Source: an optimization exercise on an open RTL-to-GDS flow (aim: small area, a short achievable clock period and few clock cycles per item). Production flows keep margins and buffers that such runs may drop.
Function was checked by simulation only, so behaviour that the tests miss may differ from the original.
The series may have gaps, and a smaller design here may also do less where the tests do not look.

Figure 1. PDN straps and rails (run 1).
The bar under the picture is 50 um long. Pins as bars on the die edge. Tap cells in grey.
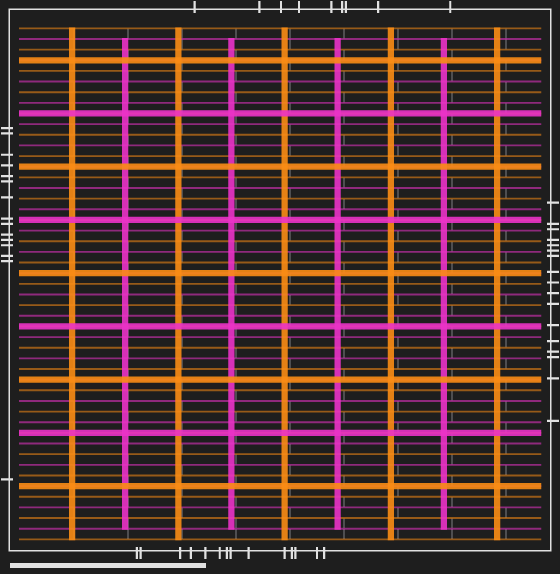
Figure 2. Cell classes on the final placement (run 1).
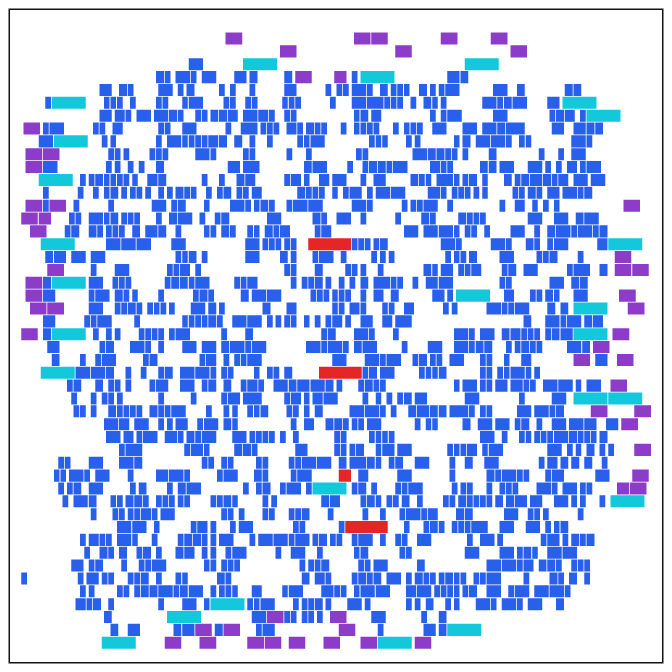
Figure 3. Clock network drawn from the DEF (run 1).
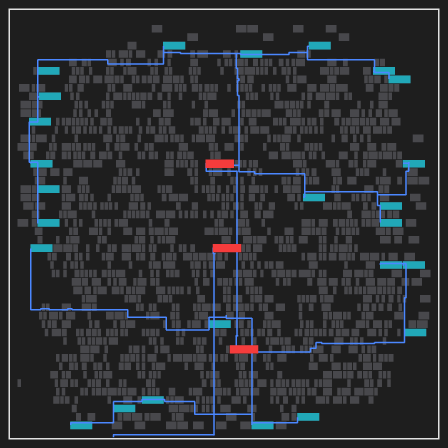
===== design/flow/design.v =====
module neuro (input clk, input rst, input load, input [24:0] din, input start,
              output [24:0] state, output ready);
  reg [24:0] x;
  wire [24:0] nx;
  assign state = x;
  assign ready = 1'b1;
  sweepc u_sweep (.x(x), .nx(nx));
  always @(posedge clk) begin
    if (!rst) x <= 25'd15321166;
    else if (load) x <= din;
    else if (start) x <= nx;
  end
endmodule
module sweepc(x, nx);
  input [24:0] x;
  wire [24:0] x;
  output [24:0] nx;
  wire [24:0] nx;
  wire _0000_;
  wire _0001_;
  wire _0002_;
  wire _0003_;
  wire _0004_;
  wire _0005_;
  wire _0006_;
  wire _0007_;
  wire _0008_;
  wire _0009_;
  wire _0010_;
  wire _0011_;
  wire _0012_;
  wire _0013_;
  wire _0014_;
  wire _0015_;
  wire _0016_;
  wire _0017_;
  wire _0018_;
  wire _0019_;
  wire _0020_;
  wire _0021_;
  wire _0022_;
  wire _0023_;
  wire _0024_;
  wire _0025_;
  wire _0026_;
  wire _0027_;
  wire _0028_;
  wire _0029_;
  wire _0030_;
  wire _0031_;
  wire _0032_;
  wire _0033_;
  wire _0034_;
  wire _0035_;
  wire _0036_;
  wire _0037_;
  wire _0038_;
  wire _0039_;
  wire _0040_;
  wire _0041_;
  wire _0042_;
  wire _0043_;
  wire _0044_;
  wire _0045_;
  wire _0046_;
  wire _0047_;
  wire _0048_;
  wire _0049_;
  wire _0050_;
  wire _0051_;
  wire _0052_;
  wire _0053_;
  wire _0054_;
  wire _0055_;
  wire _0056_;
  wire _0057_;
  wire _0058_;
  wire _0059_;
  wire _0060_;
  wire _0061_;
  wire _0062_;
  wire _0063_;
  wire _0064_;
  wire _0065_;
  wire _0066_;
  wire _0067_;
  wire _0068_;
  wire _0069_;
  wire _0070_;
  wire _0071_;
  wire _0072_;
  wire _0073_;
  wire _0074_;
  wire _0075_;
  wire _0076_;
  wire _0077_;
  wire _0078_;
  wire _0079_;
  wire _0080_;
  wire _0081_;
  wire _0082_;
  wire _0083_;
  wire _0084_;
  wire _0085_;
  wire _0086_;
  wire _0087_;
  wire _0088_;
  wire _0089_;
  wire _0090_;
  wire _0091_;
  wire _0092_;
  wire _0093_;
  wire _0094_;
  wire _0095_;
  wire _0096_;
  wire _0097_;
  wire _0098_;
  wire _0099_;
  wire _0100_;
  wire _0101_;
  wire _0102_;
  wire _0103_;
  wire _0104_;
  wire _0105_;
  wire _0106_;
  wire _0107_;
  wire _0108_;
  wire _0109_;
  wire _0110_;
  wire _0111_;
  wire _0112_;
  wire _0113_;
  wire _0114_;
  wire _0115_;
  wire _0116_;
  wire _0117_;
  wire _0118_;
  wire _0119_;
  wire _0120_;
  wire _0121_;
  wire _0122_;
  wire _0123_;
  wire _0124_;
  wire _0125_;
  wire _0126_;
  wire _0127_;
  wire _0128_;
  wire _0129_;
  wire _0130_;
  wire _0131_;
  wire _0132_;
  wire _0133_;
  wire _0134_;
  wire _0135_;
  wire _0136_;
  wire _0137_;
  wire _0138_;
  wire _0139_;
  wire _0140_;
  wire _0141_;
  wire _0142_;
  wire _0143_;
  wire _0144_;
  wire _0145_;
  wire _0146_;
  wire _0147_;
  wire _0148_;
  wire _0149_;
  wire _0150_;
  wire _0151_;
  wire _0152_;
  wire _0153_;
  wire _0154_;
  wire _0155_;
  wire _0156_;
  wire _0157_;
  wire _0158_;
  wire _0159_;
  wire _0160_;
  wire _0161_;
  wire _0162_;
  wire _0163_;
  wire _0164_;
  wire _0165_;
  wire _0166_;
  wire _0167_;
  wire _0168_;
  wire _0169_;
  wire _0170_;
  wire _0171_;
  wire _0172_;
  wire _0173_;
  wire _0174_;
  wire _0175_;
  wire _0176_;
  wire _0177_;
  wire _0178_;
  wire _0179_;
  wire _0180_;
  wire _0181_;
  wire _0182_;
  wire _0183_;
  wire _0184_;
  wire _0185_;
  wire _0186_;
  wire _0187_;
  wire _0188_;
  wire _0189_;
  wire _0190_;
  wire _0191_;
  wire _0192_;
  wire _0193_;
  wire _0194_;
  wire _0195_;
  wire _0196_;
  wire _0197_;
  wire _0198_;
  wire _0199_;
  wire _0200_;
  wire _0201_;
  wire _0202_;
  wire _0203_;
  wire _0204_;
  wire _0205_;
  wire _0206_;
  wire _0207_;
  wire _0208_;
  wire _0209_;
  wire _0210_;
  wire _0211_;
  wire _0212_;
  wire _0213_;
  wire _0214_;
  wire _0215_;
  wire _0216_;
  wire _0217_;
  wire _0218_;
  wire _0219_;
  wire _0220_;
  wire _0221_;
  wire _0222_;
  wire _0223_;
  wire _0224_;
  wire _0225_;
  wire _0226_;
  wire _0227_;
  wire _0228_;
  wire _0229_;
  wire _0230_;
  wire _0231_;
  wire _0232_;
  wire _0233_;
  wire _0234_;
  wire _0235_;
  wire _0236_;
  wire _0237_;
  wire _0238_;
  wire _0239_;
  wire _0240_;
  wire _0241_;
  wire _0242_;
  wire _0243_;
  wire _0244_;
  wire _0245_;
  wire _0246_;
  wire _0247_;
  wire _0248_;
  wire _0249_;
  wire _0250_;
  wire _0251_;
  wire _0252_;
  wire _0253_;
  wire _0254_;
  wire _0255_;
  wire _0256_;
  wire _0257_;
  wire _0258_;
  wire _0259_;
  wire _0260_;
  wire _0261_;
  wire _0262_;
  wire _0263_;
  wire _0264_;
  wire _0265_;
  wire _0266_;
  wire _0267_;
  wire _0268_;
  wire _0269_;
  wire _0270_;
  wire _0271_;
  wire _0272_;
  wire _0273_;
  wire _0274_;
  wire _0275_;
  wire _0276_;
  wire _0277_;
  wire _0278_;
  wire _0279_;
  wire _0280_;
  wire _0281_;
  wire _0282_;
  wire _0283_;
  wire _0284_;
  wire _0285_;
  wire _0286_;
  wire _0287_;
  wire _0288_;
  wire _0289_;
  wire _0290_;
  wire _0291_;
  wire _0292_;
  wire _0293_;
  wire _0294_;
  wire _0295_;
  wire _0296_;
  wire _0297_;
  wire _0298_;
  wire _0299_;
  wire _0300_;
  wire _0301_;
  wire _0302_;
  wire _0303_;
  wire _0304_;
  wire _0305_;
  wire _0306_;
  wire _0307_;
  wire _0308_;
  wire _0309_;
  wire _0310_;
  wire _0311_;
  wire _0312_;
  wire _0313_;
  wire _0314_;
  wire _0315_;
  wire _0316_;
  wire _0317_;
  wire _0318_;
  wire _0319_;
  wire _0320_;
  wire _0321_;
  wire _0322_;
  wire _0323_;
  wire _0324_;
  wire _0325_;
  wire _0326_;
  wire _0327_;
  wire _0328_;
  wire _0329_;
  wire _0330_;
  wire _0331_;
  wire _0332_;
  wire _0333_;
  wire _0334_;
  wire _0335_;
  wire _0336_;
  wire _0337_;
  wire _0338_;
  wire _0339_;
  wire _0340_;
  wire _0341_;
  wire _0342_;
  wire _0343_;
  wire _0344_;
  wire _0345_;
  wire _0346_;
  wire _0347_;
  wire _0348_;
  wire _0349_;
  wire _0350_;
  wire _0351_;
  wire _0352_;
  wire _0353_;
  wire _0354_;
  wire _0355_;
  wire _0356_;
  wire _0357_;
  wire _0358_;
  wire _0359_;
  wire _0360_;
  wire _0361_;
  wire _0362_;
  wire _0363_;
  wire _0364_;
  wire _0365_;
  wire _0366_;
  wire _0367_;
  wire _0368_;
  wire _0369_;
  wire _0370_;
  wire _0371_;
  wire _0372_;
  wire _0373_;
  wire _0374_;
  wire _0375_;
  wire _0376_;
  wire _0377_;
  wire _0378_;
  wire _0379_;
  wire _0380_;
  wire _0381_;
  wire _0382_;
  wire _0383_;
  wire _0384_;
  wire _0385_;
  wire _0386_;
  wire _0387_;
  wire _0388_;
  wire _0389_;
  wire _0390_;
  wire _0391_;
  wire _0392_;
  wire _0393_;
  wire _0394_;
  wire _0395_;
  wire _0396_;
  wire _0397_;
  wire _0398_;
  wire _0399_;
  wire _0400_;
  wire _0401_;
  wire _0402_;
  wire _0403_;
  wire _0404_;
  wire _0405_;
  wire _0406_;
  wire _0407_;
  wire _0408_;
  wire _0409_;
  wire _0410_;
  wire _0411_;
  wire _0412_;
  wire _0413_;
  wire _0414_;
  wire _0415_;
  wire _0416_;
  wire _0417_;
  wire _0418_;
  wire _0419_;
  wire _0420_;
  wire _0421_;
  wire _0422_;
  wire _0423_;
  wire _0424_;
  wire _0425_;
  wire _0426_;
  wire _0427_;
  wire _0428_;
  wire _0429_;
  wire _0430_;
  wire _0431_;
  wire _0432_;
  wire _0433_;
  wire _0434_;
  wire _0435_;
  wire _0436_;
  wire _0437_;
  wire _0438_;
  wire _0439_;
  wire _0440_;
  wire _0441_;
  wire _0442_;
  wire _0443_;
  wire _0444_;
  wire _0445_;
  wire _0446_;
  wire _0447_;
  wire _0448_;
  wire _0449_;
  wire _0450_;
  wire _0451_;
  wire _0452_;
  wire _0453_;
  wire _0454_;
  wire _0455_;
  wire _0456_;
  wire _0457_;
  wire _0458_;
  wire _0459_;
  wire _0460_;
  wire _0461_;
  wire _0462_;
  wire _0463_;
  wire _0464_;
  wire _0465_;
  wire _0466_;
  wire _0467_;
  wire _0468_;
  wire _0469_;
  wire _0470_;
  wire _0471_;
  wire _0472_;
  wire _0473_;
  wire _0474_;
  wire _0475_;
  wire _0476_;
  wire _0477_;
  wire _0478_;
  wire _0479_;
  wire _0480_;
  wire _0481_;
  wire _0482_;
  wire _0483_;
  wire _0484_;
  wire _0485_;
  wire _0486_;
  wire _0487_;
  wire _0488_;
  wire _0489_;
  wire _0490_;
  wire _0491_;
  wire _0492_;
  wire _0493_;
  wire _0494_;
  wire _0495_;
  wire _0496_;
  wire _0497_;
  wire _0498_;
  wire _0499_;
  wire _0500_;
  wire _0501_;
  wire _0502_;
  wire _0503_;
  wire _0504_;
  wire _0505_;
  wire _0506_;
  wire _0507_;
  wire _0508_;
  wire _0509_;
  wire _0510_;
  wire _0511_;
  wire _0512_;
  wire _0513_;
  wire _0514_;
  wire _0515_;
  wire _0516_;
  wire _0517_;
  wire _0518_;
  wire _0519_;
  wire _0520_;
  wire _0521_;
  wire _0522_;
  wire _0523_;
  wire _0524_;
  wire _0525_;
  wire _0526_;
  wire _0527_;
  wire _0528_;
  wire _0529_;
  wire _0530_;
  wire _0531_;
  wire _0532_;
  wire _0533_;
  wire _0534_;
  wire _0535_;
  wire _0536_;
  wire _0537_;
  wire _0538_;
  wire _0539_;
  wire _0540_;
  wire _0541_;
  wire _0542_;
  wire _0543_;
  wire _0544_;
  wire _0545_;
  wire _0546_;
  wire _0547_;
  wire _0548_;
  wire _0549_;
  wire _0550_;
  wire _0551_;
  wire _0552_;
  wire _0553_;
  wire _0554_;
  wire _0555_;
  wire _0556_;
  wire _0557_;
  wire _0558_;
  wire _0559_;
  wire _0560_;
  wire _0561_;
  wire _0562_;
  wire _0563_;
  wire _0564_;
  wire _0565_;
  wire _0566_;
  wire _0567_;
  wire _0568_;
  wire _0569_;
  wire _0570_;
  wire _0571_;
  wire _0572_;
  wire _0573_;
  wire _0574_;
  wire _0575_;
  wire _0576_;
  wire _0577_;
  wire _0578_;
  wire _0579_;
  wire _0580_;
  wire _0581_;
  wire _0582_;
  wire _0583_;
  wire _0584_;
  wire _0585_;
  wire _0586_;
  wire _0587_;
  wire _0588_;
  wire _0589_;
  wire _0590_;
  wire _0591_;
  wire _0592_;
  wire _0593_;
  wire _0594_;
  wire _0595_;
  wire _0596_;
  wire _0597_;
  wire _0598_;
  wire _0599_;
  wire _0600_;
  wire _0601_;
  wire _0602_;
  wire _0603_;
  wire _0604_;
  wire _0605_;
  wire _0606_;
  wire _0607_;
  wire _0608_;
  wire _0609_;
  wire _0610_;
  wire _0611_;
  wire _0612_;
  wire _0613_;
  wire _0614_;
  wire _0615_;
  wire _0616_;
  wire _0617_;
  wire _0618_;
  wire _0619_;
  wire _0620_;
  wire _0621_;
  wire _0622_;
  wire _0623_;
  wire _0624_;
  wire _0625_;
  wire _0626_;
  wire _0627_;
  wire _0628_;
  wire _0629_;
  wire _0630_;
  wire _0631_;
  wire _0632_;
  wire _0633_;
  wire _0634_;
  wire _0635_;
  wire _0636_;
  wire _0637_;
  wire _0638_;
  wire _0639_;
  wire _0640_;
  wire _0641_;
  wire _0642_;
  wire _0643_;
  wire _0644_;
  wire _0645_;
  wire _0646_;
  wire _0647_;
  wire _0648_;
  wire _0649_;
  wire _0650_;
  wire _0651_;
  wire _0652_;
  wire _0653_;
  wire _0654_;
  wire _0655_;
  wire _0656_;
  wire _0657_;
  wire _0658_;
  wire _0659_;
  wire _0660_;
  wire _0661_;
  wire _0662_;
  wire _0663_;
  wire _0664_;
  wire _0665_;
  wire _0666_;
  wire _0667_;
  wire _0668_;
  wire _0669_;
  wire _0670_;
  wire _0671_;
  wire _0672_;
  wire _0673_;
  wire _0674_;
  wire _0675_;
  wire _0676_;
  wire _0677_;
  wire _0678_;
  wire _0679_;
  wire _0680_;
  wire _0681_;
  wire _0682_;
  wire _0683_;
  wire _0684_;
  wire _0685_;
  wire _0686_;
  wire _0687_;
  wire _0688_;
  wire _0689_;
  wire _0690_;
  wire _0691_;
  wire _0692_;
  wire _0693_;
  wire _0694_;
  wire _0695_;
  wire _0696_;
  wire _0697_;
  wire _0698_;
  wire _0699_;
  wire _0700_;
  wire _0701_;
  wire _0702_;
  wire _0703_;
  wire _0704_;
  wire _0705_;
  wire _0706_;
  wire _0707_;
  wire _0708_;
  wire _0709_;
  wire _0710_;
  wire _0711_;
  wire _0712_;
  wire _0713_;
  wire _0714_;
  wire _0715_;
  wire _0716_;
  wire _0717_;
  wire _0718_;
  wire _0719_;
  wire _0720_;
  wire _0721_;
  wire _0722_;
  wire _0723_;
  wire _0724_;
  wire _0725_;
  wire _0726_;
  wire _0727_;
  wire _0728_;
  wire _0729_;
  wire _0730_;
  wire _0731_;
  wire _0732_;
  wire _0733_;
  wire _0734_;
  wire _0735_;
  wire _0736_;
  wire _0737_;
  wire _0738_;
  wire _0739_;
  wire _0740_;
  wire _0741_;
  wire _0742_;
  wire _0743_;
  wire _0744_;
  wire _0745_;
  wire _0746_;
  wire _0747_;
  wire _0748_;
  wire _0749_;
  wire _0750_;
  wire _0751_;
  wire _0752_;
  wire _0753_;
  wire _0754_;
  wire _0755_;
  wire _0756_;
  wire _0757_;
  wire _0758_;
  wire _0759_;
  wire _0760_;
  wire _0761_;
  wire _0762_;
  wire _0763_;
  wire _0764_;
  wire _0765_;
  wire _0766_;
  wire _0767_;
  wire _0768_;
  wire _0769_;
  wire _0770_;
  wire _0771_;
  wire _0772_;
  wire _0773_;
  wire _0774_;
  wire _0775_;
  wire _0776_;
  wire _0777_;
  wire _0778_;
  wire _0779_;
  wire _0780_;
  wire _0781_;
  wire _0782_;
  wire _0783_;
  wire _0784_;
  wire _0785_;
  wire _0786_;
  wire _0787_;
  wire _0788_;
  wire _0789_;
  wire _0790_;
  wire _0791_;
  wire _0792_;
  wire _0793_;
  wire _0794_;
  wire _0795_;
  wire _0796_;
  wire _0797_;
  wire _0798_;
  wire _0799_;
  wire _0800_;
  wire _0801_;
  wire _0802_;
  wire _0803_;
  wire _0804_;
  wire _0805_;
  wire _0806_;
  wire _0807_;
  wire _0808_;
  wire _0809_;
  wire _0810_;
  wire _0811_;
  wire _0812_;
  wire _0813_;
  wire _0814_;
  wire _0815_;
  wire _0816_;
  wire _0817_;
  wire _0818_;
  wire _0819_;
  wire _0820_;
  wire _0821_;
  wire _0822_;
  wire _0823_;
  wire _0824_;
  wire _0825_;
  wire _0826_;
  wire _0827_;
  wire _0828_;
  wire _0829_;
  wire _0830_;
  wire _0831_;
  wire _0832_;
  wire _0833_;
  wire _0834_;
  wire _0835_;
  wire _0836_;
  wire _0837_;
  wire _0838_;
  wire _0839_;
  wire _0840_;
  wire _0841_;
  wire _0842_;
  wire _0843_;
  wire _0844_;
  wire _0845_;
  wire _0846_;
  wire _0847_;
  wire _0848_;
  wire _0849_;
  wire _0850_;
  wire _0851_;
  wire _0852_;
  wire _0853_;
  wire _0854_;
  wire _0855_;
  wire _0856_;
  wire _0857_;
  wire _0858_;
  wire _0859_;
  wire _0860_;
  wire _0861_;
  wire _0862_;
  wire _0863_;
  wire _0864_;
  wire _0865_;
  wire _0866_;
  wire _0867_;
  wire _0868_;
  wire _0869_;
  wire _0870_;
  wire _0871_;
  wire _0872_;
  wire _0873_;
  wire _0874_;
  wire _0875_;
  wire _0876_;
  wire _0877_;
  wire _0878_;
  wire _0879_;
  wire _0880_;
  wire _0881_;
  wire _0882_;
  wire _0883_;
  wire _0884_;
  wire _0885_;
  wire _0886_;
  wire _0887_;
  wire _0888_;
  wire _0889_;
  wire _0890_;
  wire _0891_;
  wire _0892_;
  wire _0893_;
  wire _0894_;
  wire _0895_;
  wire _0896_;
  wire _0897_;
  wire _0898_;
  wire _0899_;
  wire _0900_;
  wire _0901_;
  wire _0902_;
  wire _0903_;
  wire _0904_;
  wire _0905_;
  wire _0906_;
  wire _0907_;
  wire _0908_;
  wire _0909_;
  wire _0910_;
  wire _0911_;
  wire _0912_;
  wire _0913_;
  wire _0914_;
  wire _0915_;
  wire _0916_;
  wire _0917_;
  wire _0918_;
  wire _0919_;
  wire _0920_;
  wire _0921_;
  wire _0922_;
  wire _0923_;
  wire _0924_;
  wire _0925_;
  wire _0926_;
  wire _0927_;
  wire _0928_;
  wire _0929_;
  wire _0930_;
  wire _0931_;
  wire _0932_;
  wire _0933_;
  wire _0934_;
  wire _0935_;
  wire _0936_;
  wire _0937_;
  wire _0938_;
  wire _0939_;
  wire _0940_;
  wire _0941_;
  wire _0942_;
  wire _0943_;
  wire _0944_;
  wire _0945_;
  wire _0946_;
  wire _0947_;
  wire _0948_;
  wire _0949_;
  wire _0950_;
  wire _0951_;
  wire _0952_;
  wire _0953_;
  wire _0954_;
  wire _0955_;
  wire _0956_;
  wire _0957_;
  wire _0958_;
  wire _0959_;
  wire _0960_;
  wire _0961_;
  wire _0962_;
  wire _0963_;
  wire _0964_;
  wire _0965_;
  wire _0966_;
  wire _0967_;
  wire _0968_;
  wire _0969_;
  wire _0970_;
  wire _0971_;
  wire _0972_;
  wire _0973_;
  wire _0974_;
  wire _0975_;
  wire _0976_;
  wire _0977_;
  wire _0978_;
  wire _0979_;
  wire _0980_;
  wire _0981_;
  wire _0982_;
  wire _0983_;
  wire _0984_;
  wire _0985_;
  wire _0986_;
  wire _0987_;
  wire _0988_;
  wire _0989_;
  wire _0990_;
  wire _0991_;
  wire _0992_;
  wire _0993_;
  wire _0994_;
  wire _0995_;
  wire _0996_;
  wire _0997_;
  wire _0998_;
  wire _0999_;
  wire _1000_;
  wire _1001_;
  wire _1002_;
  wire _1003_;
  wire _1004_;
  wire _1005_;
  wire _1006_;
  wire _1007_;
  wire _1008_;
  wire _1009_;
  wire _1010_;
  wire _1011_;
  wire _1012_;
  wire _1013_;
  wire _1014_;
  wire _1015_;
  wire _1016_;
  wire _1017_;
  wire _1018_;
  wire _1019_;
  wire _1020_;
  wire _1021_;
  wire _1022_;
  wire _1023_;
  wire _1024_;
  wire _1025_;
  wire _1026_;
  wire _1027_;
  wire _1028_;
  wire _1029_;
  wire _1030_;
  wire _1031_;
  wire _1032_;
  wire _1033_;
  wire _1034_;
  wire _1035_;
  wire _1036_;
  wire _1037_;
  wire _1038_;
  wire _1039_;
  wire _1040_;
  wire _1041_;
  wire _1042_;
  wire _1043_;
  wire _1044_;
  wire _1045_;
  wire _1046_;
  wire _1047_;
  wire _1048_;
  wire _1049_;
  wire _1050_;
  wire _1051_;
  wire _1052_;
  wire _1053_;
  wire _1054_;
  wire _1055_;
  wire _1056_;
  wire _1057_;
  wire _1058_;
  wire _1059_;
  wire _1060_;
  wire _1061_;
  wire _1062_;
  wire _1063_;
  wire _1064_;
  wire _1065_;
  wire _1066_;
  wire _1067_;
  wire _1068_;
  wire _1069_;
  wire _1070_;
  wire _1071_;
  wire _1072_;
  wire _1073_;
  wire _1074_;
  wire _1075_;
  wire _1076_;
  wire _1077_;
  wire _1078_;
  wire _1079_;
  wire _1080_;
  wire _1081_;
  wire _1082_;
  wire _1083_;
  wire _1084_;
  wire _1085_;
  wire _1086_;
  wire _1087_;
  wire _1088_;
  wire _1089_;
  wire _1090_;
  wire _1091_;
  wire _1092_;
  wire _1093_;
  wire _1094_;
  wire _1095_;
  wire _1096_;
  wire _1097_;
  wire _1098_;
  wire _1099_;
  wire _1100_;
  wire _1101_;
  wire _1102_;
  wire _1103_;
  wire _1104_;
  wire _1105_;
  wire _1106_;
  wire _1107_;
  wire _1108_;
  wire _1109_;
  wire _1110_;
  wire _1111_;
  wire _1112_;
  wire _1113_;
  wire _1114_;
  wire _1115_;
  wire _1116_;
  wire _1117_;
  wire _1118_;
  wire _1119_;
  wire _1120_;
  wire _1121_;
  wire _1122_;
  wire _1123_;
  wire _1124_;
  wire _1125_;
  wire _1126_;
  wire _1127_;
  wire _1128_;
  wire _1129_;
  wire _1130_;
  wire _1131_;
  wire _1132_;
  wire _1133_;
  wire _1134_;
  wire _1135_;
  wire _1136_;
  wire _1137_;
  wire _1138_;
  wire _1139_;
  wire _1140_;
  wire _1141_;
  wire _1142_;
  wire _1143_;
  wire _1144_;
  wire _1145_;
  wire _1146_;
  wire _1147_;
  wire _1148_;
  wire _1149_;
  wire _1150_;
  wire _1151_;
  wire _1152_;
  wire _1153_;
  wire _1154_;
  wire _1155_;
  wire _1156_;
  wire _1157_;
  wire _1158_;
  wire _1159_;
  wire _1160_;
  wire _1161_;
  wire _1162_;
  wire _1163_;
  wire _1164_;
  wire _1165_;
  wire _1166_;
  wire _1167_;
  wire _1168_;
  wire _1169_;
  wire _1170_;
  wire _1171_;
  wire _1172_;
  wire _1173_;
  wire _1174_;
  wire _1175_;
  wire _1176_;
  wire _1177_;
  wire _1178_;
  wire _1179_;
  wire _1180_;
  wire _1181_;
  wire _1182_;
  wire _1183_;
  wire _1184_;
  wire _1185_;
  wire _1186_;
  wire _1187_;
  wire _1188_;
  wire _1189_;
  assign _0637_ = ~(x[8] | x[4]);
  assign _0648_ = ~x[19];
  assign _0659_ = x[8] ^ x[4];
  assign _0670_ = _0659_ & ~(_0648_);
  assign _0680_ = ~(_0670_ | _0637_);
  assign _0691_ = ~(x[14] & x[6]);
  assign _0702_ = ~x[9];
  assign _0713_ = x[14] ^ x[6];
  assign _0724_ = _0713_ & ~(_0702_);
  assign _0735_ = _0691_ & ~(_0724_);
  assign _0746_ = ~(_0735_ | _0680_);
  assign _0757_ = ~_0746_;
  assign _0768_ = x[13] | x[15];
  assign _0778_ = _0713_ ^ x[9];
  assign _0789_ = ~x[20];
  assign _0800_ = _0659_ ^ x[19];
  assign _0811_ = _0800_ ^ _0789_;
  assign _0821_ = _0811_ ^ _0778_;
  assign _0832_ = x[13] ^ x[15];
  assign _0843_ = _0832_ & _0821_;
  assign _0854_ = _0768_ & ~(_0843_);
  assign _0865_ = _0800_ & ~(x[20]);
  assign _0876_ = ~(_0811_ & _0778_);
  assign _0886_ = _0876_ & ~(_0865_);
  assign _0897_ = ~(_0886_ | _0854_);
  assign _0908_ = _0897_ & ~(_0757_);
  assign _0919_ = ~(_0735_ & _0680_);
  assign _0930_ = _0919_ & ~(_0746_);
  assign _0941_ = _0886_ ^ _0854_;
  assign _0952_ = _0930_ & ~(_0941_);
  assign _0963_ = _0919_ & ~(_0952_);
  assign _0974_ = _0897_ ? _0757_ : _0963_;
  assign _0985_ = _0941_ ^ _0930_;
  assign _0995_ = x[23] | ~(x[18]);
  assign _1006_ = _0832_ ^ _0821_;
  assign _1017_ = ~(x[18] ^ x[23]);
  assign _1028_ = _1017_ & ~(_1006_);
  assign _1039_ = _0995_ & ~(_1028_);
  assign _1050_ = _1039_ | _0985_;
  assign _1061_ = _1039_ ^ _0985_;
  assign _1072_ = x[11] | x[16];
  assign _1082_ = ~(_1017_ ^ _1006_);
  assign _1093_ = x[11] ^ x[16];
  assign _1104_ = _1093_ & _1082_;
  assign _1115_ = _1072_ & ~(_1104_);
  assign _1126_ = _1061_ & ~(_1115_);
  assign _1136_ = _1050_ & ~(_1126_);
  assign _1147_ = _1136_ & _0974_;
  assign _1158_ = ~(_1147_ | _0908_);
  assign _0000_ = _1093_ ^ _1082_;
  assign _0010_ = x[5] & x[15];
  assign _0021_ = ~x[4];
  assign _0032_ = x[5] ^ x[15];
  assign _0043_ = _0032_ & ~(_0021_);
  assign _0054_ = ~(_0043_ | _0010_);
  assign _0065_ = ~(x[7] & x[11]);
  assign _0076_ = ~x[13];
  assign _0087_ = x[7] ^ x[11];
  assign _0098_ = _0087_ & ~(_0076_);
  assign _0108_ = _0065_ & ~(_0098_);
  assign _0119_ = _0054_ & ~(_0108_);
  assign _0130_ = ~(_0108_ ^ _0054_);
  assign _0141_ = _0032_ ^ _0021_;
  assign _0152_ = _0087_ ^ x[13];
  assign _0163_ = _0152_ | _0141_;
  assign _0174_ = _0152_ ^ _0141_;
  assign _0185_ = _0174_ & ~(x[18]);
  assign _0196_ = _0163_ & ~(_0185_);
  assign _0207_ = _0196_ & _0130_;
  assign _0214_ = _0207_ | _0119_;
  assign _0225_ = _0196_ ^ _0130_;
  assign _0236_ = ~(x[17] | x[16]);
  assign _0247_ = ~x[18];
  assign _0254_ = _0174_ ^ _0247_;
  assign _0255_ = x[17] ^ x[16];
  assign _0256_ = _0255_ & _0254_;
  assign _0257_ = ~(_0256_ | _0236_);
  assign _0258_ = ~(_0257_ & _0225_);
  assign _0259_ = _0257_ ^ _0225_;
  assign _0260_ = x[10] | x[24];
  assign _0261_ = ~(_0255_ ^ _0254_);
  assign _0262_ = x[10] ^ x[24];
  assign _0263_ = _0262_ & _0261_;
  assign _0264_ = _0260_ & ~(_0263_);
  assign _0265_ = _0259_ & ~(_0264_);
  assign _0266_ = _0258_ & ~(_0265_);
  assign _0267_ = _0266_ & ~(_0214_);
  assign _0268_ = _1136_ ^ _0974_;
  assign _0269_ = _0214_ & ~(_0266_);
  assign _0270_ = ~(_0269_ | _0267_);
  assign _0271_ = ~_0270_;
  assign _0272_ = _0271_ | _0268_;
  assign _0273_ = _0272_ & ~(_0267_);
  assign _0274_ = _1158_ & ~(_0273_);
  assign _0275_ = ~(_1115_ ^ _1061_);
  assign _0276_ = _0262_ ^ _0261_;
  assign _0277_ = _0000_ & ~(_0276_);
  assign _0278_ = ~(_0277_ & _0275_);
  assign _0279_ = ~(_0264_ ^ _0259_);
  assign _0280_ = _0279_ & ~(_0021_);
  assign _0281_ = ~(_0280_ & _0278_);
  assign _0282_ = _0021_ & ~(_0279_);
  assign _0283_ = _0282_ & ~(_0278_);
  assign _0284_ = _0271_ ^ _0268_;
  assign _0285_ = ~(_0284_ | _0283_);
  assign _0286_ = _0281_ & ~(_0285_);
  assign _0287_ = ~_1158_;
  assign _0288_ = ~(_0273_ & _0287_);
  assign _0289_ = _0282_ | _0277_;
  assign _0290_ = _0289_ | _0275_;
  assign _0291_ = ~(_0290_ & _0288_);
  assign _0292_ = _0286_ & ~(_0291_);
  assign _1187_ = _0292_ | _0274_;
  assign _0293_ = _1187_ & ~(x[4]);
  assign _0294_ = ~_0293_;
  assign _0295_ = x[4] & ~(_1187_);
  assign _0296_ = ~_0295_;
  assign _0297_ = _0000_ ? _0294_ : _0296_;
  assign _0298_ = _0275_ ^ x[4];
  assign _0299_ = _0298_ & ~(_0297_);
  assign _0300_ = _0268_ ^ x[4];
  assign _0301_ = _0299_ & ~(_0300_);
  assign _0302_ = _0301_ ^ _1158_;
  assign _0303_ = ~_0302_;
  assign _0304_ = ~(_0295_ | _0293_);
  assign _0305_ = _0304_ ^ _0000_;
  assign _0306_ = ~x[6];
  assign _0307_ = x[21] & x[2];
  assign _0308_ = ~x[1];
  assign _0309_ = x[21] ^ x[2];
  assign _0310_ = _0309_ & ~(_0308_);
  assign _0311_ = ~(_0310_ | _0307_);
  assign _0312_ = _0713_ & ~(x[23]);
  assign _0313_ = _0691_ & ~(_0312_);
  assign _0314_ = _0311_ & ~(_0313_);
  assign _0315_ = ~(_0313_ ^ _0311_);
  assign _0316_ = ~x[8];
  assign _0317_ = _0309_ ^ x[1];
  assign _0318_ = ~(_0317_ & _0316_);
  assign _0319_ = ~(_0713_ ^ x[23]);
  assign _0320_ = _0317_ ^ _0316_;
  assign _0321_ = _0320_ & ~(_0319_);
  assign _0322_ = _0318_ & ~(_0321_);
  assign _0323_ = _0322_ & _0315_;
  assign _0324_ = ~(_0323_ | _0314_);
  assign _0325_ = x[12] ^ x[19];
  assign _0326_ = _0325_ ^ x[20];
  assign _0327_ = _0702_ & ~(_0326_);
  assign _0328_ = _0326_ ^ x[9];
  assign _0329_ = ~_0328_;
  assign _0330_ = ~(_0320_ ^ _0319_);
  assign _0331_ = _0330_ & ~(_0329_);
  assign _0332_ = _0331_ | _0327_;
  assign _0333_ = ~(x[12] & x[19]);
  assign _0334_ = _0325_ & ~(_0789_);
  assign _0335_ = _0333_ & ~(_0334_);
  assign _0336_ = _0335_ | _0332_;
  assign _0337_ = _0322_ ^ _0315_;
  assign _0338_ = _0335_ ^ _0332_;
  assign _0339_ = _0338_ & _0337_;
  assign _0340_ = _0336_ & ~(_0339_);
  assign _0341_ = _0340_ ^ _0324_;
  assign _0342_ = _0338_ ^ _0337_;
  assign _0343_ = x[0] & ~(x[22]);
  assign _0344_ = _0330_ ^ _0329_;
  assign _0345_ = ~(x[0] ^ x[22]);
  assign _0346_ = _0345_ & _0344_;
  assign _0347_ = ~(_0346_ | _0343_);
  assign _0348_ = _0342_ | ~(_0347_);
  assign _0349_ = _0345_ ^ _0344_;
  assign _0350_ = x[3] & ~(_0349_);
  assign _0351_ = ~(_0347_ ^ _0342_);
  assign _0352_ = _0351_ & _0350_;
  assign _0353_ = _0348_ & ~(_0352_);
  assign _0354_ = _0353_ ^ _0341_;
  assign _0355_ = x[3] & x[0];
  assign _0356_ = x[3] ^ x[0];
  assign _0357_ = _0356_ & ~(_0308_);
  assign _0358_ = ~(_0357_ | _0355_);
  assign _0359_ = ~x[17];
  assign _0360_ = ~x[10];
  assign _0361_ = x[22] & ~(x[12]);
  assign _0362_ = x[22] | ~(x[12]);
  assign _0363_ = _0362_ & ~(_0361_);
  assign _0364_ = _0363_ ^ _0360_;
  assign _0365_ = ~(_0364_ & _0359_);
  assign _0366_ = _0364_ ^ _0359_;
  assign _0367_ = _0356_ ^ x[1];
  assign _0368_ = _0367_ & _0366_;
  assign _0369_ = _0365_ & ~(_0368_);
  assign _0370_ = _0369_ ^ _0358_;
  assign _0371_ = x[10] & ~(_0361_);
  assign _0372_ = _0362_ & ~(_0371_);
  assign _0373_ = _0372_ ^ _0370_;
  assign _0374_ = x[7] | x[5];
  assign _0375_ = _0367_ ^ _0366_;
  assign _0376_ = x[7] ^ x[5];
  assign _0377_ = _0376_ & _0375_;
  assign _0378_ = _0374_ & ~(_0377_);
  assign _0379_ = ~(_0378_ ^ _0373_);
  assign _0380_ = x[21] | ~(x[24]);
  assign _0381_ = _0376_ ^ _0375_;
  assign _0382_ = ~(x[21] ^ x[24]);
  assign _0383_ = _0382_ & ~(_0381_);
  assign _0384_ = _0380_ & ~(_0383_);
  assign _0385_ = ~(_0384_ | _0379_);
  assign _0386_ = _0384_ ^ _0379_;
  assign _0387_ = ~(_0382_ ^ _0381_);
  assign _0388_ = x[2] & ~(_0387_);
  assign _0389_ = _0386_ & ~(_0388_);
  assign _0390_ = _0389_ | _0385_;
  assign _0391_ = ~(_0369_ | _0358_);
  assign _0392_ = ~_0391_;
  assign _0393_ = _0373_ & ~(_0378_);
  assign _0394_ = _0372_ & _0370_;
  assign _0395_ = _0394_ | _0391_;
  assign _0396_ = _0393_ ? _0392_ : _0395_;
  assign _0397_ = _0396_ ^ _0390_;
  assign _0398_ = _0354_ & ~(_0397_);
  assign _0399_ = ~(_0340_ | _0324_);
  assign _0400_ = _0353_ & _0341_;
  assign _0401_ = ~(_0400_ | _0399_);
  assign _0402_ = ~(_0395_ | _0393_);
  assign _0403_ = _0396_ & _0390_;
  assign _0404_ = ~(_0403_ | _0402_);
  assign _0405_ = _0401_ & ~(_0404_);
  assign _0406_ = _0398_ & ~(_0405_);
  assign _0407_ = _0398_ | ~(_0405_);
  assign _0408_ = ~x[0];
  assign _0409_ = _0351_ ^ _0350_;
  assign _0410_ = _0409_ & ~(_0408_);
  assign _0411_ = ~(_0388_ ^ _0386_);
  assign _0412_ = ~x[3];
  assign _0413_ = _0349_ ^ _0412_;
  assign _0414_ = _0381_ ^ x[24];
  assign _0415_ = _0414_ ^ _0309_;
  assign _0416_ = ~(_0415_ | _0413_);
  assign _0417_ = _0411_ & ~(_0416_);
  assign _0418_ = _0417_ | _0410_;
  assign _0419_ = _0408_ & ~(_0409_);
  assign _0420_ = _0416_ & _0386_;
  assign _0421_ = _0420_ | _0419_;
  assign _0422_ = _0418_ & ~(_0421_);
  assign _0423_ = _0397_ ^ _0354_;
  assign _0424_ = _0423_ | _0422_;
  assign _0425_ = _0404_ & ~(_0401_);
  assign _0426_ = _0420_ & _0419_;
  assign _0427_ = _0426_ | _0425_;
  assign _0428_ = _0424_ & ~(_0427_);
  assign _0429_ = _0407_ & ~(_0428_);
  assign _1189_ = _0429_ | _0406_;
  assign _0430_ = _0356_ ^ _0349_;
  assign _0431_ = _0430_ ^ _1189_;
  assign _0432_ = _1189_ ^ x[0];
  assign _0433_ = _0415_ ^ x[0];
  assign _0434_ = _0432_ & ~(_0433_);
  assign _0435_ = ~(_0434_ ^ _0411_);
  assign _0436_ = x[1] & ~(_0435_);
  assign _0437_ = _0432_ & _0430_;
  assign _0438_ = ~(_0419_ | _0410_);
  assign _0439_ = _0437_ & ~(_0438_);
  assign _0440_ = _0439_ ^ _0354_;
  assign _0441_ = _0411_ ^ x[0];
  assign _0442_ = _0434_ & ~(_0441_);
  assign _0443_ = ~(_0442_ ^ _0397_);
  assign _0444_ = _0443_ ^ _0440_;
  assign _0445_ = _0435_ & ~(x[1]);
  assign _0446_ = _0437_ ^ _0409_;
  assign _0447_ = ~(_0433_ ^ _1189_);
  assign _0448_ = _0431_ & ~(_0447_);
  assign _0449_ = _0448_ & ~(_0446_);
  assign _0450_ = _0449_ & ~(_0445_);
  assign _0451_ = _0450_ | _0444_;
  assign _0452_ = ~(_0451_ | _0436_);
  assign _0453_ = _0446_ & ~(_0448_);
  assign _0454_ = _0444_ & ~(_0445_);
  assign _0455_ = _0453_ & ~(_0454_);
  assign _0456_ = ~(_0455_ | _0452_);
  assign _0457_ = _0440_ | ~(_0443_);
  assign _0458_ = _0354_ ? _0419_ : _0410_;
  assign _0459_ = _0458_ & _0437_;
  assign _0460_ = ~(_0459_ ^ _0401_);
  assign _0461_ = _0397_ ^ x[0];
  assign _0462_ = _0442_ & ~(_0461_);
  assign _0463_ = ~(_0462_ ^ _0404_);
  assign _0464_ = ~(_0463_ & _0460_);
  assign _0465_ = _0457_ & ~(_0464_);
  assign _0466_ = ~(_0465_ | _0456_);
  assign _0467_ = ~(_0463_ | _0460_);
  assign _0468_ = _0457_ & ~(_0467_);
  assign _0469_ = _0464_ & ~(_0468_);
  assign _0470_ = ~(_0469_ | _0466_);
  assign _0471_ = ~(_0470_ & x[2]);
  assign _0472_ = _0470_ | x[2];
  assign _0473_ = _0472_ & _0471_;
  assign _0474_ = _0473_ ^ x[1];
  assign _0475_ = _0474_ ^ _0431_;
  assign _0476_ = _0470_ | x[3];
  assign _0477_ = ~_0446_;
  assign _0478_ = _0431_ & ~(_0308_);
  assign _0479_ = _0308_ & ~(_0431_);
  assign _0480_ = _0470_ ? _0478_ : _0479_;
  assign _0481_ = _0480_ ^ _0477_;
  assign _0482_ = ~(_0470_ & x[3]);
  assign _0483_ = _0481_ ? _0482_ : _0476_;
  assign _0484_ = ~(_0483_ | _0475_);
  assign _0485_ = _0470_ & ~(_0478_);
  assign _0486_ = _0477_ ? _0470_ : _0479_;
  assign _0487_ = _0486_ & ~(_0485_);
  assign _0488_ = ~(_0487_ | _0484_);
  assign _0489_ = _0481_ ? _0471_ : _0472_;
  assign _0490_ = _0489_ | ~(_0475_);
  assign _0491_ = _0490_ ^ _0440_;
  assign _0492_ = _0491_ ^ _0488_;
  assign _0493_ = _0299_ ^ _0268_;
  assign _0494_ = ~_0493_;
  assign _0495_ = _0492_ & ~(_0494_);
  assign _0496_ = ~_0495_;
  assign _0497_ = _0481_ | _0472_;
  assign _0498_ = _0475_ & ~(_0497_);
  assign _0499_ = _0487_ | _0460_;
  assign _0500_ = ~(_0479_ & _0446_);
  assign _0501_ = ~(_0500_ | _0470_);
  assign _0502_ = _0499_ & ~(_0501_);
  assign _0503_ = _0490_ & ~(_0502_);
  assign _0504_ = ~(_0503_ | _0498_);
  assign _0505_ = _0484_ ? x[3] : _0504_;
  assign _0506_ = _0505_ | _0303_;
  assign _0507_ = _0496_ & ~(_0506_);
  assign _0508_ = _0494_ ^ _0492_;
  assign _0509_ = ~(_0297_ ^ _0275_);
  assign _0510_ = _0306_ & ~(_0509_);
  assign _0511_ = ~_0473_;
  assign _0512_ = _0482_ & _0476_;
  assign _0513_ = ~_0512_;
  assign _0514_ = _0475_ ? _0511_ : _0513_;
  assign _0515_ = _0514_ ^ _0481_;
  assign _0516_ = ~_0305_;
  assign _0517_ = _0475_ ^ _0412_;
  assign _0518_ = _0517_ & ~(_0516_);
  assign _0519_ = ~(_0518_ & _0515_);
  assign _0520_ = _0510_ & ~(_0519_);
  assign _0521_ = _0508_ & ~(_0520_);
  assign _0522_ = ~(_0509_ & x[6]);
  assign _0523_ = _0519_ & ~(_0522_);
  assign _0524_ = ~(_0518_ | _0510_);
  assign _0525_ = _0524_ & ~(_0515_);
  assign _0526_ = _0525_ | _0523_;
  assign _0527_ = _0526_ | _0521_;
  assign _0528_ = ~(_0527_ | _0507_);
  assign _0529_ = _0505_ & ~(_0302_);
  assign _0530_ = _0496_ & ~(_0529_);
  assign _0531_ = _0506_ & ~(_0530_);
  assign _0532_ = ~(_0531_ | _0528_);
  assign _0533_ = _0306_ & ~(_0532_);
  assign _0534_ = _0532_ & ~(_0306_);
  assign _0535_ = _0305_ ? _0533_ : _0534_;
  assign _0536_ = _0522_ & ~(_0510_);
  assign _0537_ = _0535_ & ~(_0536_);
  assign _0538_ = _0493_ ^ _0306_;
  assign _0539_ = _0537_ & ~(_0538_);
  assign _0540_ = _0539_ ^ _0303_;
  assign _0541_ = ~_0540_;
  assign _0542_ = ~(_0534_ | _0533_);
  assign _0543_ = _0517_ ^ x[6];
  assign _0544_ = _0543_ & ~(_0542_);
  assign _0545_ = _0515_ ^ _0306_;
  assign _0546_ = _0544_ & ~(_0545_);
  assign _0547_ = _0546_ ^ _0492_;
  assign _0548_ = _0544_ ^ _0515_;
  assign _0549_ = _0548_ ^ _0547_;
  assign _0550_ = _0546_ & ~(_0549_);
  assign _0551_ = ~(_0550_ ^ _0505_);
  assign _0552_ = _0541_ & ~(_0551_);
  assign _0553_ = ~(_0551_ & _0540_);
  assign _0554_ = _0537_ ^ _0494_;
  assign _0555_ = ~(_0554_ & _0547_);
  assign _0556_ = ~(_0554_ | _0547_);
  assign _0557_ = _0542_ ^ _0516_;
  assign _0558_ = _0543_ ^ _0532_;
  assign _0559_ = ~(_0558_ | _0557_);
  assign _0560_ = _0535_ ^ _0509_;
  assign _0561_ = ~_0560_;
  assign _0562_ = _0561_ & ~(_0559_);
  assign _0563_ = ~_0548_;
  assign _0564_ = _0559_ & ~(_0561_);
  assign _0565_ = _0563_ & ~(_0564_);
  assign _0566_ = ~(_0565_ | _0562_);
  assign _0567_ = _0566_ & ~(_0556_);
  assign _0568_ = _0555_ & ~(_0567_);
  assign _0569_ = _0553_ & ~(_0568_);
  assign _0570_ = ~(_0569_ | _0552_);
  assign _0571_ = _0553_ & ~(_0552_);
  assign _0572_ = _0571_ | _0556_;
  assign _0573_ = ~(_0562_ & _0563_);
  assign _0574_ = ~(_0564_ & _0548_);
  assign _0575_ = _0556_ | ~(_0555_);
  assign _0576_ = _0574_ & ~(_0575_);
  assign _0577_ = _0573_ & ~(_0576_);
  assign _0578_ = _0577_ | _0316_;
  assign _0579_ = _0572_ & ~(_0578_);
  assign _0580_ = _0579_ | _0570_;
  assign _1184_ = ~_0580_;
  assign _0581_ = ~(_0474_ ^ _0447_);
  assign _0582_ = _0581_ ? _0511_ : _0513_;
  assign _0583_ = x[1] & ~(_0447_);
  assign _0584_ = _0447_ & ~(x[1]);
  assign _0585_ = _0470_ ? _0583_ : _0584_;
  assign _0586_ = ~(_0585_ ^ _0435_);
  assign _0587_ = _0586_ ^ _0470_;
  assign _0588_ = _0582_ & ~(_0587_);
  assign _0589_ = ~(_0445_ | _0436_);
  assign _0590_ = _0585_ & ~(_0589_);
  assign _0591_ = _0590_ ^ _0443_;
  assign _0592_ = ~(_0591_ ^ _0588_);
  assign _0593_ = _0581_ ^ _0412_;
  assign _0594_ = ~_0593_;
  assign _0595_ = ~x[5];
  assign _0596_ = ~_0276_;
  assign _0597_ = _0596_ ? _0294_ : _0296_;
  assign _0598_ = ~(_0282_ | _0280_);
  assign _0599_ = ~(_0598_ | _0597_);
  assign _0600_ = _0021_ & ~(_0269_);
  assign _0601_ = _0599_ ? _0600_ : _0267_;
  assign _0602_ = ~_0601_;
  assign _0603_ = _0590_ | _0588_;
  assign _0604_ = ~(_0591_ ^ _0586_);
  assign _0605_ = _0603_ & ~(_0604_);
  assign _0606_ = _0605_ ^ _0463_;
  assign _0607_ = _0602_ & ~(_0606_);
  assign _0608_ = _0599_ ^ _0270_;
  assign _0609_ = ~_0608_;
  assign _0610_ = _0592_ & ~(_0609_);
  assign _0611_ = _0607_ & ~(_0610_);
  assign _0612_ = _0609_ ^ _0592_;
  assign _0613_ = ~(_0597_ ^ _0279_);
  assign _0614_ = _0595_ & ~(_0613_);
  assign _0615_ = ~(_0586_ ^ _0582_);
  assign _0616_ = _0304_ ^ _0596_;
  assign _0617_ = _0593_ & ~(_0616_);
  assign _0618_ = _0615_ | ~(_0617_);
  assign _0619_ = _0614_ & ~(_0618_);
  assign _0620_ = _0612_ & ~(_0619_);
  assign _0621_ = _0617_ | _0614_;
  assign _0622_ = _0615_ & ~(_0621_);
  assign _0623_ = ~(_0613_ & x[5]);
  assign _0624_ = _0618_ & ~(_0623_);
  assign _0625_ = _0624_ | _0622_;
  assign _0626_ = _0625_ | _0620_;
  assign _0627_ = ~(_0626_ | _0611_);
  assign _0628_ = _0606_ & ~(_0602_);
  assign _0629_ = _0610_ & ~(_0607_);
  assign _0630_ = _0629_ | _0628_;
  assign _0631_ = ~(_0630_ | _0627_);
  assign _0632_ = _0595_ & ~(_0631_);
  assign _0633_ = ~(_0632_ | _0594_);
  assign _0634_ = _0631_ & ~(_0595_);
  assign _0635_ = _0615_ ? _0634_ : _0593_;
  assign _0636_ = _0635_ & ~(_0633_);
  assign _0638_ = _0636_ ^ _0592_;
  assign _0639_ = ~(_0634_ | _0632_);
  assign _0640_ = _0616_ ^ x[5];
  assign _0641_ = ~(_0640_ | _0639_);
  assign _0642_ = _0623_ & ~(_0614_);
  assign _0643_ = _0641_ & ~(_0642_);
  assign _0644_ = _0643_ ^ _0608_;
  assign _0645_ = _0644_ | ~(_0638_);
  assign _0646_ = _0644_ & ~(_0638_);
  assign _0647_ = _0593_ ? _0632_ : _0634_;
  assign _0649_ = _0647_ ^ _0615_;
  assign _0650_ = ~(_0649_ | x[7]);
  assign _0651_ = _0641_ ^ _0613_;
  assign _0652_ = _0639_ ^ _0594_;
  assign _0653_ = _0640_ ^ _0631_;
  assign _0654_ = _0652_ & ~(_0653_);
  assign _0655_ = ~(_0654_ & _0651_);
  assign _0656_ = _0650_ & ~(_0655_);
  assign _0657_ = _0656_ | _0646_;
  assign _0658_ = _0645_ & ~(_0657_);
  assign _0660_ = ~(_0654_ | _0651_);
  assign _0661_ = _0660_ & ~(_0650_);
  assign _0662_ = ~(_0649_ & x[7]);
  assign _0663_ = _0655_ & ~(_0662_);
  assign _0664_ = _0663_ | _0661_;
  assign _0665_ = _0664_ | _0658_;
  assign _0666_ = ~(_0649_ ^ _0638_);
  assign _0667_ = _0636_ & ~(_0666_);
  assign _0668_ = _0667_ ^ _0606_;
  assign _0669_ = _0668_ | ~(_0665_);
  assign _0671_ = _0665_ | ~(_0668_);
  assign _0672_ = _0608_ ^ _0595_;
  assign _0673_ = _0643_ & ~(_0672_);
  assign _0674_ = _0673_ ^ _0601_;
  assign _0675_ = ~(_0674_ | _0646_);
  assign _0676_ = _0671_ & ~(_0675_);
  assign _1185_ = _0669_ & ~(_0676_);
  assign _0677_ = _0580_ ^ x[8];
  assign _0678_ = _0557_ ^ x[8];
  assign _0679_ = _0678_ | _0677_;
  assign _0681_ = _0560_ ^ x[8];
  assign _0682_ = _0681_ & ~(_0679_);
  assign _0683_ = _0682_ ^ _0554_;
  assign _0684_ = x[9] & ~(_0683_);
  assign _0685_ = _0532_ & ~(_0702_);
  assign _0686_ = _0677_ ^ _0557_;
  assign _0687_ = ~(_0686_ & _0685_);
  assign _0688_ = _0679_ ^ _0560_;
  assign _0689_ = _0688_ | _0687_;
  assign _0690_ = _0702_ & ~(_0532_);
  assign _0692_ = ~_0690_;
  assign _0693_ = _0692_ | _0686_;
  assign _0694_ = _0688_ ? _0693_ : _0687_;
  assign _0695_ = ~(_0694_ | _0683_);
  assign _0696_ = _0689_ & ~(_0695_);
  assign _0697_ = ~(_0696_ | _0684_);
  assign _0698_ = _0554_ ^ _0316_;
  assign _0699_ = _0682_ & ~(_0698_);
  assign _0700_ = _0699_ ^ _0541_;
  assign _0701_ = ~(_0700_ ^ _0697_);
  assign _0703_ = ~(_0690_ | _0685_);
  assign _0704_ = ~_0703_;
  assign _0705_ = _0704_ ^ _0686_;
  assign _0706_ = ~_0705_;
  assign _0707_ = ~x[11];
  assign _0708_ = _1185_ & ~(x[7]);
  assign _0709_ = x[7] & ~(_1185_);
  assign _0710_ = _0653_ ? _0709_ : _0708_;
  assign _0711_ = ~(_0710_ ^ _0651_);
  assign _0712_ = ~(_0709_ | _0708_);
  assign _0714_ = ~(_0712_ ^ _0653_);
  assign _0715_ = _0631_ | x[10];
  assign _0716_ = _0714_ & ~(_0715_);
  assign _0717_ = ~(_0631_ & x[10]);
  assign _0718_ = ~(_0717_ | _0714_);
  assign _0719_ = _0711_ ? _0716_ : _0718_;
  assign _0720_ = _0708_ | _0653_;
  assign _0721_ = ~_0709_;
  assign _0722_ = _0651_ ? _0653_ : _0721_;
  assign _0723_ = _0720_ & ~(_0722_);
  assign _0725_ = ~(_0723_ ^ _0644_);
  assign _0726_ = ~(_0725_ ^ _0719_);
  assign _0727_ = _0714_ ? _0715_ : _0717_;
  assign _0728_ = ~(_0727_ ^ _0711_);
  assign _0729_ = ~_0728_;
  assign _0730_ = _0729_ ^ _0726_;
  assign _0731_ = _0730_ & _0719_;
  assign _0732_ = _0644_ ^ x[7];
  assign _0733_ = _0732_ | ~(_0723_);
  assign _0734_ = _0733_ ^ _0674_;
  assign _0736_ = _0734_ ^ _0731_;
  assign _0737_ = ~(_0736_ & _0701_);
  assign _0738_ = _0736_ | _0701_;
  assign _0739_ = _0694_ ^ _0683_;
  assign _0740_ = ~_0739_;
  assign _0741_ = _0740_ | _0726_;
  assign _0742_ = _0726_ & ~(_0739_);
  assign _0743_ = _0717_ & _0715_;
  assign _0744_ = ~(_0743_ ^ _0714_);
  assign _0745_ = _0706_ & ~(_0744_);
  assign _0747_ = _0745_ & ~(_0728_);
  assign _0748_ = ~_0685_;
  assign _0749_ = _0686_ ? _0748_ : _0692_;
  assign _0750_ = ~(_0749_ ^ _0688_);
  assign _0751_ = _0728_ & ~(_0745_);
  assign _0752_ = _0750_ & ~(_0751_);
  assign _0753_ = _0752_ | _0747_;
  assign _0754_ = _0753_ & ~(_0742_);
  assign _0755_ = _0741_ & ~(_0754_);
  assign _0756_ = _0738_ & ~(_0755_);
  assign _0758_ = _0737_ & ~(_0756_);
  assign _0759_ = _0707_ & ~(_0758_);
  assign _0760_ = ~_0759_;
  assign _0761_ = _0738_ & _0737_;
  assign _0762_ = _0761_ | _0742_;
  assign _0763_ = ~_0750_;
  assign _0764_ = ~(_0751_ & _0763_);
  assign _0765_ = _0741_ & ~(_0742_);
  assign _0766_ = _0764_ & ~(_0765_);
  assign _0767_ = _0747_ & ~(_0763_);
  assign _0769_ = _0767_ | _0707_;
  assign _0770_ = _0769_ | _0766_;
  assign _0771_ = _0762_ & ~(_0770_);
  assign _1182_ = ~(_0771_ | _0758_);
  assign _0772_ = x[11] & ~(_1182_);
  assign _0773_ = ~_0772_;
  assign _0774_ = _0706_ ? _0760_ : _0773_;
  assign _0775_ = _0750_ ^ x[11];
  assign _0776_ = _0775_ & ~(_0774_);
  assign _0777_ = _0750_ ^ _0739_;
  assign _0779_ = _0776_ & ~(_0777_);
  assign _0780_ = ~(_0779_ ^ _0701_);
  assign _0781_ = _0744_ ? _0773_ : _0760_;
  assign _0782_ = _0728_ ^ x[11];
  assign _0783_ = ~(_0782_ | _0781_);
  assign _0784_ = _0783_ & _0730_;
  assign _0785_ = ~(_0784_ ^ _0736_);
  assign _0786_ = _0780_ & ~(_0785_);
  assign _0787_ = _0776_ ^ _0740_;
  assign _0788_ = ~(_0783_ ^ _0726_);
  assign _0790_ = ~(_0788_ | _0787_);
  assign _0791_ = _0780_ | ~(_0785_);
  assign _0792_ = _0791_ & ~(_0790_);
  assign _0793_ = ~(_0792_ | _0786_);
  assign _0794_ = _0790_ | ~(_0786_);
  assign _0795_ = _0707_ ? _0758_ : _1182_;
  assign _0796_ = _0795_ ^ _0706_;
  assign _0797_ = _0795_ ^ _0744_;
  assign _0798_ = ~(_0797_ & _0796_);
  assign _0799_ = _0076_ & ~(_0798_);
  assign _0801_ = _0781_ ^ _0729_;
  assign _0802_ = _0774_ ^ _0763_;
  assign _0803_ = _0802_ | _0801_;
  assign _0804_ = _0799_ & ~(_0803_);
  assign _0805_ = ~(_0788_ ^ _0787_);
  assign _0806_ = _0805_ | _0804_;
  assign _0807_ = _0802_ & _0801_;
  assign _0808_ = _0807_ & ~(_0799_);
  assign _0809_ = ~(_0798_ & x[13]);
  assign _0810_ = _0803_ & ~(_0809_);
  assign _0812_ = _0810_ | _0808_;
  assign _0813_ = _0806_ & ~(_0812_);
  assign _0814_ = _0794_ & ~(_0813_);
  assign _0815_ = _0814_ | _0793_;
  assign _1180_ = ~_0815_;
  assign _0816_ = _0662_ & ~(_0650_);
  assign _0817_ = ~_0708_;
  assign _0818_ = _0652_ ? _0817_ : _0721_;
  assign _0819_ = ~(_0818_ | _0816_);
  assign _0820_ = _0819_ ^ _0638_;
  assign _0822_ = _0360_ & ~(_0820_);
  assign _0823_ = ~(_0712_ ^ _0652_);
  assign _0824_ = _0715_ | ~(_0823_);
  assign _0825_ = _0818_ ^ _0649_;
  assign _0826_ = _0824_ | ~(_0825_);
  assign _0827_ = _0823_ | _0717_;
  assign _0828_ = _0825_ ? _0824_ : _0827_;
  assign _0829_ = ~(_0828_ | _0820_);
  assign _0830_ = _0826_ & ~(_0829_);
  assign _0831_ = ~(_0830_ | _0822_);
  assign _0833_ = _0819_ & ~(_0666_);
  assign _0834_ = ~(_0833_ ^ _0668_);
  assign _0835_ = _0834_ ^ _0831_;
  assign _0836_ = _0558_ ^ x[8];
  assign _0837_ = _0836_ ^ _0580_;
  assign _0838_ = _0837_ & ~(_0690_);
  assign _0839_ = ~(_0836_ | _0677_);
  assign _0840_ = _0839_ ^ _0548_;
  assign _0841_ = _0840_ ? _0837_ : _0685_;
  assign _0842_ = _0841_ & ~(_0838_);
  assign _0844_ = _0548_ ^ _0316_;
  assign _0845_ = _0839_ & ~(_0844_);
  assign _0846_ = ~(_0845_ ^ _0547_);
  assign _0847_ = ~(_0846_ ^ _0840_);
  assign _0848_ = _0842_ & ~(_0847_);
  assign _0849_ = _0845_ & ~(_0549_);
  assign _0850_ = ~(_0849_ ^ _0551_);
  assign _0851_ = _0850_ ^ _0848_;
  assign _0852_ = ~_0851_;
  assign _0853_ = ~(_0852_ & _0835_);
  assign _0855_ = _0828_ ^ _0820_;
  assign _0856_ = _0846_ ^ _0842_;
  assign _0857_ = _0856_ & _0855_;
  assign _0858_ = _0852_ ^ _0835_;
  assign _0859_ = ~x[12];
  assign _0860_ = _0837_ ? _0690_ : _0685_;
  assign _0861_ = ~(_0860_ ^ _0840_);
  assign _0862_ = _0859_ & ~(_0861_);
  assign _0863_ = _0837_ ^ _0704_;
  assign _0864_ = ~_0863_;
  assign _0866_ = ~(_0823_ ^ _0743_);
  assign _0867_ = _0864_ & ~(_0866_);
  assign _0868_ = _0823_ ? _0715_ : _0717_;
  assign _0869_ = ~(_0868_ ^ _0825_);
  assign _0870_ = _0867_ | ~(_0869_);
  assign _0871_ = _0862_ & ~(_0870_);
  assign _0872_ = _0858_ & ~(_0871_);
  assign _0873_ = _0872_ | _0857_;
  assign _0874_ = _0856_ | _0855_;
  assign _0875_ = ~(_0874_ & _0858_);
  assign _0877_ = ~(_0861_ & x[12]);
  assign _0878_ = _0870_ & ~(_0877_);
  assign _0879_ = ~_0862_;
  assign _0880_ = _0869_ | ~(_0867_);
  assign _0881_ = _0879_ & ~(_0880_);
  assign _0882_ = _0881_ | _0878_;
  assign _0883_ = _0875_ & ~(_0882_);
  assign _0884_ = _0873_ & ~(_0883_);
  assign _1181_ = _0853_ & ~(_0884_);
  assign _0885_ = _0076_ & ~(_0815_);
  assign _0887_ = ~_0885_;
  assign _0888_ = _0815_ & ~(_0076_);
  assign _0889_ = ~_0888_;
  assign _0890_ = _0797_ ? _0887_ : _0889_;
  assign _0891_ = _0890_ ^ _0801_;
  assign _0892_ = ~(_0888_ | _0885_);
  assign _0893_ = ~(_0892_ ^ _0797_);
  assign _0894_ = ~(_0893_ & x[15]);
  assign _0895_ = _0801_ ^ _0076_;
  assign _0896_ = _0895_ & ~(_0890_);
  assign _0898_ = ~(_0896_ ^ _0788_);
  assign _0899_ = _0796_ ? _0887_ : _0889_;
  assign _0900_ = _0802_ ^ _0076_;
  assign _0901_ = _0900_ & ~(_0899_);
  assign _0902_ = ~(_0901_ ^ _0787_);
  assign _0903_ = ~x[14];
  assign _0904_ = _0899_ ^ _0802_;
  assign _0905_ = _0903_ & ~(_0904_);
  assign _0906_ = _0904_ & ~(_0903_);
  assign _0907_ = ~(_0906_ | _0905_);
  assign _0909_ = ~_0856_;
  assign _0910_ = _0877_ & ~(_0862_);
  assign _0911_ = x[12] & ~(_1181_);
  assign _0912_ = _1181_ & ~(x[12]);
  assign _0913_ = _0864_ ? _0911_ : _0912_;
  assign _0914_ = _0913_ & ~(_0910_);
  assign _0915_ = _0914_ ^ _0909_;
  assign _0916_ = ~_0915_;
  assign _0917_ = _0902_ & ~(_0916_);
  assign _0918_ = _0856_ ? _0877_ : _0879_;
  assign _0920_ = _0913_ & ~(_0918_);
  assign _0921_ = _0920_ ^ _0851_;
  assign _0922_ = _0921_ | _0917_;
  assign _0923_ = _0915_ ^ _0902_;
  assign _0924_ = _0892_ ^ _0796_;
  assign _0925_ = ~(_0912_ | _0911_);
  assign _0926_ = ~(_0925_ ^ _0864_);
  assign _0927_ = _0924_ & ~(_0926_);
  assign _0928_ = _0913_ ^ _0861_;
  assign _0929_ = _0927_ & ~(_0928_);
  assign _0931_ = _0929_ & _0905_;
  assign _0932_ = _0931_ | _0923_;
  assign _0933_ = _0906_ & ~(_0929_);
  assign _0934_ = _0928_ & ~(_0927_);
  assign _0935_ = _0934_ & ~(_0905_);
  assign _0936_ = _0935_ | _0933_;
  assign _0937_ = _0932_ & ~(_0936_);
  assign _0938_ = ~(_0937_ | _0922_);
  assign _0939_ = _0904_ ^ _0902_;
  assign _0940_ = _0939_ & _0901_;
  assign _0942_ = ~(_0940_ ^ _0780_);
  assign _0943_ = _0942_ & ~(_0938_);
  assign _0944_ = _0921_ & _0917_;
  assign _0945_ = ~(_0944_ | _0937_);
  assign _0946_ = _0922_ & ~(_0945_);
  assign _0947_ = ~(_0946_ | _0943_);
  assign _0948_ = _0947_ & ~(_0903_);
  assign _0949_ = _0903_ & ~(_0947_);
  assign _0950_ = ~(_0949_ | _0948_);
  assign _0951_ = _0924_ ^ x[14];
  assign _0953_ = _0950_ | ~(_0951_);
  assign _0954_ = ~(_0953_ | _0907_);
  assign _0955_ = _0954_ ^ _0902_;
  assign _0956_ = _0898_ & ~(_0955_);
  assign _0957_ = _0898_ ^ _0891_;
  assign _0958_ = _0957_ & _0896_;
  assign _0959_ = ~(_0958_ ^ _0785_);
  assign _0960_ = _0954_ & _0939_;
  assign _0961_ = ~(_0960_ ^ _0942_);
  assign _0962_ = _0961_ | ~(_0959_);
  assign _0964_ = _1182_ | x[15];
  assign _0965_ = ~(_0955_ ^ _0898_);
  assign _0966_ = _0964_ & ~(_0965_);
  assign _0967_ = _0953_ ^ _0904_;
  assign _0968_ = ~x[15];
  assign _0969_ = _0891_ & ~(_0968_);
  assign _0970_ = _0969_ & _0967_;
  assign _0971_ = _0969_ | _0967_;
  assign _0972_ = _0951_ ^ _0947_;
  assign _0973_ = _0972_ & ~(_0893_);
  assign _0975_ = _0968_ & ~(_0891_);
  assign _0976_ = _0975_ | _0973_;
  assign _0977_ = _0971_ & ~(_0976_);
  assign _0978_ = _0977_ | _0970_;
  assign _0979_ = _0978_ | _0966_;
  assign _0980_ = _0979_ & ~(_0962_);
  assign _0981_ = _0956_ & ~(_0980_);
  assign _0982_ = _0961_ & ~(_0959_);
  assign _0983_ = _0979_ & ~(_0982_);
  assign _0984_ = _0962_ & ~(_0983_);
  assign _0986_ = ~(_0984_ | _0981_);
  assign _0987_ = _0893_ | x[15];
  assign _0988_ = _0986_ ? _0894_ : _0987_;
  assign _0989_ = ~(_0988_ ^ _0891_);
  assign _0990_ = _0986_ & ~(x[16]);
  assign _0991_ = ~(_0987_ & _0894_);
  assign _0992_ = _0991_ ^ _0986_;
  assign _1178_ = ~_0986_;
  assign _0993_ = ~(_0975_ | _0969_);
  assign _0994_ = ~(_0993_ | _0988_);
  assign _0996_ = _0994_ & _0957_;
  assign _0997_ = _0996_ ^ _0959_;
  assign _0998_ = _0967_ | x[15];
  assign _0999_ = ~(_0967_ & x[15]);
  assign _1000_ = ~(_0999_ & _0998_);
  assign _1001_ = _0972_ & ~(x[15]);
  assign _1002_ = x[15] & ~(_0972_);
  assign _1003_ = _0986_ ? _1002_ : _1001_;
  assign _1004_ = _1003_ & _1000_;
  assign _1005_ = _1004_ ^ _0955_;
  assign _1007_ = _0994_ ^ _0898_;
  assign _1008_ = _1007_ & ~(_1005_);
  assign _1009_ = _0955_ ? _0999_ : _0998_;
  assign _1010_ = _1003_ & ~(_1009_);
  assign _1011_ = _1010_ ^ _0961_;
  assign _1012_ = ~(_1011_ | _1008_);
  assign _1013_ = ~(_1012_ & _0997_);
  assign _1014_ = _1007_ ^ _1005_;
  assign _1015_ = _1003_ ^ _0967_;
  assign _1016_ = ~(_1015_ | _0989_);
  assign _1018_ = _1014_ & ~(_1016_);
  assign _1019_ = ~(_1002_ | _1001_);
  assign _1020_ = _1019_ ^ _0986_;
  assign _1021_ = _0992_ & ~(_1020_);
  assign _1022_ = _1021_ | _1018_;
  assign _1023_ = _1013_ & ~(_1022_);
  assign _1024_ = ~(_1023_ | _1178_);
  assign _1025_ = x[16] & ~(_1024_);
  assign _1026_ = _0992_ ? _0990_ : _1025_;
  assign _1027_ = _1026_ ^ _0989_;
  assign _1029_ = _1027_ & ~(x[17]);
  assign _1030_ = ~_0869_;
  assign _1031_ = _0866_ ? _0912_ : _0911_;
  assign _1032_ = _1031_ ^ _1030_;
  assign _1033_ = ~(_0925_ ^ _0866_);
  assign _1034_ = ~x[16];
  assign _1035_ = _1034_ ? _1178_ : _1024_;
  assign _1036_ = ~(_1035_ ^ _0992_);
  assign _1037_ = ~(_1036_ & _1033_);
  assign _1038_ = _1037_ & _1032_;
  assign _1040_ = _1038_ & ~(_1029_);
  assign _1041_ = _1037_ | _1032_;
  assign _1042_ = _1027_ | _0359_;
  assign _1043_ = _1041_ & ~(_1042_);
  assign _1044_ = _1043_ | _1040_;
  assign _1045_ = _0911_ & ~(_0866_);
  assign _1046_ = _0912_ & _0866_;
  assign _1047_ = _1030_ ? _1045_ : _1046_;
  assign _1048_ = _0855_ ^ x[12];
  assign _1049_ = _1047_ & ~(_1048_);
  assign _1051_ = ~(_1049_ ^ _0835_);
  assign _1052_ = ~_1051_;
  assign _1053_ = ~(_1052_ | _1044_);
  assign _1054_ = _0989_ | _1034_;
  assign _1055_ = ~(_0989_ & _1034_);
  assign _1056_ = _1055_ & _1054_;
  assign _1057_ = _1026_ & ~(_1056_);
  assign _1058_ = ~(_1057_ ^ _1007_);
  assign _1059_ = _1047_ ^ _0855_;
  assign _1060_ = _1058_ | ~(_1059_);
  assign _1062_ = _1060_ | _1053_;
  assign _1063_ = _1059_ | ~(_1058_);
  assign _1064_ = _1063_ | _1044_;
  assign _1065_ = _1007_ ? _1054_ : _1055_;
  assign _1066_ = _1026_ & ~(_1065_);
  assign _1067_ = _1066_ ^ _0997_;
  assign _1068_ = _1067_ & ~(_1052_);
  assign _1069_ = _1029_ & ~(_1041_);
  assign _1070_ = _1069_ | _1068_;
  assign _1071_ = _1064_ & ~(_1070_);
  assign _1073_ = _1052_ & ~(_1067_);
  assign _1074_ = _1073_ | _1071_;
  assign _1176_ = _1062_ & ~(_1074_);
  assign _1075_ = _1029_ | ~(_1042_);
  assign _1076_ = _1176_ & ~(x[17]);
  assign _1077_ = ~_1076_;
  assign _1078_ = x[17] & ~(_1176_);
  assign _1079_ = ~_1078_;
  assign _1080_ = _1036_ ? _1077_ : _1079_;
  assign _1081_ = _1075_ & ~(_1080_);
  assign _1083_ = ~(_1081_ ^ _1058_);
  assign _1084_ = _1020_ | x[16];
  assign _1085_ = ~(_1020_ & x[16]);
  assign _1086_ = _1015_ ? _1084_ : _1085_;
  assign _1087_ = ~(_1086_ | _1035_);
  assign _1088_ = ~(_1087_ ^ _1005_);
  assign _1089_ = _1083_ & ~(_1088_);
  assign _1090_ = ~_1029_;
  assign _1091_ = _1058_ ? _1090_ : _1042_;
  assign _1092_ = ~(_1091_ | _1080_);
  assign _1094_ = ~(_1092_ ^ _1067_);
  assign _1095_ = _1005_ ^ _1034_;
  assign _1096_ = _1087_ & ~(_1095_);
  assign _1097_ = _1096_ ^ _1011_;
  assign _1098_ = _1097_ & ~(_1094_);
  assign _1099_ = _1098_ & ~(_1089_);
  assign _1100_ = _1085_ & _1084_;
  assign _1101_ = ~(_1100_ | _1035_);
  assign _1102_ = ~(_1101_ ^ _1015_);
  assign _1103_ = _1102_ & ~(x[18]);
  assign _1105_ = ~(_1078_ | _1076_);
  assign _1106_ = _1105_ ^ _1036_;
  assign _1107_ = _1035_ ^ _1020_;
  assign _1108_ = ~(_1107_ | _1106_);
  assign _1109_ = _1080_ ^ _1027_;
  assign _1110_ = _1109_ | ~(_1108_);
  assign _1111_ = _1103_ & ~(_1110_);
  assign _1112_ = _1088_ ^ _1083_;
  assign _1113_ = _1112_ | _1111_;
  assign _1114_ = _1089_ & ~(_1098_);
  assign _1116_ = _1108_ | _1103_;
  assign _1117_ = _1109_ & ~(_1116_);
  assign _1118_ = _1102_ | _0247_;
  assign _1119_ = _1110_ & ~(_1118_);
  assign _1120_ = _1094_ & ~(_1097_);
  assign _1121_ = _1120_ | _1119_;
  assign _1122_ = _1121_ | _1117_;
  assign _1123_ = _1122_ | _1114_;
  assign _1124_ = _1113_ & ~(_1123_);
  assign _1125_ = ~(_1124_ | _1099_);
  assign _1175_ = ~_1125_;
  assign _1127_ = _0926_ ? _0948_ : _0949_;
  assign _1128_ = ~(_0928_ & x[14]);
  assign _1129_ = _0928_ | x[14];
  assign _1130_ = _0915_ ? _1129_ : _1128_;
  assign _1131_ = _1127_ & ~(_1130_);
  assign _1132_ = _1131_ ^ _0921_;
  assign _1133_ = _0950_ ^ _0926_;
  assign _1134_ = _1129_ & _1128_;
  assign _1135_ = _1127_ & ~(_1134_);
  assign _1137_ = _1135_ ^ _0916_;
  assign _1138_ = _1103_ | ~(_1118_);
  assign _1139_ = _1125_ & ~(_0247_);
  assign _1140_ = _0247_ & ~(_1125_);
  assign _1141_ = _1107_ ? _1139_ : _1140_;
  assign _1142_ = _1141_ & _1138_;
  assign _1143_ = ~(_1142_ ^ _1088_);
  assign _1144_ = _1143_ & ~(_1137_);
  assign _1145_ = ~_1103_;
  assign _1146_ = _1088_ ? _1145_ : _1118_;
  assign _1148_ = _1141_ & ~(_1146_);
  assign _1149_ = _1148_ ^ _1097_;
  assign _1150_ = _1149_ & ~(_1132_);
  assign _1151_ = _1144_ | ~(_1150_);
  assign _1152_ = _1143_ ^ _1137_;
  assign _1153_ = ~(_1140_ | _1139_);
  assign _1154_ = _1153_ ^ _1107_;
  assign _1155_ = _1133_ & ~(_1154_);
  assign _1156_ = ~(_1127_ ^ _0928_);
  assign _1157_ = ~_1156_;
  assign _1159_ = _1155_ & ~(_1157_);
  assign _1160_ = _1141_ ^ _1102_;
  assign _1161_ = _1160_ | x[19];
  assign _1162_ = _1159_ & ~(_1161_);
  assign _1163_ = _1152_ & ~(_1162_);
  assign _1164_ = _1160_ & ~(_0648_);
  assign _1165_ = _1164_ & ~(_1159_);
  assign _1166_ = _1156_ | _1155_;
  assign _1167_ = _1161_ & ~(_1166_);
  assign _1168_ = _1167_ | _1165_;
  assign _0001_ = _1168_ | _1163_;
  assign _0002_ = _1132_ & ~(_1149_);
  assign _0003_ = _1144_ & ~(_1150_);
  assign _0004_ = _0003_ | _0002_;
  assign _0005_ = _0001_ & ~(_0004_);
  assign _1174_ = _1151_ & ~(_0005_);
  assign _0006_ = ~(_1174_ & _0648_);
  assign _0007_ = _1174_ | _0648_;
  assign _0008_ = _1133_ ? _0006_ : _0007_;
  assign _0009_ = ~(_1156_ & _0648_);
  assign _0011_ = _1156_ | _0648_;
  assign _0012_ = _1137_ ? _0011_ : _0009_;
  assign _0013_ = ~(_0012_ | _0008_);
  assign _0014_ = _0013_ ^ _1132_;
  assign _0015_ = _1164_ | ~(_1161_);
  assign _0016_ = _1154_ ? _0007_ : _0006_;
  assign _0017_ = _0015_ & ~(_0016_);
  assign _0018_ = _0017_ ^ _1143_;
  assign _0019_ = _0016_ ^ _1160_;
  assign _0020_ = ~(_0019_ ^ _0018_);
  assign _0022_ = _0020_ & _0017_;
  assign _0023_ = ~(_0022_ ^ _1149_);
  assign _0024_ = _0023_ & ~(_0014_);
  assign _0025_ = _0023_ | ~(_0014_);
  assign _0026_ = _0011_ & _0009_;
  assign _0027_ = ~(_0026_ | _0008_);
  assign _0028_ = _0027_ ^ _1137_;
  assign _0029_ = ~(_0028_ | _0018_);
  assign _0030_ = _0025_ & ~(_0029_);
  assign _0031_ = _0007_ & _0006_;
  assign _0033_ = ~(_0031_ ^ _1133_);
  assign _0034_ = ~(_0031_ ^ _1154_);
  assign _0035_ = _0034_ & _0033_;
  assign _0036_ = _0008_ ^ _1157_;
  assign _0037_ = _0019_ & ~(_0036_);
  assign _0038_ = _0037_ & ~(_0035_);
  assign _0039_ = _0038_ | _0030_;
  assign _0040_ = _0028_ & _0018_;
  assign _0041_ = _0036_ & ~(_0019_);
  assign _0042_ = _0041_ & _0035_;
  assign _0044_ = _0042_ | ~(_0025_);
  assign _0045_ = _0044_ & ~(_0040_);
  assign _0046_ = _0045_ | ~(_0039_);
  assign _0047_ = _0046_ & ~(_0024_);
  assign _0048_ = x[20] & ~(_0047_);
  assign _0049_ = _0041_ | _0035_;
  assign _0050_ = _0040_ | _0037_;
  assign _0051_ = _0050_ | ~(_0049_);
  assign _0052_ = ~(_0051_ & _0030_);
  assign _0053_ = _0024_ | x[20];
  assign _0055_ = _0052_ & ~(_0053_);
  assign _0056_ = ~(_0055_ | _0048_);
  assign _0057_ = _0033_ & ~(x[20]);
  assign _0058_ = x[20] & ~(_0033_);
  assign _0059_ = _0036_ ? _0057_ : _0058_;
  assign _0060_ = _0059_ & ~(_0056_);
  assign _0061_ = _0028_ ^ x[20];
  assign _0062_ = _0060_ & ~(_0061_);
  assign _0063_ = _0062_ ^ _0014_;
  assign _0064_ = ~(_0056_ ^ _0033_);
  assign _0066_ = ~(_1032_ & x[17]);
  assign _0067_ = _1032_ | x[17];
  assign _0068_ = ~(_0067_ & _0066_);
  assign _0069_ = _1033_ ? _1076_ : _1078_;
  assign _0070_ = _0069_ & _0068_;
  assign _0071_ = _0070_ ^ _1059_;
  assign _0072_ = ~(_0060_ ^ _0028_);
  assign _0073_ = _0071_ & ~(_0072_);
  assign _0074_ = _1059_ ? _0066_ : _0067_;
  assign _0075_ = _0069_ & ~(_0074_);
  assign _0077_ = _0075_ ^ _1052_;
  assign _0078_ = _0063_ & ~(_0077_);
  assign _0079_ = _0073_ | ~(_0078_);
  assign _0080_ = _0072_ ^ _0071_;
  assign _0081_ = ~x[21];
  assign _0082_ = _0058_ | _0057_;
  assign _0083_ = _0082_ & ~(_0056_);
  assign _0084_ = _0083_ ^ _0036_;
  assign _0085_ = _0081_ & ~(_0084_);
  assign _0086_ = ~(_0069_ ^ _1032_);
  assign _0088_ = ~(_1105_ ^ _1033_);
  assign _0089_ = _0088_ & _0064_;
  assign _0090_ = _0089_ | _0086_;
  assign _0091_ = _0085_ & ~(_0090_);
  assign _0092_ = _0080_ & ~(_0091_);
  assign _0093_ = _0089_ & _0086_;
  assign _0094_ = _0093_ & ~(_0085_);
  assign _0095_ = ~(_0084_ & x[21]);
  assign _0096_ = _0090_ & ~(_0095_);
  assign _0097_ = _0096_ | _0094_;
  assign _0099_ = _0097_ | _0092_;
  assign _0100_ = _0077_ & ~(_0063_);
  assign _0101_ = _0073_ & ~(_0078_);
  assign _0102_ = _0101_ | _0100_;
  assign _0103_ = _0099_ & ~(_0102_);
  assign _1172_ = _0079_ & ~(_0103_);
  assign _0104_ = x[21] & ~(_1172_);
  assign _0105_ = _1172_ & ~(x[21]);
  assign _0106_ = _0064_ ? _0104_ : _0105_;
  assign _0107_ = ~_0085_;
  assign _0109_ = _0072_ ? _0095_ : _0107_;
  assign _0110_ = _0106_ & ~(_0109_);
  assign _0111_ = _0110_ ^ _0063_;
  assign _0112_ = ~(_0106_ ^ _0084_);
  assign _0113_ = ~(_0105_ | _0104_);
  assign _0114_ = _0113_ ^ _0064_;
  assign _0115_ = ~_0114_;
  assign _0116_ = _0095_ & ~(_0085_);
  assign _0117_ = _0106_ & ~(_0116_);
  assign _0118_ = ~(_0117_ ^ _0072_);
  assign _0120_ = _0088_ ? _0104_ : _0105_;
  assign _0121_ = ~(_0086_ & x[21]);
  assign _0122_ = _0086_ | x[21];
  assign _0123_ = _0122_ & _0121_;
  assign _0124_ = _0123_ | ~(_0120_);
  assign _0125_ = _0124_ ^ _0071_;
  assign _0126_ = ~(_0125_ ^ _0118_);
  assign _0127_ = _0120_ ^ _0086_;
  assign _0128_ = _0127_ & ~(_0112_);
  assign _0129_ = _0126_ & ~(_0128_);
  assign _0131_ = _0112_ & ~(_0127_);
  assign _0132_ = _0131_ | _0126_;
  assign _0133_ = _0113_ ^ _0088_;
  assign _0134_ = ~(_0133_ | _0114_);
  assign _0135_ = _0134_ | x[22];
  assign _0136_ = _0132_ & ~(_0135_);
  assign _0137_ = ~(_0136_ | _0129_);
  assign _0138_ = _0118_ & ~(_0125_);
  assign _0139_ = _0071_ ? _0122_ : _0121_;
  assign _0140_ = _0120_ & ~(_0139_);
  assign _0142_ = _0140_ ^ _0077_;
  assign _0143_ = _0111_ & ~(_0142_);
  assign _0144_ = _0143_ & ~(_0138_);
  assign _0145_ = ~x[22];
  assign _0146_ = _0134_ & ~(_0145_);
  assign _0147_ = _0146_ & ~(_0131_);
  assign _0148_ = _0147_ | _0144_;
  assign _0149_ = ~(_0148_ | _0137_);
  assign _0150_ = _0142_ & ~(_0111_);
  assign _0151_ = _0138_ & ~(_0143_);
  assign _0153_ = _0151_ | _0150_;
  assign _0154_ = ~(_0153_ | _0149_);
  assign _0155_ = _0154_ | x[22];
  assign _0156_ = _0155_ | _0115_;
  assign _0157_ = ~(_0154_ & x[22]);
  assign _0158_ = _0115_ & ~(_0157_);
  assign _0159_ = ~_0158_;
  assign _0160_ = _0112_ ? _0156_ : _0159_;
  assign _0161_ = _0118_ ^ _0145_;
  assign _0162_ = _0161_ | _0160_;
  assign _0164_ = _0162_ ^ _0111_;
  assign _0165_ = ~(_0034_ & _0789_);
  assign _0166_ = _0034_ | _0789_;
  assign _0167_ = _0019_ ? _0166_ : _0165_;
  assign _0168_ = ~(_0167_ | _0056_);
  assign _0169_ = _0168_ & _0020_;
  assign _0170_ = _0169_ ^ _0023_;
  assign _0171_ = ~(_0170_ | _0164_);
  assign _0172_ = ~(_0160_ ^ _0118_);
  assign _0173_ = ~(_0168_ ^ _0018_);
  assign _0175_ = _0172_ & ~(_0173_);
  assign _0176_ = _0170_ & _0164_;
  assign _0177_ = _0176_ | _0175_;
  assign _0178_ = _0177_ & ~(_0171_);
  assign _0179_ = ~(_0173_ ^ _0172_);
  assign _0180_ = ~(_0166_ & _0165_);
  assign _0181_ = _0180_ & ~(_0056_);
  assign _0182_ = ~(_0181_ ^ _0019_);
  assign _0183_ = _0114_ ? _0155_ : _0157_;
  assign _0184_ = _0183_ ^ _0112_;
  assign _0186_ = _0184_ & _0182_;
  assign _0187_ = _0157_ & _0155_;
  assign _0188_ = _0187_ & ~(_0115_);
  assign _0189_ = _0115_ & ~(_0187_);
  assign _0190_ = _0056_ ^ _0034_;
  assign _0191_ = _0190_ | _0189_;
  assign _0192_ = _0191_ | _0188_;
  assign _0193_ = _0186_ & ~(_0192_);
  assign _0194_ = _0179_ & ~(_0193_);
  assign _0195_ = _0184_ | _0182_;
  assign _0197_ = _0192_ & ~(_0195_);
  assign _0198_ = _0197_ | x[23];
  assign _0199_ = _0198_ | _0194_;
  assign _0200_ = _0171_ & ~(_0175_);
  assign _0201_ = _0195_ & ~(_0192_);
  assign _0202_ = _0201_ | _0186_;
  assign _0203_ = _0179_ & ~(_0202_);
  assign _0204_ = x[23] & ~(_0203_);
  assign _0205_ = _0204_ | _0200_;
  assign _0206_ = _0199_ & ~(_0205_);
  assign _1170_ = _0206_ | _0178_;
  assign _1186_ = ~_0532_;
  assign _1171_ = ~_0154_;
  assign _1183_ = ~_0631_;
  assign _0208_ = _0133_ ? _0155_ : _0157_;
  assign _0209_ = _0208_ ^ _0127_;
  assign _0210_ = _1106_ ? _1139_ : _1140_;
  assign _0211_ = _0210_ ^ _1109_;
  assign _0212_ = _0209_ & ~(_0211_);
  assign _0213_ = ~(_1153_ ^ _1106_);
  assign _0215_ = ~(_0187_ ^ _0133_);
  assign _0216_ = _0213_ & ~(_0215_);
  assign _0217_ = _0216_ | ~(_0212_);
  assign _0218_ = ~(_1109_ & x[18]);
  assign _0219_ = _1109_ | x[18];
  assign _0220_ = _0219_ & _0218_;
  assign _0221_ = _0210_ & ~(_0220_);
  assign _0222_ = _0221_ ^ _1083_;
  assign _0223_ = ~(_0157_ | _0133_);
  assign _0224_ = _0133_ & ~(_0155_);
  assign _0226_ = _0127_ ? _0223_ : _0224_;
  assign _0227_ = ~(_0226_ ^ _0125_);
  assign _0228_ = ~(_0227_ ^ _0222_);
  assign _0229_ = _0209_ | ~(_0211_);
  assign _0230_ = _0229_ | ~(_0216_);
  assign _0231_ = _0230_ & ~(_0228_);
  assign _0232_ = _0217_ & ~(_0231_);
  assign _0233_ = _0232_ | x[24];
  assign _0234_ = _0222_ & ~(_0227_);
  assign _0235_ = _0125_ ^ x[22];
  assign _0237_ = _0226_ & ~(_0235_);
  assign _0238_ = ~(_0237_ ^ _0142_);
  assign _0239_ = _1083_ ? _0218_ : _0219_;
  assign _0240_ = _0210_ & ~(_0239_);
  assign _0241_ = _0240_ ^ _1094_;
  assign _0242_ = ~(_0241_ | _0238_);
  assign _0243_ = _0242_ & ~(_0234_);
  assign _0244_ = _0229_ & ~(_0216_);
  assign _0245_ = _0244_ | _0212_;
  assign _0246_ = _0228_ & ~(_0245_);
  assign _0248_ = x[24] & ~(_0246_);
  assign _0249_ = _0248_ | _0243_;
  assign _0250_ = _0233_ & ~(_0249_);
  assign _0251_ = _0241_ & _0238_;
  assign _0252_ = _0234_ & ~(_0242_);
  assign _0253_ = _0252_ | _0251_;
  assign _1169_ = _0253_ | _0250_;
  assign _1179_ = ~_0947_;
  assign _1188_ = ~_0470_;
  assign _1177_ = _1024_ | _0990_;
  assign _1173_ = _0055_ | _0047_;
  assign nx = { _1169_, _1170_, _1171_, _1172_, _1173_, _1174_, _1175_, _1176_, _1177_, _1178_, _1179_, _1180_, _1181_, _1182_, _1183_, _1186_, _1184_, _1185_, _1186_, _1183_, _1187_, _1188_, _1188_, _1188_, _1189_ };
endmodule

===== design/flow/flow/run.sh =====
#!/bin/bash
# Own flow: the standard ORFS layout, with one change in synthesis: ABC maps the logic
# with an area-oriented script (flow/abc_my.script) and Yosys's full/half-adder extraction is
# skipped. Registers, flattening and renaming are exactly as in synth_recipe.tcl.
set -euo pipefail
W=$(pwd)
{
  echo 'proc abc {args} {'
  echo '  set i [lsearch -exact $args -script]'
  echo "  if { \$i >= 0 } { set args [lreplace \$args \$i [expr {\$i+1}] -script $W/flow/abc_my.script] }"
  echo '  yosys abc {*}$args'
  echo '}'
  echo 'proc extract_fa {args} {}'
  cat "$W/synth_recipe.tcl"
} > "$W/my_synth.tcl"
sed "s#SYNTH_SCRIPT=[^ ]*#SYNTH_SCRIPT=$W/my_synth.tcl#" "$W/standard.sh" > "$W/my_standard.sh"
grep -q "SYNTH_SCRIPT=$W/my_synth.tcl" "$W/my_standard.sh"
bash "$W/my_standard.sh" finish > "$W/flow_make.log" 2>&1

===== design/flow/flow/abc_my.script =====
strash
&get -n
&deepsyn -T 20
&put
dch -f
map -a
topo
stime -c

===== design/flow/standard.sh =====
#!/bin/bash
# synth_recipe.tcl (not shown) runs the flow's synth.tcl, then flattens the netlist and writes it again
# the make line also repeats each setting of config.mk as NAME=value (left out here)
make -C /OpenROAD-flow-scripts/flow DESIGN_CONFIG=/design/flow/config.mk WORK_HOME=/design/flow/orfs CLKGATE_MAP_FILE= SYNTH_SCRIPT=/design/flow/synth_recipe.tcl "${@:-finish}"

===== design/flow/config.mk =====
export PLATFORM = sky130hd
export DESIGN_NAME = neuro
export DESIGN_NICKNAME = neuro
export VERILOG_FILES = /design/flow/design.v
export SDC_FILE = /design/flow/constraint.sdc
export NUM_CORES = 4
export LEC_CHECK = 0
export ABC_AREA = 1
export CAP_MARGIN = 20
export CORE_MARGIN = 2
export CORE_UTILIZATION = 40
export PLACE_DENSITY = 0.6
export SLEW_MARGIN = 20

===== design/flow/constraint.sdc =====
create_clock -name core_clock -period 90.0 [get_ports {clk}]
set_input_delay 18.0000 -clock core_clock [delete_from_list [all_inputs] [get_ports {clk}]]
set_output_delay 18.0000 -clock core_clock [all_outputs]
set_load 0.01 [all_outputs]

==> results.txt, run 1 <==
The flow ran to the end and the layout has no timing, DRC or antenna violations. The fraction of area in non-clock buffers is 6.84%. In this run, post-CTS repair resized a total of 0 instances. After detailed routing, the wire length on met1 is about 11000 um. For this run, global-route usage on met3 was measured as 1.39%.

TritonCTS built the clock tree. Synthesis produced 1329 cells. Summed over all layers, the routed wires come to 22000 um. The simple logic cell fraction of the synthesized area is 37.4%. The minimum period implied by the final worst setup slack is 30620 ps. Yosys instantiated no cell more often than nand2_1. In this run the clock root is driven by a clkbuf_16. The finished layout holds 1613 standard cells, fillers aside. Detailed placement finished with a half-perimeter wire length of roughly 18000 um. The critical path contains buffers and inverters numbering 25 combined. The critical path data arrival time is 30820 ps. The count of final hold-check violations was 0.

Counting along the longest clock path gives a buffer depth of 2. STA classifies the critical path endpoint as a register. The met1 capacity usage during global routing came out at 33.1%. The synthesized-area fraction occupied by adder cells is less than 1%.

The standard cell with the maximum stage delay on the critical path is dfxtp_1. In this run the worst setup path terminates at x[24]. The tap cell count came out at 225. 55 I/O pins were placed.

The area used by multi-input combinational logic is 5960 sq um. Summing the sequential cell areas from Yosys gives 6.97% of the chip area. The top layer used by detailed routing is met4.

The total of hold buffers inserted after clock tree synthesis came out at 0. The worst setup path is of the reg -> reg kind. The most frequent standard cell in the layout excluding fill and tap cells is nand2_1. The clock transition at the register clock pins on the worst setup and hold paths after CTS is 100 ps.

In the layout the commonest cells are nand2_1 (355), nor2_1 (208), clkinv_1 (188), xor2_1 (153), o21ai_0 (112). The first global-routing pass estimated 35200 um of wire. The residual DRC count came out at 0. By area the synthesized netlist is led by xor2_1 (19%), nand2_1 (19%), nor2_1 (11%), clkinv_1 (9.8%), o21ai_0 (7.8%). Non-clock buffers in the final layout number 56. The number of enable flip-flop cells after synthesis came out at 0.

Setup repair after global routing left no endpoint under its margin. The share of the cycle needed by the critical path after routing is 34.0%. The startpoint identified for the worst hold timing path is x[14]. The number of violations reported at the end of detailed-routing iteration 0 came out at 470.
Testbench counts for the RTL of run 1, summed over its fixed seeds: cycles 3,649, sweeps 2,449.
## Picture notes: Figure 1
Key: VDD = magenta; VSS = orange
The core has 48 rows. 9 straps on met4. 9 straps on met5. 55 signal pins sit on the boundary.
floorplan die width: 138 um
overall die height: 138 um
Core Footprint: 17400 sq um

## Picture notes: Figure 2
Key: clock drivers and dummy loads = red [cells 4, share of their area 1.1%]; other buffers and delay cells = purple [cells 56, share of their area 7.1%]; flops = cyan [cells 25, share of their area 6.4%]; combinational and other logic = blue [cells 1303, share of their area 85%]
sequential cell area share: 6.19%
finished layout cell area: 8090 sq um

## Picture notes: Figure 3
Key: flip-flops = cyan [count 25]; clock wires = blue [length 801 um]; clock drivers = red [count 3]
Position of the flops: all over the die.
clock skew after layout: 6.24 ps
Worst-Skew Late Latency: 300 ps

==> run 2: changes to the inputs <==
==> design/flow/flow/abc_my.script (replaced) <==
strash
&get -n
&deepsyn -T 20
&put
dch -f
map -a
buffer -p
upsize -D 18000
dnsize -D 18000
topo
stime -c
==> run 2 against run 1 <==
Net effect: hold slack better by 48 ps; routed wire length up 4.0%; final cell count up 0.62%; synthesized area up 4.7%; critical path depth down 9; sequential share of layout area down 0.21 points; register-to-register slack better by 4600 ps; via count up 1.3%; first-iteration DRC count up 11%; core utilization down 1.4 points.
==> results.txt, run 2 <==
The sequential fraction of total cell area is 5.98% (-0.21 points). The share of the cycle needed by the critical path after routing is 28.9% (-5.1 points). The worst clock skew on the final layout is 5.09 ps (-1.15 ps). For this run, the number of Yosys warnings is 1. The number of port buffers came out at 53. The met1 capacity usage during global routing is 31.4% (-1.7 points). The clock transition at the register clock pins on the worst setup and hold paths after CTS is 100 ps (about the same). Measured against its own limit, the worst slew margin works out to between 40% and 50%. The clock latency on the worst-skew pair is 290 ps (about the same). The nature of the critical path endpoint is a register.

The number of signal-net buffers in the layout came out at 57 (+1.8%). The top-level port count is 55 (unchanged). The minimum period implied by the final worst setup slack was 26030 ps (-4590 ps). The library cell used most frequently in the layout, excluding fill and tap cells, is nand2_1. The summed area of non-filler cells in the final layout is 8370 sq um (+3.4%). Yosys attributes the largest share of cell area to xor2_1 (17%), nand2_1 (17%), nor2_1 (10%), inv_1 (7.7%), dfxtp_1 (6.7%). The aggregate routed wire length came out at 22900 um (+4.0%). The routed metal-1 wire length is 11200 um (+1.4%). The tightest min-delay check is of the reg -> reg type. The global-route met3 utilization came to 1.43% (+0.038 points). The tap cell count is 234 (+4.0%). The critical path is of the reg -> reg type. The simple logic cell fraction of the synthesized area came out at 36.8% (-0.65 points). The post-cts resize count is 0 (unchanged). The register area share after synthesis is 6.66% (-0.31 points). The half-perimeter wire length after placement is 18400 um (+2.7%). The synthesized-area fraction occupied by adder cells came out at 0.450% (+0.031 points). The post-synthesis instance total came out at 1344 (+1.1%). The number of enable flip-flop cells after synthesis came out at 0 (unchanged). The maximum buffer depth of the clock tree was 2 (unchanged).

The count of final hold-check violations came out at 0 (unchanged). The fraction of area in non-clock buffers came out at 6.70% (-0.14 points). The residual DRC count is 0 (unchanged).

In this run the top signal layer used is met4. The top-area cell type share of the netlist area is between 15 and 20%. The total of hold buffers inserted after clock tree synthesis came out at 0 (unchanged). The number of cells in the finished layout apart from fillers came out at 1623 (+0.62%). The largest individual stage delay along the critical path comes from the cell dfxtp_1. The critical path data arrival time came out at 26240 ps (-4580 ps).

The flow ran to the end and the layout has no timing, DRC or antenna violations. The critical path ends at x[24]. The clock tree from TritonCTS is yes. CTS placed an instance of clkbuf_16 at the clock tree root. Setup repair after global routing left no endpoint under its margin.

The count of buffer and inverter cells on the critical path is 17 (-32%). The wire length of the first global-routing pass came out at 36600 um (+4.0%).
Figure 4. PDN straps and rails (run 2).
The bar under the picture is 50 um long. Pins as bars on the die edge. Tap cells in grey.
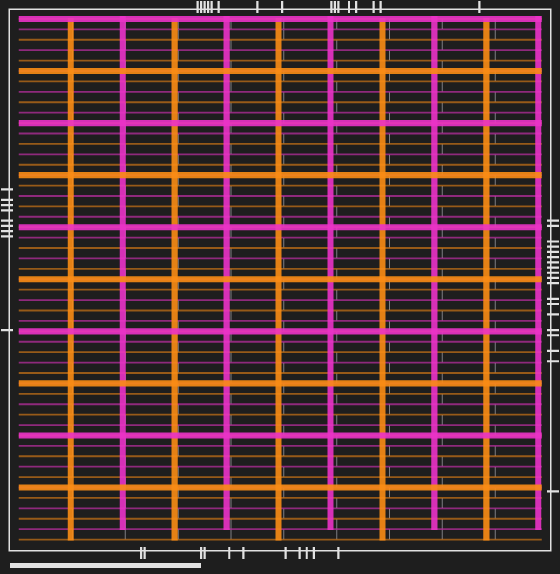
Key: VDD = magenta; VSS = orange
10 straps on met4. The core has 50 rows. 55 signal pins sit on the boundary.
Core Footprint: 18600 sq um
floorplan die width: 141 um

Figure 5. Metal layers overlaid (run 2).
Two of the layers only.
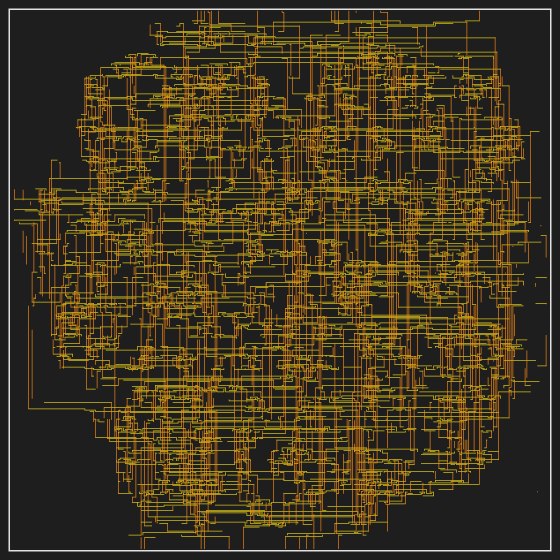
Key: metal 2 = orange [wire length 10300 um]; metal 1 = yellow [wire length 11200 um]
overall via count from detail_route: 8240
detailed-route wire length per cell: 14.1 um

==> run 3: changes to the inputs <==
--- a/design/flow/config.mk
+++ b/design/flow/config.mk
@@ -8,6 +8,6 @@
 export ABC_AREA = 1
 export CAP_MARGIN = 20
 export CORE_MARGIN = 2
-export CORE_UTILIZATION = 40
-export PLACE_DENSITY = 0.6
+export CORE_UTILIZATION = 65
+export PLACE_DENSITY = 0.75
 export SLEW_MARGIN = 20
==> run 3 against run 2 <==
Net effect: register-to-register slack got worse by 80 ps; die area decreased by 37%; global-route usage increased by 11 points; synthesized cell count unchanged; critical path depth decreased by 2; hold slack improved by 4.1 ps; still clean; via count increased by 3.5%; clock skew increased by 6.7 ps; routed wire length decreased by 6.9%.
==> results.txt, run 3 <==
The post-synthesis instance total came out at 1344 (unchanged). The number of warnings reported in the yosys synthesis log is 1 (unchanged). The post-cts resize count is 0 (unchanged). The top-area cell type share of the netlist area is 16.9% (unchanged). The wire length of the first global-routing pass is 35300 um (-3.4%). The highest metal layer carrying signal wires in the routed design is met4.

The path class of the tightest hold or removal check is reg -> reg. The half-perimeter wire length after placement is 17100 um (-7.1%).

The top-level port count is 55 (unchanged). The critical path data arrival time came out at 26300 ps (+60 ps). The clock latency on the worst-skew pair is 290 ps (about the same).

After synthesis, the cell types taking the most area are xor2_1 (17%), nand2_1 (17%), nor2_1 (10%), inv_1 (7.7%), dfxtp_1 (6.7%). The relative slew slack came to 47.5% (+4.4 points). The number of port buffers came to 53 (unchanged). The number of cells in the finished layout apart from fillers came to 1530 (-5.7%).

In this run the clock root is driven by a clkbuf_16. The tap cell count is 143 (-39%). The global-route met3 utilization is 2.78% (+1.3 points). The met1 capacity usage during global routing came out at 45.0% (+14 points). The residual DRC count came out at 0 (unchanged). The run finished with no timing, DRC or antenna violations. The minimum period implied by the final worst setup slack is 26100 ps (+78.0 ps).

The total of hold buffers inserted after clock tree synthesis came out at 0 (unchanged). STA classifies the critical path endpoint as a register. By startpoint and endpoint, the worst setup path is classified as reg -> reg. The number of vias in the routed layout is 8528 (+3.5%).

The routed length per instance came out at 13.9 um (-1.2%). The clock transition at the register clock pins on the worst setup and hold paths after CTS is 90 ps (about the same). The count of buffer and inverter cells on the critical path came out at 18 (+1). The count of final hold-check violations came to 0 (unchanged).
Figure 6. Cell classes on the final placement (run 3).
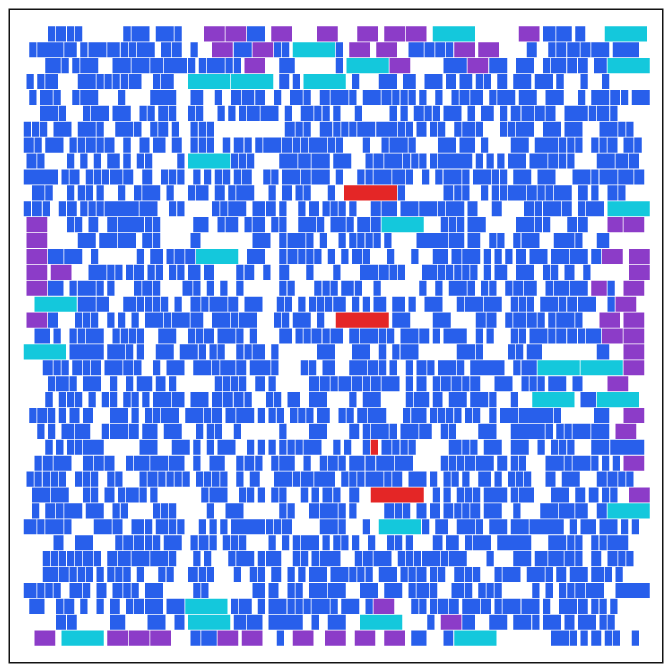
Key: flops = cyan [cells 25, share of their area 6.2%]; combinational and other logic = blue [cells 1303, share of their area 86%]; other buffers and delay cells = purple [cells 55, share of their area 6.8%]; clock drivers and dummy loads = red [cells 4, share of their area 0.98%]
# rows: 39
finished layout cell area: 8240 sq um
sequential cell area share: 6.08%
share of the core filled with cells in the final layout: 72.4%
Core Footprint: 11400 sq um

Figure 7. PDN straps and rails (run 3).
The bar under the picture is 20 um long. Pins as bars on the die edge. Tap cells in grey.
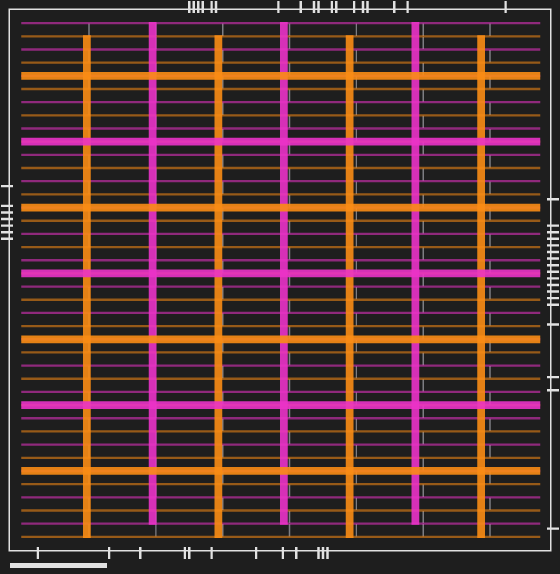
Key: VDD = magenta; VSS = orange
7 straps on met5. The core has 39 rows. 40 met1 rails follow the rows.
floorplan die width: 112 um
overall die height: 112 um

==> run 4: changes to the inputs <==
--- a/design/flow/flow/run.sh
+++ b/design/flow/flow/run.sh
@@ -1,7 +1,7 @@
 #!/bin/bash
 # Own flow: the standard ORFS layout, with one change in synthesis: ABC maps the logic
 # with an area-oriented script (flow/abc_my.script) and Yosys's full/half-adder extraction is
-# skipped. Registers, flattening and renaming are exactly as in synth_recipe.tcl.
+# skipped. The resizer aims for setup slack of 64 ns (a path of 90-64 ns). Registers, flattening and renaming are exactly as in synth_recipe.tcl.
 set -euo pipefail
 W=$(pwd)
 {
@@ -15,4 +15,4 @@
 } > "$W/my_synth.tcl"
 sed "s#SYNTH_SCRIPT=[^ ]*#SYNTH_SCRIPT=$W/my_synth.tcl#" "$W/standard.sh" > "$W/my_standard.sh"
 grep -q "SYNTH_SCRIPT=$W/my_synth.tcl" "$W/my_standard.sh"
-bash "$W/my_standard.sh" finish > "$W/flow_make.log" 2>&1
+bash "$W/my_standard.sh" finish SETUP_SLACK_MARGIN=64 > "$W/flow_make.log" 2>&1
--- a/design/flow/config.mk
+++ b/design/flow/config.mk
@@ -8,6 +8,6 @@
 export ABC_AREA = 1
 export CAP_MARGIN = 20
 export CORE_MARGIN = 2
-export CORE_UTILIZATION = 65
-export PLACE_DENSITY = 0.75
+export CORE_UTILIZATION = 40
+export PLACE_DENSITY = 0.6
 export SLEW_MARGIN = 20
==> run 4 against run 3 <==
Net effect: design area increased by 25%; clock skew decreased by 4.4 ps; first-iteration DRC count decreased by 0.67%; die area increased by 60%; routed wire length increased by 18%; global-route usage decreased by 11 points; via count increased by 3.7%; count of clock-buffer cells in the layout decreased by 1; highest routed layer unchanged.
==> results.txt, run 4 <==
For this run, the leading register cell type out of synthesis is dfxtp_1. In the post-synthesis netlist, the biggest area contributors are xor2_1 (17%), nand2_1 (17%), nor2_1 (10%), inv_1 (7.7%), dfxtp_1 (6.7%). The count of buffer and inverter cells on the critical path came out at 21 (+3).

Entering global routing, the biggest net connects 19 pins. The tightest min-delay check is of the reg -> reg type. The critical path data arrival time is 25140 ps (-1160 ps).

The routed length per instance was 14.6 um (+4.7%). The top-area cell type share of the netlist area came to 16.9% (unchanged). Synthesis inferred 25 register bits. The number of port buffers came out at 53 (unchanged). The global placement routability congestion is between 0.8 and 0.9. The combinational family with the most area after synthesis is simple AND/OR/NAND/NOR gates. The global-route met3 utilization is 1.43% (-1.3 points). The die span in x came out at 141 um (+26%). The met1 capacity usage during global routing is 31.4% (-14 points). The tap cell count came out at 234 (+64%). The count of final hold-check violations is 0 (unchanged). The post-cts resize count came out at 0 (unchanged).

The residual DRC count came out at 0 (unchanged). In this run the top signal layer used is met4. The flow ran to the end and the layout has no timing, DRC or antenna violations.

The die outline height came out at 141 um (+26%). The total of hold buffers inserted after clock tree synthesis is 0 (unchanged). The number of vias in the routed layout is 8846 (+3.7%).

The wire length of the first global-routing pass is 36600 um (+3.5%). The worst setup path is captured at a register. The number of cells in the finished layout apart from fillers was 1720 (+12%).

The minimum period implied by the final worst setup slack came out at 24920 ps (-1190 ps). STA classifies the critical path startpoint as a register. The number of flip-flops under the largest register name is 25.

The plain and repair buffers instantiated in the layout total 154. The routed length on met3 came out at 948 um.

The clock transition at the register clock pins on the worst setup and hold paths after CTS is 100 ps (about the same). The worst min-delay path startpoint is x[12]. The post-synthesis instance total came to 1344 (unchanged). The top cell class by occupied area is multi-input combinational cells. The number of warnings reported in the yosys synthesis log was 1 (unchanged). The half-perimeter wire length after placement came out at 18400 um (+7.7%). The setup path with the least slack is of type reg -> reg. The root buffer cell chosen for the clock tree is clkbuf_16.
Figure 8. The whole layout, all layers (run 4).
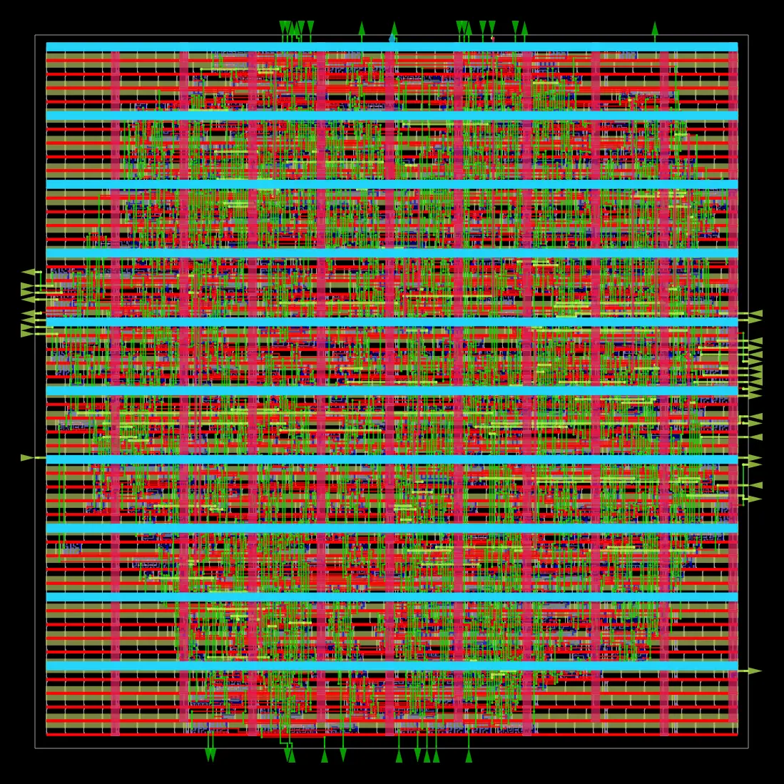
finished layout cell area: 10300 sq um
I/O pin count: 55

Figure 9. Cell classes on the final placement (run 4).
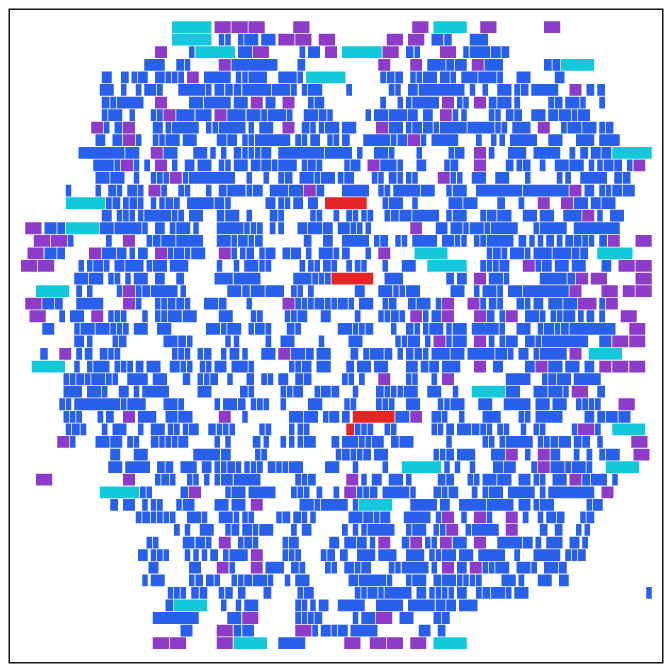
Key: clock drivers and dummy loads = red [cells 4, share of their area 0.80%]; flops = cyan [cells 25, share of their area 5.4%]; other buffers and delay cells = purple [cells 154, share of their area 13%]; combinational and other logic = blue [cells 1303, share of their area 81%]
share of the core filled with cells in the final layout: 55.4%
Core Footprint: 18600 sq um
# rows: 50
sequential cell area share: 5.24%

==> run 5: changes to the inputs <==
==> design/flow/flow/run.sh (replaced) <==
#!/bin/bash
# Own flow: the standard ORFS layout, with one change in synthesis: ABC maps the logic
# with an area-oriented script (flow/abc_my.script) and Yosys's full/half-adder extraction is
# skipped. The resizer aims for setup slack of 70 ns (a path of 90-70 ns). Registers, flattening and renaming are exactly as in synth_recipe.tcl.
set -euo pipefail
W=$(pwd)
{
  echo 'proc abc {args} {'
  echo '  set i [lsearch -exact $args -script]'
  echo "  if { \$i >= 0 } { set args [lreplace \$args \$i [expr {\$i+1}] -script $W/flow/abc_my.script] }"
  echo '  yosys abc {*}$args'
  echo '}'
  echo 'proc extract_fa {args} {}'
  cat "$W/synth_recipe.tcl"
} > "$W/my_synth.tcl"
sed "s#SYNTH_SCRIPT=[^ ]*#SYNTH_SCRIPT=$W/my_synth.tcl#" "$W/standard.sh" > "$W/my_standard.sh"
grep -q "SYNTH_SCRIPT=$W/my_synth.tcl" "$W/my_standard.sh"
bash "$W/my_standard.sh" finish SETUP_SLACK_MARGIN=70 > "$W/flow_make.log" 2>&1
==> run 5 against run 4 <==
Net effect: synthesized area unchanged; core utilization increased by 6.4 points; sequential cell count stayed put; critical path depth is 4 higher; synthesized cell count stayed put; first-iteration DRC count is 6.1% lower; via count grew 7.5%.
==> results.txt, run 5 <==
The flow ran to the end and the layout has no timing, DRC or antenna violations. Routed signal wires occupy layers up through met4. By area, the combinational part of the netlist is dominated by simple AND/OR/NAND/NOR gates. The routed length on met3 is 1330 um (+40%). The mux cell area share after synthesis is 0.300%.

In this run, synthesis inferred 0 flip-flops with an integrated enable. The top-level port count was 55 (unchanged). The wire length of the first global-routing pass was 41000 um (+12%). The row count is 50 (unchanged). Following the worst setup path forward leads to its endpoint at x[24].

In this run the most critical hold path is launched from x[2]. The path class of the tightest hold or removal check is reg -> reg.

The routed length per instance was 15.4 um (+5.3%). The residual DRC count came out at 0 (unchanged). The post-cts resize count is 151 (+151). The post-synthesis instance total was 1344 (unchanged). The transition at the pin with the smallest max-transition slack came out at 869 ps.

The total nets after synthesis is between 1000 and 1500. The number of port buffers is 53 (unchanged). The half-perimeter wire length after placement is 18500 um (+0.87%). In this run the clock root is driven by a clkbuf_16. The critical path data arrival time is 24620 ps (-520 ps).

The kind of launch point of the worst setup path is a register. The biggest slice of the area belongs to multi-input combinational cells. The count of buffer and inverter cells on the critical path came to 28 (+33%). The number of vias in the routed layout came out at 9506 (+7.5%). The minimum period implied by the final worst setup slack is 24400 ps (-513 ps). The count of final hold-check violations is 0 (unchanged). The total of hold buffers inserted after clock tree synthesis came out at 0 (unchanged). The global placement routability congestion came to 0.906 (+3.2%). The number of warnings reported in the yosys synthesis log came out at 1 (unchanged). Yosys attributes the largest share of cell area to xor2_1 (17%), nand2_1 (17%), nor2_1 (10%), inv_1 (7.7%), dfxtp_1 (6.7%). The global-route met3 utilization came out at 1.46% (+0.034 points). The number of flip-flops under the largest register name is 25 (unchanged).

The share of the cycle needed by the critical path after routing came out at approximately 27%. The number of violations reported at the end of detailed-routing iteration 0 is 553. The pin count of the biggest net entering global routing came out at 19 (unchanged). The area inside the core boundary came out at 18600 sq um (unchanged). The top-area cell type share of the netlist area came out at 16.9% (unchanged). The tap cell count was 234 (unchanged). The sequential fraction of total cell area is 4.72% (-0.52 points). The kind of critical path is reg -> reg.
Figure 10. Clock network drawn from the DEF (run 5).
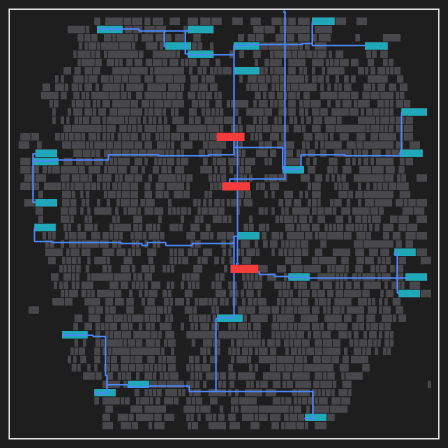
Key: clock drivers = red [count 3]; flip-flops = cyan [count 25]; clock wires = blue [length 779 um]
Position of the flops: all over the die.
clock skew after layout: 3.70 ps
Worst-Skew Late Latency: 290 ps

Figure 11. The whole layout, all layers (run 5).
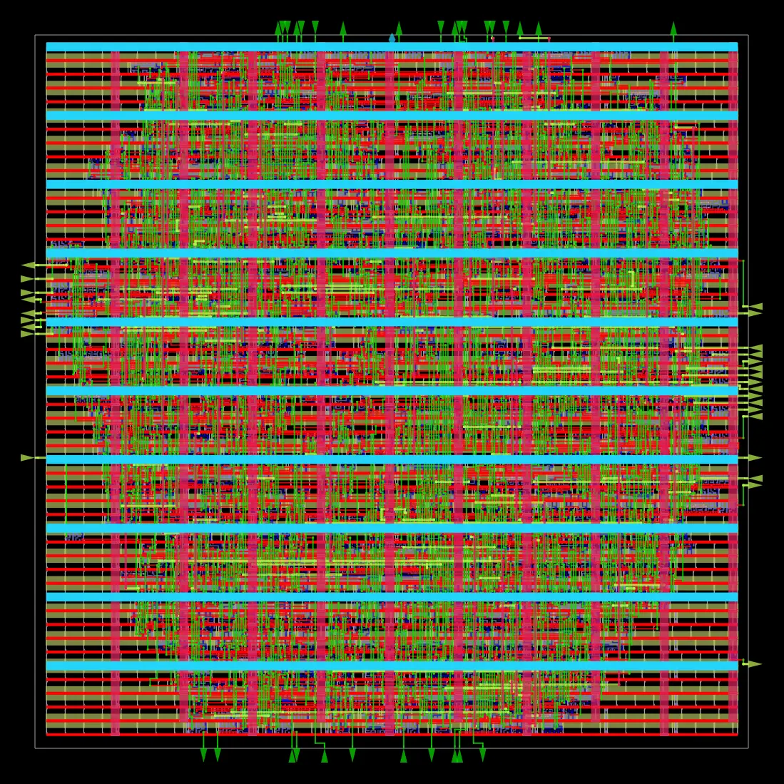
floorplan die width: 141 um
share of the core filled with cells in the final layout: 61.8%
final routed wirelength across all metal layers: 28100 um
finished layout cell area: 11500 sq um
area of the die: 19900 sq um

==> run 6: changes to the inputs <==
==> design/flow/flow/run.sh (replaced) <==
#!/bin/bash
# Own flow: the standard ORFS layout, with one change in synthesis: ABC maps the logic
# with an area-oriented script (flow/abc_my.script) and Yosys's full/half-adder extraction is
# skipped, and the port buffers are buf_1 cells. Registers, flattening and renaming are exactly as in synth_recipe.tcl.
set -euo pipefail
W=$(pwd)
{
  echo 'proc abc {args} {'
  echo '  set i [lsearch -exact $args -script]'
  echo "  if { \$i >= 0 } { set args [lreplace \$args \$i [expr {\$i+1}] -script $W/flow/abc_my.script] }"
  echo '  yosys abc {*}$args'
  echo '}'
  echo 'proc extract_fa {args} {}'
  cat "$W/synth_recipe.tcl"
} > "$W/my_synth.tcl"
sed "s#SYNTH_SCRIPT=[^ ]*#SYNTH_SCRIPT=$W/my_synth.tcl#" "$W/standard.sh" > "$W/my_standard.sh"
grep -q "SYNTH_SCRIPT=$W/my_synth.tcl" "$W/my_standard.sh"
bash "$W/my_standard.sh" finish "BUFFER_PORTS_ARGS=-buffer_cell sky130_fd_sc_hd__buf_1" > "$W/flow_make.log" 2>&1
==> run 6 against run 5 <==
Net effect: still clean on timing, DRC and antenna; synthesized area did not move; die area did not move; routed wire length fell by 20%; synthesized cell count did not move; sequential cell count did not move; highest routed layer unchanged.
==> results.txt, run 6 <==
The flow ran to the end and the layout has no timing, DRC or antenna violations. The minimum period implied by the final worst setup slack is 26360 ps (+1960 ps). The routed length on met3 was 558 um (-58%). The count of buffer and inverter cells on the critical path came out at 18 (-36%). In this run the worst hold path is classified as reg -> reg. The share of the cycle needed by the critical path after routing was 29.3% (+2.2 points).

The global-route met3 utilization is 1.26% (-0.20 points). The wire length of the first global-routing pass is 36300 um (-12%). The number of flip-flops under the largest register name came out at 25 (unchanged). The number of violations reported at the end of detailed-routing iteration 0 came out at 443 (-20%).

The library cell used as clock root buffer is clkbuf_16. The transition at the pin with the smallest max-transition slack is 854 ps (-14.7 ps). The final layout net count came out at roughly 1400. The number of global-route vias before repair is 7401. The aggregate routed wire length is 22600 um (-20%). The met1 capacity usage during global routing is 30.8%. The die span in x is 141 um (unchanged). After synthesis, the largest family of logic cells by area is simple AND/OR/NAND/NOR gates. The critical path ends at x[24].

The global placement routability congestion came out at 0.912 (+0.70%). Setup repair after global routing left no endpoint under its margin. The number of warnings reported in the yosys synthesis log was 1 (unchanged). The top-area cell type share of the netlist area came out at 16.9% (unchanged). The row count is 50 (unchanged). The post-synthesis instance total is 1344 (unchanged).

The total of hold buffers inserted after clock tree synthesis is 0 (unchanged). The die area came out at 19900 sq um (unchanged). The number of routed nets with antenna violations came out at 0.

The total nets after synthesis is 1373 (unchanged). The worst setup path is launched from a register. The post-cts resize count was 0 (-100%). The residual DRC count is 0 (unchanged).

The routed length per instance is 13.9 um (-9.5%). The top-level port count was 55 (unchanged). The worst min-delay path startpoint is x[14].

The number of endpoints failing setup at the final stage came out at 0. The half-perimeter wire length after placement came out at 18500 um (about the same). The worst setup path is of the reg -> reg kind. The number of port buffers is 53 (unchanged).

The critical path data arrival time came to 26570 ps (+1950 ps). The count of final hold-check violations is 0 (unchanged). The number of enable flip-flop cells after synthesis came out at 0 (unchanged).

The top cell class by occupied area is multi-input combinational cells. The number of vias in the routed layout is 8293 (-13%). The area inside the core boundary came out at 18600 sq um (unchanged).
Figure 12. Cell classes on the final placement (run 6).
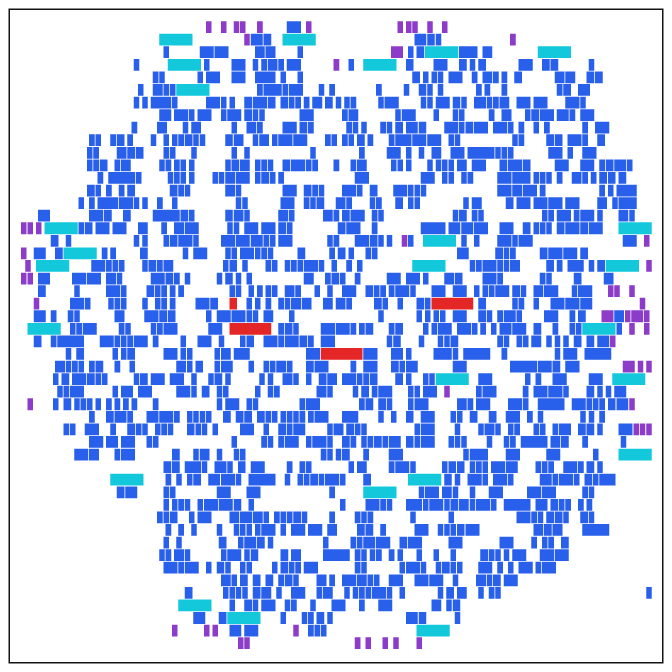
Key: clock drivers and dummy loads = red [cells 4, share of their area 1.0%]; combinational and other logic = blue [cells 1303, share of their area 90%]; other buffers and delay cells = purple [cells 57, share of their area 3.0%]; flops = cyan [cells 25, share of their area 6.5%]
sequential cell area share: 6.23%
finished layout cell area: 8040 sq um
share of the core filled with cells in the final layout: 43.3%

Figure 13. Clock network drawn from the DEF (run 6).
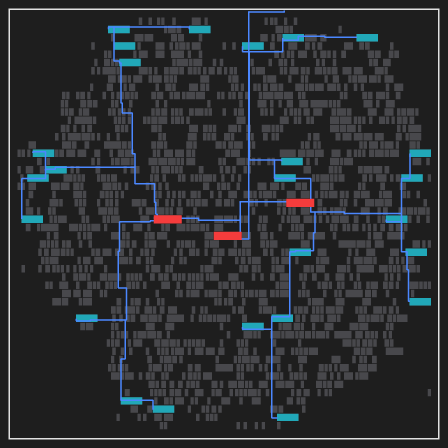
Key: flip-flops = cyan [count 25]; clock drivers = red [count 3]; clock wires = blue [length 746 um]
There are 4 routed clock nets. Position of the flops: all over the die.
clock skew after layout: 5.59 ps

==> run 7: too many edits to list; what changed since run 6 <==
design/flow/design.v: 2400 -> 2334 lines; modules unchanged: 1
  sweepc: edited, 2387 -> 2321 lines
==> run 7 against run 6 <==
Net effect: still clean on timing, DRC and antenna; register-to-register slack better by 2800 ps; global-route usage increased by 0.45 points; setup slack better by 2800 ps; non-clock buffer count is 1 lower; die area fell by 7.2%; core utilization increased by 0.18 points; fmax grew 12%; synthesized cell count is 4.4% lower; critical endpoint is now x[23].
==> results.txt, run 7 <==
The number of enable flip-flop cells after synthesis is 0 (unchanged).

The met1 capacity usage during global routing was 30.8% (+0.049 points). The die area is 18500 sq um (-7.2%). The summed area of non-filler cells in the final layout is 7460 sq um (-7.2%). The number of global-route vias before repair is 7003 (-5.4%).

The sequential fraction of total cell area came to 6.71% (+0.48 points). The number of violations reported at the end of detailed-routing iteration 0 is 385 (-13%). The flow ran to the end and the layout has no timing, DRC or antenna violations. The post-cts resize count is 0 (unchanged).

The global-route met3 utilization was 2.54% (+1.3 points). The row count was 48 (-4.0%). The endpoint of the worst setup timing path is x[23].

The half-perimeter wire length after placement came out at 17200 um (-7.1%). The top-area cell type share of the netlist area is 15.0% (-1.9 points). The total of hold buffers inserted after clock tree synthesis is 0 (unchanged).

The number of warnings reported in the yosys synthesis log came to 1 (unchanged). The library cell used as clock root buffer is clkbuf_16. The minimum period implied by the final worst setup slack is 23530 ps (-2830 ps). The number of port buffers is 53 (unchanged). The number of routed nets with antenna violations is 0 (unchanged).

The critical path data arrival time came out at 23680 ps (-2890 ps). The combinational family with the most area after synthesis is simple AND/OR/NAND/NOR gates. The number of endpoints failing setup at the final stage is 0 (unchanged).

The count of buffer and inverter cells on the critical path came out at 30 (+12).
Testbench counts for the RTL of run 7, summed over its fixed seeds: cycles 3,649, sweeps 2,449.
Figure 14. PDN straps and rails (run 7).
The bar under the picture is 50 um long. Pins as bars on the die edge. Tap cells in grey.
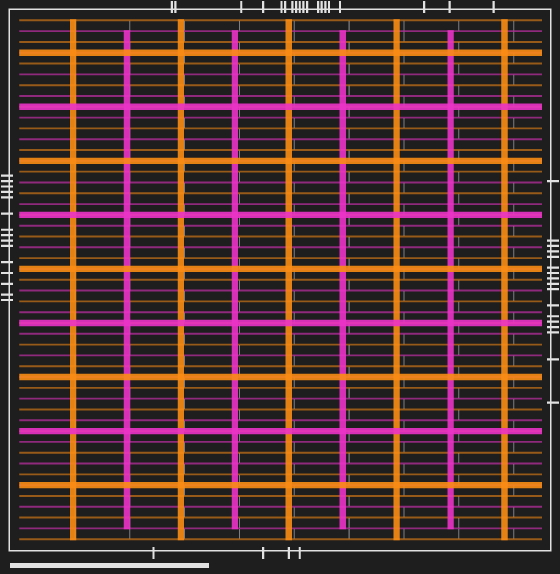
Key: VSS = orange; VDD = magenta
55 signal pins sit on the boundary. 49 met1 rails follow the rows. 9 straps on met4. 9 straps on met5. 225 tap cells.
floorplan die width: 136 um
overall die height: 136 um
Core Footprint: 17200 sq um

Figure 15. Metal layers overlaid (run 7).
Two of the layers only.
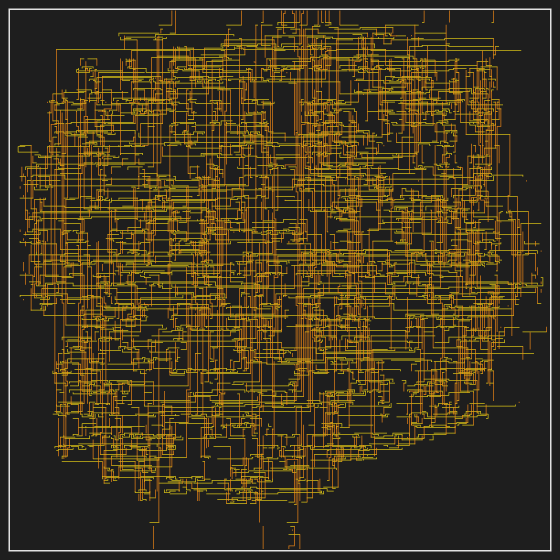
Key: metal 2 = orange [wire length 9460 um]; metal 1 = yellow [wire length 9940 um]
overall via count from detail_route: 7828
total routing usage reported by global routing: 22.9%
final routed wirelength across all metal layers: 21000 um
detailed-route wire length per cell: 13.6 um

--- run 8: outline of the changes from run 7 ---
design/flow/design.v: 2334 -> 3022 lines; modules unchanged: 1
  sweepc: edited, 2321 -> 3009 lines
==> run 8 against run 7 <==
Net effect: final cell count increased by 27%; largest cell class unchanged; register-to-register slack improved by 1000 ps; clock skew fell by 12 ps; synthesized cell count is 29% higher; highest routed layer unchanged; first-iteration DRC count up 49%; still clean; critical path depth decreased by 12.
==> results.txt, run 8 <==
The area inside the core boundary came out at 21200 sq um (+23%). The number of flip-flops under the largest register name came out at 25. The distinct cell type count of the synthesized netlist came out at 55. The total of hold buffers inserted after clock tree synthesis is 0 (unchanged). The post-cts resize count came out at 0 (unchanged).

The synthesized area divided by synthesized cell count came out at around 5.2 sq um. The top-area cell type share of the netlist area is 17.8% (+2.8 points). The die outline height came out at 151 um (+11%). The number of violations reported at the end of detailed-routing iteration 0 is 573 (+49%). The critical path data arrival time was 22630 ps (-1050 ps). The number of endpoints failing setup at the final stage came out at 0 (unchanged).

The clock net in this run drives a total of 25 sinks. The die area came out at 22900 sq um (+24%). After global routing, the most crowded layer is met2.

The instance area after placement came out at 9130 sq um. Relative to the synthesized area, the layout overhead comes to 6.02%.

The count of buffer and inverter cells on the critical path was 30 (unchanged). The slack of the critical path is 67490 ps. In this run the clock root is driven by a clkbuf_16. The minimum period implied by the final worst setup slack is 22510 ps (-1020 ps). The global-route met3 utilization is 0.813% (-1.7 points). The met1 capacity usage during global routing came out at 32.4% (+1.5 points).

The number of port buffers came out at 53 (unchanged). The half-perimeter wire length after placement was 22900 um (+33%). The top layer used by detailed routing is met4. The number of warnings reported in the yosys synthesis log is 1 (unchanged). The number of global-route vias before repair came to 9224 (+32%). The most critical setup path has its endpoint at x[23].

The flow ran to the end and the layout has no timing, DRC or antenna violations. The register bit total from synthesis came out at 25. The number of routed nets with antenna violations is 0 (unchanged). The die span in x is 151 um (+11%). The number of enable flip-flop cells after synthesis is 0 (unchanged).
Testbench counts for the RTL of run 8, summed over its fixed seeds: cycles 3,649, sweeps 2,449.
Figure 16. Cell classes on the final placement (run 8).
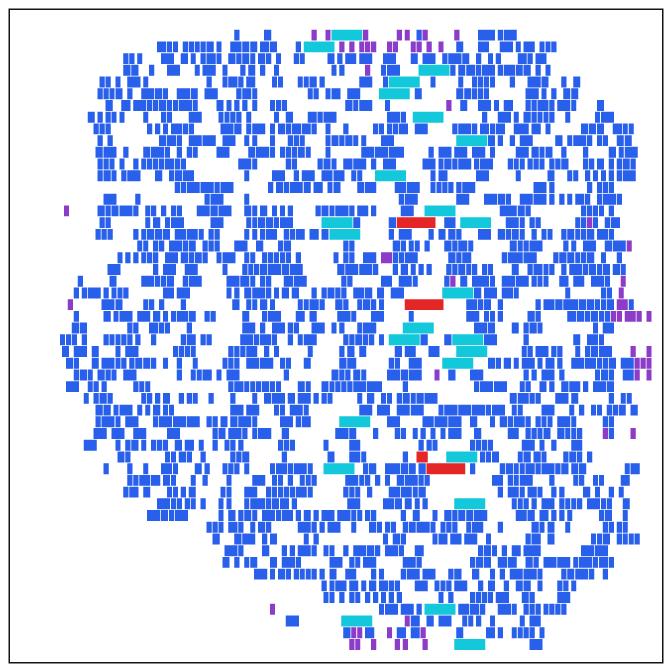
Key: flops = cyan [cells 25, share of their area 5.6%]; other buffers and delay cells = purple [cells 56, share of their area 2.5%]; combinational and other logic = blue [cells 1604, share of their area 91%]; clock drivers and dummy loads = red [cells 4, share of their area 0.93%]
sequential cell area share: 5.43%
finished layout cell area: 9210 sq um
share of the core filled with cells in the final layout: 43.5%
# rows: 53

Figure 17. Metal layers overlaid (run 8).
Two of the layers only.
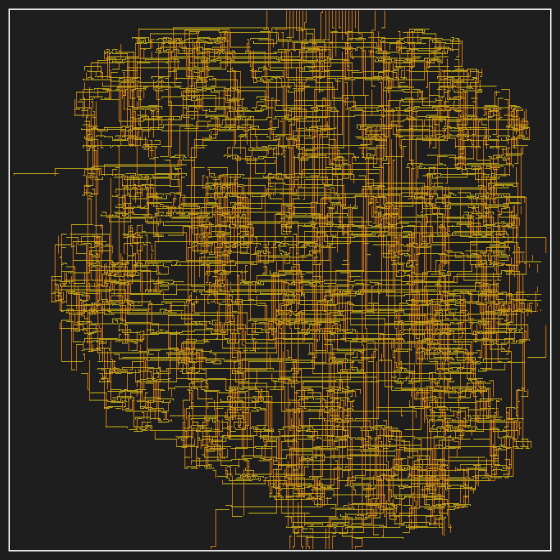
Key: metal 1 = yellow [wire length 12900 um]; metal 2 = orange [wire length 12600 um]
total routing usage reported by global routing: 24.1%
final routed wirelength across all metal layers: 27800 um
detailed-route wire length per cell: 14.1 um
overall via count from detail_route: 10300

==> run 9: too many edits to list; what changed since run 8 <==
design/flow/design.v: 3022 -> 2594 lines; modules unchanged: 1
  sweepc: edited, 3009 -> 2581 lines
==> run 9 against run 8 <==
Net effect: register-to-register slack improved by 940 ps; design area decreased by 16%; synthesized cell count decreased by 15%; via count decreased by 16%; highest routed layer unchanged; global-route usage decreased by 1.5 points; critical endpoint unchanged; final cell count decreased by 14%; hold slack got worse by 180 ps; synthesized area decreased by 17%; sequential cell count unchanged; critical path type unchanged; critical path depth decreased by 2.
==> results.txt, run 9 <==
The number of H-tree levels came out at 1. The total of hold buffers inserted after clock tree synthesis is 0 (unchanged). The path with the worst hold slack has its endpoint at x[0]. The half-perimeter wire length after placement came out at 18800 um (-18%). The top-area cell type share of the netlist area is 18.0% (+0.24 points). The register bit total from synthesis came out at 25 (unchanged). The die span in x is 138 um (-8.8%). The number of flip-flops under the largest register name is 25 (unchanged). The TritonCTS sink count was 25 (unchanged). In the layout the commonest cells are nor2_1 (345), nand2_1 (305), inv_1 (217), xor2_1 (98), a21oi_1 (74). The number of violations reported at the end of detailed-routing iteration 0 is 672 (+17%). The count of buffer and inverter cells on the critical path came to 29 (-3.3%).

The area used by multi-input combinational logic is between 5000 and 6000 sq um. The critical path data arrival time is 21720 ps (-910 ps). The flow ran to the end and the layout has no timing, DRC or antenna violations. The final layout net count came out at about 1500. The number of endpoints failing setup at the final stage was 0 (unchanged). The die area is 19100 sq um (-17%). The global-route met3 utilization is 1.18% (+0.36 points).

STA classifies the critical path endpoint as a register. In the final layout, flip-flops and latches occupy 500 sq um. Signal routing reaches up to met4. The final cell utilization of the core is 43.5% (about the same). The post-synthesis instance total is 1410. The distinct cell type count of the synthesized netlist was 48 (-13%). The number of warnings reported in the yosys synthesis log is 1 (unchanged).

The worst hold path was traced through 2 stages. The instance area after placement is 7650 sq um (-16%). The routed design uses 1190 um of met3 wire. The slack of the critical path is 68430 ps (+939 ps).

The post-cts resize count came out at 0 (unchanged). met2 is the most crowded layer. The synthesized area divided by synthesized cell count is 5.10 sq um (-2.7%). The root buffer cell chosen for the clock tree is clkbuf_16.

From synthesis to final layout, the design area changed by 7.50%. The routed length per instance came out at 13.3 um (-5.6%). The number of global-route vias before repair is 7658 (-17%). The sequential fraction of total cell area is 6.47% (+1.0 points). The relative slew slack is 32.9%. The minimum period implied by the final worst setup slack came out at 21570 ps (-939 ps). The endpoint of the worst setup timing path is x[23]. The number of routed nets with antenna violations came out at 0 (unchanged).

The number of enable flip-flop cells after synthesis is 0 (unchanged). The area inside the core boundary came out at 17800 sq um (-16%). The summed area of non-filler cells in the final layout is 7730 sq um (-16%). The routed design uses 10100 um of met2 wire.

The overall track demand over capacity in global routing was 22.6% (-1.5 points). The number of port buffers came out at 53 (unchanged). The die outline height was 138 um (-8.8%). The row count is 49 (-7.5%).
Testbench counts for the RTL of run 9, summed over its fixed seeds: cycles 3,649, sweeps 2,449.
Figure 18. Metal layers overlaid (run 9).
Two of the layers only.
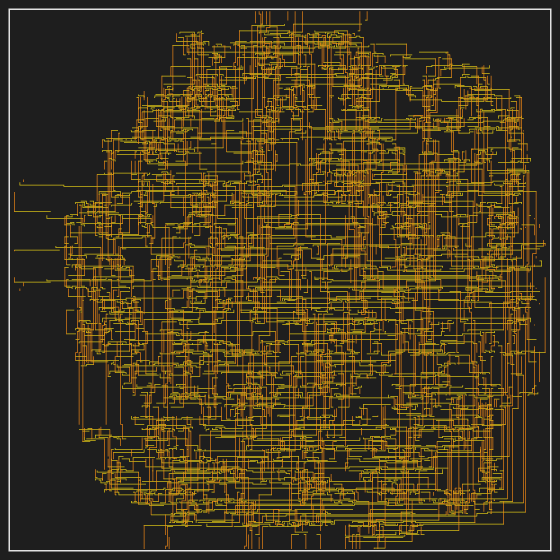
Key: metal 1 = yellow [wire length 10900 um]; metal 2 = orange [wire length 10100 um]
overall via count from detail_route: 8667
final routed wirelength across all metal layers: 22500 um

Figure 19. Clock network drawn from the DEF (run 9).
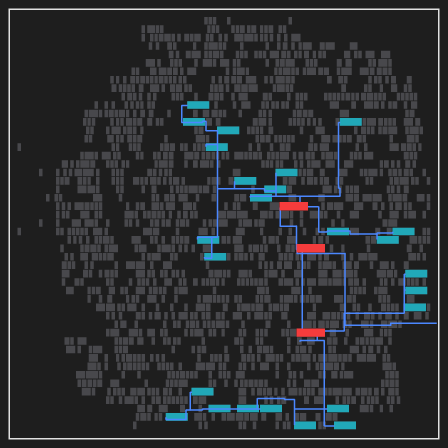
Key: flip-flops = cyan [count 25]; clock wires = blue [length 489 um]; clock drivers = red [count 3]
There are 4 routed clock nets.
clock skew after layout: 6.00 ps

==> run 10: changes to the inputs <==
==> design/flow/flow/abc_my.script (replaced) <==
strash
&get -n
&deepsyn -T 20
&put
dch -f
map -a
buffer -p
upsize -D 14000
dnsize -D 14000
topo
stime -c
==> run 10 against run 9 <==
Net effect: still clean on timing, DRC and antenna; routed wire length increased by 1.2%; clock skew decreased by 4.4 ps; global-route usage decreased by 0.25 points; critical path depth decreased by 148; via count decreased by 0.12%; die area increased by 5.3%; design area increased by 4.6%; highest routed layer unchanged.
==> results.txt, run 10 <==
The flow ran to the end and the layout has no timing, DRC or antenna violations. In the layout the commonest cells are nor2_1 (316), nand2_1 (288), inv_1 (165), xor2_1 (92), a21oi_1 (72). The number of H-tree levels is 1 (unchanged).

The final layout net count came out at 1485 (-0.20%). The standard cell with the maximum stage delay on the critical path is nor2_1. The post-synthesis to final-layout area growth is 6.59%. The post-cts resize count came out at 0 (unchanged). The half-perimeter wire length after placement is 19300 um (+3.1%). The design has 25 sequential cells.

The distinct cell type count of the synthesized netlist is 69 (+44%). The overall track demand over capacity in global routing came to 22.4% (-0.25 points). The relative slew slack is 24.1% (-8.8 points).

The instance area after placement came out at 8010 sq um (+4.6%). TritonCTS built the clock tree. The sequential fraction of total cell area is 6.19% (-0.29 points). The count of final hold-check violations was 0. The worst setup path is captured at a register. The xor and xnor area share after synthesis came out at 17.6%.

The number of port buffers came out at 53 (unchanged). Clock tree synthesis selected as its root buffer the cell clkbuf_16. The top-area cell type share of the netlist area came out at 15.7% (-2.3 points). The number of enable flip-flop cells after synthesis is 0 (unchanged).

The register bit total from synthesis is 25 (unchanged). The slack of the critical path is 69980 ps (+1560 ps). After global routing, the most crowded layer is met2.

The row count is 50 (+2.0%). The number of vias in the routed layout is 8657 (-0.12%). The met2 routed wirelength is 10300 um (+1.9%). The endpoint of the worst setup timing path is x[1]. The number of flip-flops under the largest register name was 25 (unchanged). The synthesized area divided by synthesized cell count came to 5.38 sq um (+5.5%). The post-synthesis instance total is 1410 (unchanged). In this run the top signal layer used is met4.

The number of global-route vias before repair came out at 7795 (+1.8%). The die area is 20100 sq um (+5.3%). The number of violations reported at the end of detailed-routing iteration 0 is 512 (-24%). The number of endpoints failing setup at the final stage is 0 (unchanged). The global-route met3 utilization is 1.62% (+0.44 points). The worst clock skew on the final layout is 1.56 ps (-4.44 ps). The total of hold buffers inserted after clock tree synthesis came out at 0 (unchanged). The number of warnings reported in the yosys synthesis log came out at 1 (unchanged). The count of buffer and inverter cells on the critical path is 2 (-93%). The register area came to 500 sq um (unchanged).

The routed length on met3 is 1000 um (-16%). The routed length per instance is 13.5 um (+1.1%). The summed area of non-filler cells in the final layout came to 8090 sq um (+4.6%).

The critical path data arrival time is 20130 ps (-1590 ps). The worst register-to-register path ends at x[23]. The number of routed nets with antenna violations came out at 0 (unchanged). The TritonCTS sink count came out at 25 (unchanged).
Figure 20. PDN straps and rails (run 10).
The bar under the picture is 50 um long. Pins as bars on the die edge. Tap cells in grey.
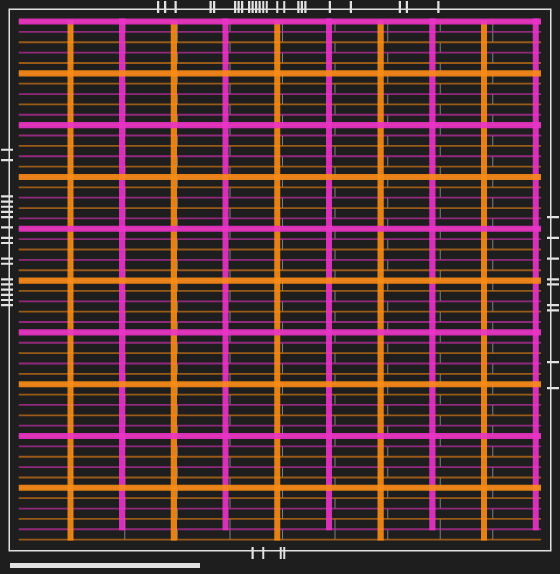
Key: VSS = orange; VDD = magenta
51 met1 rails follow the rows. 55 signal pins sit on the boundary. 234 tap cells.
Core Footprint: 18600 sq um
floorplan die width: 142 um
overall die height: 142 um

Figure 21. The whole layout, all layers (run 10).
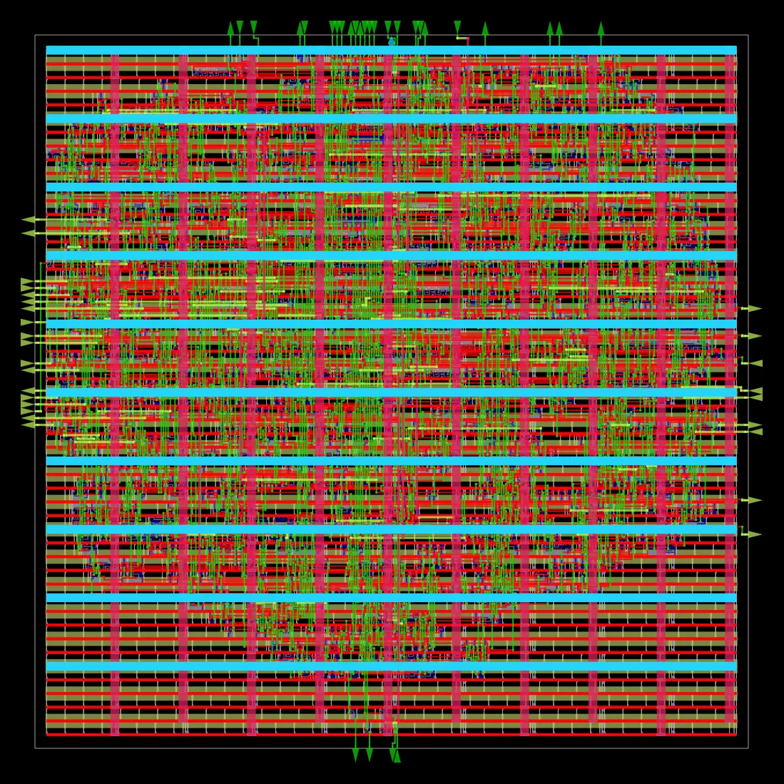
final routed wirelength across all metal layers: 22800 um
share of the core filled with cells in the final layout: 43.4%

==> run 11: changes to the inputs <==
--- a/design/flow/flow/run.sh
+++ b/design/flow/flow/run.sh
@@ -1,7 +1,4 @@
 #!/bin/bash
-# Own flow: the standard ORFS layout, with one change in synthesis: ABC maps the logic
-# with an area-oriented script (flow/abc_my.script) and Yosys's full/half-adder extraction is
-# skipped, and the port buffers are buf_1 cells. Registers, flattening and renaming are exactly as in synth_recipe.tcl.
 set -euo pipefail
 W=$(pwd)
 {
==> design/flow/flow/abc_my.script (replaced) <==
strash
&get -n
&deepsyn -T 20
&put
dch -f
amap
buffer -p
upsize -D 18000
dnsize -D 18000
topo
stime -c
==> run 11 against run 10 <==
Net effect: fmax shrank 8.3%; design area shrank 12%; sequential cell count is the same; via count shrank 3.0%; global-route usage grew 1.3 points; synthesized area shrank 12%; core utilization shrank 0.15 points; largest cell class unchanged.
==> results.txt, run 11 <==
The number of flip-flops under the largest register name is 25 (unchanged). The number of H-tree levels is 1 (unchanged). The met2 routed wirelength is 9950 um (-3.3%). The worst setup path is captured at a register.

The critical path data arrival time is 22050 ps (+1920 ps). CTS placed an instance of clkbuf_16 at the clock tree root. The number of sequential cells came out at 25 (unchanged). The instance area after placement came out at 7030 sq um (-12%). The number of violations reported at the end of detailed-routing iteration 0 was 668 (+30%). The post-synthesis to final-layout area growth is 6.49% (about the same). The xor and xnor area share after synthesis came out at 0.524% (-17 points). The post-synthesis instance total is 1243 (-12%). The register bit total from synthesis came to 25 (unchanged). The TritonCTS sink count came to 25 (unchanged). The count of final hold-check violations came out at 0 (unchanged).

In the routed layout, each cell is associated on average with a via count of 5.58. The die span in x came out at 133 um (-6.0%). The half-perimeter wire length after placement is 18000 um (-6.8%). The worst clock skew on the final layout is 5.26 ps (+3.70 ps).

In this run the worst setup path terminates at x[23]. The routed length on met3 is 1210 um (+20%). After routing, the total negative slack on setup checks comes to 0 ps. The clock tree from TritonCTS is yes. The slack of the critical path came out at 68170 ps (-1810 ps). The worst register-to-register path ends at x[23].

The top-area cell type share of the netlist area was 14.1% (-1.5 points). The count of buffer and inverter cells on the critical path came out at 19 (+17). The die outline height came to 133 um (-6.0%). The global-route met3 utilization came out at 1.71% (+0.092 points). The number of endpoints failing setup at the final stage was 0 (unchanged).

The total of hold buffers inserted after clock tree synthesis is 0 (unchanged). After detailed routing, no signal wire sits above met4. The distinct cell type count of the synthesized netlist is 68 (-1.4%). The number of routed nets with antenna violations came to 0 (unchanged). The flow ran to the end and the layout has no timing, DRC or antenna violations. The number of port buffers is 53 (unchanged). In this run the most used layer during global routing was met2. The area inside the core boundary came out at 16500 sq um (-12%). The relative slew slack is 51.3% (+27 points).

The number of enable flip-flop cells after synthesis is 0 (unchanged). The synthesized area divided by synthesized cell count is 5.38 sq um (about the same). The number of global-route vias before repair came to 7166 (-8.1%). The sequential fraction of total cell area came out at 7.03% (+0.84 points).

The largest individual stage delay along the critical path comes from the cell dfxtp_1. The final layout net count is 1316 (-11%). The die area was 17800 sq um (-12%).
Figure 22. Metal layers overlaid (run 11).
Two of the layers only.
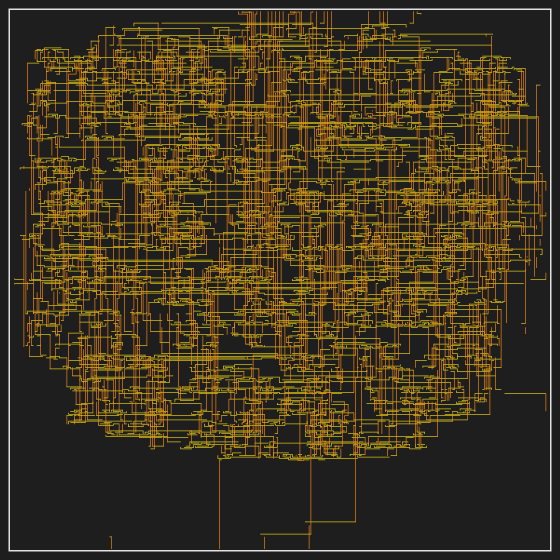
Key: metal 2 = orange [wire length 9950 um]; metal 1 = yellow [wire length 10200 um]
overall via count from detail_route: 8397
final routed wirelength across all metal layers: 21900 um
detailed-route wire length per cell: 14.5 um
total routing usage reported by global routing: 23.7%

Figure 23. The whole layout, all layers (run 11).
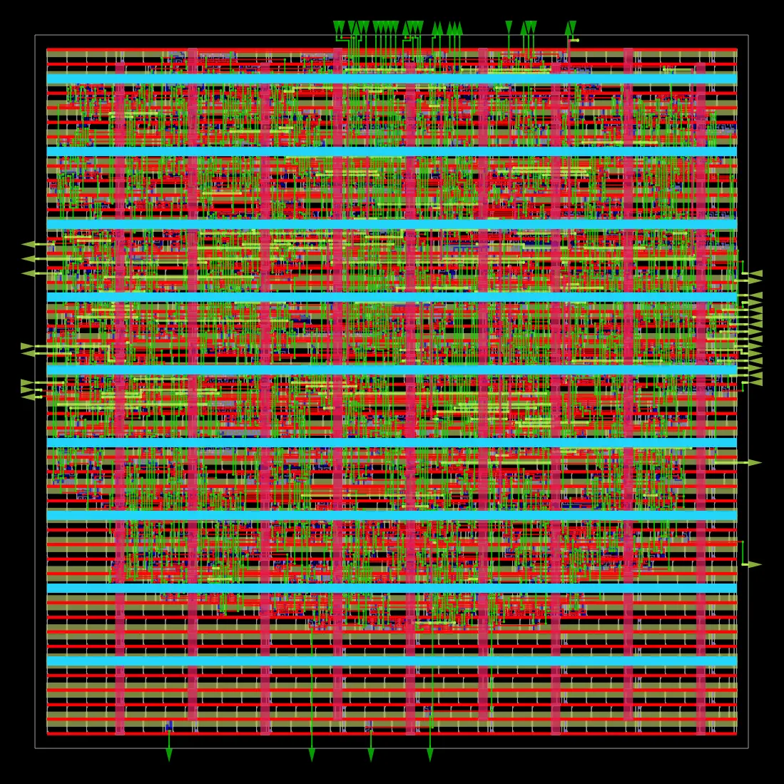
finished layout cell area: 7120 sq um
share of the core filled with cells in the final layout: 43.2%
# rows: 47

==> run 12: changes to the inputs <==
--- a/design/flow/config.mk
+++ b/design/flow/config.mk
@@ -9,5 +9,6 @@
 export CAP_MARGIN = 20
 export CORE_MARGIN = 2
 export CORE_UTILIZATION = 40
+export GPL_TIMING_DRIVEN = 1
 export PLACE_DENSITY = 0.6
 export SLEW_MARGIN = 20
==> run 12 against run 11 <==
Net effect: count of clock-buffer cells in the layout is the same; largest cell class unchanged; core utilization is the same; sequential cell count is the same; fmax is the same; synthesized area is the same; setup slack is the same; clock skew is the same; die area is the same; register-to-register slack is essentially flat; final cell count is the same; critical endpoint unchanged; critical path depth is the same.
==> results.txt, run 12 <==
The flow ran to the end and the layout has no timing, DRC or antenna violations. The number of routed nets with antenna violations is 0 (unchanged). The number of global-route vias before repair came out at 7166 (unchanged). The number of enable flip-flop cells after synthesis came out at 0 (unchanged). The library cell used as clock root buffer is clkbuf_16. The slack of the critical path is 68170 ps (unchanged).

TritonCTS built the clock tree. The number of flip-flops under the largest register name came to 25 (unchanged). The synthesized area divided by synthesized cell count is 5.38 sq um (unchanged). The die outline height came to 133 um (unchanged). The count of final hold-check violations is 0 (unchanged).

The row count was 47 (unchanged). The endpoint of the worst setup timing path is x[23]. The distinct cell type count of the synthesized netlist came out at 68 (unchanged). The aggregate routed wire length is 21900 um (unchanged).

The highest layer touched by signal routing is met4. The final cell utilization of the core came out at 43.2% (unchanged). The post-synthesis to final-layout area growth came out at 6.49% (unchanged). The number of sequential cells is 25 (unchanged). The total of hold buffers inserted after clock tree synthesis is 0 (unchanged). The routed length per instance came out at 14.5 um (unchanged). The top-area cell type share of the netlist area is 14.1% (unchanged). The number of vias in the routed layout came out at 8397 (unchanged).

The count of buffer and inverter cells on the critical path came out at 19 (unchanged). The die area came to 17800 sq um (unchanged). The peak-usage layer in the global routing report is met2. The critical path data arrival time is 22050 ps (about the same). Among all stages on the critical path, the largest delay is contributed by dfxtp_1. The summed area of non-filler cells in the final layout was 7120 sq um (unchanged).

The number of port buffers is 53 (unchanged). The routed length on met3 came out at 1210 um (unchanged). The met2 routed wirelength came out at 9950 um (unchanged). The xor and xnor area share after synthesis came out at 0.524% (unchanged).

The TritonCTS sink count came out at 25 (unchanged). The worst register-to-register path ends at x[23].

The instance area after placement came to 7030 sq um (unchanged). The global-route met3 utilization came out at 1.71% (unchanged). STA classifies the critical path endpoint as a register.

The number of violations reported at the end of detailed-routing iteration 0 was 668 (unchanged).
Figure 24. Clock network drawn from the DEF (run 12).
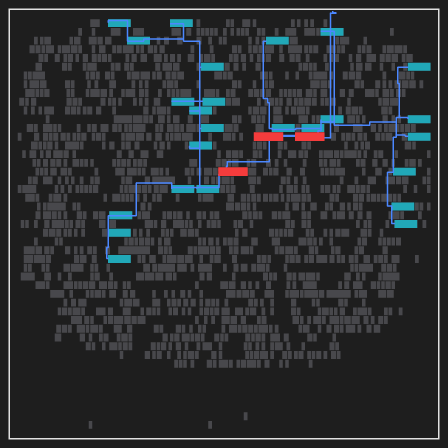
Key: clock wires = blue [length 455 um]; clock drivers = red [count 3]; flip-flops = cyan [count 25]
There are 4 routed clock nets.
clock skew after layout: 5.26 ps
Worst-Skew Late Latency: 270 ps

Figure 25. Cell classes on the final placement (run 12).
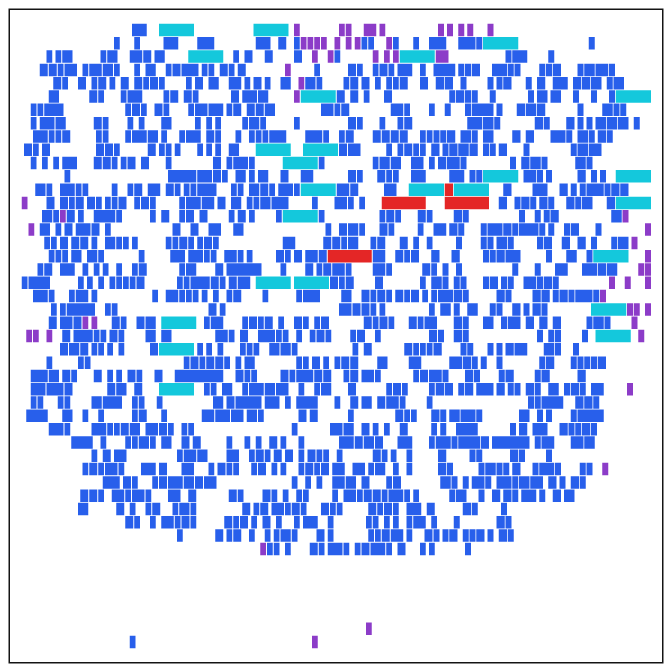
Key: flops = cyan [cells 25, share of their area 7.3%]; combinational and other logic = blue [cells 1202, share of their area 88%]; other buffers and delay cells = purple [cells 55, share of their area 3.1%]; clock drivers and dummy loads = red [cells 4, share of their area 1.2%]
Core Footprint: 16500 sq um
sequential cell area share: 7.03%

==> run 13: changes to the inputs <==
--- a/design/flow/config.mk
+++ b/design/flow/config.mk
@@ -8,7 +8,7 @@
 export ABC_AREA = 1
 export CAP_MARGIN = 20
 export CORE_MARGIN = 2
-export CORE_UTILIZATION = 40
+export CORE_UTILIZATION = 60
 export GPL_TIMING_DRIVEN = 1
-export PLACE_DENSITY = 0.6
+export PLACE_DENSITY = 0.8
 export SLEW_MARGIN = 20
==> run 13 against run 12 <==
Net effect: count of clock-buffer cells in the layout is the same; register-to-register slack lost 360 ps; hold slack got worse by 9.1 ps; core utilization is 21 points higher; non-clock buffer count fell by 1; sequential cell count is the same; synthesized area stayed put; final cell count fell by 5.4%; critical path depth increased by 6; critical endpoint unchanged.
==> results.txt, run 13 <==
The top-area cell type share of the netlist area came out at 14.1% (unchanged). The library cell used as clock root buffer is clkbuf_8. The distinct cell type count of the synthesized netlist is 68 (unchanged). The routed length on met3 came out at 1670 um (+39%). The TritonCTS sink count is 25 (unchanged). The endpoint of the worst setup timing path is x[23].

The post-synthesis to final-layout area growth is 4.36%. The row count came to 38 (-19%). The layer flagged by global routing as most heavily used is met2.

The met2 routed wirelength was 9150 um (-8.0%). The clock tree from TritonCTS is yes. The flow ran to the end and the layout has no timing, DRC or antenna violations. The endpoint identified for the worst register-to-register timing path is x[23]. The count of buffer and inverter cells on the critical path is 23 (+4). The detailed router used layers up to and including met4. The number of sequential cells is 25 (unchanged).

The count of final hold-check violations came out at 0 (unchanged). The number of port buffers is 53 (unchanged). The synthesized area divided by synthesized cell count came out at 5.38 sq um (unchanged). The sequential fraction of total cell area came out at 7.17% (+0.14 points). The total of hold buffers inserted after clock tree synthesis is 0 (unchanged). The clock latency on the worst-skew pair came to 280 ps (about the same).

The number of enable flip-flop cells after synthesis came out at 0 (unchanged). The number of violations reported at the end of detailed-routing iteration 0 came out at 810 (+21%). The slack of the critical path is 67810 ps (-357 ps).

The xor and xnor area share after synthesis came out at 0.524% (unchanged). The area inside the core boundary came out at 10800 sq um (-34%).

The instance area after placement came out at 6930 sq um (-1.5%).
Figure 26. Metal layers overlaid (run 13).
Two of the layers only.
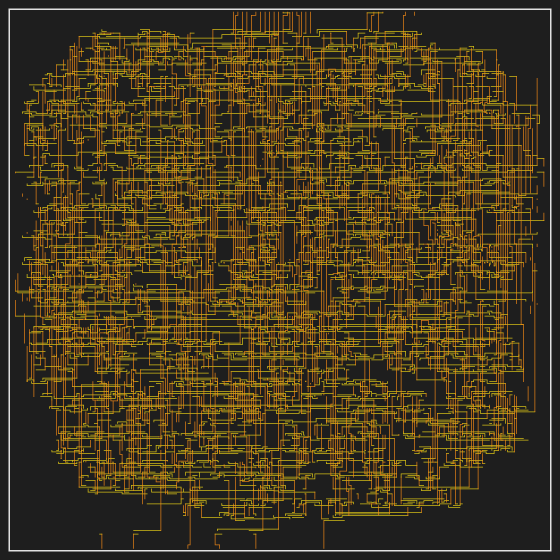
Key: metal 1 = yellow [wire length 8710 um]; metal 2 = orange [wire length 9150 um]
total routing usage reported by global routing: 32.4%
overall via count from detail_route: 8587
final routed wirelength across all metal layers: 20200 um
detailed-route wire length per cell: 14.2 um

Figure 27. The whole layout, all layers (run 13).
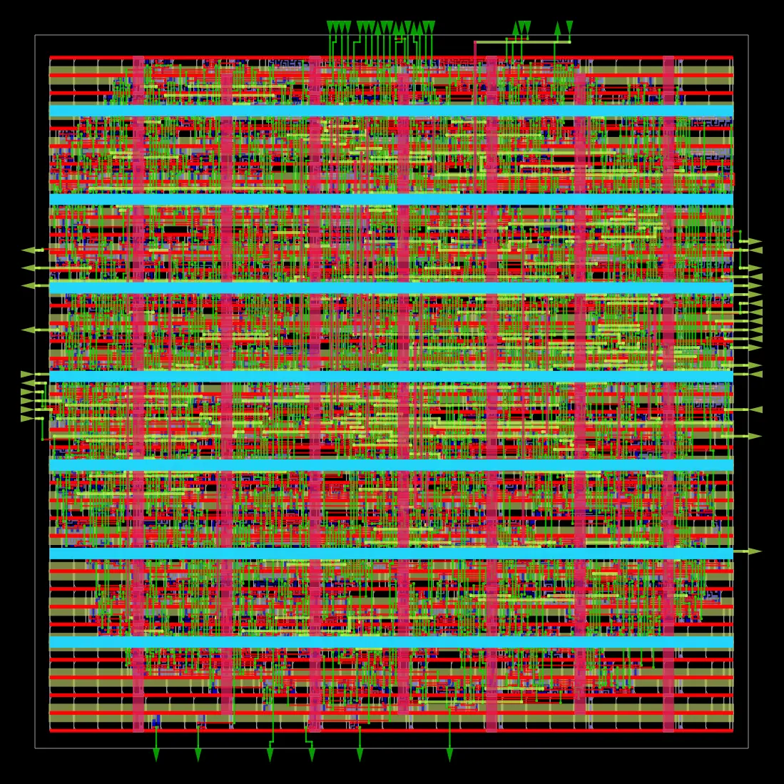
finished layout cell area: 6980 sq um
floorplan die width: 110 um
share of the core filled with cells in the final layout: 64.4%
area of the die: 12000 sq um

==> run 14: changes to the inputs <==
==> design/flow/flow/abc_my.script (replaced) <==
strash
&get -n
&deepsyn -T 20
&put
dch -f
amap
buffer -p
upsize -W 5 -R 30 -D 14000
dnsize -D 14000
topo
stime -c
--- a/design/flow/config.mk
+++ b/design/flow/config.mk
@@ -8,7 +8,6 @@
 export ABC_AREA = 1
 export CAP_MARGIN = 20
 export CORE_MARGIN = 2
-export CORE_UTILIZATION = 60
-export GPL_TIMING_DRIVEN = 1
-export PLACE_DENSITY = 0.8
+export CORE_UTILIZATION = 40
+export PLACE_DENSITY = 0.6
 export SLEW_MARGIN = 20
==> run 14 against run 13 <==
Net effect: still clean on timing, DRC and antenna; hold slack got worse by 8.4 ps; setup slack worse by 310 ps; design area barely moved.
==> results.txt, run 14 <==
The xor and xnor area share after synthesis came to 0.541% (+0.017 points). The worst hold path was traced through 2 stages. Summing all multi-input logic gate instances after layout gives 5260 sq um. The total of hold buffers inserted after clock tree synthesis is 0 (unchanged). The top-area cell type share of the netlist area came out at 15.1% (+0.93 points). In this run the clock root is driven by a clkbuf_16. The peak-usage layer in the global routing report is met2. The area inside the core boundary came out at 15800 sq um (+46%).

The clock tree from TritonCTS is yes. The number of port buffers is 53 (unchanged). The post-synthesis to final-layout area growth came out at 7.87%. The synthesized area divided by synthesized cell count is 5.21 sq um (-3.2%).

The top-level port count came out at 55. The worst flop-to-flop path endpoint is x[23]. The number of violations reported at the end of detailed-routing iteration 0 is 640 (-21%).

The met2 routed wirelength is 9560 um (+4.5%). The number of enable flip-flop cells after synthesis came to 0 (unchanged). The slack of the critical path came out at 67500 ps (-313 ps). The clock latency on the worst-skew pair is 270 ps (about the same). The sequential fraction of total cell area came out at 7.17% (about the same). The flow ran to the end and the layout has no timing, DRC or antenna violations. The number of flip-flops under the largest register name came out at 25.

The TritonCTS sink count came out at 25 (unchanged). Routed signal wires occupy layers up through met4. Cells with a size suffix above 1 make up 6.45% of the layout.

The number of detailed-routing iterations run before antenna repair came out at 8. The count of buffer and inverter cells on the critical path was 24 (+4.3%). The routed length on met3 came out at 1130 um (-33%). The slowest stage of the critical path is the dfxtp_1 cell. The instance area after placement came out at 6900 sq um (-0.40%). The distinct cell type count of the synthesized netlist came out at 62 (-8.8%).

Synthesis produced ~1200 cells. The endpoint of the worst setup timing path is x[23]. The summed area of non-filler cells in the final layout came out at 6980 sq um (about the same). The aggregate routed wire length is 21200 um (+5.2%). The total nets after synthesis is roughly 1300.

The number of sequential cells came out at 25 (unchanged). The routed length per instance is 14.1 um (-0.25%).
Figure 28. The whole layout, all layers (run 14).
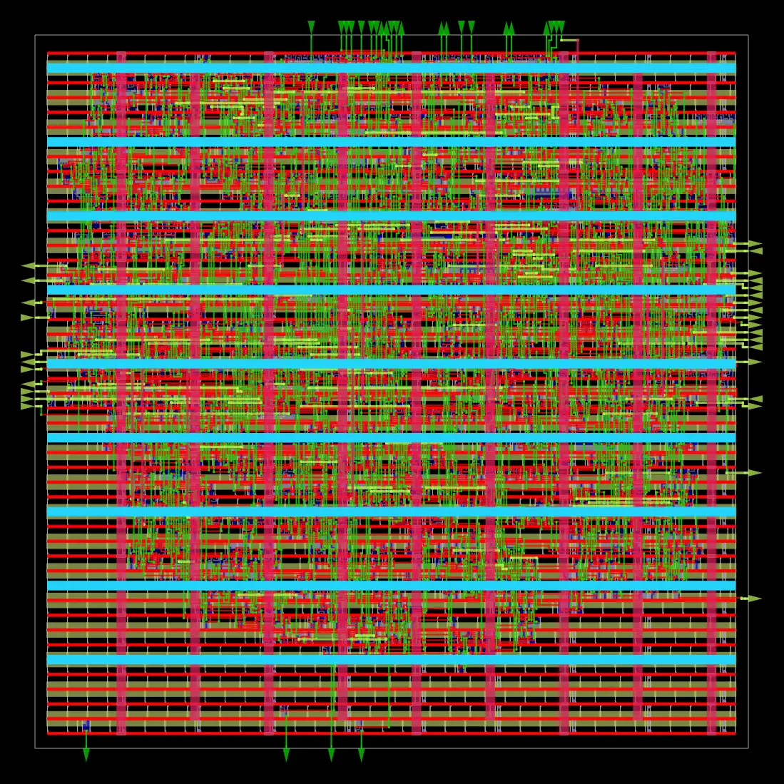
floorplan die width: 131 um
final non-filler cell total: 1503
area of the die: 17200 sq um
share of the core filled with cells in the final layout: 44.1%
# rows: 46

Figure 29. Metal layers overlaid (run 14).
Two of the layers only.
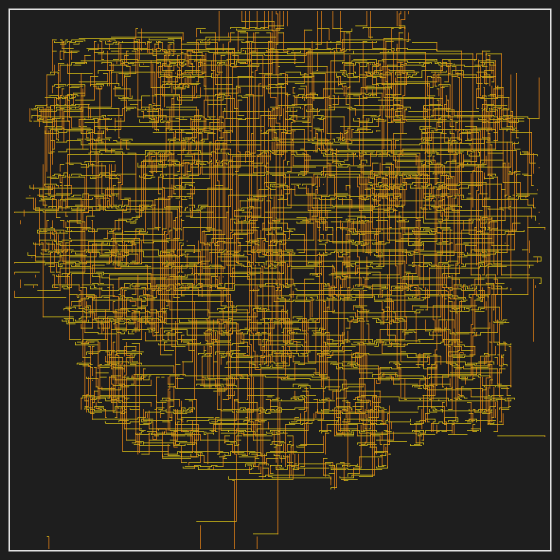
Key: metal 1 = yellow [wire length 10200 um]; metal 2 = orange [wire length 9560 um]
total routing usage reported by global routing: 23.5%
overall via count from detail_route: 8333

==> run 15: changes to the inputs <==
--- a/design/flow/flow/run.sh
+++ b/design/flow/flow/run.sh
@@ -12,4 +12,6 @@
 } > "$W/my_synth.tcl"
 sed "s#SYNTH_SCRIPT=[^ ]*#SYNTH_SCRIPT=$W/my_synth.tcl#" "$W/standard.sh" > "$W/my_standard.sh"
 grep -q "SYNTH_SCRIPT=$W/my_synth.tcl" "$W/my_standard.sh"
-bash "$W/my_standard.sh" finish "BUFFER_PORTS_ARGS=-buffer_cell sky130_fd_sc_hd__buf_1" > "$W/flow_make.log" 2>&1
+bash "$W/my_standard.sh" cts "BUFFER_PORTS_ARGS=-buffer_cell sky130_fd_sc_hd__buf_1" > "$W/flow_make_cts.log" 2>&1
+# after global routing, the resizer aims for 68.5 ns of setup slack (paths of at most 21.5 ns)
+bash "$W/my_standard.sh" finish "BUFFER_PORTS_ARGS=-buffer_cell sky130_fd_sc_hd__buf_1" SETUP_SLACK_MARGIN=68.5 > "$W/flow_make.log" 2>&1
==> design/flow/flow/abc_my.script (replaced) <==
strash
&get -n
&deepsyn -T 20
&put
dch -f
amap
buffer -p
upsize -D 18000
dnsize -D 18000
topo
stime -c
==> run 15 against run 14 <==
Net effect: fmax grew 9.2%; synthesized cell count is the same; clock skew is 0.74 ps lower; critical path depth increased by 4; die area up 3.2%.
==> results.txt, run 15 <==
The flow ran to the end and the layout has no timing, DRC or antenna violations. For this design, the slowest cell found on the critical path is dfxtp_4. The share of the Yosys chip area taken by registers is between 7 and 8%. The total nets after synthesis is 1272 (unchanged).

In the synthesized netlist the dominant register cell turns out to be dfxtp_1. The number of signal-net buffers in the layout is 124. The routed length on met3 is 1220 um (+7.9%). The number of cells traversed by the worst hold path came to 2 (unchanged). The area used by multi-input combinational logic came out at 6100 sq um (+16%).

In this run the critical register-to-register path is captured at x[23]. The number of enable flip-flop cells after synthesis came to 0 (unchanged).

The proportion of layout cells with a drive suffix above 1 came out at 23.2% (+17 points). The number of port buffers came out at 53 (unchanged). The endpoint of the worst setup timing path is x[23].

The number of violations reported at the end of detailed-routing iteration 0 is 666 (+4.1%). The non-clock inverters instantiated in the layout total approximately 170. The area inside the core boundary was 16500 sq um (+4.0%). The share of the cycle needed by the critical path after routing is 22.9%.

The distinct cell type count of the synthesized netlist came out at 68 (+9.7%). In the finished layout, the clock tree contains a buffer count of 3. The die span in x came out at 133 um (+1.6%). After detailed routing, no signal wire sits above met4.

The area growth from synthesis to layout is 25.4%. The kind of cell with the highest combined delay along the critical path is compound AO/OA/AOI/OAI gates. The count of buffer and inverter cells on the critical path is 28 (+17%). The top-level port count is 55 (unchanged). The total of hold buffers inserted after clock tree synthesis is 0 (unchanged). The instance area after placement is 7030 sq um (+2.0%).

In this design, the stage delay of the slowest critical-path cell is 400 ps. The number of cells in the finished layout apart from fillers is 1575 (+4.8%). The synthesized area divided by synthesized cell count is 5.38 sq um (+3.3%). The number of detailed-routing iterations run before antenna repair came out at 6 (-2).

The number of H-tree levels came out at 1. The most used cell along the critical path is nor2_2. The post-synthesis instance total came out at 1243 (unchanged). The TritonCTS sink count is 25 (unchanged).

The clock latency on the worst-skew pair came out at 270 ps (about the same). By instance count, the leading cell after synthesis is nor2_1. The top-area cell type share of the netlist area is 14.1% (-0.93 points). The tree is rooted in a clkbuf_16. The xor and xnor area share after synthesis is 0.524% (-0.017 points).

The initial cell density of the core came out at slightly above 40%. The met2 routed wirelength came out at 11400 um (+19%). The number of cells on the worst reg-to-reg path is between 150 and 200.

The number of flip-flops under the largest register name is 25 (unchanged). The die area is 17800 sq um (+3.2%). Setup violations remaining at the end of the flow were counted as 0. In this run the most used layer during global routing was met2. TritonCTS built the clock tree. The slack of the critical path is 69380 ps (+1890 ps). The number of sequential cells was 25 (unchanged).
Figure 30. Metal layers overlaid (run 15).
Two of the layers only.
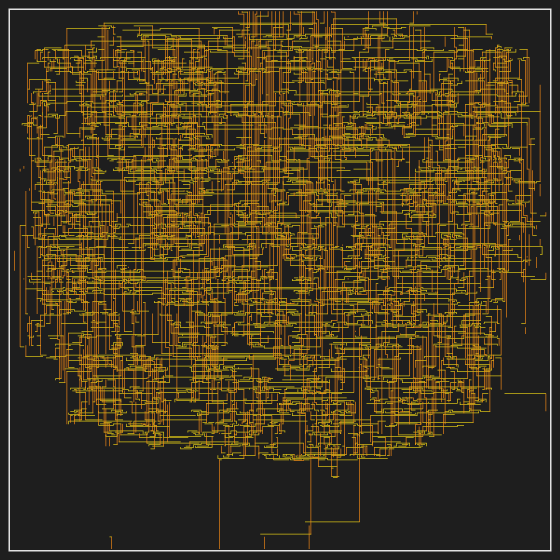
Key: metal 2 = orange [wire length 11400 um]; metal 1 = yellow [wire length 10800 um]
total routing usage reported by global routing: 23.7%
final routed wirelength across all metal layers: 23900 um
detailed-route wire length per cell: 15.2 um
overall via count from detail_route: 8902

Figure 31. Cell classes on the final placement (run 15).
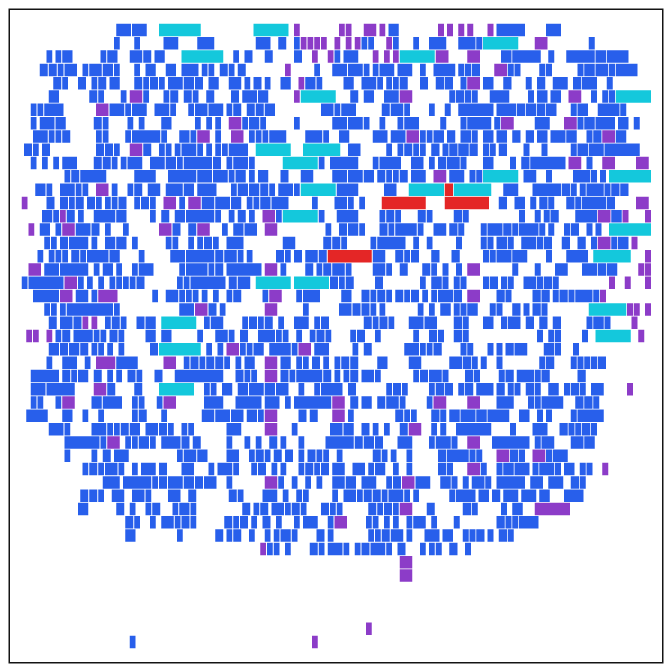
Key: flops = cyan [cells 25, share of their area 6.5%]; clock drivers and dummy loads = red [cells 4, share of their area 0.99%]; other buffers and delay cells = purple [cells 124, share of their area 9.3%]; combinational and other logic = blue [cells 1202, share of their area 83%]
# rows: 47
finished layout cell area: 8390 sq um
sequential cell area share: 6.25%
share of the core filled with cells in the final layout: 50.9%

==> run 16: changes to the inputs <==
--- a/design/flow/flow/run.sh
+++ b/design/flow/flow/run.sh
@@ -13,5 +13,5 @@
 sed "s#SYNTH_SCRIPT=[^ ]*#SYNTH_SCRIPT=$W/my_synth.tcl#" "$W/standard.sh" > "$W/my_standard.sh"
 grep -q "SYNTH_SCRIPT=$W/my_synth.tcl" "$W/my_standard.sh"
 bash "$W/my_standard.sh" cts "BUFFER_PORTS_ARGS=-buffer_cell sky130_fd_sc_hd__buf_1" > "$W/flow_make_cts.log" 2>&1
-# after global routing, the resizer aims for 68.5 ns of setup slack (paths of at most 21.5 ns)
-bash "$W/my_standard.sh" finish "BUFFER_PORTS_ARGS=-buffer_cell sky130_fd_sc_hd__buf_1" SETUP_SLACK_MARGIN=68.5 > "$W/flow_make.log" 2>&1
+# after global routing, the resizer aims for 69.5 ns of setup slack (paths of at most 20.5 ns)
+bash "$W/my_standard.sh" finish "BUFFER_PORTS_ARGS=-buffer_cell sky130_fd_sc_hd__buf_1" SETUP_SLACK_MARGIN=69.5 > "$W/flow_make.log" 2>&1
==> run 16 against run 15 <==
Net effect: still clean; non-clock buffer count increased by 30; core utilization increased by 3.8 points; sequential share of layout area decreased by 0.37 points; global-route usage unchanged; via count increased by 2.2%; fmax increased by 0.42%; critical path type unchanged; critical endpoint unchanged.
==> results.txt, run 16 <==
In the synthesized netlist the dominant register cell turns out to be dfxtp_1. The number of vias in the routed layout is 9099 (+2.2%). The number of cells in the finished layout apart from fillers came out at 1605 (+1.9%). The area inside the core boundary was 16500 sq um (unchanged). Clock tree synthesis selected as its root buffer the cell clkbuf_16. TritonCTS built the clock tree. The standard cell with the maximum stage delay on the critical path is dfxtp_4. The number of endpoints failing setup at the final stage was 0 (unchanged).

The run finished with no timing, DRC or antenna violations. The number of H-tree levels came out at 1 (unchanged). The clock latency on the worst-skew pair is 270 ps (about the same). The area used by multi-input combinational logic was 6460 sq um (+5.8%). The post-synthesis instance total is 1243 (unchanged).

The cell type group with the largest total delay on the critical path is compound AO/OA/AOI/OAI gates. The worst flop-to-flop path endpoint is x[23]. The instance area after placement is 7030 sq um (unchanged). The xor and xnor area share after synthesis is 0.524% (unchanged).

The count of cells along the worst register-to-register path came to 153 (-1.9%). The slack of the critical path is 69470 ps (+86.2 ps). The final cell utilization of the core came to 54.7% (+3.8 points).

The number of cells traversed by the worst hold path is 2 (unchanged). The number of signal-net buffers in the layout was 154 (+24%).

The die area is 17800 sq um (unchanged). The synthesized area divided by synthesized cell count is 5.38 sq um (unchanged). The overall track demand over capacity in global routing is 23.7% (unchanged).

The number of logic inverters in the finished layout was 171 (unchanged). The routed length per instance is 15.6 um (+2.4%).

The number of sequential cells is 25 (unchanged). The distinct cell type count of the synthesized netlist came out at 68 (unchanged). The top-level port count came out at 55 (unchanged). In the post-synthesis netlist, the cell with the most instances is nor2_1. The row count was 47 (unchanged). The share of the cycle needed by the critical path after routing came out at 22.8% (-0.096 points). The number of violations reported at the end of detailed-routing iteration 0 is 682 (+2.4%). The top-area cell type share of the netlist area is 14.1% (unchanged). The routed length on met3 was 1500 um (+23%).

The aggregate routed wire length came to 25000 um (+4.3%). The number of detailed-routing iterations run before antenna repair is 6 (unchanged). The count of buffer and inverter cells on the critical path was 27 (-3.6%). The TritonCTS sink count came out at 25 (unchanged). The number of clock-tree buffers in the layout came out at 3 (unchanged).
Figure 32. PDN straps and rails (run 16).
The bar under the picture is 50 um long. Pins as bars on the die edge. Tap cells in grey.
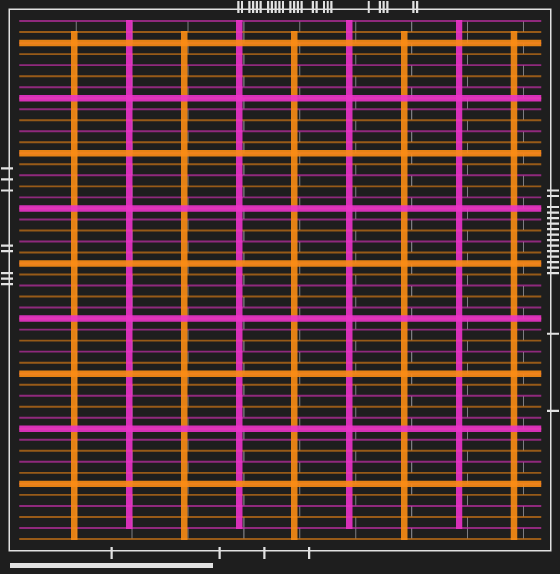
Key: VDD = magenta; VSS = orange
9 straps on met4. 9 straps on met5. The core has 47 rows. 220 tap cells. 55 signal pins sit on the boundary.
overall die height: 133 um
floorplan die width: 133 um

Figure 33. Clock network drawn from the DEF (run 16).
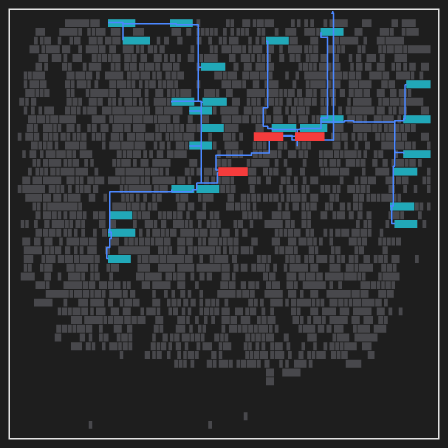
Key: clock drivers = red [count 3]; clock wires = blue [length 443 um]; flip-flops = cyan [count 25]
There are 4 routed clock nets.
clock skew after layout: 4.27 ps


==> notes/layouts.md <==
Pictures saved along the way, in no particular order.

Metal layers overlaid.
Two of the layers only.
image #1
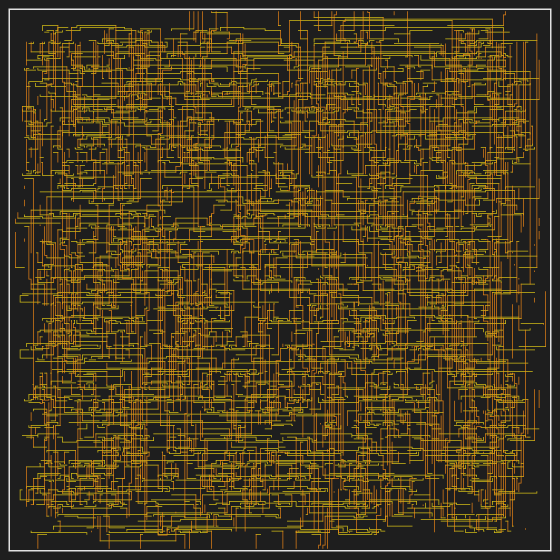
image #2
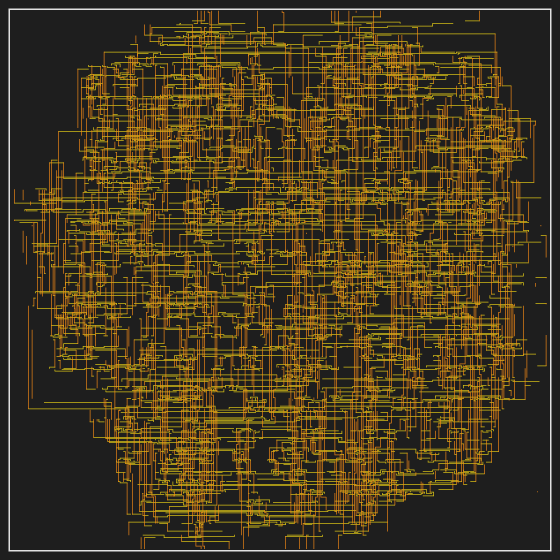
image #3
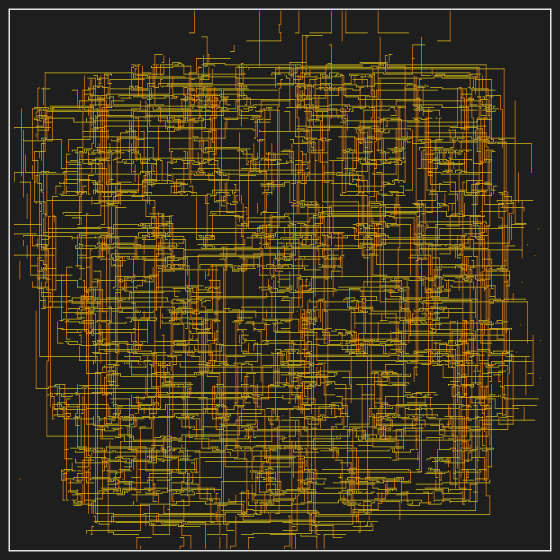
image #4
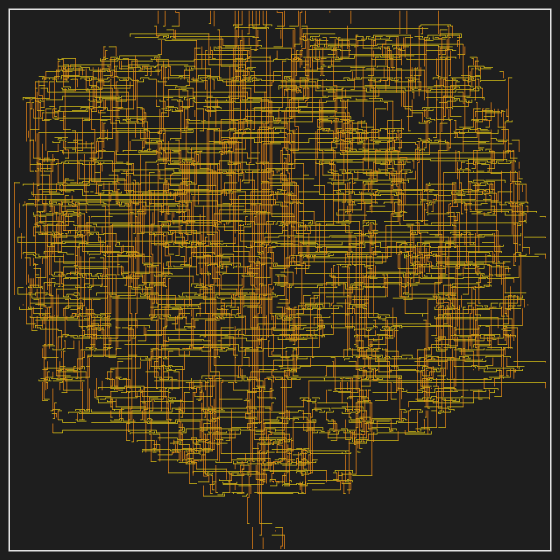
image #5
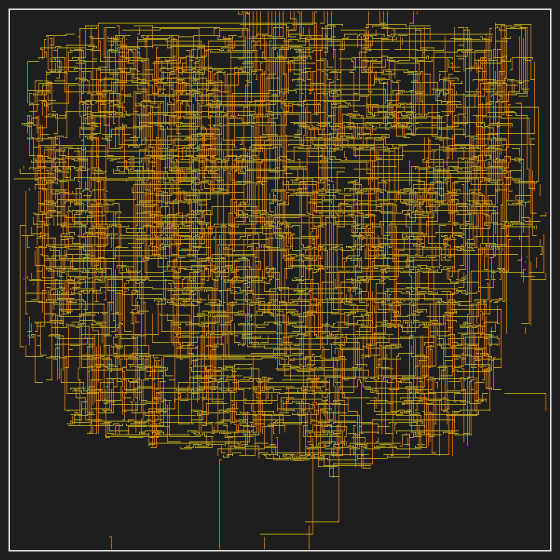
image #6
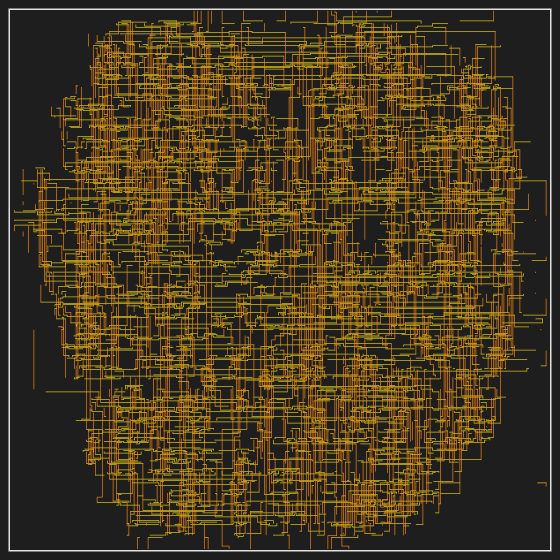
| picture | from |
|---|---|
| image #1 | run 3 |
| image #2 | run 4 |
| image #4 | run 10 |
| image #5 | run 16 |
| image #6 | run 5 |
| image #3 | run 1 |

Key to image #5:
Key: metal 2 = orange [wire length 12100 um]; metal 1 = yellow [wire length 10700 um]


==> notes/layouts.md <==
Pictures saved along the way, in no particular order.

Clock network drawn from the DEF.
Plate I
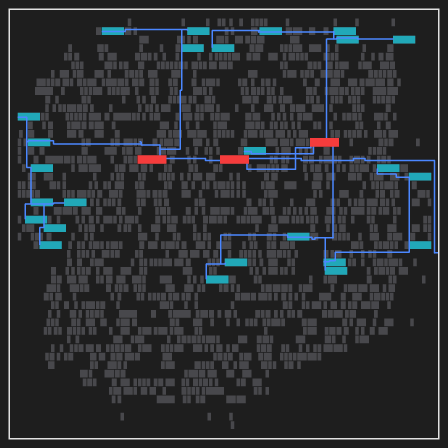
Plate II
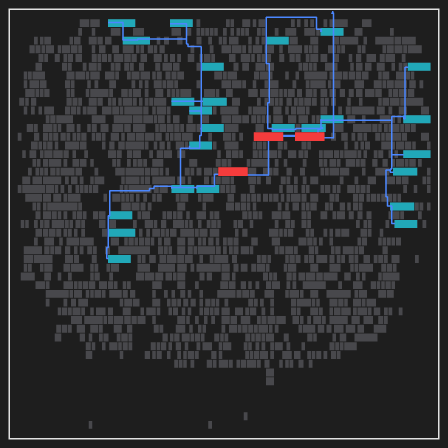
Plate III
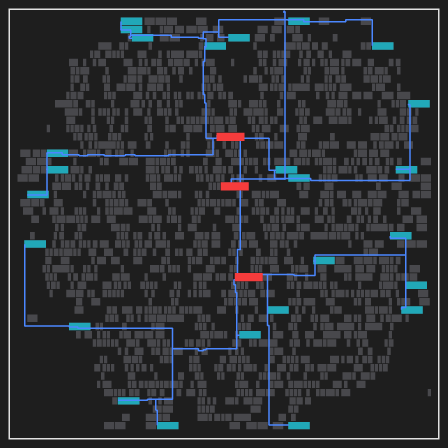
Plate IV
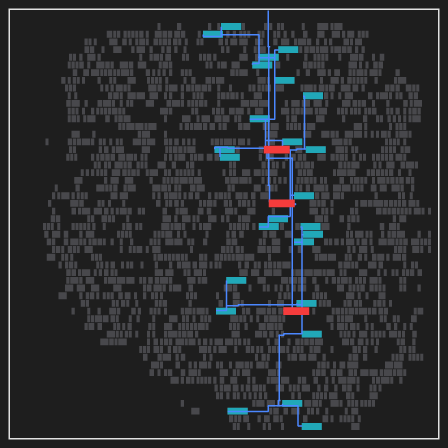
Plate V
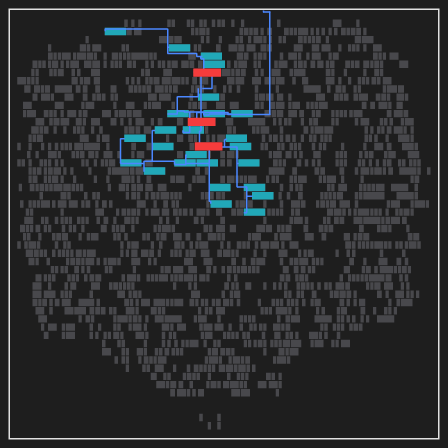
Plate VI
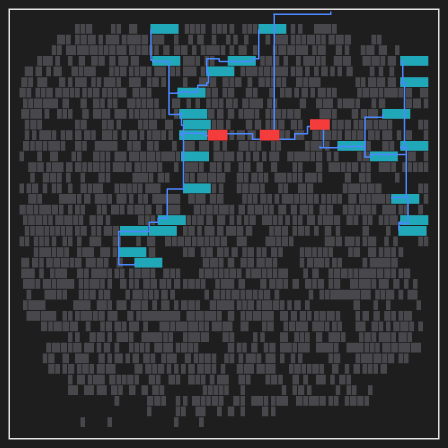
Plate II is run 15.
Plate VI is run 13.
Plate I is run 7.
Plate V is run 10.
Plate IV is run 8.
Plate III is run 2.

Key to Plate I:
Key: clock drivers = red [count 3]; flip-flops = cyan [count 25]; clock wires = blue [length 650 um]
There are 4 routed clock nets.

==> what the ideal ports hide <==
How much do the figures lean on ideal ports? The routed layouts below were timed once more, with nothing changed but the port constraints.
Step 1: set_driving_cell puts a clkbuf_16 on clk and a buf_2 on each other input, an assumption about the parent block.
Step 2 times the ports against the registers' clock, not the clock port: input delays grow and output delays shrink by t, the midpoint of the rising clock arrivals with the driver on.
Three values: no drivers, after step 1, after step 2; two values: the first two.
| run | t, ns | setup WS [ns] | worst data-port slew with drivers (ns) |
|---|---|---|---|
| run 1 | 0.330 | 59.379 / 59.379 / 59.379 | 0.05 |
| run 2 | 0.328 | 63.974 / 63.974 / 63.974 | 0.04 |
| run 3 | 0.316 | 63.896 / 63.896 / 63.896 | 0.04 |
| run 4 | 0.330 | 65.084 / 65.084 / 65.084 | 0.04 |
| run 5 | 0.327 | 65.597 / 65.597 / 65.597 | 0.05 |
| run 6 | 0.326 | 63.638 / 63.638 / 63.638 | 0.04 |
| run 7 | 0.318 | 66.469 / 66.469 / 66.469 | 0.06 |
| run 8 | 0.309 | 67.487 / 67.487 / 67.487 | 0.05 |
| run 9 | 0.304 | 68.426 / 68.426 / 68.426 | 0.05 |
| run 10 | 0.293 | 69.982 / 69.995 / 69.702 | 0.04 |
| run 11 | 0.298 | 68.167 / 68.167 / 68.167 | 0.04 |
| run 12 | 0.298 | 68.167 / 68.167 / 68.167 | 0.04 |
| run 13 | 0.302 | 67.810 / 67.810 / 67.810 | 0.04 |
| run 14 | 0.302 | 67.496 / 67.496 / 67.496 | 0.04 |
| run 15 | 0.300 | 69.383 / 69.383 / 69.383 | 0.04 |
| run 16 | 0.299 | 69.469 / 69.469 / 69.389 | 0.04 |
After both steps setup and hold are still met in every run listed. For run 10, which loses most, drivers alone change the setup slack by +0.013 ns; drivers and shift together by -0.280 ns.
